Context: an optimization exercise on an open-source flow, tuned for small area. The choices shown serve that exercise and are no tape-out recipe. Function was checked by simulation only, so behaviour that the tests miss may differ from the original. Some runs may be left out. An edit can pass the tests and still lose a function that they never use. Power and IR drop assume default switching activity.

==> design/flow/design.v <==
module hdlc_txcont (
  input      TXclk,
  input      ce,
  input      rst_n,
  input      TXEN,
  output reg enable,
  output reg BackendEnable,
  input      abortedTrans,
  input      inProgress,
  input      ValidFrame,
  output reg Frame,
  input      AbortFrame,
  output reg AbortTrans
);
  reg [3:0] a_counter;
  reg       a_state;
  reg [2:0] f_state;
  reg [4:0] f_counter;
  always @(posedge TXclk or negedge rst_n) begin
    if (!rst_n) begin
      AbortTrans <= 1'b0;
      a_counter  <= 4'd0;
      enable     <= 1'b1;
      a_state    <= 1'b0;
    end else if (ce) begin
      if (TXEN) begin
        case (a_state)
          1'b0: begin
            if (abortedTrans || AbortFrame) begin
              a_state   <= 1'b1;
              a_counter <= 4'd0;
            end
            AbortTrans <= 1'b0;
          end
          1'b1: begin
            if (a_counter == 4'd8) begin
              a_counter <= 4'd0;
              if (!abortedTrans && !AbortFrame) begin
                a_state    <= 1'b0;
                AbortTrans <= 1'b0;
              end else begin
                AbortTrans <= 1'b1;
              end
            end else begin
              a_counter <= a_counter + 4'd1;
            end
          end
        endcase
      end
      enable <= TXEN;
    end
  end
  always @(posedge TXclk or negedge rst_n) begin
    if (!rst_n) begin
      Frame         <= 1'b0;
      f_state       <= 3'b000;
      f_counter     <= 5'd0;
      BackendEnable <= 1'b0;
    end else if (ce && TXEN) begin
      case (f_state)
        3'b000: begin
          Frame <= 1'b0;
          if (ValidFrame) begin
            f_state       <= 3'b001;
            BackendEnable <= 1'b1;
          end else begin
            BackendEnable <= 1'b0;
          end
          f_counter <= 5'd0;
        end
        3'b001: begin
          if (f_counter > 5'd1 && !inProgress) begin
            f_state <= 3'b010;
            Frame   <= 1'b1;
          end else begin
            Frame <= 1'b0;
          end
          if (!inProgress) f_counter <= f_counter + 5'd1;
          BackendEnable <= 1'b1;
        end
        3'b010: begin
          Frame <= 1'b1;
          if (!ValidFrame) begin
            f_state       <= 3'b011;
            BackendEnable <= 1'b0;
          end else begin
            BackendEnable <= 1'b1;
          end
          f_counter <= 5'd0;
        end
        3'b011: begin
          if (f_counter > 5'd2 && !inProgress) f_state <= 3'b100;
          Frame <= 1'b1;
          if (!inProgress) f_counter <= f_counter + 5'd1;
          BackendEnable <= 1'b0;
        end
        3'b100: begin
          if (f_counter == 5'd10) begin
            f_counter <= 5'd0;
            f_state   <= 3'b000;
            Frame     <= 1'b0;
          end else begin
            f_counter <= f_counter + 5'd1;
            Frame     <= 1'b1;
          end
          BackendEnable <= 1'b0;
        end
        default: ;
      endcase
    end
  end
endmodule
module hdlc_zeroins (
  input            TxClk,
  input            ce,
  input            rst_n,
  input            enable,
  output reg       inProgress,
  input            BackendEnable,
  output reg       abortedTrans,
  input            ValidFrame,
  input            Writebyte,
  output reg       rdy,
  output reg       TXD,
  input      [7:0] Data
);
  reg [7:0]  data_reg;
  reg        flag;
  reg        delay_TX;
  reg [15:0] tmp_reg;
  reg [3:0]  counter;
  reg        b_state;
  reg [15:0] tmp_n;
  reg [3:0]  cnt_n;
  reg        ones;
  always @(posedge TxClk or negedge rst_n) begin
    if (!rst_n) begin
      tmp_reg    <= 16'h0000;
      counter    <= 4'd0;
      flag       <= 1'b1;
      TXD        <= 1'b1;
      delay_TX   <= 1'b1;
      inProgress <= 1'b0;
    end else if (ce && enable) begin
      ones = &tmp_reg[4:0];
      delay_TX <= tmp_reg[0];
      TXD      <= delay_TX;
      tmp_n = tmp_reg;
      cnt_n = counter;
      if (ones) begin
        tmp_n[4:0] = {1'b0, tmp_reg[4:1]};
      end else begin
        tmp_n = {1'b0, tmp_reg[15:1]};
        cnt_n = counter + 4'd1;
      end
      if (cnt_n == 4'd8) begin
        cnt_n = 4'd0;
        flag       <= 1'b1;
        inProgress <= 1'b0;
        tmp_n[15:8] = data_reg;
      end else begin
        inProgress <= 1'b1;
        flag       <= 1'b0;
      end
      tmp_reg <= tmp_n;
      counter <= cnt_n;
    end
  end
  always @(posedge TxClk or negedge rst_n) begin
    if (!rst_n) begin
      b_state      <= 1'b0;
      data_reg     <= 8'h00;
      rdy          <= 1'b0;
      abortedTrans <= 1'b0;
    end else if (ce && enable) begin
      if (BackendEnable) begin
        case (b_state)
          1'b0: begin
            if (flag) begin
              b_state  <= 1'b1;
              rdy      <= 1'b1;
              data_reg <= 8'h00;
            end
          end
          1'b1: begin
            if (Writebyte) begin
              b_state  <= 1'b0;
              rdy      <= 1'b0;
              data_reg <= Data;
            end else if (flag) begin
              b_state      <= 1'b0;
              rdy          <= 1'b0;
              data_reg     <= 8'h00;
              abortedTrans <= 1'b1;
            end
          end
        endcase
      end else begin
        rdy          <= 1'b0;
        b_state      <= 1'b0;
        abortedTrans <= 1'b0;
      end
    end
  end
endmodule
module hdlc_flagins (
  input      TXclk,
  input      ce,
  input      rst_n,
  output reg TX,
  input      TXEN,
  input      TXD,
  input      AbortFrame,
  input      Frame
);
  reg [7:0] transmit_reg;
  reg       state;
  always @(posedge TXclk or negedge rst_n) begin
    if (!rst_n) begin
      transmit_reg <= 8'hFF;
      state        <= 1'b0;
      TX           <= 1'b1;
    end else if (ce) begin
      if (TXEN) begin
      case (state)
        1'b0: begin
          TX <= transmit_reg[0];
          if (Frame && !AbortFrame) begin
            state        <= 1'b1;
            transmit_reg <= 8'b01111110;
          end else begin
            transmit_reg <= {1'b1, transmit_reg[7:1]};
          end
        end
        1'b1: begin
          TX <= transmit_reg[0];
          if (AbortFrame) begin
            transmit_reg <= 8'b11111110;
            state        <= 1'b0;
          end else if (!Frame) begin
            transmit_reg <= 8'b01111110;
            state        <= 1'b0;
          end else begin
            transmit_reg <= {TXD, transmit_reg[7:1]};
          end
        end
      endcase
      end else begin
        TX <= 1'b1;
      end
    end
  end
endmodule
module hdlc_txchannel (
  input        TxClk,
  input        TxClkEn,
  input        rst_n,
  input        TXEN,
  output       Tx,
  input        ValidFrame,
  input        AbortFrame,
  output       AbortedTrans,
  input        WriteByte,
  output       rdy,
  input  [7:0] TxData
);
  wire TXD_i, enable_i, abortedTrans_i, AbortTrans_i, Frame_i, inProgress_i, BackendEnable_i;
  assign AbortedTrans = abortedTrans_i;
  hdlc_flagins FlagMachine (
    .TXclk(TxClk), .ce(TxClkEn), .rst_n(rst_n), .TX(Tx), .TXEN(TXEN), .TXD(TXD_i),
    .AbortFrame(AbortTrans_i), .Frame(Frame_i));
  hdlc_zeroins BackendMachine (
    .TxClk(TxClk), .ce(TxClkEn), .rst_n(rst_n), .enable(TXEN), .inProgress(inProgress_i),
    .BackendEnable(BackendEnable_i), .abortedTrans(abortedTrans_i),
    .ValidFrame(ValidFrame), .Writebyte(WriteByte), .rdy(rdy), .TXD(TXD_i),
    .Data(TxData));
  hdlc_txcont Txcontroller (
    .TXclk(TxClk), .ce(TxClkEn), .rst_n(rst_n), .TXEN(TXEN), .enable(enable_i),
    .BackendEnable(BackendEnable_i), .abortedTrans(abortedTrans_i),
    .inProgress(inProgress_i), .ValidFrame(ValidFrame), .Frame(Frame_i),
    .AbortFrame(AbortFrame), .AbortTrans(AbortTrans_i));
endmodule
module hdlc_rxcont (
  input      RxClk,
  input      ce,
  input      rst,
  input      RxEn,
  output reg AbortedFrame,
  input      Abort,
  input      FlagDetect,
  output reg ValidFrame,
  output reg FrameError,
  input      aval,
  output reg initzero,
  output reg enable
);
  reg [2:0] counter;
  reg [2:0] FlagCounter;
  reg       FrameStatus;
  reg       FlagInit;
  reg [7:0] FrameStatusReg;
  reg [2:0] fc_n;
  reg       fs_n;
  reg       fi_n;
  always @(posedge RxClk or negedge rst) begin
    if (!rst) begin
      enable         <= 1'b0;
      FrameStatus    <= 1'b0;
      ValidFrame     <= 1'b0;
      AbortedFrame   <= 1'b0;
      counter        <= 3'd0;
      FlagInit       <= 1'b0;
      initzero       <= 1'b0;
      FrameStatusReg <= 8'h00;
      FrameError     <= 1'b0;
      FlagCounter    <= 3'd0;
    end else if (ce) begin
      fc_n = FlagCounter;
      fs_n = FrameStatus;
      fi_n = FlagInit;
      if (FlagDetect) begin
        fi_n = 1'b1;
        fs_n = 1'b0;
        fc_n = 3'd0;
        AbortedFrame <= 1'b0;
      end
      if (fi_n) begin
        if (fc_n == 3'd7) begin
          fs_n = 1'b1;
          fc_n = 3'd0;
          initzero <= 1'b1;
          fi_n = 1'b0;
        end else begin
          fc_n = fc_n + 3'd1;
          initzero <= 1'b0;
        end
      end else begin
        initzero <= 1'b0;
      end
      if (Abort) begin
        fs_n = 1'b0;
        AbortedFrame <= 1'b1;
      end
      ValidFrame     <= FrameStatusReg[0];
      FrameStatusReg <= {fs_n, FrameStatusReg[7:1]};
      if (RxEn) begin
        if (fs_n) begin
          if (aval) begin
            enable     <= 1'b1;
            counter    <= 3'd0;
            FrameError <= 1'b0;
          end else begin
            if (counter == 3'd5) begin
              enable     <= 1'b0;
              counter    <= 3'd0;
              FrameError <= 1'b1;
            end else begin
              enable     <= 1'b1;
              counter    <= counter + 3'd1;
              FrameError <= 1'b0;
            end
          end
        end else begin
          FrameError <= 1'b0;
          enable     <= 1'b0;
        end
      end else begin
        FrameError <= 1'b0;
        enable     <= 1'b0;
      end
      FlagCounter <= fc_n;
      FrameStatus <= fs_n;
      FlagInit    <= fi_n;
    end
  end
endmodule
module hdlc_zerodetect (
  input            ValidFrame,
  input            Readbyte,
  output reg       aval,
  input            enable,
  output reg       rdy,
  input            rst,
  input            StartofFrame,
  input            RxClk,
  input            ce,
  input            RxD,
  output reg [7:0] RxData
);
  reg [7:0] DataRegister;
  reg       flag;
  reg [7:0] tempRegister;
  reg [2:0] counter;
  reg [5:0] checkreg;
  reg       status;
  reg       rdy_var;
  reg [7:0] tr_n;
  reg [2:0] cnt_n;
  reg [5:0] cr_n;
  reg       zd;
  reg       st_n;
  reg       rv_n;
  always @(posedge RxClk or negedge rst) begin
    if (!rst) begin
      counter      <= 3'd0;
      tempRegister <= 8'h00;
      DataRegister <= 8'h00;
      flag         <= 1'b0;
      checkreg     <= 6'd0;
    end else if (ce && enable) begin
      tr_n  = tempRegister;
      cnt_n = counter;
      if (!StartofFrame) begin
        cr_n = {RxD, checkreg[5:1]};
        tr_n[cnt_n] = RxD;
      end else begin
        cr_n = {RxD, 5'b00000};
        cnt_n = 3'd0;
        tr_n[0] = RxD;
      end
      zd = !cr_n[5] && (&cr_n[4:0]);
      if (zd) begin
        flag <= 1'b0;
      end else begin
        if (cnt_n == 3'd7) begin
          DataRegister <= tr_n;
          cnt_n = 3'd0;
          flag <= 1'b1;
        end else begin
          cnt_n = cnt_n + 3'd1;
          flag <= 1'b0;
        end
      end
      tempRegister <= tr_n;
      counter      <= cnt_n;
      checkreg     <= cr_n;
    end
  end
  always @(posedge RxClk or negedge rst) begin
    if (!rst) begin
      RxData  <= 8'h00;
      status  <= 1'b0;
      aval    <= 1'b1;
      rdy_var <= 1'b0;
      rdy     <= 1'b0;
    end else if (ce) begin
      st_n = status;
      rv_n = rdy_var;
      if (enable && flag) begin
        st_n = 1'b1;
        RxData <= DataRegister;
        rv_n = 1'b1;
      end
      if (Readbyte) begin
        st_n = 1'b0;
        rv_n = 1'b0;
      end
      rdy <= rv_n;
      if (!ValidFrame) aval <= 1'b1;
      else             aval <= !st_n;
      status  <= st_n;
      rdy_var <= rv_n;
    end
  end
endmodule
module hdlc_flagdetect (
  input      Rxclk,
  input      ce,
  input      rst,
  output reg FlagDetect,
  output reg Abort,
  input      RxEn,
  output reg RXEn_O,
  output reg RXD,
  input      RX
);
  reg [7:0] ShiftReg;
  reg [7:0] Enable_Reg;
  always @(posedge Rxclk or negedge rst) begin
    if (!rst) begin
      FlagDetect <= 1'b0;
      Abort      <= 1'b0;
      RXD        <= 1'b0;
      ShiftReg   <= 8'h00;
      RXEn_O     <= 1'b1;
      Enable_Reg <= 8'hFF;
    end else if (ce) begin
      FlagDetect <= !ShiftReg[0] && (&ShiftReg[6:1]) && !ShiftReg[7];
      Abort      <= !ShiftReg[0] && (&ShiftReg[7:1]);
      ShiftReg   <= {RX, ShiftReg[7:1]};
      RXD        <= ShiftReg[0];
      RXEn_O     <= Enable_Reg[0];
      Enable_Reg <= {RxEn, Enable_Reg[7:1]};
    end
  end
endmodule
module hdlc_rxchannel (
  input        Rxclk,
  input        RxClkEn,
  input        rst,
  input        Rx,
  output [7:0] RxData,
  output       ValidFrame,
  output       FrameError,
  output       AbortSignal,
  input        Readbyte,
  output       rdy,
  input        RxEn
);
  wire RxD_i, enable_i, aval_i, FlagDetect_i, Abort_i, initzero_i, rxen_i, ValidFrame_i;
  assign ValidFrame = ValidFrame_i;
  hdlc_rxcont Controller (
    .RxClk(Rxclk), .ce(RxClkEn), .rst(rst), .RxEn(rxen_i), .AbortedFrame(AbortSignal),
    .Abort(Abort_i), .FlagDetect(FlagDetect_i), .ValidFrame(ValidFrame_i),
    .FrameError(FrameError), .aval(aval_i), .initzero(initzero_i),
    .enable(enable_i));
  hdlc_zerodetect zero_backend (
    .ValidFrame(ValidFrame_i), .Readbyte(Readbyte), .aval(aval_i),
    .enable(enable_i), .rdy(rdy), .rst(rst), .StartofFrame(initzero_i),
    .RxClk(Rxclk), .ce(RxClkEn), .RxD(RxD_i), .RxData(RxData));
  hdlc_flagdetect flag_detect (
    .Rxclk(Rxclk), .ce(RxClkEn), .rst(rst), .FlagDetect(FlagDetect_i), .Abort(Abort_i),
    .RxEn(RxEn), .RXEn_O(rxen_i), .RXD(RxD_i), .RX(Rx));
endmodule
module hdlc_txsync (
  input            rst_n,
  input            clk_D1,
  input            ce_D1,
  input            clk_D2,
  input            rdy_D1,
  output reg       rdy_D2,
  output reg       ack,
  output     [7:0] TXD_D1,
  input      [7:0] TXD_D2,
  output reg       ValidFrame_D1,
  input            ValidFrame_D2,
  input            AbortedTrans_D1,
  output reg       AbortedTrans_D2,
  output reg       AbortFrame_D1,
  input            AbortFrame_D2,
  output reg       WriteByte_D1,
  input            WriteByte_D2
);
  reg rdy_ff, wr_ff, ack_i, ack_ff, af_ff, vf_ff, at_ff;
  assign TXD_D1 = TXD_D2;
  always @(posedge clk_D2 or negedge rst_n)
    if (!rst_n) begin
      rdy_ff <= 1'b0; rdy_D2 <= 1'b0;
    end else begin
      rdy_D2 <= rdy_ff; rdy_ff <= rdy_D1;
    end
  always @(posedge clk_D1 or negedge rst_n)
    if (!rst_n) begin
      wr_ff <= 1'b0; WriteByte_D1 <= 1'b0; ack_i <= 1'b0;
    end else if (ce_D1) begin
      ack_i <= wr_ff; WriteByte_D1 <= wr_ff; wr_ff <= WriteByte_D2;
    end
  always @(posedge clk_D2 or negedge rst_n)
    if (!rst_n) begin
      ack_ff <= 1'b0; ack <= 1'b0;
    end else begin
      ack <= ack_ff; ack_ff <= ack_i;
    end
  always @(posedge clk_D1 or negedge rst_n)
    if (!rst_n) begin
      af_ff <= 1'b0; AbortFrame_D1 <= 1'b0;
    end else if (ce_D1) begin
      AbortFrame_D1 <= af_ff; af_ff <= AbortFrame_D2;
    end
  always @(posedge clk_D1 or negedge rst_n)
    if (!rst_n) begin
      vf_ff <= 1'b0; ValidFrame_D1 <= 1'b0;
    end else if (ce_D1) begin
      ValidFrame_D1 <= vf_ff; vf_ff <= ValidFrame_D2;
    end
  always @(posedge clk_D2 or negedge rst_n)
    if (!rst_n) begin
      at_ff <= 1'b0; AbortedTrans_D2 <= 1'b0;
    end else begin
      AbortedTrans_D2 <= at_ff; at_ff <= AbortedTrans_D1;
    end
endmodule
module hdlc_rxsync (
  input            rst_n,
  input            clk_D1,
  input            ce_D1,
  input            clk_D2,
  input            rdy_D1,
  output reg       rdy_D2,
  input      [7:0] RXD_D1,
  output     [7:0] RXD_D2,
  input            ValidFrame_D1,
  output reg       ValidFrame_D2,
  input            AbortSignal_D1,
  output reg       AbortSignal_D2,
  input            FrameError_D1,
  output reg       FrameError_D2,
  output reg       ReadByte_D1,
  input            ReadByte_D2
);
  reg rdy_ff, rd_ff, vf_ff, ab_ff, fe_ff;
  assign RXD_D2 = RXD_D1;
  always @(posedge clk_D2 or negedge rst_n)
    if (!rst_n) begin
      rdy_ff <= 1'b0; rdy_D2 <= 1'b0;
    end else begin
      rdy_D2 <= rdy_ff; rdy_ff <= rdy_D1;
    end
  always @(posedge clk_D1 or negedge rst_n)
    if (!rst_n) begin
      rd_ff <= 1'b0; ReadByte_D1 <= 1'b0;
    end else if (ce_D1) begin
      ReadByte_D1 <= rd_ff; rd_ff <= ReadByte_D2;
    end
  always @(posedge clk_D2 or negedge rst_n)
    if (!rst_n) begin
      vf_ff <= 1'b0; ValidFrame_D2 <= 1'b0;
    end else begin
      ValidFrame_D2 <= vf_ff; vf_ff <= ValidFrame_D1;
    end
  always @(posedge clk_D2 or negedge rst_n)
    if (!rst_n) begin
      ab_ff <= 1'b0; AbortSignal_D2 <= 1'b0;
    end else begin
      AbortSignal_D2 <= ab_ff; ab_ff <= AbortSignal_D1;
    end
  always @(posedge clk_D2 or negedge rst_n)
    if (!rst_n) begin
      fe_ff <= 1'b0; FrameError_D2 <= 1'b0;
    end else begin
      FrameError_D2 <= fe_ff; fe_ff <= FrameError_D1;
    end
endmodule
module hdlc_spmem #(
  parameter ADD_WIDTH   = 7,
  parameter WIDTH       = 8,
  parameter DEFAULT_OUT = 1'b1
) (
  input                      clk,
  input                      reset,
  input      [ADD_WIDTH-1:0] add,
  input      [WIDTH-1:0]     Data_In,
  output reg [WIDTH-1:0]     Data_Out,
  input                      WR
);
  reg [WIDTH-1:0] data [0:(1<<ADD_WIDTH)-1];
  integer i;
  always @(posedge clk or negedge reset) begin
    if (!reset) begin
      Data_Out <= {WIDTH{DEFAULT_OUT}};
      for (i = 0; i < (1<<ADD_WIDTH); i = i + 1) data[i] <= {WIDTH{1'b0}};
    end else if (!WR) begin
      data[add] <= Data_In;
      Data_Out  <= {WIDTH{DEFAULT_OUT}};
    end else begin
      Data_Out  <= data[add];
    end
  end
endmodule
module hdlc_txbuff #(
  parameter ADD_WIDTH = 7
) (
  input        TxClk,
  input        rst_n,
  input        RdBuff,
  input        Wr,
  output reg   TxDataAvail,
  input        TxEnable,
  output reg   TxDone,
  output [7:0] TxDataOutBuff,
  input  [7:0] TxDataInBuff,
  output       Full
);
  localparam IDLE_typ = 2'd0, WRITE_typ = 2'd1, READ_typ = 2'd2;
  localparam [ADD_WIDTH-1:0] MAX_ADDRESS = {ADD_WIDTH{1'b1}};
  reg                 WR_i;
  wire [ADD_WIDTH-1:0] Address;
  reg  [1:0]          p_state, n_state;
  reg  [ADD_WIDTH-1:0] FrameSize;
  reg                 load_FrSize, en_Count, rst_count;
  reg  [ADD_WIDTH-1:0] Count;
  hdlc_spmem #(.ADD_WIDTH(ADD_WIDTH), .WIDTH(8), .DEFAULT_OUT(1'b0)) Spmem_core (
    .clk(TxClk), .reset(rst_n), .add(Address), .Data_In(TxDataInBuff),
    .Data_Out(TxDataOutBuff), .WR(WR_i));
  assign Full    = (Address == MAX_ADDRESS);
  assign Address = Count;
  always @(posedge TxClk or negedge rst_n)
    if (!rst_n)          Count <= {ADD_WIDTH{1'b0}};
    else if (rst_count)  Count <= {ADD_WIDTH{1'b0}};
    else if (en_Count)   Count <= Count + 1'b1;
  always @(posedge TxClk or negedge rst_n)
    if (!rst_n)           FrameSize <= {ADD_WIDTH{1'b0}};
    else if (load_FrSize) FrameSize <= Address;
  always @(posedge TxClk or negedge rst_n)
    if (!rst_n) p_state <= IDLE_typ;
    else        p_state <= n_state;
  always @(*) begin
    case (p_state)
      IDLE_typ: begin
        TxDone      = 1'b1;
        TxDataAvail = 1'b0;
        load_FrSize = 1'b0;
        WR_i        = !Wr;
        if (Wr) begin
          n_state   = WRITE_typ;
          en_Count  = 1'b1;
          rst_count = 1'b0;
        end else begin
          n_state   = IDLE_typ;
          en_Count  = 1'b0;
          rst_count = 1'b1;
        end
      end
      WRITE_typ: begin
        TxDone      = 1'b0;
        TxDataAvail = 1'b0;
        WR_i        = !Wr;
        en_Count    = Wr;
        if (TxEnable || (Address == MAX_ADDRESS)) begin
          n_state     = READ_typ;
          load_FrSize = 1'b1;
          rst_count   = 1'b1;
        end else begin
          n_state     = WRITE_typ;
          load_FrSize = 1'b0;
          rst_count   = 1'b0;
        end
      end
      READ_typ: begin
        WR_i        = 1'b1;
        en_Count    = RdBuff;
        load_FrSize = 1'b0;
        TxDataAvail = 1'b1;
        if (Address == FrameSize) begin
          TxDone    = 1'b1;
          n_state   = IDLE_typ;
          rst_count = 1'b1;
        end else begin
          TxDone    = 1'b0;
          n_state   = READ_typ;
          rst_count = 1'b0;
        end
      end
      default: begin
        WR_i        = 1'b1;
        en_Count    = 1'b0;
        load_FrSize = 1'b0;
        TxDataAvail = 1'b0;
        TxDone      = 1'b0;
        rst_count   = 1'b1;
        n_state     = p_state;
      end
    endcase
  end
endmodule
module hdlc_rxbuff #(
  parameter FCS_TYPE  = 2,
  parameter ADD_WIDTH = 7
) (
  input                      Clk,
  input                      rst_n,
  input      [7:0]           DataBuff,
  input                      EOF,
  input                      WrBuff,
  output reg [ADD_WIDTH-1:0] FrameSize,
  output reg                 RxRdy,
  output     [7:0]           RxDataBuffOut,
  output reg                 Overflow,
  input                      Rd
);
  localparam IDLE_st = 2'd0, WRITE_st = 2'd1, READ_st = 2'd2;
  localparam [ADD_WIDTH-1:0] MAX_ADDRESS = {ADD_WIDTH{1'b1}};
  reg                  load_FrSize, en_Count, rst_count, WR_i;
  reg  [ADD_WIDTH-1:0] Count;
  wire [ADD_WIDTH-1:0] Address;
  reg  [ADD_WIDTH-1:0] FrameSize_i;
  reg                  Overflow_i, RxRdy_i;
  reg  [1:0]           p_state, n_state;
  assign Address = Count;
  always @(posedge Clk or negedge rst_n)
    if (!rst_n)          Count <= {ADD_WIDTH{1'b0}};
    else if (rst_count)  Count <= {ADD_WIDTH{1'b0}};
    else if (en_Count)   Count <= Count + 1'b1;
  always @(posedge Clk or negedge rst_n)
    if (!rst_n) begin
      FrameSize   <= {ADD_WIDTH{1'b0}};
      FrameSize_i <= {ADD_WIDTH{1'b0}};
    end else if (load_FrSize) begin
      FrameSize   <= Address - FCS_TYPE;
      FrameSize_i <= Address - FCS_TYPE;
    end
  always @(posedge Clk or negedge rst_n)
    if (!rst_n) begin
      p_state  <= IDLE_st;
      Overflow <= 1'b0;
      RxRdy    <= 1'b0;
    end else begin
      p_state  <= n_state;
      Overflow <= Overflow_i;
      RxRdy    <= RxRdy_i;
    end
  always @(*) begin
    case (p_state)
      WRITE_st: begin
        Overflow_i = (Address == MAX_ADDRESS);
        WR_i       = !WrBuff;
        en_Count   = WrBuff;
        if (EOF || (Address == MAX_ADDRESS)) begin
          RxRdy_i     = 1'b1;
          n_state     = READ_st;
          load_FrSize = 1'b1;
          rst_count   = 1'b1;
        end else begin
          RxRdy_i     = 1'b0;
          n_state     = WRITE_st;
          load_FrSize = 1'b0;
          rst_count   = 1'b0;
        end
      end
      READ_st: begin
        WR_i        = 1'b1;
        en_Count    = Rd;
        load_FrSize = 1'b0;
        if (Address == FrameSize_i) begin
          Overflow_i = 1'b0;
          RxRdy_i    = 1'b0;
          n_state    = IDLE_st;
          rst_count  = 1'b1;
        end else begin
          if (WrBuff) begin
            Overflow_i = 1'b1;
            n_state    = WRITE_st;
            rst_count  = 1'b1;
          end else begin
            Overflow_i = 1'b0;
            n_state    = READ_st;
            rst_count  = 1'b0;
          end
          RxRdy_i = 1'b1;
        end
      end
      default: begin   
        RxRdy_i     = 1'b0;
        load_FrSize = 1'b0;
        WR_i        = !WrBuff;
        Overflow_i  = 1'b0;
        if (WrBuff) begin
          n_state   = WRITE_st;
          en_Count  = 1'b1;
          rst_count = 1'b0;
        end else begin
          n_state   = IDLE_st;
          en_Count  = 1'b0;
          rst_count = 1'b1;
        end
      end
    endcase
  end
  hdlc_spmem #(.ADD_WIDTH(ADD_WIDTH), .WIDTH(8), .DEFAULT_OUT(1'b1)) Buff (
    .clk(Clk), .reset(rst_n), .add(Address), .Data_In(DataBuff),
    .Data_Out(RxDataBuffOut), .WR(WR_i));
endmodule
module hdlc_crc16_d8 (
  input  [7:0]  D,
  input  [15:0] C,
  output [15:0] N
);
  assign N[0]  = D[4] ^ D[0] ^ C[8]  ^ C[12];
  assign N[1]  = D[5] ^ D[1] ^ C[9]  ^ C[13];
  assign N[2]  = D[6] ^ D[2] ^ C[10] ^ C[14];
  assign N[3]  = D[7] ^ D[3] ^ C[11] ^ C[15];
  assign N[4]  = D[4] ^ C[12];
  assign N[5]  = D[5] ^ D[4] ^ D[0] ^ C[8] ^ C[12] ^ C[13];
  assign N[6]  = D[6] ^ D[5] ^ D[1] ^ C[9] ^ C[13] ^ C[14];
  assign N[7]  = D[7] ^ D[6] ^ D[2] ^ C[10] ^ C[14] ^ C[15];
  assign N[8]  = D[7] ^ D[3] ^ C[0] ^ C[11] ^ C[15];
  assign N[9]  = D[4] ^ C[1] ^ C[12];
  assign N[10] = D[5] ^ C[2] ^ C[13];
  assign N[11] = D[6] ^ C[3] ^ C[14];
  assign N[12] = D[7] ^ D[4] ^ D[0] ^ C[4] ^ C[8] ^ C[12] ^ C[15];
  assign N[13] = D[5] ^ D[1] ^ C[5] ^ C[9] ^ C[13];
  assign N[14] = D[6] ^ D[2] ^ C[6] ^ C[10] ^ C[14];
  assign N[15] = D[7] ^ D[3] ^ C[7] ^ C[11] ^ C[15];
endmodule
module hdlc_txfcs (
  input            TxClk,
  input            rst_n,
  input            FCSen,
  output reg       ValidFrame,
  output reg       WriteByte,
  input            rdy,
  input            ack,
  output reg [7:0] TxData,
  input            TxDataAvail,
  output reg       RdBuff,
  input      [7:0] TxDataBuff
);
  localparam IDLE_st = 4'd0, READ_st = 4'd1, WRITE_st = 4'd2, WAIT_st = 4'd3,
             SETZ1_st = 4'd4, WRITEZ1_st = 4'd5, SETZ2_st = 4'd6, WAIT2_st = 4'd7,
             WAIT_STATE1_st = 4'd8, WAIT_STATE2_st = 4'd9, WAIT_STATE3_st = 4'd10;
  reg [15:0] FCS_reg;
  reg [3:0]  state;
  wire [15:0] crc_data, crc_ones;
  hdlc_crc16_d8 crc_d (.D(TxDataBuff), .C(FCS_reg), .N(crc_data));
  hdlc_crc16_d8 crc_f (.D(8'hFF),      .C(FCS_reg), .N(crc_ones));
  always @(posedge TxClk or negedge rst_n) begin
    if (!rst_n) begin
      FCS_reg    <= 16'hFFFF;
      ValidFrame <= 1'b0;
      WriteByte  <= 1'b0;
      TxData     <= 8'h00;
      RdBuff     <= 1'b0;
      state      <= IDLE_st;
    end else begin
      case (state)
        IDLE_st: begin
          FCS_reg    <= 16'hFFFF;
          ValidFrame <= TxDataAvail;
          WriteByte  <= 1'b0;
          TxData     <= 8'h00;
          if (rdy) begin
            state  <= READ_st;
            RdBuff <= 1'b1;
          end else begin
            state  <= IDLE_st;
            RdBuff <= 1'b0;
          end
        end
        READ_st: begin
          FCS_reg    <= crc_data;
          ValidFrame <= 1'b1;
          WriteByte  <= 1'b1;
          TxData     <= TxDataBuff;
          RdBuff     <= 1'b0;
          state      <= WAIT_STATE1_st;
        end
        WAIT_STATE1_st: begin
          if (!rdy) state <= WAIT_st;
        end
        WAIT_st: begin
          ValidFrame <= 1'b1;
          WriteByte  <= 1'b0;
          if (TxDataAvail) begin
            TxData <= TxDataBuff;
            if (rdy) begin
              RdBuff <= 1'b1;
              state  <= READ_st;
            end else begin
              RdBuff <= 1'b0;
              state  <= WAIT_st;
            end
          end else begin
            TxData <= 8'hFF;
            RdBuff <= 1'b0;
            if (FCSen) begin
              FCS_reg <= crc_ones;
              state   <= SETZ1_st;
            end else begin
              FCS_reg <= 16'hFFFF;
              state   <= IDLE_st;
            end
          end
        end
        SETZ1_st: begin
          FCS_reg    <= crc_ones;
          ValidFrame <= 1'b1;
          WriteByte  <= 1'b0;
          TxData     <= 8'hFF;
          RdBuff     <= 1'b0;
          state      <= SETZ2_st;
        end
        SETZ2_st: begin
          ValidFrame <= 1'b1;
          RdBuff     <= 1'b0;
          if (rdy) begin
            WriteByte <= 1'b1;
            TxData    <= ~{FCS_reg[8], FCS_reg[9], FCS_reg[10], FCS_reg[11],
                           FCS_reg[12], FCS_reg[13], FCS_reg[14], FCS_reg[15]};
            state     <= WAIT_STATE2_st;
          end else begin
            TxData    <= 8'hFF;
            WriteByte <= 1'b0;
            state     <= SETZ2_st;
          end
        end
        WAIT_STATE2_st: begin
          if (!rdy) state <= WAIT2_st;
        end
        WAIT2_st: begin
          ValidFrame <= 1'b1;
          RdBuff     <= 1'b0;
          if (rdy) begin
            WriteByte <= 1'b1;
            TxData    <= ~{FCS_reg[0], FCS_reg[1], FCS_reg[2], FCS_reg[3],
                           FCS_reg[4], FCS_reg[5], FCS_reg[6], FCS_reg[7]};
            state     <= WAIT_STATE3_st;
          end else begin
            TxData    <= 8'hFF;
            WriteByte <= 1'b0;
            state     <= WAIT2_st;
          end
        end
        WAIT_STATE3_st: begin
          if (!rdy) state <= IDLE_st;
        end
        default: ;
      endcase
    end
  end
endmodule
module hdlc_rxfcs #(
  parameter FCS_TYPE = 2
) (
  input            clk,
  input            rst_n,
  input      [7:0] RxD,
  input            ValidFrame,
  input            rdy,
  output reg       Readbyte,
  output reg [7:0] DataBuff,
  output reg       WrBuff,
  output reg       EOF,
  input            FCSen,
  output reg       FCSerr
);
  localparam IDLE_st = 2'd0, RUN_st = 2'd1, READ_st = 2'd2, EOF_st = 2'd3;
  reg [1:0]  p_state, n_state;
  reg [15:0] FCS_reg, FCS_value;
  reg        WrBuff_i, EOF_i;
  wire [15:0] crc_next;
  hdlc_crc16_d8 crc (.D(RxD), .C(FCS_reg), .N(crc_next));
  always @(posedge clk or negedge rst_n) begin
    if (!rst_n) begin
      p_state  <= IDLE_st;
      FCS_reg  <= 16'hFFFF;
      WrBuff   <= 1'b0;
      DataBuff <= 8'hFF;
      EOF      <= 1'b0;
    end else begin
      p_state  <= n_state;
      FCS_reg  <= FCS_value;
      DataBuff <= RxD;
      WrBuff   <= WrBuff_i;
      EOF      <= EOF_i;
    end
  end
  always @(*) begin
    case (p_state)
      IDLE_st: begin
        FCSerr    = 1'b0;
        WrBuff_i  = 1'b0;
        FCS_value = 16'hFFFF;
        Readbyte  = 1'b0;
        EOF_i     = 1'b0;
        n_state   = ValidFrame ? RUN_st : IDLE_st;
      end
      RUN_st: begin
        FCSerr    = 1'b0;
        WrBuff_i  = 1'b0;
        Readbyte  = 1'b0;
        FCS_value = FCS_reg;
        if (ValidFrame) begin
          EOF_i   = 1'b0;
          n_state = rdy ? READ_st : RUN_st;
        end else begin
          n_state = EOF_st;
          EOF_i   = 1'b1;
        end
      end
      EOF_st: begin
        n_state   = IDLE_st;
        Readbyte  = 1'b0;
        WrBuff_i  = 1'b0;
        FCSerr    = FCSen && (FCS_reg != 16'h1D0F);
        FCS_value = 16'hFFFF;
        EOF_i     = 1'b0;
      end
      default: begin   
        FCSerr = 1'b0;
        EOF_i  = 1'b0;
        if (rdy) begin
          n_state   = READ_st;
          FCS_value = FCS_reg;
          WrBuff_i  = 1'b0;
          Readbyte  = 1'b1;
        end else begin
          n_state   = RUN_st;
          FCS_value = crc_next;
          WrBuff_i  = 1'b1;
          Readbyte  = 1'b0;
        end
      end
    endcase
  end
endmodule
module hdlc_wb_if #(
  parameter ADD_WIDTH = 7
) (
  input                  CLK_I,
  input                  RST_I,
  output reg             ACK_O,
  input      [2:0]       ADR_I,
  input                  CYC_I,
  input      [31:0]      DAT_I,
  output reg [31:0]      DAT_O,
  output reg             RTY_O,
  input                  STB_I,
  input                  WE_I,
  output reg             TAG0_O,
  output reg             TAG1_O,
  output reg             TxEnable,
  input                  TxDone,
  output reg [7:0]       TxDataInBuff,
  output reg             Txwr,
  input                  TxAborted,
  output reg             TxAbort,
  input                  TxOverflow,
  output reg             TxFCSen,
  input  [ADD_WIDTH-1:0] RxFrameSize,
  input                  RxRdy,
  input      [7:0]       RxDataBuffOut,
  input                  RxOverflow,
  input                  RxFrameError,
  input                  RxFCSErr,
  output reg             RxRd,
  input                  RxAbort
);
  reg        ack_0, ack_1, ack_2, ack_3, ack_4;
  reg [31:0] DATO_0, DATO_1, DATO_2, DATO_3, DATO_4;
  reg        en_0, en_1, en_2, en_3, en_4;
  reg [2:0]  counter;
  reg        rst_count;
  always @(posedge CLK_I) begin
    RTY_O <= 1'b0;
    if (RST_I) begin
      ACK_O     <= 1'b0;
      DAT_O     <= 32'h0;
      TAG0_O    <= 1'b0;
      TAG1_O    <= 1'b0;
      en_0      <= 1'b0;
      en_1      <= 1'b0;
      en_2      <= 1'b0;
      en_3      <= 1'b0;
      en_4      <= 1'b0;
      rst_count <= 1'b1;
    end else begin
      TAG0_O <= TxDone;
      TAG1_O <= RxRdy;
      if (CYC_I && STB_I) begin
        case (ADR_I)
          3'b000: begin
            ACK_O <= ack_0; DAT_O <= DATO_0;
            en_0 <= 1'b1; en_1 <= 1'b0; en_2 <= 1'b0; en_3 <= 1'b0; en_4 <= 1'b0;
            rst_count <= 1'b1;
          end
          3'b001: begin
            ACK_O <= ack_1; DAT_O <= DATO_1;
            en_0 <= 1'b0; en_1 <= !ack_1; en_2 <= 1'b0; en_3 <= 1'b0; en_4 <= 1'b0;
            rst_count <= (counter == 3'd4);
          end
          3'b010: begin
            ACK_O <= ack_2; DAT_O <= DATO_2;
            en_0 <= 1'b0; en_1 <= 1'b0; en_2 <= 1'b1; en_3 <= 1'b0; en_4 <= 1'b0;
          end
          3'b011: begin
            ACK_O <= ack_3; DAT_O <= DATO_3;
            en_0 <= 1'b0; en_1 <= 1'b0; en_2 <= 1'b0; en_3 <= !ack_3; en_4 <= 1'b0;
            rst_count <= (counter == 3'd7);
          end
          3'b100: begin
            ACK_O <= ack_4; DAT_O <= DATO_4;
            en_0 <= 1'b0; en_1 <= 1'b0; en_2 <= 1'b0; en_3 <= 1'b0; en_4 <= 1'b1;
          end
          default: begin
            DAT_O <= 32'h0; ACK_O <= 1'b1;
            en_0 <= 1'b0; en_1 <= 1'b0; en_2 <= 1'b0; en_3 <= 1'b0; en_4 <= 1'b0;
          end
        endcase
      end else begin
        DAT_O <= 32'h0;
        ACK_O <= 1'b0;
        en_0 <= 1'b0; en_1 <= 1'b0; en_2 <= 1'b0; en_3 <= 1'b0; en_4 <= 1'b0;
      end
    end
  end
  always @(posedge CLK_I) begin
    if (RST_I) begin
      ack_0    <= 1'b0;
      DATO_0   <= 32'h0;
      TxEnable <= 1'b0;
      TxAbort  <= 1'b0;
      TxFCSen  <= 1'b1;
    end else begin
      DATO_0 <= {24'h0, 3'b000, TxOverflow, TxAborted, 2'b00, TxDone};
      ack_0  <= en_0;
      if (en_0 && WE_I) begin
        TxEnable <= DAT_I[1];
        TxAbort  <= DAT_I[2];
        TxFCSen  <= DAT_I[5];
      end
    end
  end
  always @(posedge CLK_I) begin
    if (RST_I) begin
      ack_1        <= 1'b0;
      DATO_1       <= 32'h0;
      Txwr         <= 1'b0;
      TxDataInBuff <= 8'h00;
    end else begin
      DATO_1 <= 32'h0;
      if (WE_I && en_1) begin
        case (counter)
          3'd0: begin Txwr <= 1'b1; TxDataInBuff <= DAT_I[7:0];   ack_1 <= 1'b0; end
          3'd1: begin Txwr <= 1'b1; TxDataInBuff <= DAT_I[15:8];  ack_1 <= 1'b0; end
          3'd2: begin Txwr <= 1'b1; TxDataInBuff <= DAT_I[23:16]; ack_1 <= 1'b0; end
          3'd3: begin Txwr <= 1'b1; TxDataInBuff <= DAT_I[31:24]; ack_1 <= 1'b1; end
          default: begin Txwr <= 1'b0; TxDataInBuff <= 8'h00; ack_1 <= 1'b0; end
        endcase
      end else begin
        TxDataInBuff <= 8'h00;
        Txwr         <= 1'b0;
        ack_1        <= 1'b0;
      end
    end
  end
  always @(posedge CLK_I) begin
    if (RST_I) begin
      ack_2  <= 1'b0;
      DATO_2 <= 32'h0;
    end else begin
      DATO_2 <= {24'h0, 3'b000, RxOverflow, RxAbort, RxFrameError, RxFCSErr, RxRdy};
      ack_2  <= en_2;
    end
  end
  always @(posedge CLK_I) begin
    if (RST_I) begin
      ack_3  <= 1'b0;
      DATO_3 <= 32'h0;
      RxRd   <= 1'b0;
    end else begin
      if (en_3 && !WE_I) begin
        case (counter)
          3'd0: begin RxRd <= 1'b1; DATO_3 <= 32'h0; ack_3 <= 1'b0; end
          3'd1: begin RxRd <= 1'b1; DATO_3 <= {RxDataBuffOut, DATO_3[31:8]}; ack_3 <= 1'b0; end
          3'd2: begin RxRd <= 1'b1; DATO_3 <= {RxDataBuffOut, DATO_3[31:8]}; ack_3 <= 1'b0; end
          3'd3: begin RxRd <= 1'b0; DATO_3 <= {RxDataBuffOut, DATO_3[31:8]}; ack_3 <= 1'b0; end
          3'd4: begin RxRd <= 1'b0; DATO_3 <= {RxDataBuffOut, DATO_3[31:8]}; ack_3 <= 1'b0; end
          3'd5: begin RxRd <= 1'b0; DATO_3 <= {RxDataBuffOut, DATO_3[31:8]}; ack_3 <= 1'b1; end
          default: begin RxRd <= 1'b0; DATO_3 <= 32'h0; ack_3 <= 1'b0; end
        endcase
      end else begin
        DATO_3 <= 32'h0;
        RxRd   <= 1'b0;
        ack_3  <= 1'b0;
      end
    end
  end
  always @(posedge CLK_I) begin
    if (RST_I) begin
      ack_4  <= 1'b0;
      DATO_4 <= 32'h0;
    end else begin
      DATO_4 <= {24'h0, 1'b0, RxFrameSize};
      ack_4  <= en_4;
    end
  end
  always @(posedge CLK_I) begin
    if (rst_count)             counter <= 3'd0;
    else if (en_1 || en_3)     counter <= counter + 3'd1;
    else                       counter <= 3'd0;
  end
endmodule
module hdlc #(
  parameter FCS_TYPE  = 2,
  parameter ADD_WIDTH = 7
) (
  output        Tx,
  input         Rx,
  input         TxClkEn,
  input         RxClkEn,
  input         TxEN,
  input         RxEn,
  input         RST_I,
  input         CLK_I,
  input  [2:0]  ADR_I,
  output [31:0] DAT_O,
  input  [31:0] DAT_I,
  input         WE_I,
  input         STB_I,
  output        ACK_O,
  input         CYC_I,
  output        RTY_O,
  output        TAG0_O,
  output        TAG1_O
);
  wire rst_n = !RST_I;
  wire       Tx_rdy_D1, Tx_rdy_D2, Tx_ack;
  wire [7:0] TXD_D1, TXD_D2;
  wire       Tx_ValidFrame_D1, Tx_ValidFrame_D2;
  wire       Tx_AbortedTrans_D1, Tx_AbortedTrans_D2;
  wire       Tx_AbortFrame_D1, Tx_AbortFrame_D2;
  wire       Tx_WriteByte_D1, Tx_WriteByte_D2;
  wire       Rx_ValidFrame_D1, Rx_ValidFrame_D2;
  wire [7:0] RxD_D1, RxD_D2;
  wire       Rx_FrameError_D1, Rx_FrameError_D2;
  wire       Rx_AbortSignal_D1, Rx_AbortSignal_D2;
  wire       Rx_Readbyte_D1, Rx_Readbyte_D2;
  wire       Rx_rdy_D1, Rx_rdy_D2;
  wire       TxDataAvail, Tx_RdBuff, TxDone, TxEnable, Tx_Full;
  wire [7:0] TxDataInBuff, TxDataOutBuff;
  wire       Tx_Wr_Buff;
  wire       FCSen;
  wire                 Rx_WrBuff, Rx_EOF;
  wire [ADD_WIDTH-1:0] Rx_FrameSize;
  wire [7:0]           Rx_DataBuff;
  wire                 Rx_Buff_Overflow, Rx_FCSerr;
  wire [7:0]           RxDataBuffOut;
  wire                 Rx_Rd_Buff, RxRdy_int;
  hdlc_wb_if #(.ADD_WIDTH(ADD_WIDTH)) WB_host (
    .CLK_I(CLK_I), .RST_I(RST_I), .ACK_O(ACK_O), .ADR_I(ADR_I), .CYC_I(CYC_I),
    .DAT_I(DAT_I), .DAT_O(DAT_O), .RTY_O(RTY_O), .STB_I(STB_I), .WE_I(WE_I),
    .TAG0_O(TAG0_O), .TAG1_O(TAG1_O),
    .TxEnable(TxEnable), .TxDone(TxDone), .TxDataInBuff(TxDataInBuff),
    .Txwr(Tx_Wr_Buff), .TxAborted(Tx_AbortedTrans_D2), .TxAbort(Tx_AbortFrame_D2),
    .TxOverflow(Tx_Full), .TxFCSen(FCSen),
    .RxFrameSize(Rx_FrameSize), .RxRdy(RxRdy_int), .RxDataBuffOut(RxDataBuffOut),
    .RxOverflow(Rx_Buff_Overflow), .RxFrameError(Rx_FrameError_D2),
    .RxFCSErr(Rx_FCSerr), .RxRd(Rx_Rd_Buff), .RxAbort(Rx_AbortSignal_D2));
  hdlc_txsync TxSynch (
    .rst_n(rst_n), .clk_D1(CLK_I), .ce_D1(TxClkEn), .clk_D2(CLK_I),
    .rdy_D1(Tx_rdy_D1), .rdy_D2(Tx_rdy_D2), .ack(Tx_ack),
    .TXD_D1(TXD_D1), .TXD_D2(TXD_D2),
    .ValidFrame_D1(Tx_ValidFrame_D1), .ValidFrame_D2(Tx_ValidFrame_D2),
    .AbortedTrans_D1(Tx_AbortedTrans_D1), .AbortedTrans_D2(Tx_AbortedTrans_D2),
    .AbortFrame_D1(Tx_AbortFrame_D1), .AbortFrame_D2(Tx_AbortFrame_D2),
    .WriteByte_D1(Tx_WriteByte_D1), .WriteByte_D2(Tx_WriteByte_D2));
  hdlc_txbuff #(.ADD_WIDTH(ADD_WIDTH)) TxBuff (
    .TxClk(CLK_I), .rst_n(rst_n), .RdBuff(Tx_RdBuff), .Wr(Tx_Wr_Buff),
    .TxDataAvail(TxDataAvail), .TxEnable(TxEnable), .TxDone(TxDone),
    .TxDataOutBuff(TxDataOutBuff), .TxDataInBuff(TxDataInBuff), .Full(Tx_Full));
  hdlc_txfcs TxFCS (
    .TxClk(CLK_I), .rst_n(rst_n), .FCSen(FCSen),
    .ValidFrame(Tx_ValidFrame_D2), .WriteByte(Tx_WriteByte_D2),
    .rdy(Tx_rdy_D2), .ack(Tx_ack), .TxData(TXD_D2),
    .TxDataAvail(TxDataAvail), .RdBuff(Tx_RdBuff), .TxDataBuff(TxDataOutBuff));
  hdlc_txchannel TxCore (
    .TxClk(CLK_I), .TxClkEn(TxClkEn), .rst_n(rst_n), .TXEN(TxEN), .Tx(Tx),
    .ValidFrame(Tx_ValidFrame_D1), .AbortFrame(Tx_AbortFrame_D1),
    .AbortedTrans(Tx_AbortedTrans_D1), .WriteByte(Tx_WriteByte_D1),
    .rdy(Tx_rdy_D1), .TxData(TXD_D1));
  hdlc_rxchannel RxChannel (
    .Rxclk(CLK_I), .RxClkEn(RxClkEn), .rst(rst_n), .Rx(Rx), .RxData(RxD_D1),
    .ValidFrame(Rx_ValidFrame_D1), .FrameError(Rx_FrameError_D1),
    .AbortSignal(Rx_AbortSignal_D1), .Readbyte(Rx_Readbyte_D1),
    .rdy(Rx_rdy_D1), .RxEn(RxEn));
  hdlc_rxsync RxSynch (
    .rst_n(rst_n), .clk_D1(CLK_I), .ce_D1(RxClkEn), .clk_D2(CLK_I),
    .rdy_D1(Rx_rdy_D1), .rdy_D2(Rx_rdy_D2),
    .RXD_D1(RxD_D1), .RXD_D2(RxD_D2),
    .ValidFrame_D1(Rx_ValidFrame_D1), .ValidFrame_D2(Rx_ValidFrame_D2),
    .AbortSignal_D1(Rx_AbortSignal_D1), .AbortSignal_D2(Rx_AbortSignal_D2),
    .FrameError_D1(Rx_FrameError_D1), .FrameError_D2(Rx_FrameError_D2),
    .ReadByte_D1(Rx_Readbyte_D1), .ReadByte_D2(Rx_Readbyte_D2));
  hdlc_rxbuff #(.FCS_TYPE(FCS_TYPE), .ADD_WIDTH(ADD_WIDTH)) RxBuff (
    .Clk(CLK_I), .rst_n(rst_n), .DataBuff(Rx_DataBuff), .EOF(Rx_EOF),
    .WrBuff(Rx_WrBuff), .FrameSize(Rx_FrameSize), .RxRdy(RxRdy_int),
    .RxDataBuffOut(RxDataBuffOut), .Overflow(Rx_Buff_Overflow), .Rd(Rx_Rd_Buff));
  hdlc_rxfcs #(.FCS_TYPE(FCS_TYPE)) RxFCS (
    .clk(CLK_I), .rst_n(rst_n), .RxD(RxD_D2), .ValidFrame(Rx_ValidFrame_D2),
    .rdy(Rx_rdy_D2), .Readbyte(Rx_Readbyte_D2), .DataBuff(Rx_DataBuff),
    .WrBuff(Rx_WrBuff), .EOF(Rx_EOF), .FCSen(FCSen), .FCSerr(Rx_FCSerr));
endmodule
==> design/flow/run.sh <==
#!/bin/bash
# synth_recipe.tcl (not shown) runs the flow's synth.tcl, then flattens the netlist and writes it again
# the make line also repeats each setting of config.mk as NAME=value (left out here)
make -C /OpenROAD-flow-scripts/flow DESIGN_CONFIG=/design/flow/config.mk WORK_HOME=/design/flow/orfs CLKGATE_MAP_FILE= SYNTH_SCRIPT=/design/flow/synth_recipe.tcl finish
==> design/flow/config.mk <==
export PLATFORM = sky130hd
export DESIGN_NAME = hdlc
export DESIGN_NICKNAME = hdlc
export VERILOG_FILES = /design/flow/design.v
export SDC_FILE = /design/flow/constraint.sdc
export NUM_CORES = 4
export LEC_CHECK = 0
export CAP_MARGIN = 20
export CORE_MARGIN = 2
export CORE_UTILIZATION = 40
export PLACE_DENSITY = 0.6
export SLEW_MARGIN = 20
==> design/flow/constraint.sdc <==
create_clock -name core_clock -period 10.0 [get_ports {CLK_I}]
set_input_delay 2.0000 -clock core_clock [delete_from_list [all_inputs] [get_ports {CLK_I}]]
set_output_delay 2.0000 -clock core_clock [all_outputs]
set_load 0.01 [all_outputs]
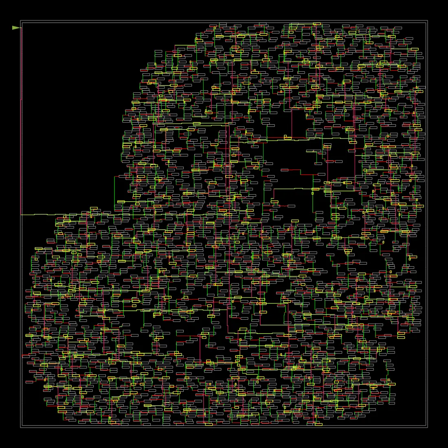
**Above:** run 1 (clock nets).
Skew-Pair Late Insertion Delay: 0.93 ns
total clock buffers created by CTS: 276
clock buf count: 411

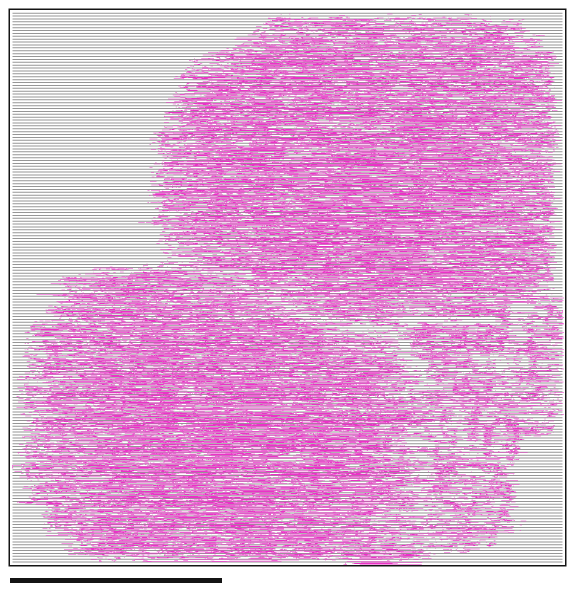
**Above:** run 1 (M1 wires).
Bar = 200 um. Supply wires on this layer in gray.
longest straight run: 127 um
wire length on this layer: 200 mm
main direction: horizontal

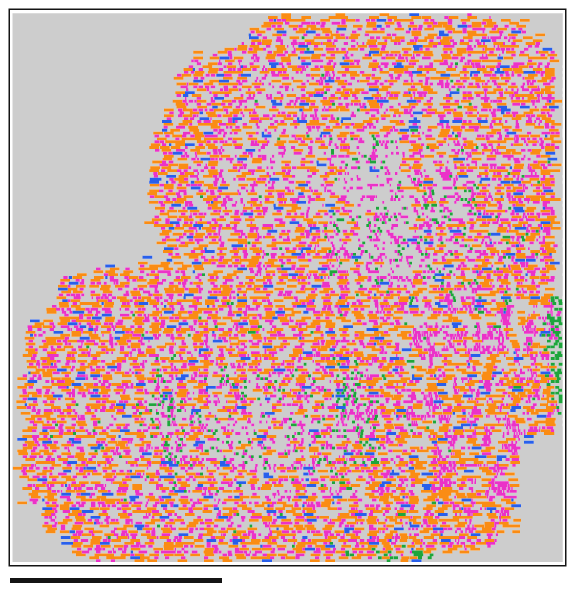
**Above:** run 1 (placed cells, one color a class).
Bar = 200 um. Fill, decap, tap and diode cells in gray.
| color | class | cells |
|---|---|---|
| blue | clock drivers and dummy loads | 485 |
| magenta | combinational and other logic | 5,544 |
| green | other buffers and delay cells | 529 |
| orange | flops | 2,421 |
Cell Rows: 190
sequential share of cell area: 48.66%

==> run 1: power breakdown <==
group	internal, uW	total, uW	switching [uW]
sequential	10100	10400	281
clock	5860	10200	4380
combinational	496	1350	852
==> run 1: area by class of cell <==
type | instances | share of cell area (%)
antenna | 18 | 0.03641
clock buffer | 411 | 6.592
clock inverter | 74 | 0.6230
inverter | 56 | 0.1729
multi-input combinational | 5488 | 36.81
sequential | 2421 | 48.66
tap | 3552 | 3.592
timing repair buffer | 529 | 3.504
==> run 1: cell usage after synthesis (56+ instances only) <==
master    count
dfrtp_1    2244
and3_1      136
a21oi_1     118
dfxtp_1     107
a22oi_1     665
nor2_1      366
clkbuf_1    509
nor4_1       84
nand4_1     161
nand3_1     250
dfstp_2      70
o21ai_0     103
xnor2_1      59
mux2_2     2103
nor3_1      186
and2_1      107
inv_1        56
a32oi_1     106
nand2_1     410
==> run 1: metal layers <==
metal	track usage [%]	up-vias	part of all wire (%)	wire [um]
li1	-	32250	-	-
met5	0.3686	-	0.046	232
met3	13.41	1489	13	68170
met2	50.11	5910	40	203100
met1	49.11	44100	39	199800
met4	21.34	14	7.3	37230
==> run 1: through the flow <==
stage | total power (uW) | cell area, sq um | worst slack (ns) | hold WS [ns] | std cells
final | 22000 | 123700 | 4.752 | 0.3499 | 12550
after detailed placement | 11930 | 114700 | 4.291 | 0.3387 | 12040
after floorplan | 11550 | 107500 | -29.70 | 0.3312 | 8560
after global placement | 11870 | 114600 | 4.371 | 0.3359 | 12040
after CTS | 22030 | 123600 | 4.978 | 0.3519 | 12530
after global routing | 22630 | 123700 | 4.840 | 0.3685 | 12530
==> run 1: worst max-delay path by stage <==
stage                     slack (ns)  depth (start not counted)                         from                                      end
after detailed placement        4.29                          4                        RST_I      RxBuff.Buff.data[34][3]$_DFFE_PP0P_
after floorplan               -29.70                          5                        RST_I             WB_host.DAT_O[11]$_SDFF_PP0_
after global routing            4.84                         10  TxBuff.Count[6]$_DFFE_PP0P_  TxBuff.Spmem_core.Data_Out[5]$_DFF_PP0_
after CTS                       4.98                         10  TxBuff.Count[6]$_DFFE_PP0P_  TxBuff.Spmem_core.Data_Out[5]$_DFF_PP0_
final                           4.75                         10  TxBuff.Count[6]$_DFFE_PP0P_  TxBuff.Spmem_core.Data_Out[5]$_DFF_PP0_
after global placement          4.37                          4                        RST_I      RxBuff.Buff.data[34][7]$_DFFE_PP0P_
==> run 1: critical path: cells and delay by family, from the launching register on <==
kind	cells	cell delay (ns)
flip-flops	1	0.45
AND/OR/NAND/NOR	5	2.92
AO/OA/AOI/OAI	2	0.42
buffers and inverters	3	1.22
==> run 1: logic make-up after synthesis <==
| family | after synthesis |
|---|---|
| AOI/OAI and AO/OA | 1297 |
| xor gates and xnor gates | 96 |
| adders and majority gates | 41 |
| buffers and inverters | 651 |
| DFF | 2421 |
| muxes | 2129 |
| other | 1 |
| and+or+nand+nor | 1924 |
==> flow_metrics.py, run 1 <==
metrics = {
    "synthesis": {
        "synth_top_area_cell": "dfrtp_1",
        "synthFlopType": "dfrtp_1",
        "synthMuxAreaShare_pct": 22.27,
        "synth.top_cell.area_share_pct": 52.21,
        "synth_edf_count": 0,
        "ys_types": 86,
        "yosys.area_share.simple_pct": 9.185,
        "yosys_warnings": 17,
        "avgSynthCellArea_sq_um": 12.56,
        "netlist_instances": 8560,
        "synth-xor-area-share_pct": 0.7818,
        "synth_compound_area_share_pct": 8.933,
        "async_flop_share_pct": 95.58,
        "ys_ff_latch": 2421,
        "synth_adder_area_share_pct": 0.4770,
        "yosys-top-cells-area": "dfrtp_1 (52%), mux2_2 (22%), a22oi_1 (4.6%)",
        "synth_seq_area_share_pct": 55.92,
        "synth_top_family_by_area": "multiplexers",
    },
    "clock_network": {
        "cts_hold_buf": 0,
        "cts_resized": 0,
        "path_clk_slew_ns": 0.06,
        "clock-sinks": 2421,
        "htreeDepth": 5,
        "clockBufferDepth": 4,
        "post_cts_buffers": 0,
    },
    "worst_setup_path": {
        "reg2reg_depth": 10,
        "cp_max_fo": 44,
        "startpoint_type": "flop",
        "rr_startpoint": "TxBuff.Count[6]$_DFFE_PP0P_",
        "crit_top_cell": "buf_4",
        "critical_path_class": "reg2reg",
        "endpoint_kind": "flop",
        "critical_path.max_stage_delay_ns": 1.01,
        "r2r-end": "TxBuff.Spmem_core.Data_Out[5]$_DFF_PP0_",
        "reg2reg_setup_slack_ns": 4.75,
        "cp.required_ns": 10.75,
        "path_cells": "buf_4 -> and3b_2 -> buf_4 -> buf_4 -> nand2_1 -> o22ai_1 -> or3_1 -> or4_1 -> nor4_1 -> a311oi_1",
        "cp_slowest_cell": "nor4_1",
    },
    "grt": {
        "grt.total_usage_pct": 36.54,
        "grt_max_degree": 160,
        "grt_pass1_vias": 80770,
        "grt_antenna_before_repair": 42,
        "gr-total-overflow": 0,
        "grt_pass1_wl_mm": 688.1,
    },
    "min_path": {
        "hold_end": "TxSynch.rdy_D2$_DFF_PP0_",
        "hold_start": "TxSynch.rdy_ff$_DFF_PP0_",
        "hold_path.class": "reg2reg",
    },
    "die": {
        "dieArea_sq_mm": 0.2730,
        "start_util_pct": 40.18,
        "fp.dieW_um": 522.5,
        "num_io_pins": 82,
        "die_h_um": 522.5,
        "core_sq_mm": 0.2677,
    },
    "sta": {
        "fin_crit_ns": 5.248,
        "setup_tns_ns": 0,
        "max_freq_ghz": 0.1906,
        "maxSlewViolCount": 0,
        "slew_headroom_pct": 12.49,
        "worst_pin_slew_ns": 1.308,
        "min_period_over_period_pct": 52.48,
        "rsz0062_at_grt": "no",
        "finalClockSkew_ns": 0.06305,
    },
    "final_layout": {
        "mostFrequentLayoutCells": "dfrtp_1 (2,239), mux2_2 (2,103), a22oi_1 (665)",
        "fill_cells": 24140,
        "drive_above_1_share_pct": 36.04,
        "final_core_util_pct": 46.22,
        "fin_nets": 8858,
        "multi_input_area_sq_mm": 0.04554,
        "final_common_cell": "dfrtp_1",
        "seq_area_sq_mm": 0.06020,
    },
    "drt": {
        "via_per_inst": 6.675,
        "dr.first_iter.drc_count": 12250,
        "routed_wl_mm": 508.6,
        "drt_first_pass_iters": 8,
        "remaining_drc_errors": 0,
        "vias": 83760,
    },
    "power": {
        "p_per_area_mw_per_mm2": 177.9,
        "peakVddDrop_v": 0.0001257,
        "cellLeakagePower_uw": 0.05882,
    },
    "placed_design": {
        "gp_congestion": 1.060,
        "dpl.hpwl_mm": 347.3,
        "portBuffers": 80,
    },
    "status": {
        "status": "no timing/DRC/antenna violations",
    },
    "flow_run": {
        "maxCapViolCount": 0,
    },
}
==> run 2: changes to the inputs <==
--- a/design/flow/design.v
+++ b/design/flow/design.v
@@ -635,4 +635,5 @@
   parameter ADD_WIDTH   = 7,
   parameter WIDTH       = 8,
+  parameter DEPTH       = 1 << ADD_WIDTH,
   parameter DEFAULT_OUT = 1'b1
 ) (
@@ -644,16 +645,22 @@
   input                      WR
 );
-  reg [WIDTH-1:0] data [0:(1<<ADD_WIDTH)-1];
-  integer i;
+  reg [WIDTH-1:0] data [0:DEPTH-1];
+  reg [ADD_WIDTH:0] used;    
+  always @(posedge clk)
+    if (!WR) data[add] <= Data_In;
+  always @(posedge clk or negedge reset)
+    if (!reset)
+      used <= {(ADD_WIDTH+1){1'b0}};
+    else if (!WR && ({1'b0, add} == used))
+      used <= used + 1'b1;
   always @(posedge clk or negedge reset) begin
-    if (!reset) begin
+    if (!reset)
       Data_Out <= {WIDTH{DEFAULT_OUT}};
-      for (i = 0; i < (1<<ADD_WIDTH); i = i + 1) data[i] <= {WIDTH{1'b0}};
-    end else if (!WR) begin
-      data[add] <= Data_In;
-      Data_Out  <= {WIDTH{DEFAULT_OUT}};
-    end else begin
-      Data_Out  <= data[add];
-    end
+    else if (!WR)
+      Data_Out <= {WIDTH{DEFAULT_OUT}};
+    else if ({1'b0, add} < used)
+      Data_Out <= data[add];
+    else
+      Data_Out <= {WIDTH{1'b0}};
   end
 endmodule
@@ -857,5 +864,5 @@
     endcase
   end
-  hdlc_spmem #(.ADD_WIDTH(ADD_WIDTH), .WIDTH(8), .DEFAULT_OUT(1'b1)) Buff (
+  hdlc_spmem #(.ADD_WIDTH(ADD_WIDTH), .WIDTH(8), .DEPTH((1<<ADD_WIDTH)-1), .DEFAULT_OUT(1'b1)) Buff (
     .clk(Clk), .reset(rst_n), .add(Address), .Data_In(DataBuff),
     .Data_Out(RxDataBuffOut), .WR(WR_i));
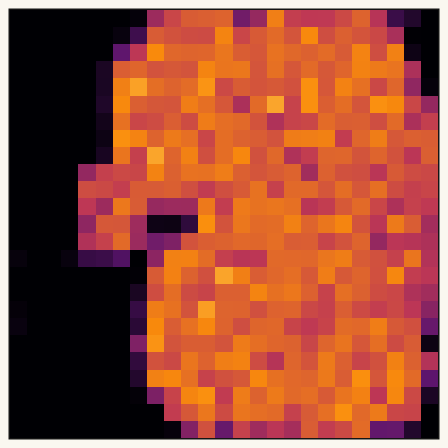
**Above:** run 2 (cell density map).
25 x 25 tiles, from black (low) to pale yellow (high), 0 to 100% covered.
emptiest ninth of the die: lower left
fullest tile: 80%
tiles over 75% full: 2.4%
nearly empty tiles: 25%
mean over tiles: 43%
Core ar.: 0.2399 sq mm
Util after Layout: 45.10%
Starting Density: 40.14%

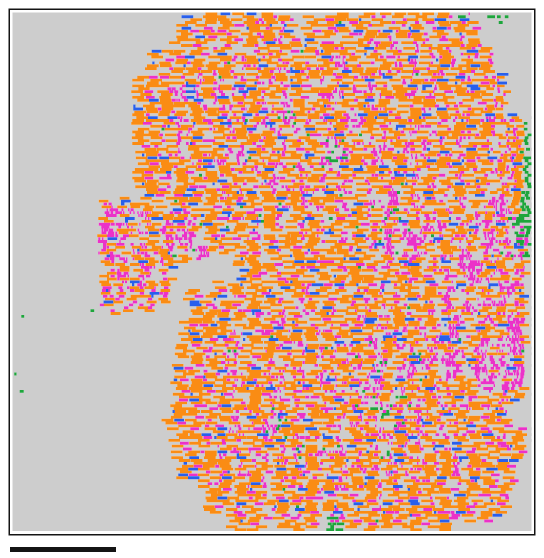
**Above:** run 2 (placed cells, one color a class).
Bar = 100 um. Fill, decap, tap and diode cells in gray.
| color | class | cells |
|---|---|---|
| blue | clock drivers and dummy loads | 437 |
| magenta | combinational and other logic | 3,062 |
| green | other buffers and delay cells | 189 |
| orange | flops | 2,429 |
Design Area, Final: 0.1082 sq mm
Cell Rows: 180

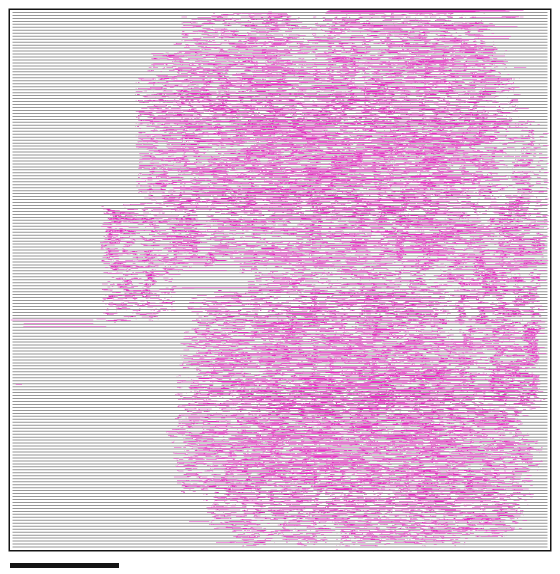
**Above:** run 2 (M1 wires).
Bar = 100 um. Supply wires on this layer in gray.
nets with wire on the layer: 5,814
main direction: horizontal
wire length on this layer: 110 mm
share of all routed wire: 43%
longest straight run: 177 um
met1 Track Usage GR: 30.06%
total number of vias: 53,980
WL final: 256.9 mm

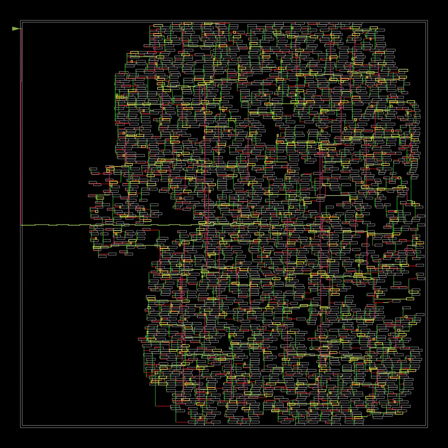
**Above:** run 2 (clock nets).
total clock buffers created by CTS: 233
Skew-Pair Late Insertion Delay: 0.88 ns

==> flow_metrics.py, run 2 <==
metrics = {
    "status": {
        "status": "no timing/DRC/antenna violations",
    },
    "power": {
        "switching_share_pct": 22.49,
        "pwr-share-comb_pct": 6.0,
        "fin_total_pwr_uw": 21850,
        "p_clk_share_pct": 41.1,
        "p_per_area_mw_per_mm2": 202.0,
        "intPower_uw": 16940,
        "p_switching_uw": 4915,
        "seqPwrFrac_pct": 52.9,
    },
    "grt": {
        "grt_pass1_vias": 52430,
        "gr-total-overflow": 0,
        "grt_antenna_before_repair": 8,
        "grt_max_degree": 156,
        "grt.total_usage_pct": 20.64,
        "grt_pass1_wl_mm": 370.8,
    },
    "sta": {
        "rsz0062_at_grt": "no",
        "setup_tns_ns": 0,
        "max_freq_ghz": 0.2103,
        "slew_headroom_pct": 19.96,
        "maxSlewViolCount": 0,
        "fin_crit_ns": 4.754,
        "finalClockSkew_ns": 0.02885,
        "worst_pin_slew_ns": 1.194,
    },
    "synthesis": {
        "avgSynthCellArea_sq_um": 16.52,
        "synth.top_cell.area_share_pct": 63.63,
        "ys_ff_latch": 2429,
        "yosys-top-cells-area": "edfxtp_1 (64%), dfrtp_1 (5.5%), mux2i_1 (5.0%)",
        "synth_seq_area_share_pct": 73.28,
        "synth_edf_count": 2040,
        "netlist_top_cells_count": "edfxtp_1 (2,040), mux2i_1 (485), nor2_1 (435)",
        "synth_top_area_cell": "edfxtp_1",
        "ys_types": 86,
        "async_flop_share_pct": 11.61,
        "synth.most_common_cell": "edfxtp_1",
        "netlist_instances": 5827,
        "synthFlopType": "edfxtp_1",
        "yosys_warnings": 15,
    },
    "worst_setup_path": {
        "endpoint_kind": "flop",
        "critical_path_class": "reg2reg",
        "cp.required_ns": 10.76,
        "cp_max_fo": 44,
        "startpoint_type": "flop",
    },
    "flow_run": {
        "maxCapViolCount": 0,
    },
    "clock_network": {
        "htreeDepth": 4,
        "post_cts_buffers": 0,
        "path_clk_slew_ns": 0.06,
        "clockBufferDepth": 3,
        "clock-sinks": 2429,
        "cts_resized": 0,
        "cts_hold_buf": 0,
    },
    "drt": {
        "remaining_drc_errors": 0,
        "highest_layer": "met4",
        "dr.first_iter.drc_count": 6451,
        "drt-wirelength-per-cell_um": 27.61,
        "route.met3.wl_mm": 22.30,
        "wl_met1_mm": 110.1,
        "route.met2.wl_mm": 117.3,
    },
    "die": {
        "dieArea_sq_mm": 0.2446,
        "fp.dieW_um": 494.6,
        "num_io_pins": 82,
        "die_h_um": 494.6,
    },
    "min_path": {
        "hold_path.class": "reg2reg",
    },
    "placed_design": {
        "gp_congestion": 0.8624,
        "portBuffers": 80,
        "dpl.hpwl_mm": 156.5,
    },
    "final_layout": {
        "fill_cells": 20520,
        "final_common_cell": "edfxtp_1",
        "fin_nets": 6014,
        "multi_input_area_sq_mm": 0.02386,
        "seq_area_sq_mm": 0.07063,
        "drive_above_1_share_pct": 14.83,
        "mostFrequentLayoutCells": "edfxtp_1 (2,040), mux2i_1 (485), nor2_1 (435)",
    },
}
==> run 2: cell count changes in the layout (fill, tap and decap cells not counted), sizes merged, moves of 183 or more <==
cell | before | now
mux2 | 2103 | 117
o22ai | 25 | 208
edfxtp | 0 | 2040
mux2i | 25 | 485
dfrtp | 2244 | 212
mux4 | 1 | 208
nand3 | 252 | 50
buf | 450 | 110
a22oi | 668 | 82
==> run 2: power by group through the flow <==
stage          clock [uW]  sequential, uW  combinational [uW]
2_1_floorplan           0           11600                1060
3_3_place_gp            0           11800                1270
3_5_place_dp            0           11800                1310
4_1_cts              9090           11600                1310
5_1_grt              9470           11600                1450
6_report             8980           11600                1310
==> run 2: stage by stage <==
step / std cells / hold WS, ns / cell area (sq um) / utilization [%] / setup slack, ns
2_1_floorplan: 5827 / 0.3312 / 96270 / - / 2.138
3_3_place_gp: 8864 / 0.3313 / 100400 / 41.84 / 4.762
3_5_place_dp: 8865 / 0.3355 / 100400 / 41.85 / 4.680
4_1_cts: 9302 / 0.3559 / 108100 / 45.09 / 5.181
5_1_grt: 9304 / 0.3590 / 108200 / 45.10 / 4.996
6_report: 9305 / 0.3495 / 108200 / 45.10 / 5.246
==> run 2: final timing paths <==
kind	startpoint	endpoint	slack [ns]	depth (start not counted)
worst min-delay path	RxSynch.rdy_ff$_DFF_PP0_	RxSynch.rdy_D2$_DFF_PP0_	0.35	0
worst min register to register	RxSynch.rdy_ff$_DFF_PP0_	RxSynch.rdy_D2$_DFF_PP0_	0.35	0
worst max register to register	RxBuff.Count[0]$_DFFE_PP0P_	RxBuff.Buff.Data_Out[2]$_DFF_PP1_	5.25	9
min in group asynchronous	RST_I	TxSynch.AbortFrame_D1$_DFFE_PP0P_	1.90	4
worst max-delay path	RxBuff.Count[0]$_DFFE_PP0P_	RxBuff.Buff.Data_Out[2]$_DFF_PP1_	5.25	9
max in group asynchronous	RST_I	RxChannel.flag_detect.ShiftReg[1]$_DFFE_PP0P_	6.00	6
==> run 2: metal layers <==
metal / track usage [%] / up-vias
met5: 0 / -
met4: 6.125 / 0
met3: 3.929 / 407
met2: 31.46 / 2421
met1: 30.06 / 28120
li1: - / 23030
==> run 2: worst max-delay path, cell delays in order, from the launching register on <==
cell and delay, ns:
dfrtp_4 0.94, buf_4 0.78, or4b_1 0.75, buf_4 0.43, o22ai_1 0.14, or4_1 0.49, o31ai_1 0.53, o2111ai_1 0.20
a21oi_1 0.17, o221ai_1 0.14
==> run 2: logic make-up after synthesis <==
| kind of cell | after synthesis | synth area share (%) |
|---|---|---|
| xor+xnor | 101 | 0.9189 |
| simple gates | 1104 | 5.216 |
| other cells | 1 | 0.003895 |
| fa+ha+maj | 54 | 0.7018 |
| mux | 810 | 11.28 |
| buf+inv | 405 | 2.067 |
| compound gates | 923 | 6.535 |
| flops | 2429 | 73.28 |
==> run 2: area by class of cell <==
class,instances,area share [%]
well taps,3185,3.684
diodes,3,0.006940
inverters,69,0.2429
repair buffers,189,1.542
clock buffers,298,5.839
multi-input cells,2993,22.06
clock inverters,139,1.336
flip-flops and latches,2429,65.29
## Run 3: files that changed since run 2, shown whole
==> design/flow/design.v <==
module hdlc_rd3 (
  input  [2:0] s,
  input  [7:0] d0, d1, d2,
  output [7:0] y
);
  assign y = ~((d0 & {8{s[0]}}) | (d1 & {8{s[1]}}) | (d2 & {8{s[2]}}));
endmodule
module hdlc_spmem #(
  parameter DEPTH       = 128,
  parameter DEFAULT_OUT = 1'b1
) (
  input            clk,
  input            rst,
  input      [6:0] add,
  input      [7:0] Data_In,
  output reg [7:0] Data_Out,
  input            WR
);
  localparam NG = (DEPTH + 2) / 3;
  reg  [7:0]      used;             
  wire [3*NG-1:0] sel;              
  wire [8*3*NG-1:0] q;              
  wire [8*NG-1:0] y;                
  reg  [7:0]      rd;
  integer i;
  genvar g;
  generate
    for (g = 0; g < 3*NG; g = g + 1) begin : row
      if (g < DEPTH) begin : m
        reg [7:0] data;
        assign sel[g] = (add == g);
        always @(posedge clk)
          if (!WR && sel[g]) data <= Data_In;
        assign q[8*g +: 8] = data;
      end else begin : e
        assign sel[g] = 1'b0;
        assign q[8*g +: 8] = 8'h00;
      end
    end
    for (g = 0; g < NG; g = g + 1) begin : grp
      hdlc_rd3 rd3 (.s(sel[3*g +: 3]), .d0(q[8*(3*g) +: 8]), .d1(q[8*(3*g+1) +: 8]),
                    .d2(q[8*(3*g+2) +: 8]), .y(y[8*g +: 8]));
    end
  endgenerate
  always @(*) begin
    rd = 8'h00;
    for (i = 0; i < NG; i = i + 1)
      rd = rd | ~y[8*i +: 8];
  end
  always @(posedge clk or posedge rst)
    if (rst)
      used <= 8'd0;
    else if (!WR && ({1'b0, add} == used))
      used <= used + 1'b1;
  always @(posedge clk or posedge rst) begin
    if (rst)
      Data_Out <= {8{DEFAULT_OUT}};
    else if (!WR)
      Data_Out <= {8{DEFAULT_OUT}};
    else if ({1'b0, add} < used)
      Data_Out <= rd;
    else
      Data_Out <= 8'h00;
  end
endmodule
module hdlc #(
  parameter FCS_TYPE  = 2,
  parameter ADD_WIDTH = 7
) (
  output reg    Tx,
  input         Rx,
  input         TxClkEn,
  input         RxClkEn,
  input         TxEN,
  input         RxEn,
  input         RST_I,
  input         CLK_I,
  input  [2:0]  ADR_I,
  output reg [31:0] DAT_O,
  input  [31:0] DAT_I,
  input         WE_I,
  input         STB_I,
  output reg    ACK_O,
  input         CYC_I,
  output        RTY_O,
  output reg    TAG0_O,
  output reg    TAG1_O
);
  localparam [6:0] MAX_ADDRESS = 7'h7F;
  assign RTY_O = 1'b0;
  reg        ack_0, ack_1, ack_2, ack_3, ack_4;
  reg  [4:0] DATO_0;    
  reg  [4:0] DATO_2;
  reg [31:0] DATO_3;
  reg  [6:0] DATO_4;
  reg        en_0, en_1, en_2, en_3, en_4;
  reg  [2:0] wb_counter;
  reg        rst_count;
  reg        TxEnable, TxAbort, TxFCSen;
  reg  [7:0] TxDataInBuff;
  reg        Txwr;
  reg        RxRd;
  wire       TxDone, Tx_Full, Tx_AbortedTrans_D2;
  wire [6:0] Rx_FrameSize;
  wire       RxRdy_int, Rx_Buff_Overflow, Rx_FrameError_D2, Rx_FCSerr, Rx_AbortSignal_D2;
  wire [7:0] RxDataBuffOut;
  always @(posedge CLK_I) begin
    if (RST_I) begin
      ACK_O     <= 1'b0;
      DAT_O     <= 32'h0;
      TAG0_O    <= 1'b0;
      TAG1_O    <= 1'b0;
      en_0      <= 1'b0;
      en_1      <= 1'b0;
      en_2      <= 1'b0;
      en_3      <= 1'b0;
      en_4      <= 1'b0;
      rst_count <= 1'b1;
    end else begin
      TAG0_O <= TxDone;
      TAG1_O <= RxRdy_int;
      if (CYC_I && STB_I) begin
        case (ADR_I)
          3'b000: begin
            ACK_O <= ack_0; DAT_O <= {24'h0, 3'b000, DATO_0};
            en_0 <= 1'b1; en_1 <= 1'b0; en_2 <= 1'b0; en_3 <= 1'b0; en_4 <= 1'b0;
            rst_count <= 1'b1;
          end
          3'b001: begin
            ACK_O <= ack_1; DAT_O <= 32'h0;
            en_0 <= 1'b0; en_1 <= !ack_1; en_2 <= 1'b0; en_3 <= 1'b0; en_4 <= 1'b0;
            rst_count <= (wb_counter == 3'd4);
          end
          3'b010: begin
            ACK_O <= ack_2; DAT_O <= {24'h0, 3'b000, DATO_2};
            en_0 <= 1'b0; en_1 <= 1'b0; en_2 <= 1'b1; en_3 <= 1'b0; en_4 <= 1'b0;
          end
          3'b011: begin
            ACK_O <= ack_3; DAT_O <= DATO_3;
            en_0 <= 1'b0; en_1 <= 1'b0; en_2 <= 1'b0; en_3 <= !ack_3; en_4 <= 1'b0;
            rst_count <= (wb_counter == 3'd7);
          end
          3'b100: begin
            ACK_O <= ack_4; DAT_O <= {24'h0, 1'b0, DATO_4};
            en_0 <= 1'b0; en_1 <= 1'b0; en_2 <= 1'b0; en_3 <= 1'b0; en_4 <= 1'b1;
          end
          default: begin
            DAT_O <= 32'h0; ACK_O <= 1'b1;
            en_0 <= 1'b0; en_1 <= 1'b0; en_2 <= 1'b0; en_3 <= 1'b0; en_4 <= 1'b0;
          end
        endcase
      end else begin
        DAT_O <= 32'h0;
        ACK_O <= 1'b0;
        en_0 <= 1'b0; en_1 <= 1'b0; en_2 <= 1'b0; en_3 <= 1'b0; en_4 <= 1'b0;
      end
    end
  end
  always @(posedge CLK_I) begin
    if (RST_I) begin
      ack_0    <= 1'b0;
      DATO_0   <= 5'h0;
      TxEnable <= 1'b0;
      TxAbort  <= 1'b0;
      TxFCSen  <= 1'b1;
    end else begin
      DATO_0 <= {Tx_Full, Tx_AbortedTrans_D2, 2'b00, TxDone};
      ack_0  <= en_0;
      if (en_0 && WE_I) begin
        TxEnable <= DAT_I[1];
        TxAbort  <= DAT_I[2];
        TxFCSen  <= DAT_I[5];
      end
    end
  end
  always @(posedge CLK_I) begin
    if (RST_I) begin
      ack_1        <= 1'b0;
      Txwr         <= 1'b0;
      TxDataInBuff <= 8'h00;
    end else begin
      if (WE_I && en_1) begin
        case (wb_counter)
          3'd0: begin Txwr <= 1'b1; TxDataInBuff <= DAT_I[7:0];   ack_1 <= 1'b0; end
          3'd1: begin Txwr <= 1'b1; TxDataInBuff <= DAT_I[15:8];  ack_1 <= 1'b0; end
          3'd2: begin Txwr <= 1'b1; TxDataInBuff <= DAT_I[23:16]; ack_1 <= 1'b0; end
          3'd3: begin Txwr <= 1'b1; TxDataInBuff <= DAT_I[31:24]; ack_1 <= 1'b1; end
          default: begin Txwr <= 1'b0; TxDataInBuff <= 8'h00; ack_1 <= 1'b0; end
        endcase
      end else begin
        TxDataInBuff <= 8'h00;
        Txwr         <= 1'b0;
        ack_1        <= 1'b0;
      end
    end
  end
  always @(posedge CLK_I) begin
    if (RST_I) begin
      ack_2  <= 1'b0;
      DATO_2 <= 5'h0;
    end else begin
      DATO_2 <= {Rx_Buff_Overflow, Rx_AbortSignal_D2, Rx_FrameError_D2, Rx_FCSerr, RxRdy_int};
      ack_2  <= en_2;
    end
  end
  always @(posedge CLK_I) begin
    if (RST_I) begin
      ack_3  <= 1'b0;
      DATO_3 <= 32'h0;
      RxRd   <= 1'b0;
    end else begin
      if (en_3 && !WE_I) begin
        case (wb_counter)
          3'd0: begin RxRd <= 1'b1; DATO_3 <= 32'h0; ack_3 <= 1'b0; end
          3'd1: begin RxRd <= 1'b1; DATO_3 <= {RxDataBuffOut, DATO_3[31:8]}; ack_3 <= 1'b0; end
          3'd2: begin RxRd <= 1'b1; DATO_3 <= {RxDataBuffOut, DATO_3[31:8]}; ack_3 <= 1'b0; end
          3'd3: begin RxRd <= 1'b0; DATO_3 <= {RxDataBuffOut, DATO_3[31:8]}; ack_3 <= 1'b0; end
          3'd4: begin RxRd <= 1'b0; DATO_3 <= {RxDataBuffOut, DATO_3[31:8]}; ack_3 <= 1'b0; end
          3'd5: begin RxRd <= 1'b0; DATO_3 <= {RxDataBuffOut, DATO_3[31:8]}; ack_3 <= 1'b1; end
          default: begin RxRd <= 1'b0; DATO_3 <= 32'h0; ack_3 <= 1'b0; end
        endcase
      end else begin
        DATO_3 <= 32'h0;
        RxRd   <= 1'b0;
        ack_3  <= 1'b0;
      end
    end
  end
  always @(posedge CLK_I) begin
    if (RST_I) begin
      ack_4  <= 1'b0;
      DATO_4 <= 7'h0;
    end else begin
      DATO_4 <= Rx_FrameSize;
      ack_4  <= en_4;
    end
  end
  always @(posedge CLK_I) begin
    if (rst_count)             wb_counter <= 3'd0;
    else if (en_1 || en_3)     wb_counter <= wb_counter + 3'd1;
    else                       wb_counter <= 3'd0;
  end
  wire       Tx_rdy_D1;            
  wire       Tx_AbortedTrans_D1;   
  reg        Tx_WriteByte_D2;      
  reg        Tx_ValidFrame_D2;     
  reg  [7:0] TXD;                  
  reg ts_rdy_ff, Tx_rdy_D2, ts_wr_ff, Tx_WriteByte_D1, ts_ack_i, ts_ack_ff, Tx_ack;
  reg ts_af_ff, Tx_AbortFrame_D1, ts_vf_ff, Tx_ValidFrame_D1, ts_at_ff;
  reg Tx_AbortedTrans_D2_r;
  assign Tx_AbortedTrans_D2 = Tx_AbortedTrans_D2_r;
  always @(posedge CLK_I or posedge RST_I)
    if (RST_I) begin
      ts_rdy_ff <= 1'b0; Tx_rdy_D2 <= 1'b0;
      ts_ack_ff <= 1'b0; Tx_ack <= 1'b0;
      ts_at_ff <= 1'b0; Tx_AbortedTrans_D2_r <= 1'b0;
    end else begin
      Tx_rdy_D2 <= ts_rdy_ff; ts_rdy_ff <= Tx_rdy_D1;
      Tx_ack <= ts_ack_ff; ts_ack_ff <= ts_ack_i;
      Tx_AbortedTrans_D2_r <= ts_at_ff; ts_at_ff <= Tx_AbortedTrans_D1;
    end
  always @(posedge CLK_I or posedge RST_I)
    if (RST_I) begin
      ts_wr_ff <= 1'b0; Tx_WriteByte_D1 <= 1'b0; ts_ack_i <= 1'b0;
      ts_af_ff <= 1'b0; Tx_AbortFrame_D1 <= 1'b0;
      ts_vf_ff <= 1'b0; Tx_ValidFrame_D1 <= 1'b0;
    end else if (TxClkEn) begin
      ts_ack_i <= ts_wr_ff; Tx_WriteByte_D1 <= ts_wr_ff; ts_wr_ff <= Tx_WriteByte_D2;
      Tx_AbortFrame_D1 <= ts_af_ff; ts_af_ff <= TxAbort;
      Tx_ValidFrame_D1 <= ts_vf_ff; ts_vf_ff <= Tx_ValidFrame_D2;
    end
  localparam TB_IDLE = 2'd0, TB_WRITE = 2'd1, TB_READ = 2'd2;
  reg  [1:0] tb_p_state, tb_n_state;
  reg  [6:0] tb_FrameSize, tb_Count;
  reg        tb_WR_i, tb_load_FrSize, tb_en_Count, tb_rst_count;
  reg        TxDataAvail, tb_TxDone;
  reg        Tx_RdBuff;    
  wire [7:0] TxDataOutBuff;
  assign TxDone  = tb_TxDone;
  assign Tx_Full = (tb_Count == MAX_ADDRESS);
  always @(posedge CLK_I or posedge RST_I)
    if (RST_I)             tb_Count <= 7'd0;
    else if (tb_rst_count) tb_Count <= 7'd0;
    else if (tb_en_Count)  tb_Count <= tb_Count + 1'b1;
  always @(posedge CLK_I or posedge RST_I)
    if (RST_I)               tb_FrameSize <= 7'd0;
    else if (tb_load_FrSize) tb_FrameSize <= tb_Count;
  always @(posedge CLK_I or posedge RST_I)
    if (RST_I) tb_p_state <= TB_IDLE;
    else       tb_p_state <= tb_n_state;
  always @(*) begin
    case (tb_p_state)
      TB_IDLE: begin
        tb_TxDone      = 1'b1;
        TxDataAvail    = 1'b0;
        tb_load_FrSize = 1'b0;
        tb_WR_i        = !Txwr;
        if (Txwr) begin
          tb_n_state   = TB_WRITE;
          tb_en_Count  = 1'b1;
          tb_rst_count = 1'b0;
        end else begin
          tb_n_state   = TB_IDLE;
          tb_en_Count  = 1'b0;
          tb_rst_count = 1'b1;
        end
      end
      TB_WRITE: begin
        tb_TxDone   = 1'b0;
        TxDataAvail = 1'b0;
        tb_WR_i     = !Txwr;
        tb_en_Count = Txwr;
        if (TxEnable || (tb_Count == MAX_ADDRESS)) begin
          tb_n_state     = TB_READ;
          tb_load_FrSize = 1'b1;
          tb_rst_count   = 1'b1;
        end else begin
          tb_n_state     = TB_WRITE;
          tb_load_FrSize = 1'b0;
          tb_rst_count   = 1'b0;
        end
      end
      TB_READ: begin
        tb_WR_i        = 1'b1;
        tb_en_Count    = Tx_RdBuff;
        tb_load_FrSize = 1'b0;
        TxDataAvail    = 1'b1;
        if (tb_Count == tb_FrameSize) begin
          tb_TxDone    = 1'b1;
          tb_n_state   = TB_IDLE;
          tb_rst_count = 1'b1;
        end else begin
          tb_TxDone    = 1'b0;
          tb_n_state   = TB_READ;
          tb_rst_count = 1'b0;
        end
      end
      default: begin
        tb_WR_i        = 1'b1;
        tb_en_Count    = 1'b0;
        tb_load_FrSize = 1'b0;
        TxDataAvail    = 1'b0;
        tb_TxDone      = 1'b0;
        tb_rst_count   = 1'b1;
        tb_n_state     = tb_p_state;
      end
    endcase
  end
  hdlc_spmem #(.DEPTH(128), .DEFAULT_OUT(1'b0)) TxMem (
    .clk(CLK_I), .rst(RST_I), .add(tb_Count), .Data_In(TxDataInBuff),
    .Data_Out(TxDataOutBuff), .WR(tb_WR_i));
  localparam TF_IDLE = 4'd0, TF_READ = 4'd1, TF_WRITE = 4'd2, TF_WAIT = 4'd3,
             TF_SETZ1 = 4'd4, TF_WRITEZ1 = 4'd5, TF_SETZ2 = 4'd6, TF_WAIT2 = 4'd7,
             TF_WAIT_STATE1 = 4'd8, TF_WAIT_STATE2 = 4'd9, TF_WAIT_STATE3 = 4'd10;
  reg [15:0] tf_FCS;
  reg [3:0]  tf_state;
  wire [15:0] tf_crc_data = crc16_d8(TxDataOutBuff, tf_FCS);
  wire [15:0] tf_crc_ones = crc16_d8(8'hFF, tf_FCS);
  always @(posedge CLK_I or posedge RST_I) begin
    if (RST_I) begin
      tf_FCS           <= 16'hFFFF;
      Tx_ValidFrame_D2 <= 1'b0;
      Tx_WriteByte_D2  <= 1'b0;
      TXD              <= 8'h00;
      Tx_RdBuff        <= 1'b0;
      tf_state         <= TF_IDLE;
    end else begin
      case (tf_state)
        TF_IDLE: begin
          tf_FCS           <= 16'hFFFF;
          Tx_ValidFrame_D2 <= TxDataAvail;
          Tx_WriteByte_D2  <= 1'b0;
          TXD              <= 8'h00;
          if (Tx_rdy_D2) begin
            tf_state  <= TF_READ;
            Tx_RdBuff <= 1'b1;
          end else begin
            tf_state  <= TF_IDLE;
            Tx_RdBuff <= 1'b0;
          end
        end
        TF_READ: begin
          tf_FCS           <= tf_crc_data;
          Tx_ValidFrame_D2 <= 1'b1;
          Tx_WriteByte_D2  <= 1'b1;
          TXD              <= TxDataOutBuff;
          Tx_RdBuff        <= 1'b0;
          tf_state         <= TF_WAIT_STATE1;
        end
        TF_WAIT_STATE1: begin
          if (!Tx_rdy_D2) tf_state <= TF_WAIT;
        end
        TF_WAIT: begin
          Tx_ValidFrame_D2 <= 1'b1;
          Tx_WriteByte_D2  <= 1'b0;
          if (TxDataAvail) begin
            TXD <= TxDataOutBuff;
            if (Tx_rdy_D2) begin
              Tx_RdBuff <= 1'b1;
              tf_state  <= TF_READ;
            end else begin
              Tx_RdBuff <= 1'b0;
              tf_state  <= TF_WAIT;
            end
          end else begin
            TXD       <= 8'hFF;
            Tx_RdBuff <= 1'b0;
            if (TxFCSen) begin
              tf_FCS   <= tf_crc_ones;
              tf_state <= TF_SETZ1;
            end else begin
              tf_FCS   <= 16'hFFFF;
              tf_state <= TF_IDLE;
            end
          end
        end
        TF_SETZ1: begin
          tf_FCS           <= tf_crc_ones;
          Tx_ValidFrame_D2 <= 1'b1;
          Tx_WriteByte_D2  <= 1'b0;
          TXD              <= 8'hFF;
          Tx_RdBuff        <= 1'b0;
          tf_state         <= TF_SETZ2;
        end
        TF_SETZ2: begin
          Tx_ValidFrame_D2 <= 1'b1;
          Tx_RdBuff        <= 1'b0;
          if (Tx_rdy_D2) begin
            Tx_WriteByte_D2 <= 1'b1;
            TXD <= ~{tf_FCS[8], tf_FCS[9], tf_FCS[10], tf_FCS[11],
                     tf_FCS[12], tf_FCS[13], tf_FCS[14], tf_FCS[15]};
            tf_state <= TF_WAIT_STATE2;
          end else begin
            TXD             <= 8'hFF;
            Tx_WriteByte_D2 <= 1'b0;
            tf_state        <= TF_SETZ2;
          end
        end
        TF_WAIT_STATE2: begin
          if (!Tx_rdy_D2) tf_state <= TF_WAIT2;
        end
        TF_WAIT2: begin
          Tx_ValidFrame_D2 <= 1'b1;
          Tx_RdBuff        <= 1'b0;
          if (Tx_rdy_D2) begin
            Tx_WriteByte_D2 <= 1'b1;
            TXD <= ~{tf_FCS[0], tf_FCS[1], tf_FCS[2], tf_FCS[3],
                     tf_FCS[4], tf_FCS[5], tf_FCS[6], tf_FCS[7]};
            tf_state <= TF_WAIT_STATE3;
          end else begin
            TXD             <= 8'hFF;
            Tx_WriteByte_D2 <= 1'b0;
            tf_state        <= TF_WAIT2;
          end
        end
        TF_WAIT_STATE3: begin
          if (!Tx_rdy_D2) tf_state <= TF_IDLE;
        end
        default: ;
      endcase
    end
  end
  reg [3:0] tc_a_counter;
  reg       tc_a_state;
  reg [2:0] tc_f_state;
  reg [4:0] tc_f_counter;
  reg       tc_enable;        
  reg       tc_BackendEnable, tc_Frame, tc_AbortTrans;
  reg       zi_inProgress;
  always @(posedge CLK_I or posedge RST_I) begin
    if (RST_I) begin
      tc_AbortTrans <= 1'b0;
      tc_a_counter  <= 4'd0;
      tc_enable     <= 1'b1;
      tc_a_state    <= 1'b0;
    end else if (TxClkEn) begin
      if (TxEN) begin
        case (tc_a_state)
          1'b0: begin
            if (Tx_AbortedTrans_D1 || Tx_AbortFrame_D1) begin
              tc_a_state   <= 1'b1;
              tc_a_counter <= 4'd0;
            end
            tc_AbortTrans <= 1'b0;
          end
          1'b1: begin
            if (tc_a_counter == 4'd8) begin
              tc_a_counter <= 4'd0;
              if (!Tx_AbortedTrans_D1 && !Tx_AbortFrame_D1) begin
                tc_a_state    <= 1'b0;
                tc_AbortTrans <= 1'b0;
              end else begin
                tc_AbortTrans <= 1'b1;
              end
            end else begin
              tc_a_counter <= tc_a_counter + 4'd1;
            end
          end
        endcase
      end
      tc_enable <= TxEN;
    end
  end
  always @(posedge CLK_I or posedge RST_I) begin
    if (RST_I) begin
      tc_Frame         <= 1'b0;
      tc_f_state       <= 3'b000;
      tc_f_counter     <= 5'd0;
      tc_BackendEnable <= 1'b0;
    end else if (TxClkEn && TxEN) begin
      case (tc_f_state)
        3'b000: begin
          tc_Frame <= 1'b0;
          if (Tx_ValidFrame_D1) begin
            tc_f_state       <= 3'b001;
            tc_BackendEnable <= 1'b1;
          end else begin
            tc_BackendEnable <= 1'b0;
          end
          tc_f_counter <= 5'd0;
        end
        3'b001: begin
          if (tc_f_counter > 5'd1 && !zi_inProgress) begin
            tc_f_state <= 3'b010;
            tc_Frame   <= 1'b1;
          end else begin
            tc_Frame <= 1'b0;
          end
          if (!zi_inProgress) tc_f_counter <= tc_f_counter + 5'd1;
          tc_BackendEnable <= 1'b1;
        end
        3'b010: begin
          tc_Frame <= 1'b1;
          if (!Tx_ValidFrame_D1) begin
            tc_f_state       <= 3'b011;
            tc_BackendEnable <= 1'b0;
          end else begin
            tc_BackendEnable <= 1'b1;
          end
          tc_f_counter <= 5'd0;
        end
        3'b011: begin
          if (tc_f_counter > 5'd2 && !zi_inProgress) tc_f_state <= 3'b100;
          tc_Frame <= 1'b1;
          if (!zi_inProgress) tc_f_counter <= tc_f_counter + 5'd1;
          tc_BackendEnable <= 1'b0;
        end
        3'b100: begin
          if (tc_f_counter == 5'd10) begin
            tc_f_counter <= 5'd0;
            tc_f_state   <= 3'b000;
            tc_Frame     <= 1'b0;
          end else begin
            tc_f_counter <= tc_f_counter + 5'd1;
            tc_Frame     <= 1'b1;
          end
          tc_BackendEnable <= 1'b0;
        end
        default: ;
      endcase
    end
  end
  reg [7:0]  zi_data_reg;
  reg        zi_flag, zi_delay_TX, zi_TXD;
  reg [15:0] zi_tmp_reg;
  reg [3:0]  zi_counter;
  reg        zi_b_state, zi_rdy, zi_abortedTrans;
  reg [15:0] zi_tmp_n;
  reg [3:0]  zi_cnt_n;
  reg        zi_ones;
  assign Tx_rdy_D1          = zi_rdy;
  assign Tx_AbortedTrans_D1 = zi_abortedTrans;
  always @(posedge CLK_I or posedge RST_I) begin
    if (RST_I) begin
      zi_tmp_reg    <= 16'h0000;
      zi_counter    <= 4'd0;
      zi_flag       <= 1'b1;
      zi_TXD        <= 1'b1;
      zi_delay_TX   <= 1'b1;
      zi_inProgress <= 1'b0;
    end else if (TxClkEn && TxEN) begin
      zi_ones = &zi_tmp_reg[4:0];
      zi_delay_TX <= zi_tmp_reg[0];
      zi_TXD      <= zi_delay_TX;
      zi_tmp_n = zi_tmp_reg;
      zi_cnt_n = zi_counter;
      if (zi_ones) begin
        zi_tmp_n[4:0] = {1'b0, zi_tmp_reg[4:1]};
      end else begin
        zi_tmp_n = {1'b0, zi_tmp_reg[15:1]};
        zi_cnt_n = zi_counter + 4'd1;
      end
      if (zi_cnt_n == 4'd8) begin
        zi_cnt_n = 4'd0;
        zi_flag       <= 1'b1;
        zi_inProgress <= 1'b0;
        zi_tmp_n[15:8] = zi_data_reg;
      end else begin
        zi_inProgress <= 1'b1;
        zi_flag       <= 1'b0;
      end
      zi_tmp_reg <= zi_tmp_n;
      zi_counter <= zi_cnt_n;
    end
  end
  always @(posedge CLK_I or posedge RST_I) begin
    if (RST_I) begin
      zi_b_state      <= 1'b0;
      zi_data_reg     <= 8'h00;
      zi_rdy          <= 1'b0;
      zi_abortedTrans <= 1'b0;
    end else if (TxClkEn && TxEN) begin
      if (tc_BackendEnable) begin
        case (zi_b_state)
          1'b0: begin
            if (zi_flag) begin
              zi_b_state  <= 1'b1;
              zi_rdy      <= 1'b1;
              zi_data_reg <= 8'h00;
            end
          end
          1'b1: begin
            if (Tx_WriteByte_D1) begin
              zi_b_state  <= 1'b0;
              zi_rdy      <= 1'b0;
              zi_data_reg <= TXD;
            end else if (zi_flag) begin
              zi_b_state      <= 1'b0;
              zi_rdy          <= 1'b0;
              zi_data_reg     <= 8'h00;
              zi_abortedTrans <= 1'b1;
            end
          end
        endcase
      end else begin
        zi_rdy          <= 1'b0;
        zi_b_state      <= 1'b0;
        zi_abortedTrans <= 1'b0;
      end
    end
  end
  reg [7:0] fi_transmit_reg;
  reg       fi_state;
  always @(posedge CLK_I or posedge RST_I) begin
    if (RST_I) begin
      fi_transmit_reg <= 8'hFF;
      fi_state        <= 1'b0;
      Tx              <= 1'b1;
    end else if (TxClkEn) begin
      if (TxEN) begin
        case (fi_state)
          1'b0: begin
            Tx <= fi_transmit_reg[0];
            if (tc_Frame && !tc_AbortTrans) begin
              fi_state        <= 1'b1;
              fi_transmit_reg <= 8'b01111110;
            end else begin
              fi_transmit_reg <= {1'b1, fi_transmit_reg[7:1]};
            end
          end
          1'b1: begin
            Tx <= fi_transmit_reg[0];
            if (tc_AbortTrans) begin
              fi_transmit_reg <= 8'b11111110;
              fi_state        <= 1'b0;
            end else if (!tc_Frame) begin
              fi_transmit_reg <= 8'b01111110;
              fi_state        <= 1'b0;
            end else begin
              fi_transmit_reg <= {zi_TXD, fi_transmit_reg[7:1]};
            end
          end
        endcase
      end else begin
        Tx <= 1'b1;
      end
    end
  end
  reg       fd_FlagDetect, fd_Abort, fd_RXD, fd_RXEn_O;
  reg [7:0] fd_ShiftReg, fd_Enable_Reg;
  always @(posedge CLK_I or posedge RST_I) begin
    if (RST_I) begin
      fd_FlagDetect <= 1'b0;
      fd_Abort      <= 1'b0;
      fd_RXD        <= 1'b0;
      fd_ShiftReg   <= 8'h00;
      fd_RXEn_O     <= 1'b1;
      fd_Enable_Reg <= 8'hFF;
    end else if (RxClkEn) begin
      fd_FlagDetect <= !fd_ShiftReg[0] && (&fd_ShiftReg[6:1]) && !fd_ShiftReg[7];
      fd_Abort      <= !fd_ShiftReg[0] && (&fd_ShiftReg[7:1]);
      fd_ShiftReg   <= {Rx, fd_ShiftReg[7:1]};
      fd_RXD        <= fd_ShiftReg[0];
      fd_RXEn_O     <= fd_Enable_Reg[0];
      fd_Enable_Reg <= {RxEn, fd_Enable_Reg[7:1]};
    end
  end
  reg [2:0] rc_counter, rc_FlagCounter;
  reg       rc_FrameStatus, rc_FlagInit;
  reg [7:0] rc_FrameStatusReg;
  reg       rc_enable, rc_initzero, Rx_ValidFrame_D1, Rx_FrameError_D1, Rx_AbortSignal_D1;
  reg [2:0] rc_fc_n;
  reg       rc_fs_n, rc_fi_n;
  reg       zd_aval;
  always @(posedge CLK_I or posedge RST_I) begin
    if (RST_I) begin
      rc_enable         <= 1'b0;
      rc_FrameStatus    <= 1'b0;
      Rx_ValidFrame_D1  <= 1'b0;
      Rx_AbortSignal_D1 <= 1'b0;
      rc_counter        <= 3'd0;
      rc_FlagInit       <= 1'b0;
      rc_initzero       <= 1'b0;
      rc_FrameStatusReg <= 8'h00;
      Rx_FrameError_D1  <= 1'b0;
      rc_FlagCounter    <= 3'd0;
    end else if (RxClkEn) begin
      rc_fc_n = rc_FlagCounter;
      rc_fs_n = rc_FrameStatus;
      rc_fi_n = rc_FlagInit;
      if (fd_FlagDetect) begin
        rc_fi_n = 1'b1;
        rc_fs_n = 1'b0;
        rc_fc_n = 3'd0;
        Rx_AbortSignal_D1 <= 1'b0;
      end
      if (rc_fi_n) begin
        if (rc_fc_n == 3'd7) begin
          rc_fs_n = 1'b1;
          rc_fc_n = 3'd0;
          rc_initzero <= 1'b1;
          rc_fi_n = 1'b0;
        end else begin
          rc_fc_n = rc_fc_n + 3'd1;
          rc_initzero <= 1'b0;
        end
      end else begin
        rc_initzero <= 1'b0;
      end
      if (fd_Abort) begin
        rc_fs_n = 1'b0;
        Rx_AbortSignal_D1 <= 1'b1;
      end
      Rx_ValidFrame_D1  <= rc_FrameStatusReg[0];
      rc_FrameStatusReg <= {rc_fs_n, rc_FrameStatusReg[7:1]};
      if (fd_RXEn_O) begin
        if (rc_fs_n) begin
          if (zd_aval) begin
            rc_enable        <= 1'b1;
            rc_counter       <= 3'd0;
            Rx_FrameError_D1 <= 1'b0;
          end else begin
            if (rc_counter == 3'd5) begin
              rc_enable        <= 1'b0;
              rc_counter       <= 3'd0;
              Rx_FrameError_D1 <= 1'b1;
            end else begin
              rc_enable        <= 1'b1;
              rc_counter       <= rc_counter + 3'd1;
              Rx_FrameError_D1 <= 1'b0;
            end
          end
        end else begin
          Rx_FrameError_D1 <= 1'b0;
          rc_enable        <= 1'b0;
        end
      end else begin
        Rx_FrameError_D1 <= 1'b0;
        rc_enable        <= 1'b0;
      end
      rc_FlagCounter <= rc_fc_n;
      rc_FrameStatus <= rc_fs_n;
      rc_FlagInit    <= rc_fi_n;
    end
  end
  reg [7:0] zd_DataRegister, zd_tempRegister, RxD;
  reg       zd_flag, zd_status, zd_rdy_var, Rx_rdy_D1;
  reg [2:0] zd_counter;
  reg [5:0] zd_checkreg;
  reg [7:0] zd_tr_n;
  reg [2:0] zd_cnt_n;
  reg [5:0] zd_cr_n;
  reg       zd_zd, zd_st_n, zd_rv_n;
  reg       Rx_Readbyte_D1;
  always @(posedge CLK_I or posedge RST_I) begin
    if (RST_I) begin
      zd_counter      <= 3'd0;
      zd_tempRegister <= 8'h00;
      zd_DataRegister <= 8'h00;
      zd_flag         <= 1'b0;
      zd_checkreg     <= 6'd0;
    end else if (RxClkEn && rc_enable) begin
      zd_tr_n  = zd_tempRegister;
      zd_cnt_n = zd_counter;
      if (!rc_initzero) begin
        zd_cr_n = {fd_RXD, zd_checkreg[5:1]};
        zd_tr_n[zd_cnt_n] = fd_RXD;
      end else begin
        zd_cr_n = {fd_RXD, 5'b00000};
        zd_cnt_n = 3'd0;
        zd_tr_n[0] = fd_RXD;
      end
      zd_zd = !zd_cr_n[5] && (&zd_cr_n[4:0]);
      if (zd_zd) begin
        zd_flag <= 1'b0;
      end else begin
        if (zd_cnt_n == 3'd7) begin
          zd_DataRegister <= zd_tr_n;
          zd_cnt_n = 3'd0;
          zd_flag <= 1'b1;
        end else begin
          zd_cnt_n = zd_cnt_n + 3'd1;
          zd_flag <= 1'b0;
        end
      end
      zd_tempRegister <= zd_tr_n;
      zd_counter      <= zd_cnt_n;
      zd_checkreg     <= zd_cr_n;
    end
  end
  always @(posedge CLK_I or posedge RST_I) begin
    if (RST_I) begin
      RxD        <= 8'h00;
      zd_status  <= 1'b0;
      zd_aval    <= 1'b1;
      zd_rdy_var <= 1'b0;
      Rx_rdy_D1  <= 1'b0;
    end else if (RxClkEn) begin
      zd_st_n = zd_status;
      zd_rv_n = zd_rdy_var;
      if (rc_enable && zd_flag) begin
        zd_st_n = 1'b1;
        RxD <= zd_DataRegister;
        zd_rv_n = 1'b1;
      end
      if (Rx_Readbyte_D1) begin
        zd_st_n = 1'b0;
        zd_rv_n = 1'b0;
      end
      Rx_rdy_D1 <= zd_rv_n;
      if (!Rx_ValidFrame_D1) zd_aval <= 1'b1;
      else                   zd_aval <= !zd_st_n;
      zd_status  <= zd_st_n;
      zd_rdy_var <= zd_rv_n;
    end
  end
  reg rs_rdy_ff, Rx_rdy_D2, rs_rd_ff, rs_vf_ff, Rx_ValidFrame_D2, rs_ab_ff, rs_fe_ff;
  reg Rx_AbortSignal_D2_r, Rx_FrameError_D2_r;
  reg Rx_Readbyte_D2;    
  assign Rx_AbortSignal_D2 = Rx_AbortSignal_D2_r;
  assign Rx_FrameError_D2  = Rx_FrameError_D2_r;
  always @(posedge CLK_I or posedge RST_I)
    if (RST_I) begin
      rs_rdy_ff <= 1'b0; Rx_rdy_D2 <= 1'b0;
      rs_vf_ff <= 1'b0; Rx_ValidFrame_D2 <= 1'b0;
      rs_ab_ff <= 1'b0; Rx_AbortSignal_D2_r <= 1'b0;
      rs_fe_ff <= 1'b0; Rx_FrameError_D2_r <= 1'b0;
    end else begin
      Rx_rdy_D2 <= rs_rdy_ff; rs_rdy_ff <= Rx_rdy_D1;
      Rx_ValidFrame_D2 <= rs_vf_ff; rs_vf_ff <= Rx_ValidFrame_D1;
      Rx_AbortSignal_D2_r <= rs_ab_ff; rs_ab_ff <= Rx_AbortSignal_D1;
      Rx_FrameError_D2_r <= rs_fe_ff; rs_fe_ff <= Rx_FrameError_D1;
    end
  always @(posedge CLK_I or posedge RST_I)
    if (RST_I) begin
      rs_rd_ff <= 1'b0; Rx_Readbyte_D1 <= 1'b0;
    end else if (RxClkEn) begin
      Rx_Readbyte_D1 <= rs_rd_ff; rs_rd_ff <= Rx_Readbyte_D2;
    end
  localparam RF_IDLE = 2'd0, RF_RUN = 2'd1, RF_READ = 2'd2, RF_EOF = 2'd3;
  reg [1:0]  rf_p_state, rf_n_state;
  reg [15:0] rf_FCS, rf_FCS_value;
  reg        rf_WrBuff_i, rf_EOF_i, rf_FCSerr;
  reg [7:0]  Rx_DataBuff;
  reg        Rx_WrBuff, Rx_EOF;
  wire [15:0] rf_crc_next = crc16_d8(RxD, rf_FCS);
  assign Rx_FCSerr = rf_FCSerr;
  always @(posedge CLK_I or posedge RST_I) begin
    if (RST_I) begin
      rf_p_state  <= RF_IDLE;
      rf_FCS      <= 16'hFFFF;
      Rx_WrBuff   <= 1'b0;
      Rx_DataBuff <= 8'hFF;
      Rx_EOF      <= 1'b0;
    end else begin
      rf_p_state  <= rf_n_state;
      rf_FCS      <= rf_FCS_value;
      Rx_DataBuff <= RxD;
      Rx_WrBuff   <= rf_WrBuff_i;
      Rx_EOF      <= rf_EOF_i;
    end
  end
  always @(*) begin
    case (rf_p_state)
      RF_IDLE: begin
        rf_FCSerr      = 1'b0;
        rf_WrBuff_i    = 1'b0;
        rf_FCS_value   = 16'hFFFF;
        Rx_Readbyte_D2 = 1'b0;
        rf_EOF_i       = 1'b0;
        rf_n_state     = Rx_ValidFrame_D2 ? RF_RUN : RF_IDLE;
      end
      RF_RUN: begin
        rf_FCSerr      = 1'b0;
        rf_WrBuff_i    = 1'b0;
        Rx_Readbyte_D2 = 1'b0;
        rf_FCS_value   = rf_FCS;
        if (Rx_ValidFrame_D2) begin
          rf_EOF_i   = 1'b0;
          rf_n_state = Rx_rdy_D2 ? RF_READ : RF_RUN;
        end else begin
          rf_n_state = RF_EOF;
          rf_EOF_i   = 1'b1;
        end
      end
      RF_EOF: begin
        rf_n_state     = RF_IDLE;
        Rx_Readbyte_D2 = 1'b0;
        rf_WrBuff_i    = 1'b0;
        rf_FCSerr      = TxFCSen && (rf_FCS != 16'h1D0F);
        rf_FCS_value   = 16'hFFFF;
        rf_EOF_i       = 1'b0;
      end
      default: begin   
        rf_FCSerr = 1'b0;
        rf_EOF_i  = 1'b0;
        if (Rx_rdy_D2) begin
          rf_n_state     = RF_READ;
          rf_FCS_value   = rf_FCS;
          rf_WrBuff_i    = 1'b0;
          Rx_Readbyte_D2 = 1'b1;
        end else begin
          rf_n_state     = RF_RUN;
          rf_FCS_value   = rf_crc_next;
          rf_WrBuff_i    = 1'b1;
          Rx_Readbyte_D2 = 1'b0;
        end
      end
    endcase
  end
  localparam RB_IDLE = 2'd0, RB_WRITE = 2'd1, RB_READ = 2'd2;
  reg  [6:0] rb_Count, rb_FrameSize;
  reg  [1:0] rb_p_state, rb_n_state;
  reg        rb_load_FrSize, rb_en_Count, rb_rst_count, rb_WR_i;
  reg        rb_Overflow_i, rb_RxRdy_i, rb_Overflow, rb_RxRdy;
  assign Rx_FrameSize     = rb_FrameSize;
  assign RxRdy_int        = rb_RxRdy;
  assign Rx_Buff_Overflow = rb_Overflow;
  always @(posedge CLK_I or posedge RST_I)
    if (RST_I)             rb_Count <= 7'd0;
    else if (rb_rst_count) rb_Count <= 7'd0;
    else if (rb_en_Count)  rb_Count <= rb_Count + 1'b1;
  always @(posedge CLK_I or posedge RST_I)
    if (RST_I)               rb_FrameSize <= 7'd0;
    else if (rb_load_FrSize) rb_FrameSize <= rb_Count - FCS_TYPE;
  always @(posedge CLK_I or posedge RST_I)
    if (RST_I) begin
      rb_p_state  <= RB_IDLE;
      rb_Overflow <= 1'b0;
      rb_RxRdy    <= 1'b0;
    end else begin
      rb_p_state  <= rb_n_state;
      rb_Overflow <= rb_Overflow_i;
      rb_RxRdy    <= rb_RxRdy_i;
    end
  always @(*) begin
    case (rb_p_state)
      RB_WRITE: begin
        rb_Overflow_i = (rb_Count == MAX_ADDRESS);
        rb_WR_i       = !Rx_WrBuff;
        rb_en_Count   = Rx_WrBuff;
        if (Rx_EOF || (rb_Count == MAX_ADDRESS)) begin
          rb_RxRdy_i     = 1'b1;
          rb_n_state     = RB_READ;
          rb_load_FrSize = 1'b1;
          rb_rst_count   = 1'b1;
        end else begin
          rb_RxRdy_i     = 1'b0;
          rb_n_state     = RB_WRITE;
          rb_load_FrSize = 1'b0;
          rb_rst_count   = 1'b0;
        end
      end
      RB_READ: begin
        rb_WR_i        = 1'b1;
        rb_en_Count    = RxRd;
        rb_load_FrSize = 1'b0;
        if (rb_Count == rb_FrameSize) begin
          rb_Overflow_i = 1'b0;
          rb_RxRdy_i    = 1'b0;
          rb_n_state    = RB_IDLE;
          rb_rst_count  = 1'b1;
        end else begin
          if (Rx_WrBuff) begin
            rb_Overflow_i = 1'b1;
            rb_n_state    = RB_WRITE;
            rb_rst_count  = 1'b1;
          end else begin
            rb_Overflow_i = 1'b0;
            rb_n_state    = RB_READ;
            rb_rst_count  = 1'b0;
          end
          rb_RxRdy_i = 1'b1;
        end
      end
      default: begin   
        rb_RxRdy_i     = 1'b0;
        rb_load_FrSize = 1'b0;
        rb_WR_i        = !Rx_WrBuff;
        rb_Overflow_i  = 1'b0;
        if (Rx_WrBuff) begin
          rb_n_state   = RB_WRITE;
          rb_en_Count  = 1'b1;
          rb_rst_count = 1'b0;
        end else begin
          rb_n_state   = RB_IDLE;
          rb_en_Count  = 1'b0;
          rb_rst_count = 1'b1;
        end
      end
    endcase
  end
  hdlc_spmem #(.DEPTH(127), .DEFAULT_OUT(1'b1)) RxMem (
    .clk(CLK_I), .rst(RST_I), .add(rb_Count), .Data_In(Rx_DataBuff),
    .Data_Out(RxDataBuffOut), .WR(rb_WR_i));
  function [15:0] crc16_d8(input [7:0] D, input [15:0] C);
    begin
      crc16_d8[0]  = D[4] ^ D[0] ^ C[8]  ^ C[12];
      crc16_d8[1]  = D[5] ^ D[1] ^ C[9]  ^ C[13];
      crc16_d8[2]  = D[6] ^ D[2] ^ C[10] ^ C[14];
      crc16_d8[3]  = D[7] ^ D[3] ^ C[11] ^ C[15];
      crc16_d8[4]  = D[4] ^ C[12];
      crc16_d8[5]  = D[5] ^ D[4] ^ D[0] ^ C[8] ^ C[12] ^ C[13];
      crc16_d8[6]  = D[6] ^ D[5] ^ D[1] ^ C[9] ^ C[13] ^ C[14];
      crc16_d8[7]  = D[7] ^ D[6] ^ D[2] ^ C[10] ^ C[14] ^ C[15];
      crc16_d8[8]  = D[7] ^ D[3] ^ C[0] ^ C[11] ^ C[15];
      crc16_d8[9]  = D[4] ^ C[1] ^ C[12];
      crc16_d8[10] = D[5] ^ C[2] ^ C[13];
      crc16_d8[11] = D[6] ^ C[3] ^ C[14];
      crc16_d8[12] = D[7] ^ D[4] ^ D[0] ^ C[4] ^ C[8] ^ C[12] ^ C[15];
      crc16_d8[13] = D[5] ^ D[1] ^ C[5] ^ C[9] ^ C[13];
      crc16_d8[14] = D[6] ^ D[2] ^ C[6] ^ C[10] ^ C[14];
      crc16_d8[15] = D[7] ^ D[3] ^ C[7] ^ C[11] ^ C[15];
    end
  endfunction
endmodule
==> design/flow/config.mk <==
export PLATFORM = sky130hd
export DESIGN_NAME = hdlc
export DESIGN_NICKNAME = hdlc
export VERILOG_FILES = /design/flow/design.v
export SDC_FILE = /design/flow/constraint.sdc
export NUM_CORES = 4
export LEC_CHECK = 0
export CAP_MARGIN = 20
export CORE_MARGIN = 2
export CORE_UTILIZATION = 40
export PLACE_DENSITY = 0.6
export SLEW_MARGIN = 20
export SYNTH_HIERARCHICAL = 1
export SYNTH_MINIMUM_KEEP_SIZE = 0
==> flow_metrics.py, run 3 <==
metrics = {
    "placed_design": {
        "pre_cts_slack_ns": 5.387,
        "dpl.hpwl_mm": 140.9,
        "gp_congestion": 0.8307,
        "portBuffers": 80,
    },
    "synthesis": {
        "yosys-top-cells-area": "edfxtp_1 (68%), a222oi_1 (7.7%), dfrtp_1 (5.9%)",
        "synth_compound_area_share_pct": 10.04,
        "synth_edf_count": 2040,
        "netlist_top_cells_count": "edfxtp_1 (2,040), a222oi_1 (696), nor2_1 (581)",
        "synth_top_area_cell": "edfxtp_1",
        "avgSynthCellArea_sq_um": 16.64,
        "yosys_warnings": 9,
        "async_flop_share_pct": 11.61,
        "synth.most_common_cell": "edfxtp_1",
        "yosys.area_share.simple_pct": 7.325,
        "synth.top_cell.area_share_pct": 67.71,
        "synth_adder_area_share_pct": 0.6914,
        "netlist_instances": 5437,
        "synth_top_family_by_area": "compound AO/OA/AOI/OAI gates",
        "synth_seq_area_share_pct": 77.97,
        "ys_types": 82,
        "ys_ff_latch": 2429,
        "synthFlopType": "edfxtp_1",
        "synth-xor-area-share_pct": 0.9680,
        "synthMuxAreaShare_pct": 0.9086,
    },
    "die": {
        "fp.dieW_um": 479.6,
        "num_io_pins": 82,
        "core_sq_mm": 0.2249,
        "die_h_um": 479.6,
        "dieArea_sq_mm": 0.2300,
        "num_rows": 174,
    },
    "sta": {
        "rsz0062_at_grt": "no",
        "setup_tns_ns": 0,
        "max_freq_ghz": 0.2263,
        "final.setup.worst_slack_ns": 5.581,
        "slew_headroom_pct": 27.40,
        "fin_crit_ns": 4.419,
        "worst_pin_slew_ns": 1.089,
        "maxSlewViolCount": 0,
        "finalClockSkew_ns": 0.05461,
        "min_period_over_period_pct": 44.19,
    },
    "min_path": {
        "hold_path.class": "reg2reg",
        "hold_end": "Rx_AbortSignal_D2_r$_DFF_PP0_",
        "hold_depth": 0,
        "hold_start": "rs_ab_ff$_DFF_PP0_",
    },
    "grt": {
        "grt_antenna_before_repair": 6,
        "grt.total_usage_pct": 19.07,
        "gr-total-overflow": 0,
        "grt_max_degree": 95,
        "grt_pass1_wl_mm": 332.4,
        "grt_pass1_vias": 50520,
    },
    "clock_network": {
        "htreeDepth": 4,
        "clockBufferDepth": 3,
        "post_cts_buffers": 0,
        "cts_hold_buf": 0,
        "clock_latency_ns": 0.87,
        "cts_resized": 0,
        "path_clk_slew_ns": 0.06,
        "cts_inserted_buffers": 227,
        "clock-sinks": 2429,
    },
    "worst_setup_path": {
        "rr_startpoint": "tb_Count[3]$_DFFE_PP0P_",
        "cp.required_ns": 10.70,
        "startpoint_type": "flop",
        "reg2reg_setup_slack_ns": 5.58,
        "reg2reg_depth": 9,
        "endpoint_kind": "flop",
        "critical_path_class": "reg2reg",
        "cp_max_fo": 14,
        "r2r-end": "TxMem.Data_Out[6]$_DFF_PP0_",
    },
    "final_layout": {
        "fin_nets": 5594,
        "final_area_sq_mm": 0.1015,
        "mostFrequentLayoutCells": "edfxtp_1 (2,040), a222oi_1 (696), nor2_1 (581)",
        "final_common_cell": "edfxtp_1",
        "drive_above_1_share_pct": 11.01,
        "fill_cells": 19210,
    },
    "power": {
        "seqPwrFrac_pct": 54.5,
        "switching_share_pct": 21.41,
        "p_switching_uw": 4433,
        "p_clk_share_pct": 41.4,
        "intPower_uw": 16270,
        "p_per_area_mw_per_mm2": 204.0,
        "fin_total_pwr_uw": 20710,
        "pwr-share-comb_pct": 4.1,
    },
    "drt": {
        "remaining_drc_errors": 0,
        "dr.first_iter.drc_count": 7608,
        "drt-wirelength-per-cell_um": 25.93,
        "routed_wl_mm": 225.2,
    },
    "status": {
        "status": "no timing/DRC/antenna violations",
    },
    "flow_run": {
        "maxCapViolCount": 0,
    },
}
-- run 3: worst max path at each step --
stage | depth (start not counted) | startpoint | slack, ns | end
floorplan | 5 | RST_I | 3.72 | DAT_O[12]$_SDFF_PP0_
global placement | 5 | RST_I | 5.45 | DAT_O[16]$_SDFF_PP0_
detailed placement | 5 | RST_I | 5.39 | DAT_O[10]$_SDFF_PP0_
CTS | 9 | tb_Count[2]$_DFFE_PP0P_ | 5.56 | TxMem.Data_Out[1]$_DFF_PP0_
global route | 9 | tb_Count[3]$_DFFE_PP0P_ | 5.55 | TxMem.Data_Out[1]$_DFF_PP0_
finish | 9 | tb_Count[3]$_DFFE_PP0P_ | 5.58 | TxMem.Data_Out[6]$_DFF_PP0_
-- run 3: Yosys stat by module (local to each module, per instance), excerpt --
module,times used,flip-flops and latches
hdlc_rd3,86,0
hdlc,1,357
-- run 3: cell type report --
type                            count  area (sq um)  area share [%]
Antenna cell                        3         7.507        0.007395
Clock buffer                      305          6380           6.285
Clock inverter                    113          1061           1.045
Inverter                           66         255.2          0.2514
Multi-Input combinational cell   2630         18170           17.90
Sequential cell                  2429         70610           69.55
Tap cell                         2992          3744           3.688
Timing Repair Buffer              145          1296           1.277
-- run 3: cell families after synthesis --
logic type	Yosys count
other cells	3
fa+ha+maj	50
xor+xnor	100
compound gates	1027
simple gates	1350
mux	75
buf+inv	403
flops	2429
-- run 3: critical path: stages (launching register included) --
cell and delay, ns:
dfrtp_1 0.66, nor2_1 0.17, nand2_1 0.59, buf_4 0.35, nor2_1 0.18, a222oi_1 0.70, nand4_1 0.31, nor4_1 0.95
and3_1 0.28, nor3_1 0.05
-- run 3: routing by layer --
metal	vias up	global-route usage (%)	part of all wire, %
li1	22480	-	-
met1	26450	25.90	41
met2	2169	31.37	49
met3	369	3.056	7.4
met4	4	6.212	2.9
met5	-	0	0.0098
-- run 3: metrics by stage --
stage / hold WS, ns / instances
5_1_grt: 0.3668 / 8683
2_1_floorplan: 0.3312 / 5462
6_report: 0.3411 / 8683
3_5_place_dp: 0.3463 / 8260
4_1_cts: 0.3523 / 8678
3_3_place_gp: 0.3330 / 8258
-- run 3: power groups by stage --
stage / sequential (uW) / clock [uW] / combinational [uW]
floorplan: 11400 / 0 / 665
global placement: 11500 / 0 / 825
detailed placement: 11500 / 0 / 849
CTS: 11300 / 8690 / 853
global route: 11300 / 9080 / 950
finish: 11300 / 8580 / 849
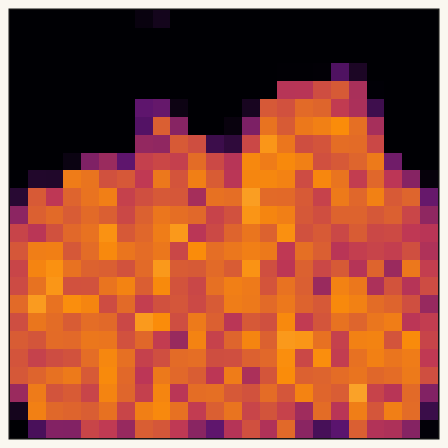
**Above:** run 3 (cell density map).
24 x 24 tiles, from black (low) to pale yellow (high), 0 to 100% covered.
nearly empty tiles: 27%
fullest tile: 80%
emptiest ninth of the die: upper left
tiles over 75% full: 3.1%
mean over tiles: 43%
Starting Density: 40.23%
Util after Layout: 45.14%

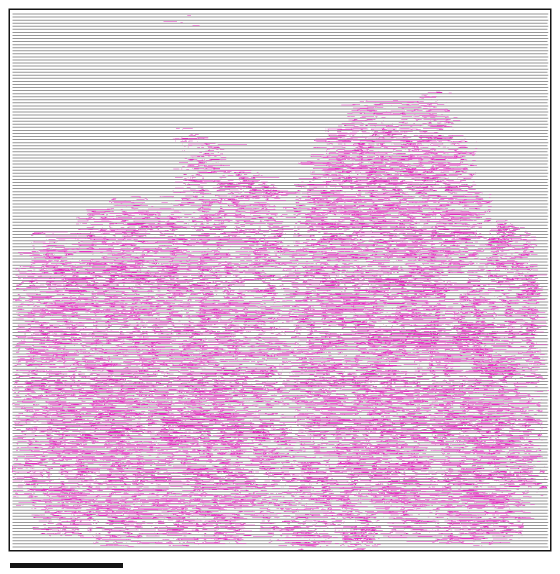
**Above:** run 3 (M1 wires).
Bar = 100 um. Supply wires on this layer in gray.
main direction: horizontal
longest straight run: 167 um
wire length on this layer: 91.7 mm
share of all routed wire: 41%
nets with wire on the layer: 5,464
met1 Track Usage GR: 25.90%
total number of vias: 51,470

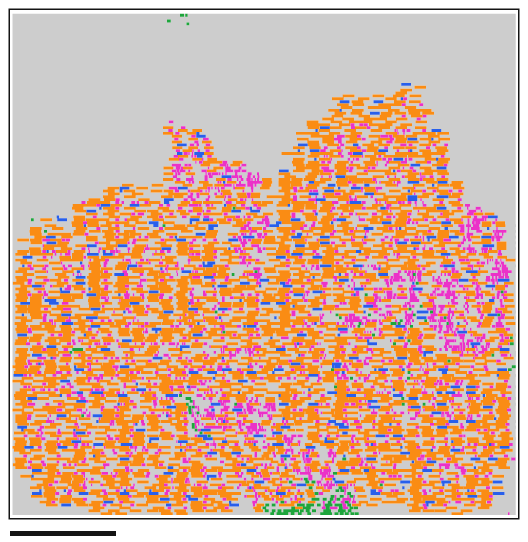
**Above:** run 3 (placed cells, one color a class).
Bar = 100 um. Fill, decap, tap and diode cells in gray.
| color | class | cells |
|---|---|---|
| magenta | combinational and other logic | 2,696 |
| green | other buffers and delay cells | 145 |
| orange | flops | 2,429 |
| blue | clock drivers and dummy loads | 418 |

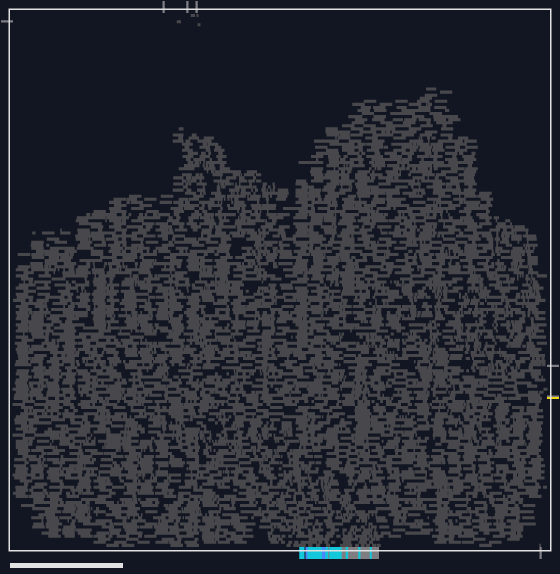
**Above:** run 3 (pin placement).
Bar = 100 um. Pins as bars across the die edge, other pins in gray.
| color | port | pins | direction | edge |
|---|---|---|---|---|
| yellow | TxEN | 1 | input | right |
| blue | ADR_I | 3 | input | bottom |
| cyan | DAT_O | 32 | output | bottom |

**Run 3: clock nets**

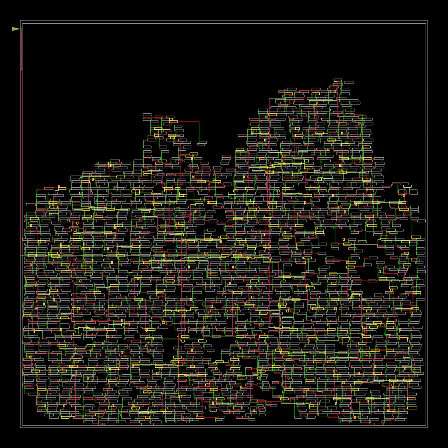

==> run 4: changes to the inputs <==
--- a/design/flow/design.v
+++ b/design/flow/design.v
@@ -24,4 +24,5 @@
   reg  [7:0]      rd;
   integer i;
+  wire [7:0] wd = WR ? rd : Data_In;
   genvar g;
   generate
@@ -31,5 +32,5 @@
         assign sel[g] = (add == g);
         always @(posedge clk)
-          if (!WR && sel[g]) data <= Data_In;
+          if (sel[g]) data <= wd;
         assign q[8*g +: 8] = data;
       end else begin : e
@@ -105,8 +106,20 @@
   wire       RxRdy_int, Rx_Buff_Overflow, Rx_FrameError_D2, Rx_FCSerr, Rx_AbortSignal_D2;
   wire [7:0] RxDataBuffOut;
+  reg        rd3_acc;    
+  reg  [7:0] DAT_O_lo;
+  always @(*) DAT_O = {DATO_3[31:8] & {24{rd3_acc}}, DAT_O_lo};
+  always @(posedge CLK_I) begin
+    case (ADR_I)
+      3'b000:  DAT_O_lo <= {3'b000, DATO_0};
+      3'b010:  DAT_O_lo <= {3'b000, DATO_2};
+      3'b011:  DAT_O_lo <= DATO_3[7:0];
+      3'b100:  DAT_O_lo <= {1'b0, DATO_4};
+      default: DAT_O_lo <= 8'h00;
+    endcase
+  end
   always @(posedge CLK_I) begin
     if (RST_I) begin
       ACK_O     <= 1'b0;
-      DAT_O     <= 32'h0;
+      rd3_acc   <= 1'b0;
       TAG0_O    <= 1'b0;
       TAG1_O    <= 1'b0;
@@ -118,38 +131,38 @@
       rst_count <= 1'b1;
     end else begin
-      TAG0_O <= TxDone;
-      TAG1_O <= RxRdy_int;
+      TAG0_O  <= TxDone;
+      TAG1_O  <= RxRdy_int;
+      rd3_acc <= CYC_I && STB_I && (ADR_I == 3'b011);
       if (CYC_I && STB_I) begin
         case (ADR_I)
           3'b000: begin
-            ACK_O <= ack_0; DAT_O <= {24'h0, 3'b000, DATO_0};
+            ACK_O <= ack_0;
             en_0 <= 1'b1; en_1 <= 1'b0; en_2 <= 1'b0; en_3 <= 1'b0; en_4 <= 1'b0;
             rst_count <= 1'b1;
           end
           3'b001: begin
-            ACK_O <= ack_1; DAT_O <= 32'h0;
+            ACK_O <= ack_1;
             en_0 <= 1'b0; en_1 <= !ack_1; en_2 <= 1'b0; en_3 <= 1'b0; en_4 <= 1'b0;
             rst_count <= (wb_counter == 3'd4);
           end
           3'b010: begin
-            ACK_O <= ack_2; DAT_O <= {24'h0, 3'b000, DATO_2};
+            ACK_O <= ack_2;
             en_0 <= 1'b0; en_1 <= 1'b0; en_2 <= 1'b1; en_3 <= 1'b0; en_4 <= 1'b0;
           end
           3'b011: begin
-            ACK_O <= ack_3; DAT_O <= DATO_3;
+            ACK_O <= ack_3;
             en_0 <= 1'b0; en_1 <= 1'b0; en_2 <= 1'b0; en_3 <= !ack_3; en_4 <= 1'b0;
             rst_count <= (wb_counter == 3'd7);
           end
           3'b100: begin
-            ACK_O <= ack_4; DAT_O <= {24'h0, 1'b0, DATO_4};
+            ACK_O <= ack_4;
             en_0 <= 1'b0; en_1 <= 1'b0; en_2 <= 1'b0; en_3 <= 1'b0; en_4 <= 1'b1;
           end
           default: begin
-            DAT_O <= 32'h0; ACK_O <= 1'b1;
+            ACK_O <= 1'b1;
             en_0 <= 1'b0; en_1 <= 1'b0; en_2 <= 1'b0; en_3 <= 1'b0; en_4 <= 1'b0;
           end
         endcase
       end else begin
-        DAT_O <= 32'h0;
         ACK_O <= 1'b0;
         en_0 <= 1'b0; en_1 <= 1'b0; en_2 <= 1'b0; en_3 <= 1'b0; en_4 <= 1'b0;
@@ -157,13 +170,12 @@
     end
   end
+  always @(posedge CLK_I) DATO_0 <= {Tx_Full, Tx_AbortedTrans_D2, 2'b00, TxDone};
   always @(posedge CLK_I) begin
     if (RST_I) begin
       ack_0    <= 1'b0;
-      DATO_0   <= 5'h0;
       TxEnable <= 1'b0;
       TxAbort  <= 1'b0;
       TxFCSen  <= 1'b1;
     end else begin
-      DATO_0 <= {Tx_Full, Tx_AbortedTrans_D2, 2'b00, TxDone};
       ack_0  <= en_0;
       if (en_0 && WE_I) begin
@@ -174,66 +186,39 @@
     end
   end
+  always @(posedge CLK_I) TxDataInBuff <= DAT_I[8*wb_counter[1:0] +: 8];
   always @(posedge CLK_I) begin
     if (RST_I) begin
-      ack_1        <= 1'b0;
-      Txwr         <= 1'b0;
-      TxDataInBuff <= 8'h00;
+      ack_1 <= 1'b0;
+      Txwr  <= 1'b0;
     end else begin
-      if (WE_I && en_1) begin
-        case (wb_counter)
-          3'd0: begin Txwr <= 1'b1; TxDataInBuff <= DAT_I[7:0];   ack_1 <= 1'b0; end
-          3'd1: begin Txwr <= 1'b1; TxDataInBuff <= DAT_I[15:8];  ack_1 <= 1'b0; end
-          3'd2: begin Txwr <= 1'b1; TxDataInBuff <= DAT_I[23:16]; ack_1 <= 1'b0; end
-          3'd3: begin Txwr <= 1'b1; TxDataInBuff <= DAT_I[31:24]; ack_1 <= 1'b1; end
-          default: begin Txwr <= 1'b0; TxDataInBuff <= 8'h00; ack_1 <= 1'b0; end
-        endcase
-      end else begin
-        TxDataInBuff <= 8'h00;
-        Txwr         <= 1'b0;
-        ack_1        <= 1'b0;
-      end
+      Txwr  <= WE_I && en_1 && !wb_counter[2];
+      ack_1 <= WE_I && en_1 && (wb_counter == 3'd3);
     end
   end
+  always @(posedge CLK_I) DATO_2 <= {Rx_Buff_Overflow, Rx_AbortSignal_D2, Rx_FrameError_D2, Rx_FCSerr, RxRdy_int};
   always @(posedge CLK_I) begin
-    if (RST_I) begin
-      ack_2  <= 1'b0;
-      DATO_2 <= 5'h0;
-    end else begin
-      DATO_2 <= {Rx_Buff_Overflow, Rx_AbortSignal_D2, Rx_FrameError_D2, Rx_FCSerr, RxRdy_int};
-      ack_2  <= en_2;
-    end
+    if (RST_I) ack_2 <= 1'b0;
+    else       ack_2 <= en_2;
   end
   always @(posedge CLK_I) begin
-    if (RST_I) begin
-      ack_3  <= 1'b0;
+    if (en_3 && !WE_I && (wb_counter != 3'd0) && (wb_counter <= 3'd5))
+      DATO_3 <= {RxDataBuffOut, DATO_3[31:8]};
+    else if (!ack_3)
       DATO_3 <= 32'h0;
-      RxRd   <= 1'b0;
-    end else begin
-      if (en_3 && !WE_I) begin
-        case (wb_counter)
-          3'd0: begin RxRd <= 1'b1; DATO_3 <= 32'h0; ack_3 <= 1'b0; end
-          3'd1: begin RxRd <= 1'b1; DATO_3 <= {RxDataBuffOut, DATO_3[31:8]}; ack_3 <= 1'b0; end
-          3'd2: begin RxRd <= 1'b1; DATO_3 <= {RxDataBuffOut, DATO_3[31:8]}; ack_3 <= 1'b0; end
-          3'd3: begin RxRd <= 1'b0; DATO_3 <= {RxDataBuffOut, DATO_3[31:8]}; ack_3 <= 1'b0; end
-          3'd4: begin RxRd <= 1'b0; DATO_3 <= {RxDataBuffOut, DATO_3[31:8]}; ack_3 <= 1'b0; end
-          3'd5: begin RxRd <= 1'b0; DATO_3 <= {RxDataBuffOut, DATO_3[31:8]}; ack_3 <= 1'b1; end
-          default: begin RxRd <= 1'b0; DATO_3 <= 32'h0; ack_3 <= 1'b0; end
-        endcase
-      end else begin
-        DATO_3 <= 32'h0;
-        RxRd   <= 1'b0;
-        ack_3  <= 1'b0;
-      end
-    end
   end
   always @(posedge CLK_I) begin
     if (RST_I) begin
-      ack_4  <= 1'b0;
-      DATO_4 <= 7'h0;
+      ack_3 <= 1'b0;
+      RxRd  <= 1'b0;
     end else begin
-      DATO_4 <= Rx_FrameSize;
-      ack_4  <= en_4;
+      RxRd  <= en_3 && !WE_I && (wb_counter <= 3'd2);
+      ack_3 <= en_3 && !WE_I && (wb_counter == 3'd5);
     end
   end
+  always @(posedge CLK_I) DATO_4 <= Rx_FrameSize;
+  always @(posedge CLK_I) begin
+    if (RST_I) ack_4 <= 1'b0;
+    else       ack_4 <= en_4;
+  end
   always @(posedge CLK_I) begin
     if (rst_count)             wb_counter <= 3'd0;
--- a/design/flow/config.mk
+++ b/design/flow/config.mk
@@ -8,6 +8,9 @@
 export CAP_MARGIN = 20
 export CORE_MARGIN = 2
-export CORE_UTILIZATION = 40
-export PLACE_DENSITY = 0.6
+export CORE_UTILIZATION = 60
+export CTS_BUF_LIST = sky130_fd_sc_hd__clkbuf_16
+export CTS_CLUSTER_DIAMETER = 60
+export CTS_CLUSTER_SIZE = 30
+export PLACE_DENSITY = 0.8
 export SLEW_MARGIN = 20
 export SYNTH_HIERARCHICAL = 1
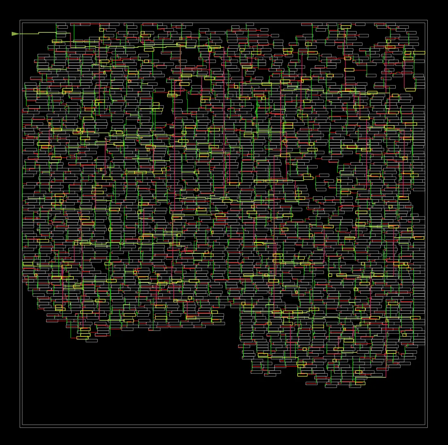
**Above:** run 4 (clock nets).
Clk. pwr: 6420 uW
Post-Route Skew: 0.05867 ns
clock buf count: 137
Skew-Pair Late Insertion Delay: 0.81 ns
total clock buffers created by CTS: 130

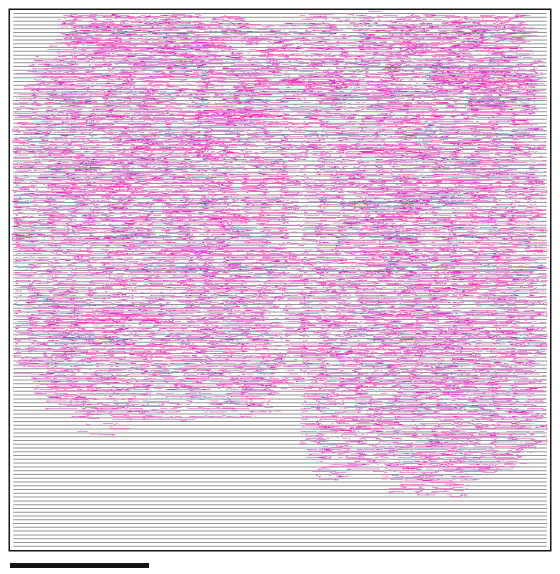
**Above:** run 4 (M1 wires).
Bar = 100 um. Supply wires on this layer in gray.
main direction: horizontal
wire length on this layer: 74.4 mm
met1 Track Usage GR: 35.29%
WL final: 199.6 mm

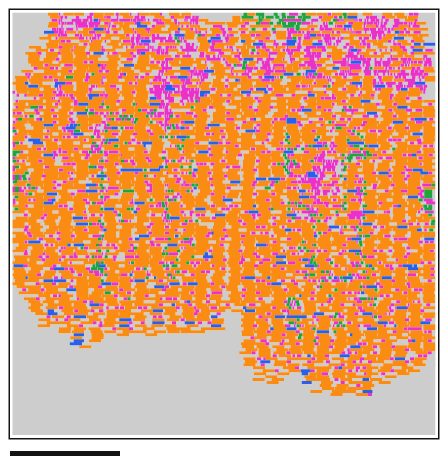
**Above:** run 4 (placed cells, one color a class).
Bar = 100 um. Fill, decap, tap and diode cells in gray.
| color | class | cells |
|---|---|---|
| blue | clock drivers and dummy loads | 236 |
| magenta | combinational and other logic | 2,427 |
| green | other buffers and delay cells | 378 |
| orange | flops | 2,408 |

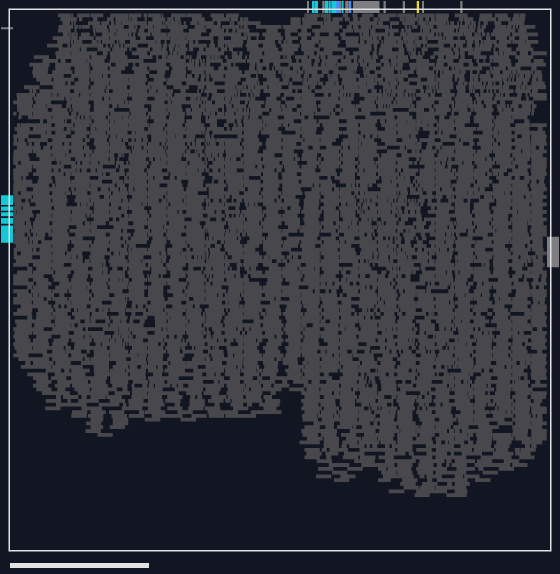
**Above:** run 4 (pin placement).
Bar = 100 um. Pins as bars across the die edge, other pins in gray.
| color | port | pins | direction | edge |
|---|---|---|---|---|
| yellow | TxEN | 1 | input | top |
| blue | ADR_I | 3 | input | top |
| cyan | DAT_O | 32 | output | 21 left, 11 top |
all pins by edge: 44 top, 22 left, 16 right
buffers added on ports: 80
DIE HEIGHT: 388.8 um

==> flow_metrics.py, run 4 <==
metrics = {
    "placed_design": {
        "gp_congestion": 0.8636,
        "dpl.hpwl_mm": 122.4,
    },
    "clock_network": {
        "clock-sinks": 2408,
        "path_clk_slew_ns": 0.09,
        "post_cts_buffers": 0,
        "clockBufferDepth": 3,
        "cts_tree": "done",
        "htreeDepth": 4,
        "clock-root-buffer": "clkbuf_16",
        "cts_hold_buf": 0,
        "cts_resized": 0,
    },
    "die": {
        "dieArea_sq_mm": 0.1512,
        "fp.dieW_um": 388.8,
        "core_sq_mm": 0.1473,
        "num_rows": 141,
        "start_util_pct": 60.32,
        "num_io_pins": 82,
    },
    "synthesis": {
        "synth_adder_area_share_pct": 0.7041,
        "async_flop_share_pct": 11.71,
        "netlist_instances": 5077,
        "synth_seq_area_share_pct": 79.28,
        "ys_ff_latch": 2408,
        "syn-cell-area_sq_mm": 0.08885,
        "synth-xor-area-share_pct": 1.073,
        "synth.top_cell.area_share_pct": 70.02,
        "synth_edf_count": 2072,
        "synth_top_area_cell": "edfxtp_1",
        "yosys-top-cells-area": "edfxtp_1 (70%), a222oi_1 (7.8%), dfrtp_1 (6.0%)",
        "yosys_warnings": 9,
        "yosys.area_share.simple_pct": 6.033,
        "synth.most_common_cell": "edfxtp_1",
        "ys_types": 85,
        "avgSynthCellArea_sq_um": 17.50,
        "synthFlopType": "edfxtp_1",
        "synth_top_family_by_area": "compound AO/OA/AOI/OAI gates",
        "netlist_top_cells_count": "edfxtp_1 (2,072), a222oi_1 (688), nor2_1 (387)",
        "synthMuxAreaShare_pct": 1.110,
        "synth_compound_area_share_pct": 10.04,
    },
    "drt": {
        "dr.first_iter.drc_count": 9049,
        "remaining_drc_errors": 0,
        "drt_first_pass_iters": 13,
        "ant_nets": 0,
        "drt-wirelength-per-cell_um": 27.04,
        "via_per_inst": 6.832,
        "vias": 50420,
    },
    "min_path": {
        "hold_end": "DATO_2[2]$_DFF_P_",
        "hold_path.class": "reg2reg",
        "hold_start": "Rx_FrameError_D2_r$_DFF_PP0_",
        "hold_depth": 0,
    },
    "worst_setup_path": {
        "crit_arrival_ns": 5.62,
        "rr_startpoint": "rb_Count[3]$_DFFE_PP0P_",
        "path_delay_family": "simple AND/OR/NAND/NOR gates",
        "cp.required_ns": 10.36,
        "r2r-end": "RxMem.row[51].m.data[6]$_DFFE_PP_",
        "critPathBufInv": 2,
        "reg2reg_setup_slack_ns": 4.74,
        "reg2reg_depth": 10,
        "critical_path_class": "reg2reg",
        "critical_path.max_stage_delay_ns": 0.98,
        "path_cells": "nor2_1 -> nand2_1 -> nor2_1 -> buf_4 -> a222oi_1 -> nand4_1 -> nor4_1 -> and3_1 -> nor2_4 -> buf_4",
        "endpoint_kind": "flop",
        "cp.depth": 10,
        "startpoint_type": "flop",
        "cp_slowest_cell": "nor4_1",
        "cp_max_fo": 105,
    },
    "grt": {
        "grt_antenna_before_repair": 7,
        "use_met3_pct": 4.526,
        "grt_max_degree": 129,
        "grt-busiest-layer": "met2",
        "grt_pass1_vias": 48890,
        "use_met2_pct": 41.45,
        "gr-total-overflow": 0,
        "grt_pass1_wl_mm": 300.7,
        "grt.total_usage_pct": 26.10,
    },
    "sta": {
        "hold_viol_final": 0,
        "slew_headroom_pct": 15.49,
        "setup_viol": 0,
        "fin_crit_ns": 5.256,
        "min_period_over_period_pct": 52.56,
        "worst_pin_slew_ns": 1.256,
        "setup_tns_ns": 0,
        "max_freq_ghz": 0.1903,
        "rsz0062_at_grt": "no",
        "maxSlewViolCount": 0,
    },
    "final_layout": {
        "final_core_util_pct": 66.67,
        "regMostFlops": "TxMem.row.m.data",
        "drive_above_1_share_pct": 13.25,
        "top_regs": "TxMem.row.m.data x1024, RxMem.row.m.data x1016, DATO_3 x32",
        "largest_reg_flops": 1024,
        "final_common_cell": "edfxtp_1",
        "area_growth_pct": 10.54,
        "fin_nets": 5440,
        "fill_cells": 9099,
        "mostFrequentLayoutCells": "edfxtp_1 (2,072), a222oi_1 (688), nor2_1 (370)",
    },
    "power": {
        "p_per_area_mw_per_mm2": 206.0,
        "fin_total_pwr_uw": 20240,
        "peakVddDrop_v": 0.0002518,
        "cellLeakagePower_uw": 0.03193,
    },
    "status": {
        "status": "no timing/DRC/antenna violations",
    },
    "flow_run": {
        "maxCapViolCount": 0,
    },
}
-- run 4: logic make-up (layout without fill, tap and decap cells) --
logic type / count (synthesis) / after routing
muxes: 80 / 80
and+or+nand+nor: 1080 / 1080
other: 3 / 29
AOI/OAI and AO/OA: 1014 / 1014
adders and majority gates: 50 / 50
DFF: 2408 / 2408
xor gates and xnor gates: 108 / 108
buffers and inverters: 334 / 681
-- run 4: stage by stage --
stage | worst slack, ns | area, sq um | hold WS (ns) | instances
6_report | 4.744 | 98220 | 0.3423 | 7380
5_1_grt | 4.690 | 98220 | 0.3516 | 7379
4_1_cts | 4.724 | 98160 | 0.3409 | 7376
3_5_place_dp | 4.754 | 93360 | 0.3290 | 7140
3_3_place_gp | 5.082 | 93290 | 0.3255 | 7137
2_1_floorplan | 1.169 | 88950 | 0.3242 | 5102
-- run 4: worst max-delay path by stage --
stage,from,to,slack (ns)
after floorplan,RST_I,RxD[0]$_DFFE_PP0P_,1.17
after global placement,rb_Count[3]$_DFFE_PP0P_,RxMem.row[48].m.data[1]$_DFFE_PP_,5.08
after detailed placement,rb_Count[5]$_DFFE_PP0P_,RxMem.row[16].m.data[4]$_DFFE_PP_,4.75
after CTS,rb_Count[5]$_DFFE_PP0P_,RxMem.row[54].m.data[3]$_DFFE_PP_,4.72
after global routing,rb_Count[5]$_DFFE_PP0P_,RxMem.row[51].m.data[4]$_DFFE_PP_,4.69
final,rb_Count[3]$_DFFE_PP0P_,RxMem.row[51].m.data[6]$_DFFE_PP_,4.74
-- run 4: report_power, final --
| part | leakage [uW] | switching [uW] | internal, uW | total, uW |
|---|---|---|---|---|
| Clock | 0.00234 | 3380 | 3050 | 6420 |
| Combinational | 0.00728 | 1300 | 443 | 1750 |
| Sequential | 0.0223 | 195 | 11900 | 12100 |
| Total | 0.0319 | 4870 | 15400 | 20200 |
-- run 4: cell type report --
type / count / area, sq um / share of cell area, %
diodes: 1 / 2.502 / 0.002548
clock buffers: 137 / 3428 / 3.490
clock inverters: 99 / 1371 / 1.396
inverters: 67 / 259.0 / 0.2637
multi-input cells: 2360 / 17190 / 17.50
flip-flops and latches: 2408 / 70450 / 71.72
well taps: 1930 / 2415 / 2.459
repair buffers: 378 / 3109 / 3.166
-- run 4: per-module statistics from Yosys, one instance, submodules excluded, a selection --
module    cells inside  times used
hdlc              1417           1
hdlc_rd3            10          86
-- run 4: layer usage --
layer | share of wire (%) | wire [um]
met5 | 0.017 | 33
met4 | 5.4 | 10820
met3 | 9.5 | 19010
met2 | 48 | 95290
met1 | 37 | 74410
**Run 4: cell density map**

39 x 39 tiles, from black (low) to pale yellow (high), 0 to 100% covered.
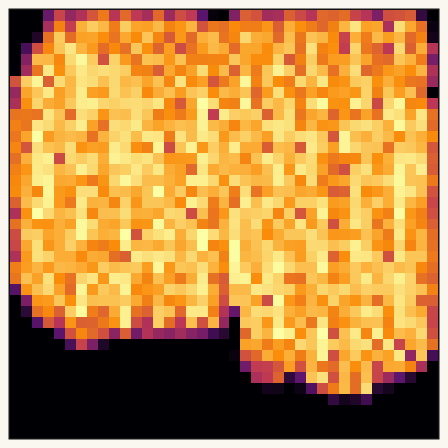

==> run 5: changes to the inputs <==
--- a/design/flow/design.v
+++ b/design/flow/design.v
@@ -54,8 +54,6 @@
     else if (!WR && ({1'b0, add} == used))
       used <= used + 1'b1;
-  always @(posedge clk or posedge rst) begin
-    if (rst)
-      Data_Out <= {8{DEFAULT_OUT}};
-    else if (!WR)
+  always @(posedge clk) begin
+    if (!WR)
       Data_Out <= {8{DEFAULT_OUT}};
     else if ({1'b0, add} < used)
@@ -268,7 +266,6 @@
     else if (tb_rst_count) tb_Count <= 7'd0;
     else if (tb_en_Count)  tb_Count <= tb_Count + 1'b1;
-  always @(posedge CLK_I or posedge RST_I)
-    if (RST_I)               tb_FrameSize <= 7'd0;
-    else if (tb_load_FrSize) tb_FrameSize <= tb_Count;
+  always @(posedge CLK_I)
+    if (tb_load_FrSize) tb_FrameSize <= tb_Count;
   always @(posedge CLK_I or posedge RST_I)
     if (RST_I) tb_p_state <= TB_IDLE;
@@ -342,10 +339,55 @@
   wire [15:0] tf_crc_data = crc16_d8(TxDataOutBuff, tf_FCS);
   wire [15:0] tf_crc_ones = crc16_d8(8'hFF, tf_FCS);
+  reg [15:0] tf_FCS_n;
+  reg [7:0]  TXD_n;
+  always @(*) begin
+    tf_FCS_n = tf_FCS;
+    TXD_n    = TXD;
+    case (tf_state)
+      TF_IDLE: begin
+        tf_FCS_n = 16'hFFFF;
+        TXD_n    = 8'h00;
+      end
+      TF_READ: begin
+        tf_FCS_n = tf_crc_data;
+        TXD_n    = TxDataOutBuff;
+      end
+      TF_WAIT: begin
+        if (TxDataAvail) begin
+          TXD_n = TxDataOutBuff;
+        end else begin
+          TXD_n    = 8'hFF;
+          tf_FCS_n = TxFCSen ? tf_crc_ones : 16'hFFFF;
+        end
+      end
+      TF_SETZ1: begin
+        tf_FCS_n = tf_crc_ones;
+        TXD_n    = 8'hFF;
+      end
+      TF_SETZ2: begin
+        if (Tx_rdy_D2)
+          TXD_n = ~{tf_FCS[8], tf_FCS[9], tf_FCS[10], tf_FCS[11],
+                    tf_FCS[12], tf_FCS[13], tf_FCS[14], tf_FCS[15]};
+        else
+          TXD_n = 8'hFF;
+      end
+      TF_WAIT2: begin
+        if (Tx_rdy_D2)
+          TXD_n = ~{tf_FCS[0], tf_FCS[1], tf_FCS[2], tf_FCS[3],
+                    tf_FCS[4], tf_FCS[5], tf_FCS[6], tf_FCS[7]};
+        else
+          TXD_n = 8'hFF;
+      end
+      default: ;
+    endcase
+  end
+  always @(posedge CLK_I) begin
+    tf_FCS <= tf_FCS_n;
+    TXD    <= TXD_n;
+  end
   always @(posedge CLK_I or posedge RST_I) begin
     if (RST_I) begin
-      tf_FCS           <= 16'hFFFF;
       Tx_ValidFrame_D2 <= 1'b0;
       Tx_WriteByte_D2  <= 1'b0;
-      TXD              <= 8'h00;
       Tx_RdBuff        <= 1'b0;
       tf_state         <= TF_IDLE;
@@ -353,8 +395,6 @@
       case (tf_state)
         TF_IDLE: begin
-          tf_FCS           <= 16'hFFFF;
           Tx_ValidFrame_D2 <= TxDataAvail;
           Tx_WriteByte_D2  <= 1'b0;
-          TXD              <= 8'h00;
           if (Tx_rdy_D2) begin
             tf_state  <= TF_READ;
@@ -366,8 +406,6 @@
         end
         TF_READ: begin
-          tf_FCS           <= tf_crc_data;
           Tx_ValidFrame_D2 <= 1'b1;
           Tx_WriteByte_D2  <= 1'b1;
-          TXD              <= TxDataOutBuff;
           Tx_RdBuff        <= 1'b0;
           tf_state         <= TF_WAIT_STATE1;
@@ -380,5 +418,4 @@
           Tx_WriteByte_D2  <= 1'b0;
           if (TxDataAvail) begin
-            TXD <= TxDataOutBuff;
             if (Tx_rdy_D2) begin
               Tx_RdBuff <= 1'b1;
@@ -389,11 +426,8 @@
             end
           end else begin
-            TXD       <= 8'hFF;
             Tx_RdBuff <= 1'b0;
             if (TxFCSen) begin
-              tf_FCS   <= tf_crc_ones;
               tf_state <= TF_SETZ1;
             end else begin
-              tf_FCS   <= 16'hFFFF;
               tf_state <= TF_IDLE;
             end
@@ -401,8 +435,6 @@
         end
         TF_SETZ1: begin
-          tf_FCS           <= tf_crc_ones;
           Tx_ValidFrame_D2 <= 1'b1;
           Tx_WriteByte_D2  <= 1'b0;
-          TXD              <= 8'hFF;
           Tx_RdBuff        <= 1'b0;
           tf_state         <= TF_SETZ2;
@@ -413,9 +445,6 @@
           if (Tx_rdy_D2) begin
             Tx_WriteByte_D2 <= 1'b1;
-            TXD <= ~{tf_FCS[8], tf_FCS[9], tf_FCS[10], tf_FCS[11],
-                     tf_FCS[12], tf_FCS[13], tf_FCS[14], tf_FCS[15]};
             tf_state <= TF_WAIT_STATE2;
           end else begin
-            TXD             <= 8'hFF;
             Tx_WriteByte_D2 <= 1'b0;
             tf_state        <= TF_SETZ2;
@@ -430,9 +459,6 @@
           if (Tx_rdy_D2) begin
             Tx_WriteByte_D2 <= 1'b1;
-            TXD <= ~{tf_FCS[0], tf_FCS[1], tf_FCS[2], tf_FCS[3],
-                     tf_FCS[4], tf_FCS[5], tf_FCS[6], tf_FCS[7]};
             tf_state <= TF_WAIT_STATE3;
           end else begin
-            TXD             <= 8'hFF;
             Tx_WriteByte_D2 <= 1'b0;
             tf_state        <= TF_WAIT2;
@@ -763,26 +789,27 @@
   reg [2:0] zd_counter;
   reg [5:0] zd_checkreg;
-  reg [7:0] zd_tr_n;
   reg [2:0] zd_cnt_n;
   reg [5:0] zd_cr_n;
   reg       zd_zd, zd_st_n, zd_rv_n;
   reg       Rx_Readbyte_D1;
+  wire [2:0] zd_cnt_cur     = rc_initzero ? 3'd0 : zd_counter;
+  wire [5:0] zd_checkreg_n  = rc_initzero ? {fd_RXD, 5'b00000} : {fd_RXD, zd_checkreg[5:1]};
+  reg  [7:0] zd_tr_cur;
+  always @(*) begin
+    zd_tr_cur = zd_tempRegister;
+    zd_tr_cur[zd_cnt_cur] = fd_RXD;
+  end
   always @(posedge CLK_I or posedge RST_I) begin
     if (RST_I) begin
       zd_counter      <= 3'd0;
-      zd_tempRegister <= 8'h00;
-      zd_DataRegister <= 8'h00;
       zd_flag         <= 1'b0;
       zd_checkreg     <= 6'd0;
     end else if (RxClkEn && rc_enable) begin
-      zd_tr_n  = zd_tempRegister;
       zd_cnt_n = zd_counter;
       if (!rc_initzero) begin
         zd_cr_n = {fd_RXD, zd_checkreg[5:1]};
-        zd_tr_n[zd_cnt_n] = fd_RXD;
       end else begin
         zd_cr_n = {fd_RXD, 5'b00000};
         zd_cnt_n = 3'd0;
-        zd_tr_n[0] = fd_RXD;
       end
       zd_zd = !zd_cr_n[5] && (&zd_cr_n[4:0]);
@@ -791,5 +818,4 @@
       end else begin
         if (zd_cnt_n == 3'd7) begin
-          zd_DataRegister <= zd_tr_n;
           zd_cnt_n = 3'd0;
           zd_flag <= 1'b1;
@@ -799,12 +825,18 @@
         end
       end
-      zd_tempRegister <= zd_tr_n;
       zd_counter      <= zd_cnt_n;
       zd_checkreg     <= zd_cr_n;
     end
   end
+  always @(posedge CLK_I)
+    if (RxClkEn && rc_enable) begin
+      zd_tempRegister <= zd_tr_cur;
+      if (!(!zd_checkreg_n[5] && (&zd_checkreg_n[4:0])) && (zd_cnt_cur == 3'd7))
+        zd_DataRegister <= zd_tr_cur;
+    end
+  always @(posedge CLK_I)
+    if (RxClkEn && rc_enable && zd_flag) RxD <= zd_DataRegister;
   always @(posedge CLK_I or posedge RST_I) begin
     if (RST_I) begin
-      RxD        <= 8'h00;
       zd_status  <= 1'b0;
       zd_aval    <= 1'b1;
@@ -816,5 +848,4 @@
       if (rc_enable && zd_flag) begin
         zd_st_n = 1'b1;
-        RxD <= zd_DataRegister;
         zd_rv_n = 1'b1;
       end
@@ -861,15 +892,15 @@
   wire [15:0] rf_crc_next = crc16_d8(RxD, rf_FCS);
   assign Rx_FCSerr = rf_FCSerr;
+  always @(posedge CLK_I) begin
+    rf_FCS      <= rf_FCS_value;
+    Rx_DataBuff <= RxD;
+  end
   always @(posedge CLK_I or posedge RST_I) begin
     if (RST_I) begin
       rf_p_state  <= RF_IDLE;
-      rf_FCS      <= 16'hFFFF;
       Rx_WrBuff   <= 1'b0;
-      Rx_DataBuff <= 8'hFF;
       Rx_EOF      <= 1'b0;
     end else begin
       rf_p_state  <= rf_n_state;
-      rf_FCS      <= rf_FCS_value;
-      Rx_DataBuff <= RxD;
       Rx_WrBuff   <= rf_WrBuff_i;
       Rx_EOF      <= rf_EOF_i;
==> design/flow/flow/run.sh (new file) <==
#!/bin/bash
# The standard layout (standard.sh, with the standard synthesis), with
# three knobs changed through make variables:
#  - the buffers that synthesis (ABC) inserted are removed at floorplan, so
#    that the resizer buffers only the nets that need it;
#  - ports are buffered with the smallest buffer;
#  - the clock tree uses clkbuf_16 sink clusters of up to 30 flip-flops
#    within 60 um, and no dummy loads.
# The make output goes to flow_make.log; each ORFS step writes its own log
# under orfs/logs/.
set -euo pipefail
cd "$(dirname "$0")/.."
bash standard.sh \
  REMOVE_ABC_BUFFERS=1 \
  "BUFFER_PORTS_ARGS=-buffer_cell sky130_fd_sc_hd__buf_1" \
  "CTS_ARGS=-sink_clustering_enable -repair_clock_nets -sink_clustering_size 30 -sink_clustering_max_diameter 60 -buf_list sky130_fd_sc_hd__clkbuf_16 -dont_use_dummy_load" \
  finish > flow_make.log 2>&1
==> design/flow/standard.sh (new file) <==
#!/bin/bash
# synth_recipe.tcl (not shown) runs the flow's synth.tcl, then flattens the netlist and writes it again
# the make line also repeats each setting of config.mk as NAME=value (left out here)
make -C /OpenROAD-flow-scripts/flow DESIGN_CONFIG=/design/flow/config.mk WORK_HOME=/design/flow/orfs CLKGATE_MAP_FILE= SYNTH_SCRIPT=/design/flow/synth_recipe.tcl "${@:-finish}"
==> design/flow/config.mk (replaced) <==
export PLATFORM = sky130hd
export DESIGN_NAME = hdlc
export DESIGN_NICKNAME = hdlc
export VERILOG_FILES = /design/flow/design.v
export SDC_FILE = /design/flow/constraint.sdc
export NUM_CORES = 4
export LEC_CHECK = 0
export CAP_MARGIN = 10
export CORE_MARGIN = 2
export CORE_UTILIZATION = 60
export GPL_TIMING_DRIVEN = 0
export PLACE_DENSITY = 0.8
export SLEW_MARGIN = 10
export SYNTH_HIERARCHICAL = 1
export SYNTH_MINIMUM_KEEP_SIZE = 0
removed: design/flow/run.sh
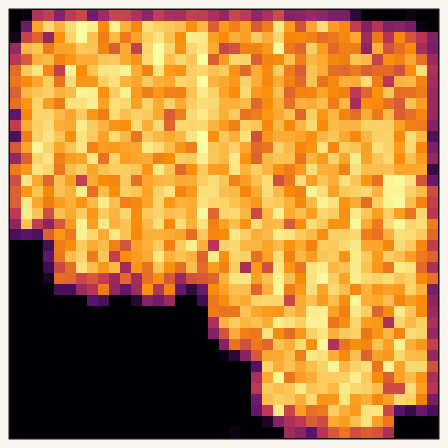
**Above:** run 5 (cell density map).
39 x 39 tiles, from black (low) to pale yellow (high), 0 to 100% covered.
nearly empty tiles: 19%
fullest tile: 100%
tiles over 75% full: 52%
emptiest ninth of the die: lower left

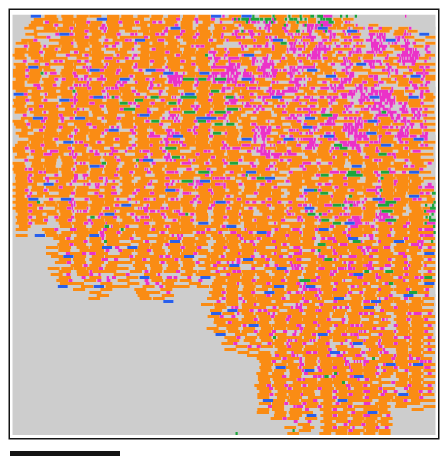
**Above:** run 5 (placed cells, one color a class).
Bar = 100 um. Fill, decap, tap and diode cells in gray.
| color | class | cells |
|---|---|---|
| green | other buffers and delay cells | 160 |
| magenta | combinational and other logic | 2,309 |
| orange | flops | 2,408 |
| blue | clock drivers | 115 |

==> flow_metrics.py, run 5 <==
metrics = {
    "worst_setup_path": {
        "critical_path.max_stage_delay_ns": 1.24,
        "critPathCapture": "RxMem.row[85].m.data[2]$_DFFE_PP_",
        "cp.required_ns": 10.51,
        "path_cells": "nor2b_1 -> nand3_1 -> nor2_1 -> a222oi_1 -> nand4_1 -> nor4_1 -> and3_1 -> nor2_4 -> buf_16 -> buf_12",
        "cp.depth": 10,
        "rr_startpoint": "rb_Count[3]$_DFFE_PP0P_",
        "cp-startpoint": "rb_Count[3]$_DFFE_PP0P_",
        "endpoint_kind": "flop",
        "cp_slowest_cell": "nor2_1",
        "critical_path_class": "reg2reg",
        "critPathBufInv": 2,
        "cp_max_fo": 44,
        "reg2reg_setup_slack_ns": 4.37,
        "path_delay_family": "simple AND/OR/NAND/NOR gates",
        "startpoint_type": "flop",
        "reg2reg_depth": 10,
        "crit_arrival_ns": 6.14,
        "r2r-end": "RxMem.row[85].m.data[2]$_DFFE_PP_",
    },
    "sta": {
        "max_freq_ghz": 0.1775,
        "rsz0062_at_grt": "no",
        "slew_headroom_pct": 13.84,
        "fin_crit_ns": 5.633,
        "worst_pin_slew_ns": 1.288,
        "min_period_over_period_pct": 56.33,
        "setup_viol": 0,
        "maxSlewViolCount": 0,
        "finalClockSkew_ns": 0.1815,
        "hold_viol_final": 0,
    },
    "clock_network": {
        "clock-root-buffer": "clkbuf_16",
        "clockBufferDepth": 3,
        "htreeDepth": 3,
        "clock_latency_ns": 0.83,
        "post_cts_buffers": 0,
        "cts_resized": 0,
        "cts_hold_buf": 0,
        "path_clk_slew_ns": 0.08,
        "clock-sinks": 2408,
        "cts_inserted_buffers": 115,
        "cts_tree": "done",
    },
    "synthesis": {
        "yosys_warnings": 9,
        "yosys-top-cells-area": "edfxtp_1 (73%), a222oi_1 (7.8%), dfrtp_1 (4.7%)",
        "ys_ff_latch": 2408,
        "synth.most_common_cell": "edfxtp_1",
        "async_flop_share_pct": 7.766,
        "synth_top_area_cell": "edfxtp_1",
        "synthFlopType": "edfxtp_1",
        "netlist_top_cells_count": "edfxtp_1 (2,143), a222oi_1 (688), nor2_1 (338)",
        "ys_types": 90,
        "synth.top_cell.area_share_pct": 72.80,
        "synth_edf_count": 2143,
        "avgSynthCellArea_sq_um": 17.86,
        "syn-cell-area_sq_mm": 0.08839,
        "synth_seq_area_share_pct": 79.89,
        "netlist_instances": 4949,
    },
    "die": {
        "dieArea_sq_mm": 0.1504,
        "core_sq_mm": 0.1459,
        "start_util_pct": 60.58,
        "num_rows": 140,
        "num_io_pins": 82,
    },
    "drt": {
        "route.met3.wl_mm": 15.55,
        "drt-wirelength-per-cell_um": 26.11,
        "drt_first_pass_iters": 11,
        "ant_nets": 0,
        "remaining_drc_errors": 0,
        "route.met2.wl_mm": 87.83,
        "via_per_inst": 6.914,
        "dr.first_iter.drc_count": 7923,
        "vias": 47770,
        "routed_wl_mm": 180.4,
        "highest_layer": "met5",
        "wl_met1_mm": 69.56,
    },
    "placed_design": {
        "place_area_sq_mm": 0.09126,
        "portBuffers": 80,
        "gp_congestion": 0.8273,
        "dpl.hpwl_mm": 114.0,
    },
    "final_layout": {
        "area_growth_pct": 7.066,
        "drive_above_1_share_pct": 9.054,
        "fill_cells": 9386,
        "final_core_util_pct": 64.86,
        "regMostFlops": "TxMem.row.m.data",
        "mostFrequentLayoutCells": "edfxtp_1 (2,143), a222oi_1 (688), nor2_1 (215)",
        "top_regs": "TxMem.row.m.data x1024, RxMem.row.m.data x1016, DATO_3 x32",
        "fin_nets": 5089,
        "final_common_cell": "edfxtp_1",
        "final_area_sq_mm": 0.09464,
        "diodes": 0,
        "largest_reg_flops": 1024,
    },
    "power": {
        "p_per_area_mw_per_mm2": 195.0,
        "cellLeakagePower_uw": 0.02937,
        "peakVddDrop_v": 0.0002267,
    },
    "status": {
        "status": "no timing/DRC/antenna violations",
    },
    "min_path": {
        "hold_path.class": "reg2reg",
    },
    "grt": {
        "grt.total_usage_pct": 23.34,
        "grt_antenna_before_repair": 6,
        "grt_pass1_wl_mm": 272.9,
        "gr-total-overflow": 0,
        "grt_max_degree": 123,
        "grt_pass1_vias": 45670,
    },
    "flow_run": {
        "maxCapViolCount": 0,
    },
}
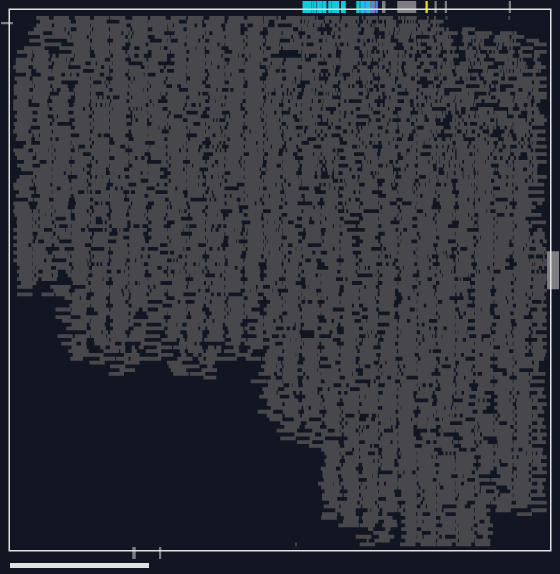
**Above:** run 5 (pin placement).
Bar = 100 um. Pins as bars across the die edge, other pins in gray.
| color | port | pins | direction | edge |
|---|---|---|---|---|
| cyan | DAT_O | 32 | output | top |
| blue | ADR_I | 3 | input | top |
| yellow | TxEN | 1 | input | top |
all pins by edge: 58 top, 20 right, 3 bottom, 1 left
DIE HEIGHT: 387.8 um
width of the chip: 387.8 um

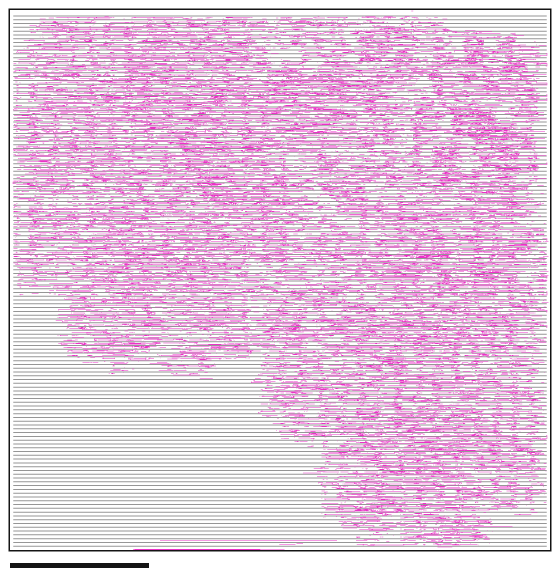
**Above:** run 5 (M1 wires).
Bar = 100 um. Supply wires on this layer in gray.
nets with wire on the layer: 4,952
share of all routed wire: 39%
wire length on this layer: 69.6 mm

==> run 5: cell count changes after synthesis, sizes merged, moves of 22 or more <==
| cell | previous run | this run |
|---|---|---|
| dfrtp | 212 | 165 |
| nor2 | 387 | 361 |
| a21oi | 88 | 66 |
| dfxtp | 54 | 78 |
| dfstp | 70 | 22 |
| edfxtp | 2072 | 2143 |
| o21ai | 114 | 72 |
==> run 5: cells by family (layout without fill, tap and decap cells) <==
kind of cell / after synthesis / in the layout / share of synthesized area [%]
DFF: 2408 / 2408 / 79.89
and+or+nand+nor: 1046 / 1046 / 5.934
AOI/OAI and AO/OA: 957 / 957 / 9.805
buffers and inverters: 321 / 339 / 1.750
xor gates and xnor gates: 105 / 105 / 1.040
muxes: 59 / 59 / 0.8564
adders and majority gates: 50 / 50 / 0.7078
other: 3 / 28 / 0.01274
==> run 5: worst register-to-register path, delay by kind of cell (launching register included) <==
| family | cells | cell delay (ns) |
|---|---|---|
| AOI/OAI and AO/OA | 1 | 0.31 |
| buffers and inverters | 2 | 0.50 |
| DFF | 1 | 0.76 |
| and+or+nand+nor | 7 | 3.80 |
==> run 5: per-layer routing <==
layer  vias to the layer above  GRT usage, %
met1                     24210         32.25
met4                         4         8.672
met5                         -             0
met2                      2396         37.74
met3                       377         4.013
li1                      20780             -
==> run 5: per-module statistics from Yosys (local to each module, per instance), excerpt <==
module    flip-flops and latches  times used  area [sq um]  cells inside
hdlc_rd3                       0          86         90.09            10
hdlc                         336           1         14740          1286
==> run 5: power by group <==
| group | internal (uW) | switching [uW] |
|---|---|---|
| sequential | 11700 | 170 |
| combinational | 562 | 1160 |
| clock | 2040 | 2790 |
==> run 5: worst min-delay path by stage <==
stage / start / endpoint / slack, ns / cells after the start
finish: ts_at_ff$_DFF_PP0_ / Tx_AbortedTrans_D2_r$_DFF_PP0_ / 0.30 / 0
CTS: ts_at_ff$_DFF_PP0_ / Tx_AbortedTrans_D2_r$_DFF_PP0_ / 0.30 / 0
floorplan: Tx_AbortedTrans_D2_r$_DFF_PP0_ / DATO_0[3]$_DFF_P_ / 0.32 / 0
detailed placement: Tx_AbortedTrans_D2_r$_DFF_PP0_ / DATO_0[3]$_DFF_P_ / 0.33 / 0
global placement: rb_Overflow$_DFF_PP0_ / DATO_2[4]$_DFF_P_ / 0.33 / 0
global route: ts_at_ff$_DFF_PP0_ / Tx_AbortedTrans_D2_r$_DFF_PP0_ / 0.31 / 0
==> run 5: cell type report <==
type	instances	area, sq um	area share (%)
flip-flops and latches	2408	70620	74.62
multi-input cells	2245	16810	17.76
clock buffers	115	2878	3.041
well taps	1917	2399	2.534
repair buffers	160	1687	1.782
inverters	64	247.7	0.2618
==> run 5: through the flow <==
step / hold WS, ns / setup slack (ns) / total power [uW] / TNS [ns] / std cells
3_3_place_gp: 0.3268 / -1.548 / 13640 / -1783.73 / 6714
6_report: 0.3007 / 4.367 / 18460 / 0 / 6909
2_1_floorplan: 0.3242 / 3.192 / 13090 / 0 / 4717
4_1_cts: 0.3004 / 4.565 / 18470 / 0 / 6883
3_5_place_dp: 0.3325 / 4.663 / 13830 / 0 / 6768
5_1_grt: 0.3115 / 4.165 / 18970 / 0 / 6909
==> run 6: changes to the inputs <==
--- a/design/flow/design.v
+++ b/design/flow/design.v
@@ -6,4 +6,12 @@
   assign y = ~((d0 & {8{s[0]}}) | (d1 & {8{s[1]}}) | (d2 & {8{s[2]}}));
 endmodule
+module hdlc_wsel (
+  input        WR,
+  input  [7:0] rd,
+  input  [7:0] Data_In,
+  output [7:0] wd
+);
+  assign wd = WR ? rd : Data_In;
+endmodule
 module hdlc_spmem #(
   parameter DEPTH       = 128,
@@ -24,5 +32,6 @@
   reg  [7:0]      rd;
   integer i;
-  wire [7:0] wd = WR ? rd : Data_In;
+  localparam NW = 4;
+  wire [8*NW-1:0] wd;
   genvar g;
   generate
@@ -32,5 +41,5 @@
         assign sel[g] = (add == g);
         always @(posedge clk)
-          if (sel[g]) data <= wd;
+          if (sel[g]) data <= wd[8*(g*NW/DEPTH) +: 8];
         assign q[8*g +: 8] = data;
       end else begin : e
@@ -39,4 +48,7 @@
       end
     end
+    for (g = 0; g < NW; g = g + 1) begin : wsel
+      hdlc_wsel ws (.WR(WR), .rd(rd), .Data_In(Data_In), .wd(wd[8*g +: 8]));
+    end
     for (g = 0; g < NG; g = g + 1) begin : grp
       hdlc_rd3 rd3 (.s(sel[3*g +: 3]), .d0(q[8*(3*g) +: 8]), .d1(q[8*(3*g+1) +: 8]),
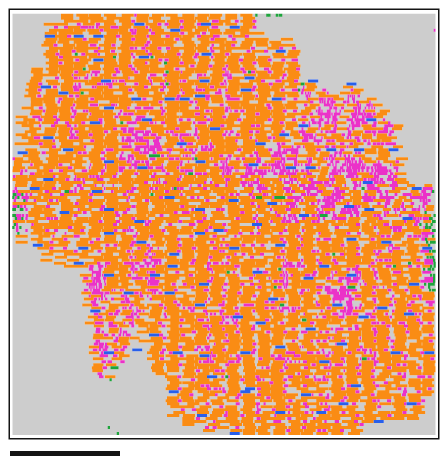
**Above:** run 6 (placed cells, one color a class).
Bar = 100 um. Fill, decap, tap and diode cells in gray.
| color | class | cells |
|---|---|---|
| magenta | combinational and other logic | 2,346 |
| blue | clock drivers | 120 |
| orange | flops | 2,408 |
| green | other buffers and delay cells | 112 |
Util after Layout: 63.95%
Core ar.: 0.1477 sq mm
Design Area, Final: 0.09443 sq mm
sequential share of cell area: 74.79%
Cell Rows: 141

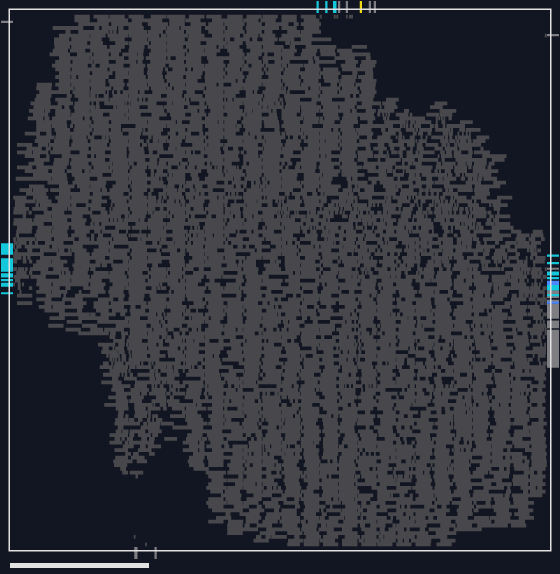
**Above:** run 6 (pin placement).
Bar = 100 um. Pins as bars across the die edge, other pins in gray.
| color | port | pins | direction | edge |
|---|---|---|---|---|
| yellow | TxEN | 1 | input | top |
| cyan | DAT_O | 32 | output | 19 left, 9 right, 4 top |
| blue | ADR_I | 3 | input | right |

==> flow_metrics.py, run 6 <==
metrics = {
    "synthesis": {
        "yosys_warnings": 9,
        "ys_types": 85,
        "netlist_instances": 4990,
        "netlist_top_cells_count": "edfxtp_1 (2,143), a222oi_1 (688), nor2_1 (335)",
        "synth_top_area_cell": "edfxtp_1",
        "synth_edf_count": 2143,
        "synthFlopType": "edfxtp_1",
        "async_flop_share_pct": 7.766,
        "synth.most_common_cell": "edfxtp_1",
        "avgSynthCellArea_sq_um": 17.89,
        "yosys-top-cells-area": "edfxtp_1 (72%), a222oi_1 (7.7%), dfrtp_1 (4.6%)",
        "ys_ff_latch": 2408,
        "syn-cell-area_sq_mm": 0.08926,
        "synth.top_cell.area_share_pct": 72.09,
        "synth_seq_area_share_pct": 79.11,
    },
    "clock_network": {
        "htreeDepth": 3,
        "clockBufferDepth": 3,
        "cts_tree": "done",
        "cts_resized": 0,
        "cts_hold_buf": 0,
        "path_clk_slew_ns": 0.08,
        "post_cts_buffers": 0,
        "clock-root-buffer": "clkbuf_16",
    },
    "placed_design": {
        "portBuffers": 80,
        "dpl.hpwl_mm": 120.8,
        "gp_congestion": 0.8847,
    },
    "power": {
        "fin_total_pwr_uw": 18590,
        "cellLeakagePower_uw": 0.02703,
        "peakVddDrop_v": 0.0001678,
        "switching_share_pct": 22.90,
        "p_clk_share_pct": 26.7,
        "pwr-share-comb_pct": 9.1,
        "p_per_area_mw_per_mm2": 196.8,
        "p_switching_uw": 4256,
        "seqPwrFrac_pct": 64.2,
        "intPower_uw": 14330,
    },
    "drt": {
        "ant_nets": 0,
        "vias": 48720,
        "routed_wl_mm": 191.6,
        "remaining_drc_errors": 0,
        "dr.first_iter.drc_count": 8954,
        "drt-wirelength-per-cell_um": 27.69,
        "via_per_inst": 7.041,
        "drt_first_pass_iters": 11,
    },
    "sta": {
        "finalClockSkew_ns": 0.1505,
        "fin_crit_ns": 5.621,
        "min_period_over_period_pct": 56.21,
        "worst_pin_slew_ns": 1.290,
        "rsz0062_at_grt": "no",
        "maxSlewViolCount": 0,
        "slew_headroom_pct": 13.68,
        "hold_viol_final": 0,
        "max_freq_ghz": 0.1779,
        "setup_tns_ns": 0,
        "setup_viol": 0,
    },
    "final_layout": {
        "final_common_cell": "edfxtp_1",
        "area_growth_pct": 5.785,
        "drive_above_1_share_pct": 8.744,
        "fill_cells": 9581,
        "regMostFlops": "TxMem.row.m.data",
        "mostFrequentLayoutCells": "edfxtp_1 (2,143), a222oi_1 (688), nor2_1 (217)",
        "largest_reg_flops": 1024,
        "fin_nets": 5083,
        "top_regs": "TxMem.row.m.data x1024, RxMem.row.m.data x1016, DATO_3 x32",
    },
    "grt": {
        "grt.total_usage_pct": 24.70,
        "grt_max_degree": 94,
        "grt_pass1_vias": 45630,
        "grt_pass1_wl_mm": 284.8,
        "grt_antenna_before_repair": 16,
        "gr-total-overflow": 0,
    },
    "worst_setup_path": {
        "crit_arrival_ns": 6.00,
        "critical_path_class": "reg2reg",
        "startpoint_type": "flop",
        "endpoint_kind": "flop",
        "cp_max_fo": 32,
        "cp.required_ns": 10.37,
    },
    "flow_run": {
        "maxCapViolCount": 0,
    },
    "die": {
        "die_h_um": 389.7,
        "dieArea_sq_mm": 0.1519,
        "fp.dieW_um": 389.7,
        "start_util_pct": 60.45,
        "num_io_pins": 82,
    },
    "min_path": {
        "hold_path.class": "reg2reg",
    },
    "status": {
        "status": "no timing/DRC/antenna violations",
    },
}
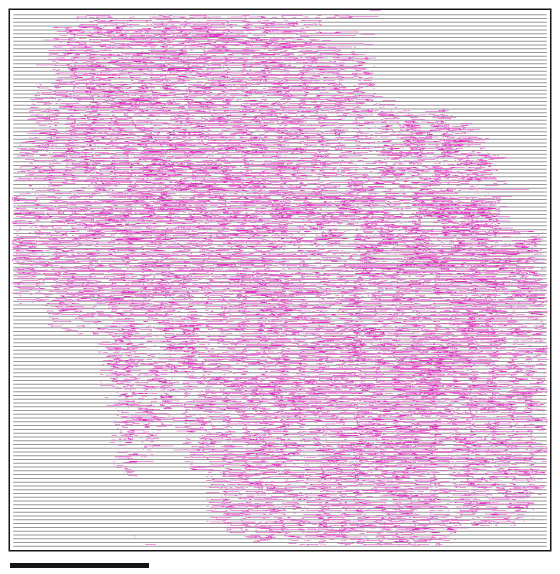
**Above:** run 6 (M1 wires).
Bar = 100 um. Supply wires on this layer in gray.
wire length on this layer: 73.9 mm
longest straight run: 175 um

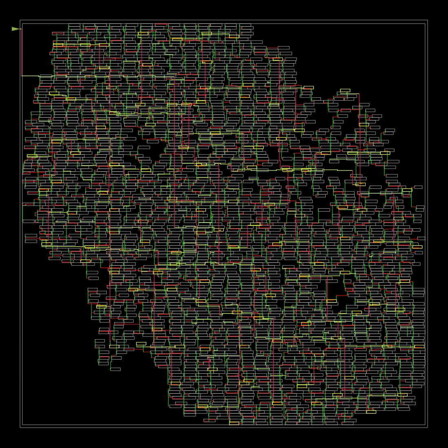
**Above:** run 6 (clock nets).
total clock buffers created by CTS: 120
Skew-Pair Late Insertion Delay: 0.83 ns
CTS Sinks: 2,408
final sequential cell count: 2,408

run 6: worst max-delay path, stage by stage, from the launching register on:
cell and delay (ns):
dfrtp_1 0.69, nor2_1 0.24, nand2_1 0.74, nor2_1 0.55, a222oi_1 0.63, nand4_1 0.27, nor4_1 0.97, nand3_1 0.53
mux2_4 0.57
run 6: through the flow:
step                cell area [sq um]  std cells  hold slack (ns)  utilization, %  worst slack (ns)
CTS                             93940       6893           0.3542           63.62             4.834
floorplan                       88000       4754           0.3242               -             3.192
detailed placement              90940       6773           0.3332           61.58             4.890
global route                    94420       6916           0.3574           63.94             4.317
finish                          94430       6919           0.3529           63.95             4.379
global placement                90710       6764           0.3284           61.43            0.5228
run 6: logic make-up after synthesis:
kind of cell               share of synthesized area (%)
AOI/OAI and AO/OA                                  9.722
adders and majority gates                         0.7008
muxes                                              1.925
and+or+nand+nor                                    5.676
other                                            0.01261
xor gates and xnor gates                           1.030
buffers and inverters                              1.819
DFF                                                79.11
run 6: per-layer routing:
layer	routed length (um)	global-route usage, %	vias up	part of all wire (%)
li1	-	-	20860	-
met1	73930	36.78	24540	39
met2	87630	37.25	2957	46
met3	24480	5.818	346	13
met4	5452	6.364	14	2.8
met5	88	0	-	0.046
run 6: modules after synthesis, one instance, submodules excluded, a selection:
module / area, sq um / flip-flops and latches
hdlc: 14740 / 336
hdlc_wsel: 131.4 / 0
hdlc_rd3: 90.09 / 0
run 6: worst paths after layout:
path	start	to	slack [ns]	cells after the start
min reg2reg	rs_rdy_ff$_DFF_PP0_	Rx_rdy_D2$_DFF_PP0_	0.35	0
max	tb_Count[1]$_DFFE_PP0P_	TxMem.row[56].m.data[1]$_DFFE_PP_	4.38	8
max reg2reg	tb_Count[1]$_DFFE_PP0P_	TxMem.row[56].m.data[1]$_DFFE_PP_	4.38	8
min	rs_rdy_ff$_DFF_PP0_	Rx_rdy_D2$_DFF_PP0_	0.35	0
min in group asynchronous	RST_I	RxMem.used[4]$_DFFE_PP0P_	1.71	2
max in group asynchronous	RST_I	fd_Enable_Reg[0]$_DFFE_PP1P_	7.20	3
run 6: layout make-up:
| cell class | instances | area [sq um] | area share [%] |
|---|---|---|---|
| well taps | 1930 | 2415 | 2.557 |
| repair buffers | 112 | 645.6 | 0.6837 |
| multi-input cells | 2275 | 17460 | 18.49 |
| clock buffers | 120 | 3003 | 3.180 |
| diodes | 3 | 7.507 | 0.007950 |
| flip-flops and latches | 2408 | 70620 | 74.79 |
| inverters | 71 | 274.0 | 0.2902 |
run 6: power by group through the flow:
stage,registers (uW),clock network (uW),logic (uW)
2_1_floorplan,12100,0,1050
3_3_place_gp,12100,0,1550
3_5_place_dp,12200,0,1670
4_1_cts,11900,4980,1680
5_1_grt,12000,5270,1840
6_report,11900,4960,1700
==> run 7: changes to the inputs <==
--- a/design/flow/design.v
+++ b/design/flow/design.v
@@ -101,6 +101,6 @@
   assign RTY_O = 1'b0;
   reg        ack_0, ack_1, ack_2, ack_3, ack_4;
-  reg  [4:0] DATO_0;    
-  reg  [4:0] DATO_2;
+  reg  [4:1] DATO_0;    
+  reg  [4:1] DATO_2;    
   reg [31:0] DATO_3;
   reg  [6:0] DATO_4;
@@ -121,6 +121,6 @@
   always @(posedge CLK_I) begin
     case (ADR_I)
-      3'b000:  DAT_O_lo <= {3'b000, DATO_0};
-      3'b010:  DAT_O_lo <= {3'b000, DATO_2};
+      3'b000:  DAT_O_lo <= {3'b000, DATO_0[4:1], TAG0_O};
+      3'b010:  DAT_O_lo <= {3'b000, DATO_2[4:1], TAG1_O};
       3'b011:  DAT_O_lo <= DATO_3[7:0];
       3'b100:  DAT_O_lo <= {1'b0, DATO_4};
@@ -180,5 +180,5 @@
     end
   end
-  always @(posedge CLK_I) DATO_0 <= {Tx_Full, Tx_AbortedTrans_D2, 2'b00, TxDone};
+  always @(posedge CLK_I) DATO_0[4:1] <= {Tx_Full, Tx_AbortedTrans_D2, 2'b00};
   always @(posedge CLK_I) begin
     if (RST_I) begin
@@ -206,5 +206,5 @@
     end
   end
-  always @(posedge CLK_I) DATO_2 <= {Rx_Buff_Overflow, Rx_AbortSignal_D2, Rx_FrameError_D2, Rx_FCSerr, RxRdy_int};
+  always @(posedge CLK_I) DATO_2[4:1] <= {Rx_Buff_Overflow, Rx_AbortSignal_D2, Rx_FrameError_D2, Rx_FCSerr};
   always @(posedge CLK_I) begin
     if (RST_I) ack_2 <= 1'b0;
==> design/flow/flow/run.sh (replaced) <==
#!/bin/bash
# The standard layout (standard.sh, with the standard synthesis), with
# three knobs changed through make variables:
#  - the buffers that synthesis (ABC) inserted are removed at floorplan, so
#    that the resizer buffers only the nets that need it;
#  - ports are buffered with the smallest buffer;
#  - the clock tree uses clkbuf_16 sink clusters of up to 26 flip-flops
#    within 80 um, and no dummy loads.
# The make output goes to flow_make.log; each ORFS step writes its own log
# under orfs/logs/.
set -euo pipefail
cd "$(dirname "$0")/.."
bash standard.sh \
  REMOVE_ABC_BUFFERS=1 \
  "BUFFER_PORTS_ARGS=-buffer_cell sky130_fd_sc_hd__buf_1" \
  "CTS_ARGS=-sink_clustering_enable -repair_clock_nets -sink_clustering_size 26 -sink_clustering_max_diameter 80 -buf_list sky130_fd_sc_hd__clkbuf_16 -dont_use_dummy_load" \
  finish > flow_make.log 2>&1
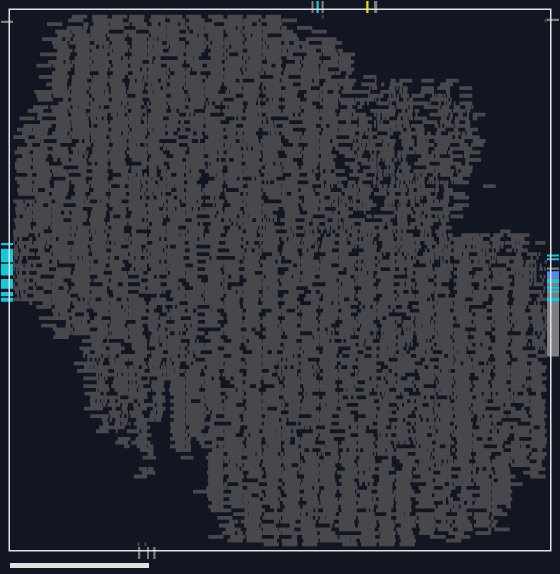
**Above:** run 7 (pin placement).
Bar = 100 um. Pins as bars across the die edge, other pins in gray.
| color | port | pins | direction | edge |
|---|---|---|---|---|
| blue | ADR_I | 3 | input | right |
| yellow | TxEN | 1 | input | top |
| cyan | DAT_O | 32 | output | 23 left, 8 right, 1 top |

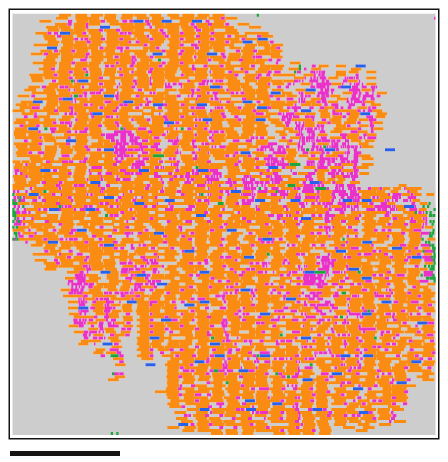
**Above:** run 7 (placed cells, one color a class).
Bar = 100 um. Fill, decap, tap and diode cells in gray.
| color | class | cells |
|---|---|---|
| magenta | combinational and other logic | 2,346 |
| orange | flops | 2,406 |
| blue | clock drivers | 109 |
| green | other buffers and delay cells | 115 |

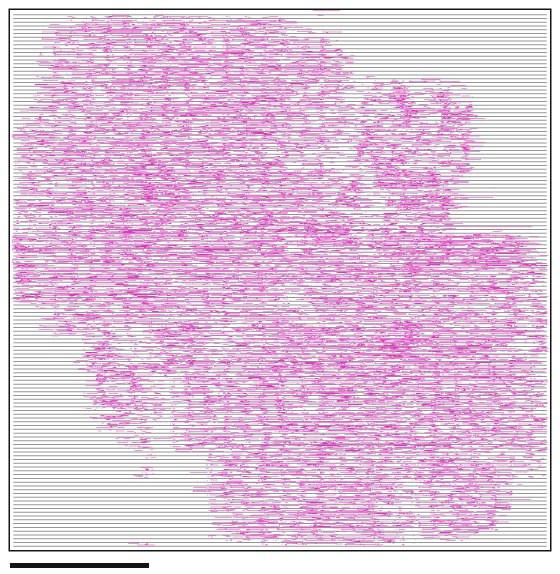
**Above:** run 7 (M1 wires).
Bar = 100 um. Supply wires on this layer in gray.
share of all routed wire: 39%
nets with wire on the layer: 4,930
longest straight run: 104 um

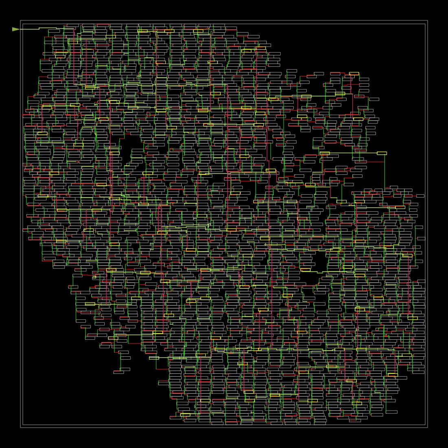
**Above:** run 7 (clock nets).
total clock buffers created by CTS: 109
final sequential cell count: 2,406
CTS Sinks: 2,406

==> flow_metrics.py, run 7 <==
metrics = {
    "clock_network": {
        "cts_resized": 0,
        "cts_tree": "done",
        "cts_hold_buf": 0,
        "clockBufferDepth": 3,
        "post_cts_buffers": 0,
        "clock-root-buffer": "clkbuf_16",
        "path_clk_slew_ns": 0.10,
        "clock_latency_ns": 0.78,
        "htreeDepth": 3,
    },
    "flow_run": {
        "maxCapViolCount": 0,
    },
    "die": {
        "start_util_pct": 60.43,
        "die_h_um": 389.6,
        "dieArea_sq_mm": 0.1518,
        "fp.dieW_um": 389.6,
        "num_io_pins": 82,
        "num_rows": 141,
        "core_sq_mm": 0.1477,
    },
    "sta": {
        "finalClockSkew_ns": 0.1157,
        "worst_pin_slew_ns": 1.323,
        "maxSlewViolCount": 0,
        "min_period_over_period_pct": 53.09,
        "fin_crit_ns": 5.309,
        "setup_viol": 0,
        "rsz0062_at_grt": "no",
        "max_freq_ghz": 0.1884,
        "setup_tns_ns": 0,
        "slew_headroom_pct": 11.46,
        "hold_viol_final": 0,
    },
    "placed_design": {
        "dpl.hpwl_mm": 120.5,
        "gp_congestion": 0.8763,
        "dp.cells": 6773,
        "portBuffers": 80,
    },
    "drt": {
        "drt-wirelength-per-cell_um": 27.48,
        "routed_wl_mm": 189.9,
        "drt_first_pass_iters": 14,
        "via_per_inst": 7.074,
        "remaining_drc_errors": 0,
        "dr.first_iter.drc_count": 7778,
        "ant_nets": 0,
        "vias": 48880,
    },
    "power": {
        "p_per_area_mw_per_mm2": 195.0,
        "peakVddDrop_v": 0.0001616,
        "cellLeakagePower_uw": 0.02691,
    },
    "synthesis": {
        "netlist_top_cells_count": "edfxtp_1 (2,143), a222oi_1 (688), nor2_1 (333)",
        "yosys-top-cells-area": "edfxtp_1 (72%), a222oi_1 (7.7%), dfrtp_1 (4.6%)",
        "yosys_warnings": 9,
        "netlist_instances": 4989,
        "synth_seq_area_share_pct": 79.10,
        "syn-cell-area_sq_mm": 0.08923,
        "ys_ff_latch": 2406,
        "synth.most_common_cell": "edfxtp_1",
        "async_flop_share_pct": 7.772,
        "ys_types": 84,
        "synth_top_area_cell": "edfxtp_1",
        "synthFlopType": "edfxtp_1",
        "avgSynthCellArea_sq_um": 17.89,
        "synth_edf_count": 2143,
        "synth.top_cell.area_share_pct": 72.12,
    },
    "final_layout": {
        "final_common_cell": "edfxtp_1",
        "top_regs": "TxMem.row.m.data x1024, RxMem.row.m.data x1016, DATO_3 x32",
        "largest_reg_flops": 1024,
        "final_cells": 6909,
        "regMostFlops": "TxMem.row.m.data",
        "fin_nets": 5073,
        "drive_above_1_share_pct": 8.762,
        "mostFrequentLayoutCells": "edfxtp_1 (2,143), a222oi_1 (688), nor2_1 (204)",
        "fill_cells": 9540,
        "area_growth_pct": 5.540,
    },
    "worst_setup_path": {
        "startpoint_type": "flop",
        "reg2reg_setup_slack_ns": 4.69,
        "critical_path.max_stage_delay_ns": 0.92,
        "path_cells": "nand3_1 -> nor2_1 -> a222oi_1 -> nand4_1 -> nor4_1 -> and3_1 -> inv_1 -> mux2_4",
        "critPathBufInv": 1,
        "crit_arrival_ns": 5.72,
        "path_delay_family": "simple AND/OR/NAND/NOR gates",
        "critical_path_class": "reg2reg",
        "cp.required_ns": 10.41,
        "cp_slowest_cell": "nand3_1",
        "endpoint_kind": "flop",
        "cp_max_fo": 32,
    },
    "grt": {
        "grt_antenna_before_repair": 10,
        "grt_max_degree": 92,
        "grt_pass1_wl_mm": 282.5,
        "gr-total-overflow": 0,
        "grt_pass1_vias": 45270,
        "grt.total_usage_pct": 24.47,
    },
    "status": {
        "status": "no timing/DRC/antenna violations",
    },
    "min_path": {
        "hold_path.class": "reg2reg",
    },
}
run 7: cell count changes in the layout (fill, tap and decap cells not counted), sizes merged, moves of 4 or more:
cell / before / now
o221ai: 10 / 6
nand2: 177 / 184
a31oi: 15 / 9
clkbuf: 120 / 109
inv: 71 / 75
a221o: 0 / 8
nor3: 40 / 34
run 7: final cells by class:
class                           instances  area (sq um)  share of cell area (%)
Sequential cell                      2406         70580                   74.95
Multi-Input combinational cell       2271         17470                   18.55
Clock buffer                          109          2728                   2.896
Tap cell                             1930          2415                   2.564
Timing Repair Buffer                  115         688.2                  0.7307
Inverter                               75         289.0                  0.3069
Antenna cell                            3         7.507                0.007972
run 7: layer usage:
layer	vias up	GRT usage [%]	share of wire, %
met5	-	0.03190	0.025
met4	8	7.562	3.2
met3	317	4.520	12
met2	2962	36.95	46
met1	24760	36.72	39
li1	20830	-	-
run 7: worst paths after layout:
kind	start	endpoint	depth (start not counted)
min	en_4$_SDFF_PP0_	ack_4$_SDFF_PP0_	1
min reg2reg	en_4$_SDFF_PP0_	ack_4$_SDFF_PP0_	1
max	rb_Count[4]$_DFFE_PP0P_	RxMem.row[45].m.data[3]$_DFFE_PP_	8
max in group asynchronous	RST_I	fd_Enable_Reg[1]$_DFFE_PP1P_	3
min in group asynchronous	RST_I	TxMem.used[1]$_DFFE_PP0P_	2
max reg2reg	rb_Count[4]$_DFFE_PP0P_	RxMem.row[45].m.data[3]$_DFFE_PP_	8
run 7: stage by stage:
| stage | hold slack (ns) | util, % | cell area, sq um | setup slack (ns) | total power (uW) |
|---|---|---|---|---|---|
| detailed placement | 0.3358 | 61.58 | 90930 | 4.722 | 13820 |
| finish | 0.3446 | 63.78 | 94170 | 4.691 | 18370 |
| floorplan | 0.3242 | - | 87960 | 3.202 | 13130 |
| global route | 0.3426 | 63.77 | 94170 | 4.644 | 18860 |
| global placement | 0.3308 | 61.41 | 90680 | 0.6743 | 13690 |
| CTS | 0.3457 | 63.43 | 93660 | 4.735 | 18370 |
run 7: power by group:
group | internal [uW] | leakage (uW) | switching [uW] | total (uW)
clock network | 1940 | 0.00134 | 2810 | 4750
logic | 456 | 0.00634 | 1230 | 1690
registers | 11800 | 0.0192 | 179 | 11900
run 7: kinds of logic (layout without fill, tap and decap cells):
| kind of cell | Yosys count | in the layout | share of synthesized area (%) |
|---|---|---|---|
| fa+ha+maj | 50 | 50 | 0.7011 |
| simple gates | 1010 | 1010 | 5.659 |
| xor+xnor | 105 | 105 | 1.031 |
| mux | 122 | 122 | 1.913 |
| other cells | 3 | 31 | 0.01262 |
| compound gates | 956 | 956 | 9.743 |
| buf+inv | 337 | 299 | 1.843 |
| flops | 2406 | 2406 | 79.10 |
run 7: per-module statistics from Yosys (local to each module, per instance), a selection:
| module | cells inside | copies in the design |
|---|---|---|
| hdlc | 1285 | 1 |
| hdlc_rd3 | 10 | 86 |
| hdlc_wsel | 9 | 8 |
**Run 7: cell density map**

39 x 39 tiles, from black (low) to pale yellow (high), 0 to 100% covered.
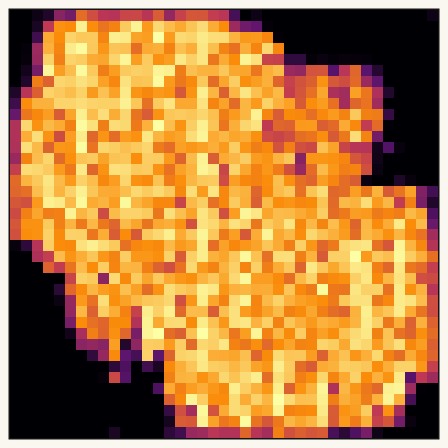

==> run 8: changes to the inputs <==
--- a/design/flow/design.v
+++ b/design/flow/design.v
@@ -349,6 +349,7 @@
   reg [15:0] tf_FCS;
   reg [3:0]  tf_state;
-  wire [15:0] tf_crc_data = crc16_d8(TxDataOutBuff, tf_FCS);
-  wire [15:0] tf_crc_ones = crc16_d8(8'hFF, tf_FCS);
+  wire [15:0] tf_crc      = crc16_d8((tf_state == TF_READ) ? TxDataOutBuff : 8'hFF, tf_FCS);
+  wire [15:0] tf_crc_data = tf_crc;
+  wire [15:0] tf_crc_ones = tf_crc;
   reg [15:0] tf_FCS_n;
   reg [7:0]  TXD_n;
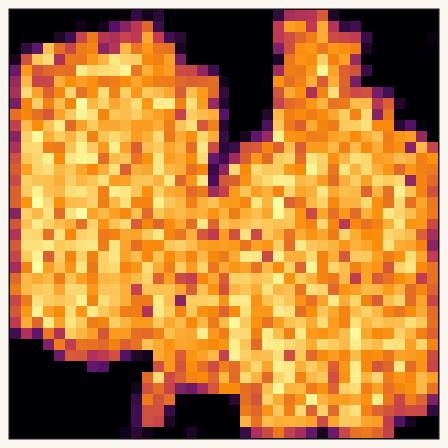
**Above:** run 8 (cell density map).
39 x 39 tiles, from black (low) to pale yellow (high), 0 to 100% covered.
emptiest ninth of the die: lower left
fullest tile: 100%
mean over tiles: 60%
tiles over 75% full: 47%
nearly empty tiles: 17%
Util after Layout: 63.68%
Starting Density: 60.34%

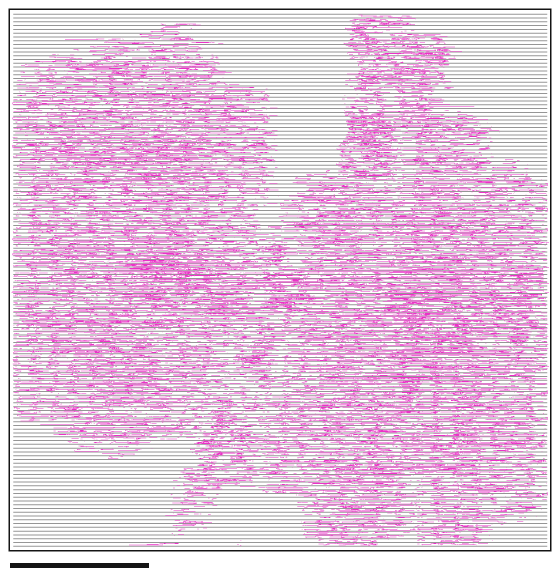
**Above:** run 8 (M1 wires).
Bar = 100 um. Supply wires on this layer in gray.
wire length on this layer: 72.2 mm
longest straight run: 104 um
nets with wire on the layer: 4,893
share of all routed wire: 38%
main direction: horizontal

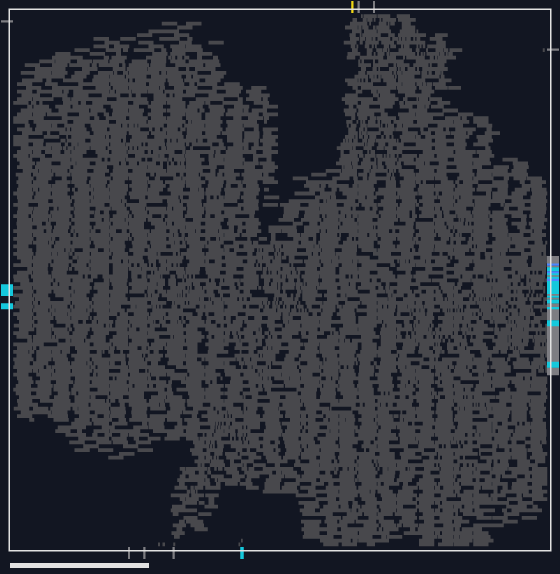
**Above:** run 8 (pin placement).
Bar = 100 um. Pins as bars across the die edge, other pins in gray.
| color | port | pins | direction | edge |
|---|---|---|---|---|
| yellow | TxEN | 1 | input | top |
| blue | ADR_I | 3 | input | right |
| cyan | DAT_O | 32 | output | 21 right, 9 left, 2 bottom |
all pins by edge: 64 right, 10 left, 5 bottom, 3 top
width of the chip: 389.3 um
DIE HEIGHT: 389.3 um

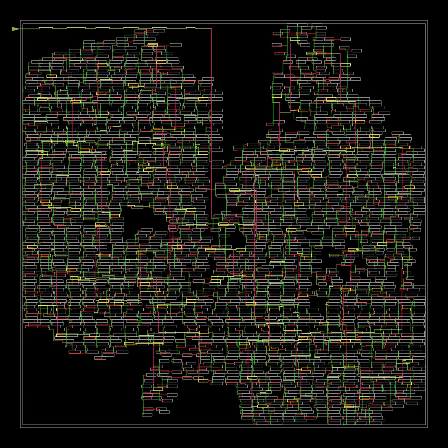
**Above:** run 8 (clock nets).
total clock buffers created by CTS: 108
clock buf count: 108

==> flow_metrics.py, run 8 <==
metrics = {
    "final_layout": {
        "area_growth_pct": 5.551,
        "regMostFlops": "TxMem.row.m.data",
        "drive_above_1_share_pct": 8.824,
        "final_common_cell": "edfxtp_1",
        "fin_nets": 5072,
        "mostFrequentLayoutCells": "edfxtp_1 (2,143), a222oi_1 (688), nor2_1 (223)",
    },
    "synthesis": {
        "netlist_instances": 4982,
        "synth-xor-area-share_pct": 0.9690,
        "ys_types": 81,
        "synthFlopType": "edfxtp_1",
        "async_flop_share_pct": 7.772,
        "synth_top_area_cell": "edfxtp_1",
        "yosys-top-cells-area": "edfxtp_1 (72%), a222oi_1 (7.7%), dfrtp_1 (4.6%)",
        "synthMuxAreaShare_pct": 1.951,
        "synth_top_family_by_area": "compound AO/OA/AOI/OAI gates",
        "yosys_warnings": 9,
        "synth.top_cell.area_share_pct": 72.23,
        "avgSynthCellArea_sq_um": 17.88,
        "synth_adder_area_share_pct": 0.7022,
    },
    "sta": {
        "timing.hold.ws_ns": 0.3381,
        "worst_pin_slew_ns": 1.394,
        "slew_headroom_pct": 6.180,
        "final.setup.worst_slack_ns": 4.039,
        "finalClockSkew_ns": 0.1201,
        "rsz0062_at_grt": "no",
        "setup_viol": 0,
        "max_freq_ghz": 0.1677,
        "hold_viol_final": 0,
    },
    "worst_setup_path": {
        "crit_arrival_ns": 6.39,
        "critical_path_class": "reg2reg",
        "reg2reg_depth": 8,
        "endpoint_kind": "flop",
        "path_cells": "nor2_1 -> nand3_1 -> nor2_1 -> a222oi_1 -> nand4_1 -> nor4_1 -> nand3_1 -> mux2_4",
        "r2r-end": "TxMem.row[6].m.data[0]$_DFFE_PP_",
        "cp-startpoint": "tb_Count[2]$_DFFE_PP0P_",
        "cp_max_fo": 32,
    },
    "grt": {
        "use_met2_pct": 38.97,
        "grt_pass1_wl_mm": 284.7,
        "grt-busiest-layer": "met2",
        "grt_antenna_before_repair": 4,
        "grt.total_usage_pct": 24.81,
    },
    "flow_run": {
        "maxCapViolCount": 0,
    },
    "drt": {
        "drt-wirelength-per-cell_um": 27.74,
        "ant_nets": 0,
        "routed_wl_mm": 191.6,
        "via_per_inst": 6.995,
        "drt_first_pass_iters": 15,
    },
    "placed_design": {
        "gp_congestion": 0.8844,
    },
    "power": {
        "fin_total_pwr_uw": 18650,
        "peakVddDrop_v": 0.0002206,
        "cellLeakagePower_uw": 0.02687,
    },
    "clock_network": {
        "clock-sinks": 2406,
        "clock_latency_ns": 0.80,
        "cts_hold_buf": 0,
        "path_clk_slew_ns": 0.10,
    },
    "die": {
        "num_io_pins": 82,
        "dieArea_sq_mm": 0.1516,
        "num_rows": 141,
    },
    "min_path": {
        "hold_depth": 0,
    },
    "status": {
        "status": "no timing/DRC/antenna violations",
    },
}
==> run 8: kinds of logic after synthesis <==
kind of cell             count (synthesis)
AO/OA/AOI/OAI                          936
XOR/XNOR                                97
adder cells (fa/ha/maj)                 50
buffers and inverters                  332
flip-flops                            2406
multiplexers                           126
other                                    3
AND/OR/NAND/NOR                       1032
==> run 8: power by group <==
group / switching [uW] / internal, uW / total, uW
sequential: 292 / 11800 / 12100
combinational: 1290 / 524 / 1810
clock: 2800 / 1930 / 4730
==> run 8: area by class of cell <==
class | instances | area (sq um) | share of cell area (%)
Antenna cell | 1 | 2.502 | 0.002661
Clock buffer | 108 | 2703 | 2.874
Inverter | 74 | 285.3 | 0.3034
Multi-Input combinational cell | 2269 | 17350 | 18.45
Sequential cell | 2406 | 70580 | 75.05
Tap cell | 1930 | 2415 | 2.568
Timing Repair Buffer | 118 | 706.9 | 0.7517
==> run 8: worst max path at each step <==
| stage | to | slack, ns | depth (start not counted) |
|---|---|---|---|
| detailed placement | TxMem.row[49].m.data[6]$_DFFE_PP_ | 4.64 | 8 |
| CTS | TxMem.row[4].m.data[6]$_DFFE_PP_ | 4.57 | 8 |
| global placement | ACK_O$_SDFF_PP0_ | 0.61 | 4 |
| floorplan | Rx_AbortSignal_D1$_DFFE_PP0P_ | 3.37 | 1 |
| global route | TxMem.row[6].m.data[0]$_DFFE_PP_ | 4.21 | 8 |
| finish | TxMem.row[6].m.data[0]$_DFFE_PP_ | 4.04 | 8 |
==> run 8: per-module statistics from Yosys, one instance, submodules excluded, excerpt <==
| module | cells | flip-flops and latches | area, sq um | copies in the design |
|---|---|---|---|---|
| hdlc_wsel | 9 | 0 | 131.4 | 8 |
| hdlc | 1274 | 334 | 14540 | 1 |
| hdlc_rd3 | 10 | 0 | 90.09 | 86 |
==> run 8: per-layer routing <==
metal,part of all wire (%),vias up
li1,-,20770
met1,38,24440
met2,47,2688
met3,11,411
met4,4.2,2
met5,0.010,-
==> run 8: worst max-delay path: cells and delay by family, from the launching register on <==
kind / cells / cell delay (ns)
AOI/OAI and AO/OA: 1 / 0.57
DFF: 1 / 0.66
muxes: 1 / 0.63
and+or+nand+nor: 6 / 3.71
==> run 8: metrics by stage <==
step | std cells | cell area [sq um] | utilization, %
after floorplan | 4749 | 87860 | -
after global placement | 6759 | 90570 | 61.34
after detailed placement | 6767 | 90780 | 61.48
after CTS | 6875 | 93480 | 63.31
after global routing | 6905 | 94040 | 63.68
final | 6906 | 94040 | 63.68
==> run 9: changes to the inputs <==
--- a/design/flow/design.v
+++ b/design/flow/design.v
@@ -8,9 +8,10 @@
 module hdlc_wsel (
   input        WR,
+  input        WR_n,    
   input  [7:0] rd,
   input  [7:0] Data_In,
   output [7:0] wd
 );
-  assign wd = WR ? rd : Data_In;
+  assign wd = (rd & {8{WR}}) | (Data_In & {8{WR_n}});
 endmodule
 module hdlc_spmem #(
@@ -49,5 +50,5 @@
     end
     for (g = 0; g < NW; g = g + 1) begin : wsel
-      hdlc_wsel ws (.WR(WR), .rd(rd), .Data_In(Data_In), .wd(wd[8*g +: 8]));
+      hdlc_wsel ws (.WR(WR), .WR_n(!WR), .rd(rd), .Data_In(Data_In), .wd(wd[8*g +: 8]));
     end
     for (g = 0; g < NG; g = g + 1) begin : grp
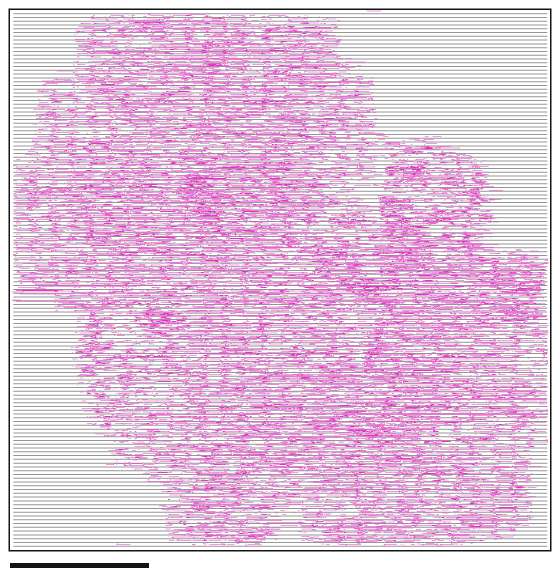
**Above:** run 9 (M1 wires).
Bar = 100 um. Supply wires on this layer in gray.
longest straight run: 200 um
nets with wire on the layer: 4,880
share of all routed wire: 39%
wire length on this layer: 74.5 mm
main direction: horizontal
WL final: 191.2 mm
met1 Track Usage GR: 37.32%
total number of vias: 48,650

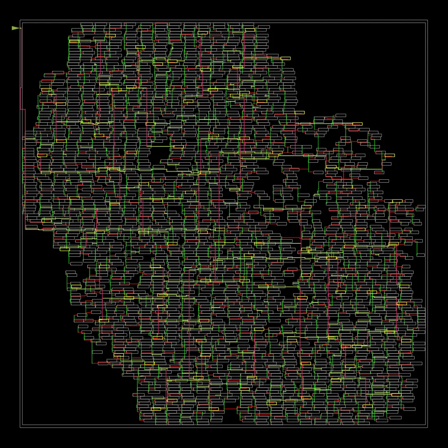
**Above:** run 9 (clock nets).
Post-Route Skew: 0.1402 ns
total clock buffers created by CTS: 107

==> flow_metrics.py, run 9 <==
metrics = {
    "clock_network": {
        "path_clk_slew_ns": 0.10,
        "clockBufferDepth": 3,
        "cts_hold_buf": 0,
        "cts_tree": "done",
        "clock-sinks": 2406,
        "clock_latency_ns": 0.79,
        "htreeDepth": 3,
        "post_cts_buffers": 0,
        "cts_resized": 0,
        "clock-root-buffer": "clkbuf_16",
    },
    "sta": {
        "hold_viol_final": 0,
        "fin_crit_ns": 6.184,
        "rsz0062_at_grt": "no",
        "max_freq_ghz": 0.1617,
        "worst_pin_slew_ns": 1.332,
        "final.setup.worst_slack_ns": 3.817,
        "slew_headroom_pct": 10.84,
        "setup_tns_ns": 0,
        "min_period_over_period_pct": 61.84,
        "setup_viol": 0,
        "maxSlewViolCount": 0,
    },
    "die": {
        "num_rows": 141,
        "dieArea_sq_mm": 0.1512,
        "core_sq_mm": 0.1475,
        "num_io_pins": 82,
        "start_util_pct": 60.27,
    },
    "synthesis": {
        "synth_edf_count": 2143,
        "netlist_top_cells_count": "edfxtp_1 (2,143), a222oi_1 (688), nor2_1 (333)",
        "synth_top_area_cell": "edfxtp_1",
        "synth.top_cell.area_share_pct": 72.40,
        "avgSynthCellArea_sq_um": 17.80,
        "ys_types": 82,
        "synth_seq_area_share_pct": 79.40,
        "synthFlopType": "edfxtp_1",
        "synth.most_common_cell": "edfxtp_1",
        "syn-cell-area_sq_mm": 0.08889,
        "yosys_warnings": 9,
        "ys_ff_latch": 2406,
        "yosys-top-cells-area": "edfxtp_1 (72%), a222oi_1 (7.7%), dfrtp_1 (4.6%)",
        "netlist_instances": 4993,
        "async_flop_share_pct": 7.772,
    },
    "drt": {
        "via_per_inst": 7.057,
        "drt_first_pass_iters": 11,
        "ant_nets": 0,
        "dr.first_iter.drc_count": 8617,
        "remaining_drc_errors": 0,
        "drt-wirelength-per-cell_um": 27.73,
    },
    "grt": {
        "grt_pass1_wl_mm": 282.5,
        "grt.total_usage_pct": 24.60,
        "grt_max_degree": 93,
        "grt_antenna_before_repair": 6,
        "grt_pass1_vias": 44980,
        "gr-total-overflow": 0,
    },
    "worst_setup_path": {
        "critical_path_class": "reg2reg",
        "r2r-end": "TxMem.row[113].m.data[4]$_DFFE_PP_",
        "reg2reg_depth": 8,
        "cp_max_fo": 32,
        "crit_arrival_ns": 6.48,
        "endpoint_kind": "flop",
        "cp.required_ns": 10.29,
        "rr_startpoint": "tb_Count[3]$_DFFE_PP0P_",
        "startpoint_type": "flop",
        "reg2reg_setup_slack_ns": 3.82,
    },
    "final_layout": {
        "area_growth_pct": 5.319,
        "mostFrequentLayoutCells": "edfxtp_1 (2,143), a222oi_1 (688), nor2_1 (199)",
        "top_regs": "TxMem.row.m.data x1024, RxMem.row.m.data x1016, DATO_3 x32",
        "largest_reg_flops": 1024,
        "final_common_cell": "edfxtp_1",
        "regMostFlops": "TxMem.row.m.data",
        "drive_above_1_share_pct": 7.944,
        "fin_nets": 5057,
    },
    "min_path": {
        "hold_path.class": "reg2reg",
        "hold_start": "ts_rdy_ff$_DFF_PP0_",
        "hold_depth": 0,
        "hold_end": "Tx_rdy_D2$_DFF_PP0_",
    },
    "placed_design": {
        "dpl.hpwl_mm": 120.2,
        "pre_cts_slack_ns": 4.167,
        "gp_congestion": 0.8824,
        "portBuffers": 80,
    },
    "flow_run": {
        "maxCapViolCount": 0,
    },
    "power": {
        "p_per_area_mw_per_mm2": 206.0,
        "fin_total_pwr_uw": 19280,
        "peakVddDrop_v": 0.0002086,
        "cellLeakagePower_uw": 0.02662,
    },
    "status": {
        "status": "no timing/DRC/antenna violations",
    },
}
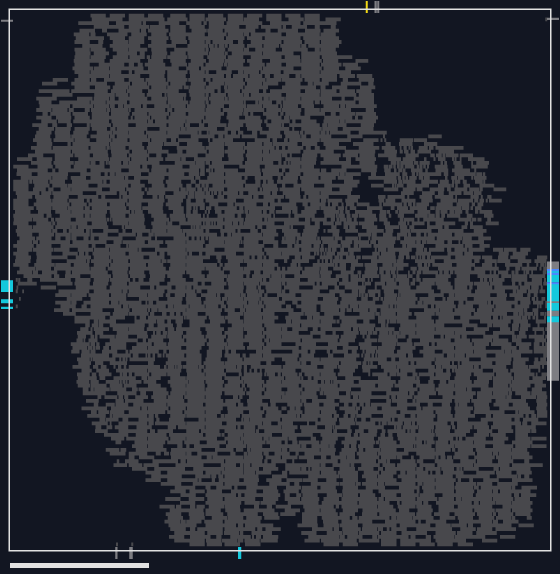
**Above:** run 9 (pin placement).
Bar = 100 um. Pins as bars across the die edge, other pins in gray.
| color | port | pins | direction | edge |
|---|---|---|---|---|
| yellow | TxEN | 1 | input | top |
| cyan | DAT_O | 32 | output | 21 right, 9 left, 2 bottom |
| blue | ADR_I | 3 | input | right |
all pins by edge: 64 right, 10 left, 5 bottom, 3 top
width of the chip: 388.9 um
DIE HEIGHT: 388.9 um

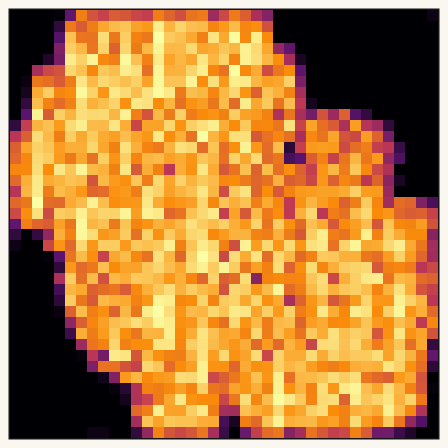
**Above:** run 9 (cell density map).
39 x 39 tiles, from black (low) to pale yellow (high), 0 to 100% covered.
fullest tile: 100%
emptiest ninth of the die: upper right
nearly empty tiles: 20%

[run 9: routing by layer]
layer / vias to the layer above / share of wire [%] / GRT usage (%)
li1: 20830 / - / -
met1: 24460 / 39 / 37.32
met3: 343 / 12 / 4.977
met4: 2 / 2.9 / 7.548
met2: 3020 / 46 / 36.48
met5: - / 0.028 / 0
[run 9: logic make-up after synthesis]
group | after synthesis | share of synthesized area, %
and+or+nand+nor | 1031 | 5.870
adders and majority gates | 50 | 0.7038
buffers and inverters | 346 | 1.952
AOI/OAI and AO/OA | 999 | 10.19
other | 3 | 0.01267
muxes | 62 | 0.8896
xor gates and xnor gates | 96 | 0.9783
DFF | 2406 | 79.40
[run 9: cell type report]
cell class | instances | area (sq um)
flip-flops and latches | 2406 | 70580
fillers | 9623 | 53870
multi-input cells | 2266 | 17080
clock buffers | 107 | 2678
well taps | 1930 | 2415
repair buffers | 104 | 555.5
inverters | 77 | 296.5
diodes | 4 | 10.01
[run 9: worst max path at each step]
stage	startpoint	end	slack, ns
final	tb_Count[3]$_DFFE_PP0P_	TxMem.row[113].m.data[4]$_DFFE_PP_	3.82
after global routing	tb_Count[3]$_DFFE_PP0P_	TxMem.row[113].m.data[4]$_DFFE_PP_	3.97
after CTS	rb_Count[0]$_DFFE_PP0P_	RxMem.row[60].m.data[4]$_DFFE_PP_	4.09
after detailed placement	rb_Count[0]$_DFFE_PP0P_	RxMem.row[57].m.data[4]$_DFFE_PP_	4.17
after global placement	RST_I	en_1$_SDFF_PP0_	0.52
after floorplan	RST_I	en_1$_SDFF_PP0_	3.18
[run 9: modules after synthesis, one instance, submodules excluded, a selection]
module / times used / cells inside / flip-flops and latches / cell area [sq um]
hdlc_wsel: 8 / 10 / 0 / 92.59
hdlc: 1 / 1275 / 334 / 14640
hdlc_rd3: 86 / 10 / 0 / 90.09
[run 9: critical path, stage by stage (launching register included)]
cell and delay (ns):
dfrtp_1 0.58, nor2b_1 0.26, nand3_1 0.70, nor2_1 0.53, a222oi_1 0.64, nand4_1 0.27, nor4_1 1.15, nand3_1 0.71
a22o_1 0.86
[run 9: power by group]
group          switching [uW]  internal, uW
Combinational            1570           599
Sequential                329         12100
Clock                    2810          1910
[run 9: per-stage QoR]
stage | util [%] | cell area [sq um] | std cells | hold slack (ns)
3_3_place_gp | 61.19 | 90250 | 6759 | 0.3274
6_report | 63.47 | 93620 | 6894 | 0.3541
5_1_grt | 63.47 | 93610 | 6890 | 0.3641
2_1_floorplan | - | 87540 | 4749 | 0.3242
3_5_place_dp | 61.32 | 90440 | 6767 | 0.3369
4_1_cts | 63.14 | 93120 | 6874 | 0.3533
**Run 9: placed cells, one color a class**

Bar = 100 um. Fill, decap, tap and diode cells in gray.
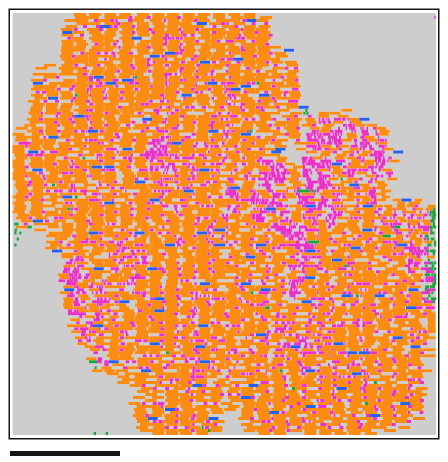

==> run 10: changes to the inputs <==
--- a/design/flow/design.v
+++ b/design/flow/design.v
@@ -6,4 +6,11 @@
   assign y = ~((d0 & {8{s[0]}}) | (d1 & {8{s[1]}}) | (d2 & {8{s[2]}}));
 endmodule
+module hdlc_rd1 (
+  input        s,
+  input  [7:0] d0,
+  output [7:0] y
+);
+  assign y = ~(d0 & {8{s}});
+endmodule
 module hdlc_wsel (
   input        WR,
@@ -53,6 +60,10 @@
     end
     for (g = 0; g < NG; g = g + 1) begin : grp
-      hdlc_rd3 rd3 (.s(sel[3*g +: 3]), .d0(q[8*(3*g) +: 8]), .d1(q[8*(3*g+1) +: 8]),
-                    .d2(q[8*(3*g+2) +: 8]), .y(y[8*g +: 8]));
+      if (DEPTH - 3*g >= 2) begin : s3
+        hdlc_rd3 rd3 (.s(sel[3*g +: 3]), .d0(q[8*(3*g) +: 8]), .d1(q[8*(3*g+1) +: 8]),
+                      .d2(q[8*(3*g+2) +: 8]), .y(y[8*g +: 8]));
+      end else begin : s1
+        hdlc_rd1 rd1 (.s(sel[3*g]), .d0(q[8*(3*g) +: 8]), .y(y[8*g +: 8]));
+      end
     end
   endgenerate
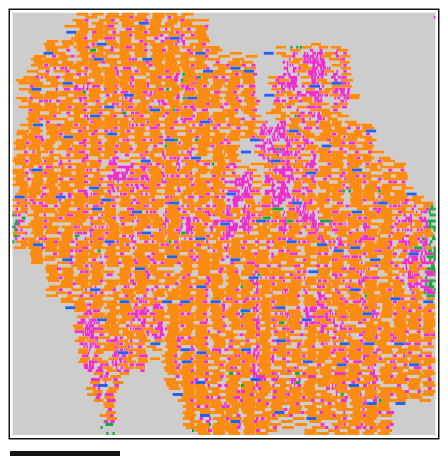
**Above:** run 10 (placed cells, one color a class).
Bar = 100 um. Fill, decap, tap and diode cells in gray.
| color | class | cells |
|---|---|---|
| green | other buffers and delay cells | 119 |
| magenta | combinational and other logic | 2,325 |
| blue | clock drivers | 107 |
| orange | flops | 2,406 |

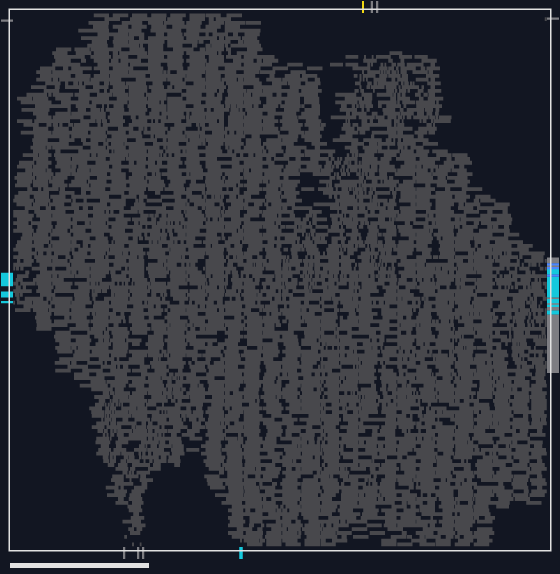
**Above:** run 10 (pin placement).
Bar = 100 um. Pins as bars across the die edge, other pins in gray.
| color | port | pins | direction | edge |
|---|---|---|---|---|
| cyan | DAT_O | 32 | output | 19 right, 11 left, 2 bottom |
| yellow | TxEN | 1 | input | top |
| blue | ADR_I | 3 | input | right |

==> flow_metrics.py, run 10 <==
metrics = {
    "sta": {
        "max_freq_ghz": 0.1679,
        "setup_viol": 0,
        "min_period_over_period_pct": 59.56,
        "worst_pin_slew_ns": 1.315,
        "hold_viol_final": 0,
        "final.setup.worst_slack_ns": 4.044,
        "maxSlewViolCount": 0,
        "fin_crit_ns": 5.956,
    },
    "worst_setup_path": {
        "cp_max_fo": 32,
        "critPathBufInv": 0,
        "critical_path_class": "reg2reg",
        "path_cells": "nor2_1 -> nand3_1 -> nor2_1 -> a222oi_1 -> nand4_1 -> nor4_1 -> nand3_1 -> a22o_1",
        "cp.required_ns": 10.23,
        "cp_slowest_cell": "nor4_1",
        "path_delay_family": "simple AND/OR/NAND/NOR gates",
        "startpoint_type": "flop",
        "critical_path.max_stage_delay_ns": 1.00,
        "endpoint_kind": "flop",
    },
    "die": {
        "fp.dieW_um": 388.8,
        "num_io_pins": 82,
        "die_h_um": 388.8,
    },
    "final_layout": {
        "final_cells": 6890,
        "mostFrequentLayoutCells": "edfxtp_1 (2,143), a222oi_1 (680), nor2_1 (207)",
        "largest_reg_flops": 1024,
        "final_common_cell": "edfxtp_1",
        "fin_nets": 5054,
        "regMostFlops": "TxMem.row.m.data",
        "drive_above_1_share_pct": 7.989,
        "final_area_sq_mm": 0.09361,
        "multi_input_area_sq_mm": 0.01693,
    },
    "clock_network": {
        "htreeDepth": 3,
        "cts_hold_buf": 0,
        "clockBufferDepth": 3,
        "path_clk_slew_ns": 0.10,
        "cts_tree": "done",
        "cts_resized": 0,
        "clock-root-buffer": "clkbuf_16",
        "post_cts_buffers": 0,
        "cts_inserted_buffers": 107,
    },
    "drt": {
        "remaining_drc_errors": 0,
        "ant_nets": 0,
        "dr.first_iter.drc_count": 8733,
        "routed_wl_mm": 191.8,
        "via_per_inst": 7.056,
    },
    "synthesis": {
        "async_flop_share_pct": 7.772,
        "synthFlopType": "edfxtp_1",
        "yosys_warnings": 9,
        "synth_edf_count": 2143,
        "syn-cell-area_sq_mm": 0.08883,
        "ys_ff_latch": 2406,
        "ys_types": 82,
        "avgSynthCellArea_sq_um": 17.80,
        "netlist_instances": 4991,
    },
    "power": {
        "seqPwrFrac_pct": 63.9,
        "cellLeakagePower_uw": 0.02712,
        "peakVddDrop_v": 0.0002824,
        "p_per_area_mw_per_mm2": 210.6,
        "fin_total_pwr_uw": 19720,
        "p_clk_share_pct": 24.0,
        "pwr-share-comb_pct": 12.1,
        "intPower_uw": 14800,
        "switching_share_pct": 24.97,
    },
    "placed_design": {
        "dp.cells": 6749,
        "dpl.hpwl_mm": 120.4,
        "place_area_sq_mm": 0.09033,
        "portBuffers": 80,
    },
    "grt": {
        "gr-total-overflow": 0,
        "grt_pass1_vias": 45610,
        "grt_antenna_before_repair": 5,
    },
    "status": {
        "status": "no timing/DRC/antenna violations",
    },
}
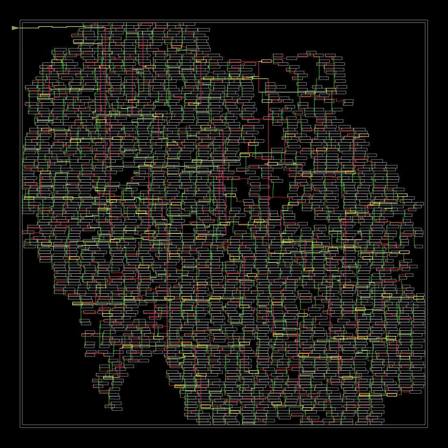
**Above:** run 10 (clock nets).
Post-Route Skew: 0.1412 ns
Skew-Pair Late Insertion Delay: 0.79 ns

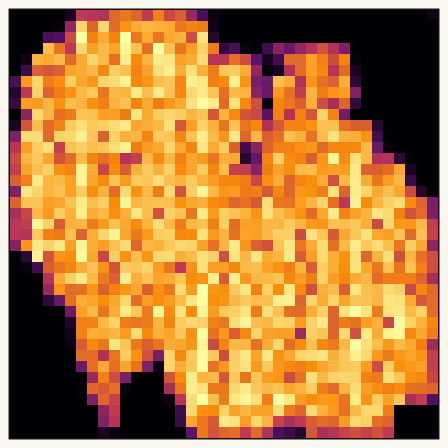
**Above:** run 10 (cell density map).
39 x 39 tiles, from black (low) to pale yellow (high), 0 to 100% covered.
densest ninth of the die: center
emptiest ninth of the die: upper right
tiles over 75% full: 48%
mean over tiles: 60%
fullest tile: 100%
nearly empty tiles: 19%

==> run 10: changes by cell type after synthesis <==
cell      before  now
conb_1         3    2
clkbuf_2     172  170
a222oi_1     688  680
buf_2         12   13
nand2_1      180  188
==> run 10: layout make-up <==
cell class,count,share of cell area (%)
inverter,77,0.3168
timing repair buffer,119,0.7592
sequential,2406,75.39
tap,1930,2.580
antenna,3,0.008019
multi-input combinational,2248,18.08
clock buffer,107,2.860
==> run 10: kinds of logic (layout without fill, tap and decap cells) <==
| logic type | after synthesis | in the layout | synth area share, % |
|---|---|---|---|
| other | 2 | 13 | 0.008454 |
| AOI/OAI and AO/OA | 991 | 991 | 10.11 |
| xor gates and xnor gates | 96 | 96 | 0.9789 |
| muxes | 62 | 62 | 0.8902 |
| DFF | 2406 | 2406 | 79.46 |
| and+or+nand+nor | 1039 | 1039 | 5.907 |
| buffers and inverters | 345 | 303 | 1.948 |
| adders and majority gates | 50 | 50 | 0.7043 |
==> run 10: final timing paths <==
| path | from | endpoint | slack (ns) | cells after the start |
|---|---|---|---|---|
| max | tb_Count[3]$_DFFE_PP0P_ | TxMem.row[55].m.data[2]$_DFFE_PP_ | 4.04 | 8 |
| min | ts_rdy_ff$_DFF_PP0_ | Tx_rdy_D2$_DFF_PP0_ | 0.28 | 0 |
| max reg2reg | tb_Count[3]$_DFFE_PP0P_ | TxMem.row[55].m.data[2]$_DFFE_PP_ | 4.04 | 8 |
| min reg2reg | ts_rdy_ff$_DFF_PP0_ | Tx_rdy_D2$_DFF_PP0_ | 0.28 | 0 |
| max in group asynchronous | RST_I | fd_Enable_Reg[2]$_DFFE_PP1P_ | 7.18 | 3 |
| min in group asynchronous | RST_I | RxMem.used[0]$_DFFE_PP0P_ | 1.73 | 2 |
==> run 10: through the flow <==
step | hold slack, ns | utilization [%]
floorplan | 0.3242 | -
global placement | 0.3258 | 61.19
detailed placement | 0.3269 | 61.32
CTS | 0.2855 | 63.14
global route | 0.2963 | 63.54
finish | 0.2778 | 63.55
==> run 10: layer usage <==
layer	global-route usage, %	wire length [um]
met5	0	10
met2	38.73	89950
met1	34.92	72340
met3	5.185	22190
met4	8.865	7323
==> run 10: worst reg2reg max path: stages (launching register included) <==
cell      delay [ns]
dfrtp_1         0.65
nor2_1          0.19
nand3_1         0.79
nor2_1          0.58
a222oi_1        0.58
nand4_1         0.30
nor4_1          1.00
nand3_1         0.56
a22o_1          0.76
==> run 10: modules after synthesis (local to each module, per instance), a selection <==
module,cells,times used
hdlc_wsel,10,8
hdlc,1275,1
hdlc_rd3,10,85
hdlc_rd1,9,1
==> run 10: power groups by stage <==
stage,sequential (uW),combinational [uW],clock (uW)
finish,12600,2390,4720
global placement,12800,2180,0
detailed placement,12800,2350,0
global route,12700,2610,5020
CTS,12600,2360,4720
floorplan,12700,1500,0
==> run 11: changes to the inputs <==
==> design/flow/flow/run.sh (replaced) <==
#!/bin/bash
# The standard layout (standard.sh, with the standard synthesis), with
# three knobs changed through make variables:
#  - the buffers that synthesis (ABC) inserted are removed at floorplan, so
#    that the resizer buffers only the nets that need it;
#  - ports are buffered with the smallest buffer;
#  - the clock tree uses clkbuf_16 sink clusters of up to 28 flip-flops
#    within 90 um, and no dummy loads.
# The make output goes to flow_make.log; each ORFS step writes its own log
# under orfs/logs/.
set -euo pipefail
cd "$(dirname "$0")/.."
bash standard.sh \
  REMOVE_ABC_BUFFERS=1 \
  "BUFFER_PORTS_ARGS=-buffer_cell sky130_fd_sc_hd__buf_1" \
  "CTS_ARGS=-sink_clustering_enable -repair_clock_nets -sink_clustering_size 28 -sink_clustering_max_diameter 90 -buf_list sky130_fd_sc_hd__clkbuf_16 -dont_use_dummy_load" \
  finish > flow_make.log 2>&1
--- a/design/flow/config.mk
+++ b/design/flow/config.mk
@@ -6,10 +6,10 @@
 export NUM_CORES = 4
 export LEC_CHECK = 0
-export CAP_MARGIN = 10
+export CAP_MARGIN = 5
 export CORE_MARGIN = 2
 export CORE_UTILIZATION = 60
 export GPL_TIMING_DRIVEN = 0
 export PLACE_DENSITY = 0.8
-export SLEW_MARGIN = 10
+export SLEW_MARGIN = 5
 export SYNTH_HIERARCHICAL = 1
 export SYNTH_MINIMUM_KEEP_SIZE = 0
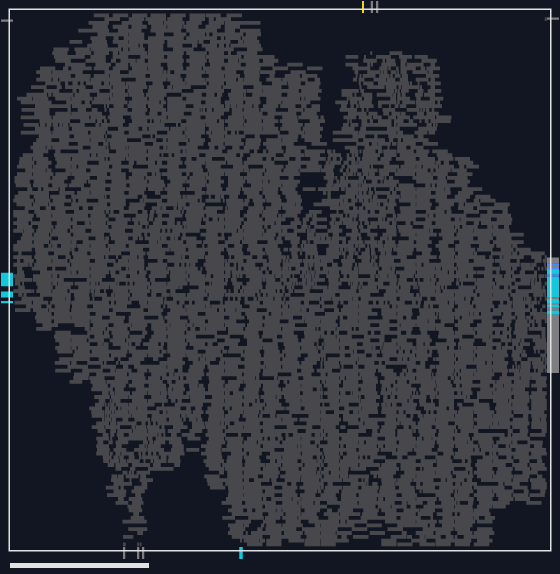
**Above:** run 11 (pin placement).
Bar = 100 um. Pins as bars across the die edge, other pins in gray.
| color | port | pins | direction | edge |
|---|---|---|---|---|
| cyan | DAT_O | 32 | output | 19 right, 11 left, 2 bottom |
| blue | ADR_I | 3 | input | right |
| yellow | TxEN | 1 | input | top |
all pins by edge: 62 right, 12 left, 5 bottom, 3 top

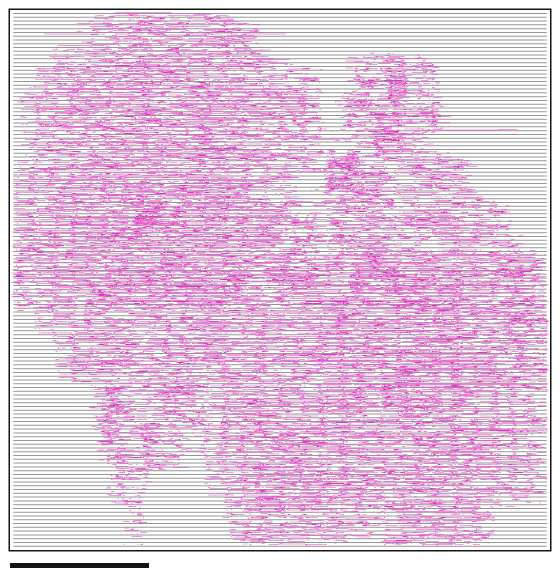
**Above:** run 11 (M1 wires).
Bar = 100 um. Supply wires on this layer in gray.
main direction: horizontal
nets with wire on the layer: 4,852
longest straight run: 112 um

==> flow_metrics.py, run 11 <==
metrics = {
    "worst_setup_path": {
        "endpoint_kind": "flop",
        "cp.required_ns": 10.22,
        "critical_path_class": "reg2reg",
        "startpoint_type": "flop",
    },
    "sta": {
        "fin_crit_ns": 6.047,
        "max_freq_ghz": 0.1654,
        "setup_viol": 0,
        "min_period_over_period_pct": 60.47,
        "hold_viol_final": 0,
        "finalClockSkew_ns": 0.1299,
        "worst_pin_slew_ns": 1.371,
    },
    "drt": {
        "via_per_inst": 7.049,
        "routed_wl_mm": 190.5,
        "ant_nets": 0,
        "remaining_drc_errors": 0,
        "dr.first_iter.drc_count": 8692,
    },
    "clock_network": {
        "cts_tree": "done",
        "cts_resized": 0,
        "clockBufferDepth": 3,
        "clock-root-buffer": "clkbuf_16",
        "cts_inserted_buffers": 97,
        "clock_latency_ns": 0.79,
        "cts_hold_buf": 0,
    },
    "synthesis": {
        "synth_edf_count": 2143,
        "avgSynthCellArea_sq_um": 17.80,
        "synthFlopType": "edfxtp_1",
        "syn-cell-area_sq_mm": 0.08883,
        "synth_adder_area_share_pct": 0.7043,
        "synthMuxAreaShare_pct": 0.8902,
        "synth_compound_area_share_pct": 10.11,
        "ys_ff_latch": 2406,
        "synth-xor-area-share_pct": 0.9789,
        "yosys_warnings": 9,
        "netlist_instances": 4991,
        "ys_types": 82,
        "synth_top_family_by_area": "compound AO/OA/AOI/OAI gates",
        "yosys.area_share.simple_pct": 5.907,
    },
    "die": {
        "num_io_pins": 82,
        "fp.dieW_um": 388.8,
        "die_h_um": 388.8,
    },
    "grt": {
        "gr-total-overflow": 0,
        "grt_antenna_before_repair": 6,
    },
    "placed_design": {
        "portBuffers": 80,
        "dpl.hpwl_mm": 119.9,
    },
    "final_layout": {
        "drive_above_1_share_pct": 5.359,
        "largest_reg_flops": 1024,
        "multi_input_area_sq_mm": 0.01669,
        "regMostFlops": "TxMem.row.m.data",
        "fin_nets": 5023,
        "final_common_cell": "edfxtp_1",
        "mostFrequentLayoutCells": "edfxtp_1 (2,143), a222oi_1 (680), nor2_1 (296)",
    },
    "status": {
        "status": "no timing/DRC/antenna violations",
    },
    "power": {
        "p_per_area_mw_per_mm2": 209.7,
        "cellLeakagePower_uw": 0.02688,
        "peakVddDrop_v": 0.0003373,
    },
}
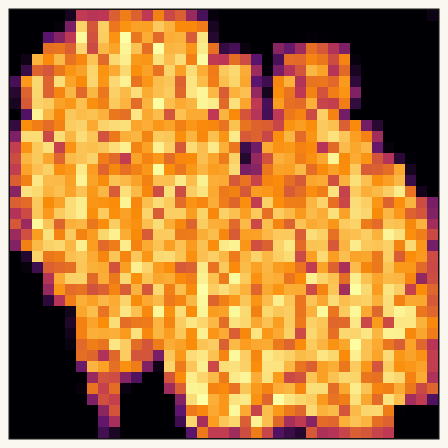
**Above:** run 11 (cell density map).
39 x 39 tiles, from black (low) to pale yellow (high), 0 to 100% covered.
tiles over 75% full: 47%
fullest tile: 100%
densest ninth of the die: center
emptiest ninth of the die: upper right
mean over tiles: 60%
nearly empty tiles: 19%
Core ar.: 0.1473 sq mm
Util after Layout: 63.08%
Starting Density: 60.30%

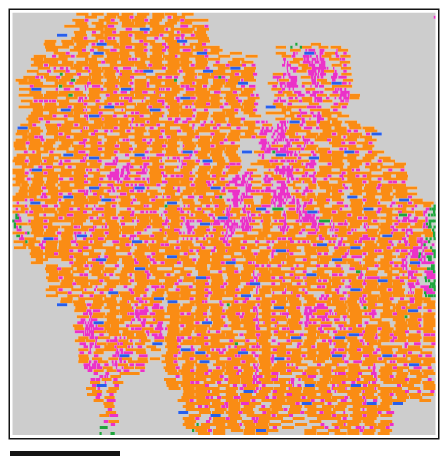
**Above:** run 11 (placed cells, one color a class).
Bar = 100 um. Fill, decap, tap and diode cells in gray.
| color | class | cells |
|---|---|---|
| magenta | combinational and other logic | 2,325 |
| blue | clock drivers | 97 |
| orange | flops | 2,406 |
| green | other buffers and delay cells | 98 |
Design Area, Final: 0.09293 sq mm
sequential share of cell area: 75.95%

[run 11: cell counts after synthesis]
No cell type changed its count.
[run 11: report_power, final]
group | total, uW | switching [uW] | internal (uW)
clock | 4510 | 2770 | 1740
sequential | 12600 | 346 | 12300
combinational | 2360 | 1750 | 611
total | 19500 | 4860 | 14600
[run 11: routing by layer]
metal  up-vias  GRT usage, %  wire, um
met3       371         5.032     22420
met4         6         8.652      6909
met2      2784         38.19     88990
met1     24450         35.22     72140
li1      20740             -         -
met5         -             0        74
[run 11: cell families after synthesis]
kind of cell | count (synthesis)
AOI/OAI and AO/OA | 991
xor gates and xnor gates | 96
adders and majority gates | 50
buffers and inverters | 345
DFF | 2406
muxes | 62
other | 2
and+or+nand+nor | 1039
[run 11: final cells by class]
type	count	area share, %
timing repair buffer	98	0.5520
sequential	2406	75.95
inverter	77	0.3191
antenna	3	0.008079
multi-input combinational	2248	17.96
tap	1930	2.599
clock buffer	97	2.612
[run 11: modules after synthesis (local to each module, per instance), a selection]
module     flops+latches  cells inside  copies in the design  cell area [sq um]
hdlc_rd3               0            10                    85              90.09
hdlc_rd1               0             9                     1              35.03
hdlc_wsel              0            10                     8              92.59
hdlc                 334          1275                     1              14640
[run 11: path summary, 6_finish.rpt]
check,end,depth (start not counted),start,slack [ns]
max reg2reg,TxMem.row[55].m.data[2]$_DFFE_PP_,8,tb_Count[3]$_DFFE_PP0P_,3.95
min,DATO_2[2]$_DFF_P_,0,Rx_FrameError_D2_r$_DFF_PP0_,0.35
max in group asynchronous,fd_Enable_Reg[1]$_DFFE_PP1P_,3,RST_I,7.15
min reg2reg,DATO_2[2]$_DFF_P_,0,Rx_FrameError_D2_r$_DFF_PP0_,0.35
min in group asynchronous,RxMem.used[2]$_DFFE_PP0P_,2,RST_I,1.72
max,TxMem.row[55].m.data[2]$_DFFE_PP_,8,tb_Count[3]$_DFFE_PP0P_,3.95
[run 11: worst max-delay path: stages, from the launching register on]
cell,delay [ns]
dfrtp_1,0.68
nor2_1,0.20
nand2_1,0.80
nor2_1,0.53
a222oi_1,0.58
nand4_1,0.32
nor4_1,0.98
nand3_1,0.56
a22o_1,0.78
[run 11: per-stage QoR]
step	std cells	power (uW)	hold slack (ns)	worst slack (ns)	instance area [sq um]
after detailed placement	6746	15190	0.3269	4.262	90280
after CTS	6843	19490	0.3531	4.183	92710
after floorplan	4731	14170	0.3242	3.181	87420
final	6859	19490	0.3527	3.953	92930
after global placement	6741	14990	0.3258	0.4463	90130
after global routing	6856	20070	0.3608	3.969	92920
==> run 12: changes to the inputs <==
--- a/design/flow/design.v
+++ b/design/flow/design.v
@@ -6,11 +6,4 @@
   assign y = ~((d0 & {8{s[0]}}) | (d1 & {8{s[1]}}) | (d2 & {8{s[2]}}));
 endmodule
-module hdlc_rd1 (
-  input        s,
-  input  [7:0] d0,
-  output [7:0] y
-);
-  assign y = ~(d0 & {8{s}});
-endmodule
 module hdlc_wsel (
   input        WR,
@@ -60,10 +53,6 @@
     end
     for (g = 0; g < NG; g = g + 1) begin : grp
-      if (DEPTH - 3*g >= 2) begin : s3
-        hdlc_rd3 rd3 (.s(sel[3*g +: 3]), .d0(q[8*(3*g) +: 8]), .d1(q[8*(3*g+1) +: 8]),
-                      .d2(q[8*(3*g+2) +: 8]), .y(y[8*g +: 8]));
-      end else begin : s1
-        hdlc_rd1 rd1 (.s(sel[3*g]), .d0(q[8*(3*g) +: 8]), .y(y[8*g +: 8]));
-      end
+      hdlc_rd3 rd3 (.s(sel[3*g +: 3]), .d0(q[8*(3*g) +: 8]), .d1(q[8*(3*g+1) +: 8]),
+                    .d2(q[8*(3*g+2) +: 8]), .y(y[8*g +: 8]));
     end
   endgenerate
==> flow_metrics.py, run 12 <==
metrics = {
    "sta": {
        "slew_headroom_pct": 10.08,
        "min_period_over_period_pct": 62.05,
        "rsz0062_at_grt": "no",
        "setup_viol": 0,
        "finalClockSkew_ns": 0.1155,
        "worst_pin_slew_ns": 1.344,
        "max_freq_ghz": 0.1612,
        "fin_crit_ns": 6.205,
        "hold_viol_final": 0,
    },
    "drt": {
        "via_per_inst": 7.046,
        "highest_layer": "met4",
        "wl_met1_mm": 74.63,
        "routed_wl_mm": 190.5,
        "dr.first_iter.drc_count": 8522,
        "ant_nets": 0,
        "route.met2.wl_mm": 86.80,
        "drt-wirelength-per-cell_um": 27.64,
        "route.met3.wl_mm": 23.23,
        "remaining_drc_errors": 0,
    },
    "synthesis": {
        "netlist_instances": 4993,
        "synth_edf_count": 2143,
        "syn-cell-area_sq_mm": 0.08889,
        "ys_ff_latch": 2406,
        "async_flop_share_pct": 7.772,
        "synthFlopType": "edfxtp_1",
        "yosys_warnings": 9,
        "synth_seq_area_share_pct": 79.40,
        "ys_types": 82,
        "avgSynthCellArea_sq_um": 17.80,
    },
    "final_layout": {
        "top_regs": "TxMem.row.m.data x1024, RxMem.row.m.data x1016, DATO_3 x32",
        "final_cells": 6893,
        "fin_nets": 5056,
        "mostFrequentLayoutCells": "edfxtp_1 (2,143), a222oi_1 (688), nor2_1 (291)",
        "final_common_cell": "edfxtp_1",
        "largest_reg_flops": 1024,
        "drive_above_1_share_pct": 5.747,
        "regMostFlops": "TxMem.row.m.data",
    },
    "clock_network": {
        "clockBufferDepth": 3,
        "clock_latency_ns": 0.78,
        "post_cts_buffers": 0,
        "cts_tree": "done",
        "cts_resized": 0,
        "path_clk_slew_ns": 0.10,
        "cts_hold_buf": 0,
        "clock-root-buffer": "clkbuf_16",
    },
    "placed_design": {
        "dp.cells": 6766,
        "place_area_sq_mm": 0.09043,
        "portBuffers": 80,
        "dpl.hpwl_mm": 120.1,
    },
    "worst_setup_path": {
        "critical_path_class": "reg2reg",
        "path_cells": "nor2b_1 -> nand3_1 -> nor2_1 -> a222oi_1 -> nand4_1 -> nor4_1 -> nand3_1 -> a22o_1",
        "cp_slowest_cell": "nor4_1",
        "path_delay_family": "simple AND/OR/NAND/NOR gates",
        "cp_max_fo": 32,
        "endpoint_kind": "flop",
        "crit_arrival_ns": 6.48,
        "critical_path.max_stage_delay_ns": 1.11,
        "cp.required_ns": 10.27,
        "crit_top_cell": "nand3_1",
        "critPathBufInv": 0,
        "startpoint_type": "flop",
    },
    "die": {
        "num_io_pins": 82,
        "dieArea_sq_mm": 0.1512,
        "fp.dieW_um": 388.9,
        "die_h_um": 388.9,
    },
    "power": {
        "switching_share_pct": 24.44,
        "cellLeakagePower_uw": 0.02656,
        "seqPwrFrac_pct": 65.0,
        "intPower_uw": 14420,
        "peakVddDrop_v": 0.0002246,
        "p_switching_uw": 4665,
        "pwr-share-comb_pct": 11.4,
        "p_per_area_mw_per_mm2": 204.8,
        "p_clk_share_pct": 23.7,
    },
    "grt": {
        "grt_pass1_wl_mm": 281.4,
        "grt_antenna_before_repair": 4,
        "gr-total-overflow": 0,
    },
    "status": {
        "status": "no timing/DRC/antenna violations",
    },
}
## run 12: metrics by stage
step	power (uW)	setup slack (ns)	hold WS, ns	util, %
after floorplan	13860	3.181	0.3242	-
after global placement	14610	0.5151	0.3274	61.19
after detailed placement	14770	4.203	0.3412	61.31
after CTS	19080	4.187	0.3662	62.97
after global routing	19650	3.982	0.3843	63.19
final	19090	3.795	0.3626	63.20
## run 12: modules after synthesis (local to each module, per instance), excerpt
module     cell area [sq um]  copies in the design  flops+latches
hdlc                   14640                     1            334
hdlc_wsel              92.59                     8              0
hdlc_rd3               90.09                    86              0
## run 12: final cells by class
class	count	area, sq um
flip-flops and latches	2406	70580
diodes	4	10.01
clock buffers	98	2452
fillers	9669	54280
inverters	77	296.5
multi-input cells	2266	16820
repair buffers	112	640.6
well taps	1930	2415
## run 12: worst register-to-register path: stages (launching register included)
cell and delay, ns:
dfrtp_1 0.66, nor2b_1 0.17, nand3_1 0.73, nor2_1 0.55, a222oi_1 0.64, nand4_1 0.28
nor4_1 1.11, nand3_1 0.73, a22o_1 0.87
## run 12: final timing paths
check	start	endpoint	slack, ns	cells past startpoint
setup / recovery	tb_Count[3]$_DFFE_PP0P_	TxMem.row[100].m.data[4]$_DFFE_PP_	3.79	8
hold / removal	rs_vf_ff$_DFF_PP0_	Rx_ValidFrame_D2$_DFF_PP0_	0.36	0
setup reg to reg	tb_Count[3]$_DFFE_PP0P_	TxMem.row[100].m.data[4]$_DFFE_PP_	3.79	8
hold reg to reg	rs_vf_ff$_DFF_PP0_	Rx_ValidFrame_D2$_DFF_PP0_	0.36	0
max in group asynchronous	RST_I	zd_aval$_DFFE_PP1P_	7.20	3
min in group asynchronous	RST_I	RxMem.used[2]$_DFFE_PP0P_	1.71	2
## run 12: kinds of logic after synthesis
group / Yosys count / synth area share (%)
other cells: 3 / 0.01267
simple gates: 1031 / 5.870
mux: 62 / 0.8896
xor+xnor: 96 / 0.9783
fa+ha+maj: 50 / 0.7038
flops: 2406 / 79.40
compound gates: 999 / 10.19
buf+inv: 346 / 1.952
## run 12: power groups by stage
stage | Sequential (uW) | Clock [uW] | Combinational, uW
global route | 12500 | 4820 | 2370
finish | 12400 | 4520 | 2170
CTS | 12400 | 4520 | 2150
detailed placement | 12600 | 0 | 2150
floorplan | 12500 | 0 | 1390
global placement | 12600 | 0 | 2010
## run 12: routing by layer
| layer | track usage (%) | vias up |
|---|---|---|
| met5 | 0 | - |
| met4 | 7.526 | 0 |
| met3 | 4.764 | 324 |
| met2 | 36.45 | 2962 |
| li1 | - | 20790 |
| met1 | 37.12 | 24490 |
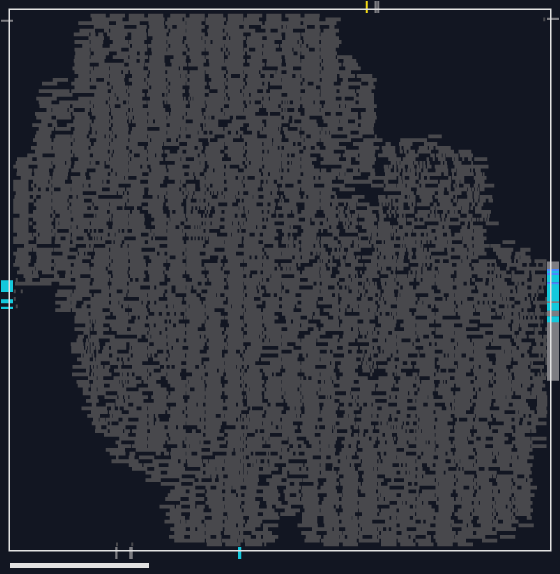
**Above:** run 12 (pin placement).
Bar = 100 um. Pins as bars across the die edge, other pins in gray.
| color | port | pins | direction | edge |
|---|---|---|---|---|
| cyan | DAT_O | 32 | output | 21 right, 9 left, 2 bottom |
| blue | ADR_I | 3 | input | right |
| yellow | TxEN | 1 | input | top |

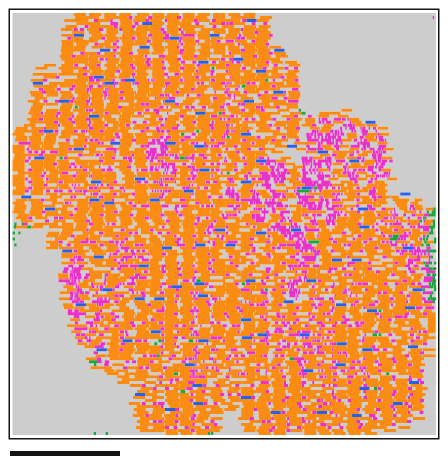
**Above:** run 12 (placed cells, one color a class).
Bar = 100 um. Fill, decap, tap and diode cells in gray.
| color | class | cells |
|---|---|---|
| magenta | combinational and other logic | 2,343 |
| green | other buffers and delay cells | 112 |
| blue | clock drivers | 98 |
| orange | flops | 2,406 |
Core ar.: 0.1475 sq mm
Util after Layout: 63.20%
Design Area, Final: 0.09321 sq mm
sequential share of cell area: 75.72%

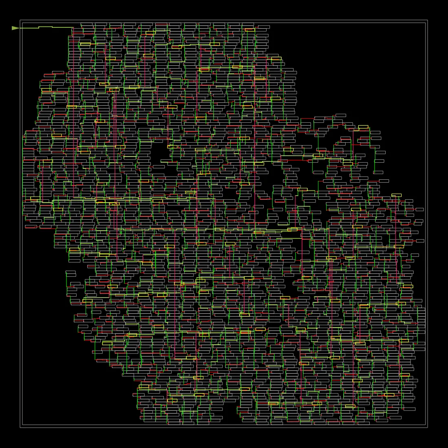
**Above:** run 12 (clock nets).
Clk. pwr: 4520 uW
clock buf count: 98
total clock buffers created by CTS: 98

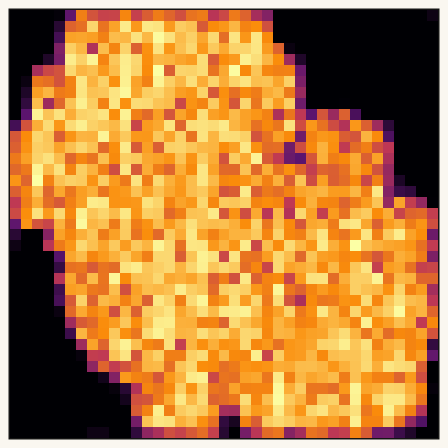
**Above:** run 12 (cell density map).
39 x 39 tiles, from black (low) to pale yellow (high), 0 to 100% covered.
fullest tile: 100%
tiles over 75% full: 48%
mean over tiles: 60%
emptiest ninth of the die: upper right
nearly empty tiles: 20%
Starting Density: 60.27%

[afterwards: timing with drivers on the ports]
No port has a modelled driver above. Below, the same layouts with a new extraction and two added sets of constraints.
Step 1 assumes that a clkbuf_16 drives the clock port and a buf_2 every other input.
Step 2 adds t to the input delays and takes it off the output delays; t is the mean of the earliest and latest rising clock arrival at the registers after step 1. Input paths then give back, and output paths get back, about the clock's delay inside the block.
a / b / c = ideal / step 1 / step 2; a / b = the first two.
| run | t (ns) | setup slack, ns | worst register clock-pin slew, ns | cell pins on the clock port's net |
|---|---|---|---|---|
| run 1 | 1.001 | 4.752 / 4.752 / 4.456 | 0.07 / 0.07 | 1 |
| run 2 | 0.951 | 5.246 / 5.246 / 5.106 | 0.07 / 0.07 | 1 |
| run 3 | 0.932 | 5.581 / 5.581 / 5.548 | 0.07 / 0.07 | 1 |
| run 4 | 0.871 | 4.744 / 4.744 / 4.744 | 0.12 / 0.12 | 1 |
| run 5 | 0.819 | 4.367 / 4.367 / 4.367 | 0.11 / 0.11 | 1 |
| run 6 | 0.847 | 4.379 / 4.379 / 4.379 | 0.11 / 0.11 | 1 |
| run 7 | 0.810 | 4.691 / 4.691 / 4.691 | 0.11 / 0.11 | 1 |
| run 8 | 0.823 | 4.039 / 4.039 / 4.039 | 0.10 / 0.10 | 1 |
| run 9 | 0.806 | 3.816 / 3.816 / 3.816 | 0.10 / 0.10 | 1 |
| run 10 | 0.810 | 4.044 / 4.044 / 4.044 | 0.11 / 0.11 | 1 |
| run 11 | 0.808 | 3.953 / 3.953 / 3.953 | 0.11 / 0.11 | 1 |
| run 12 | 0.808 | 3.795 / 3.795 / 3.795 | 0.11 / 0.11 | 1 |
After both steps every run listed still meets setup and hold. The setup slack of run 1, which loses most, moves by 0.000 ns with the drivers and by -0.296 ns with both steps. Setup slack includes reset recovery checks.
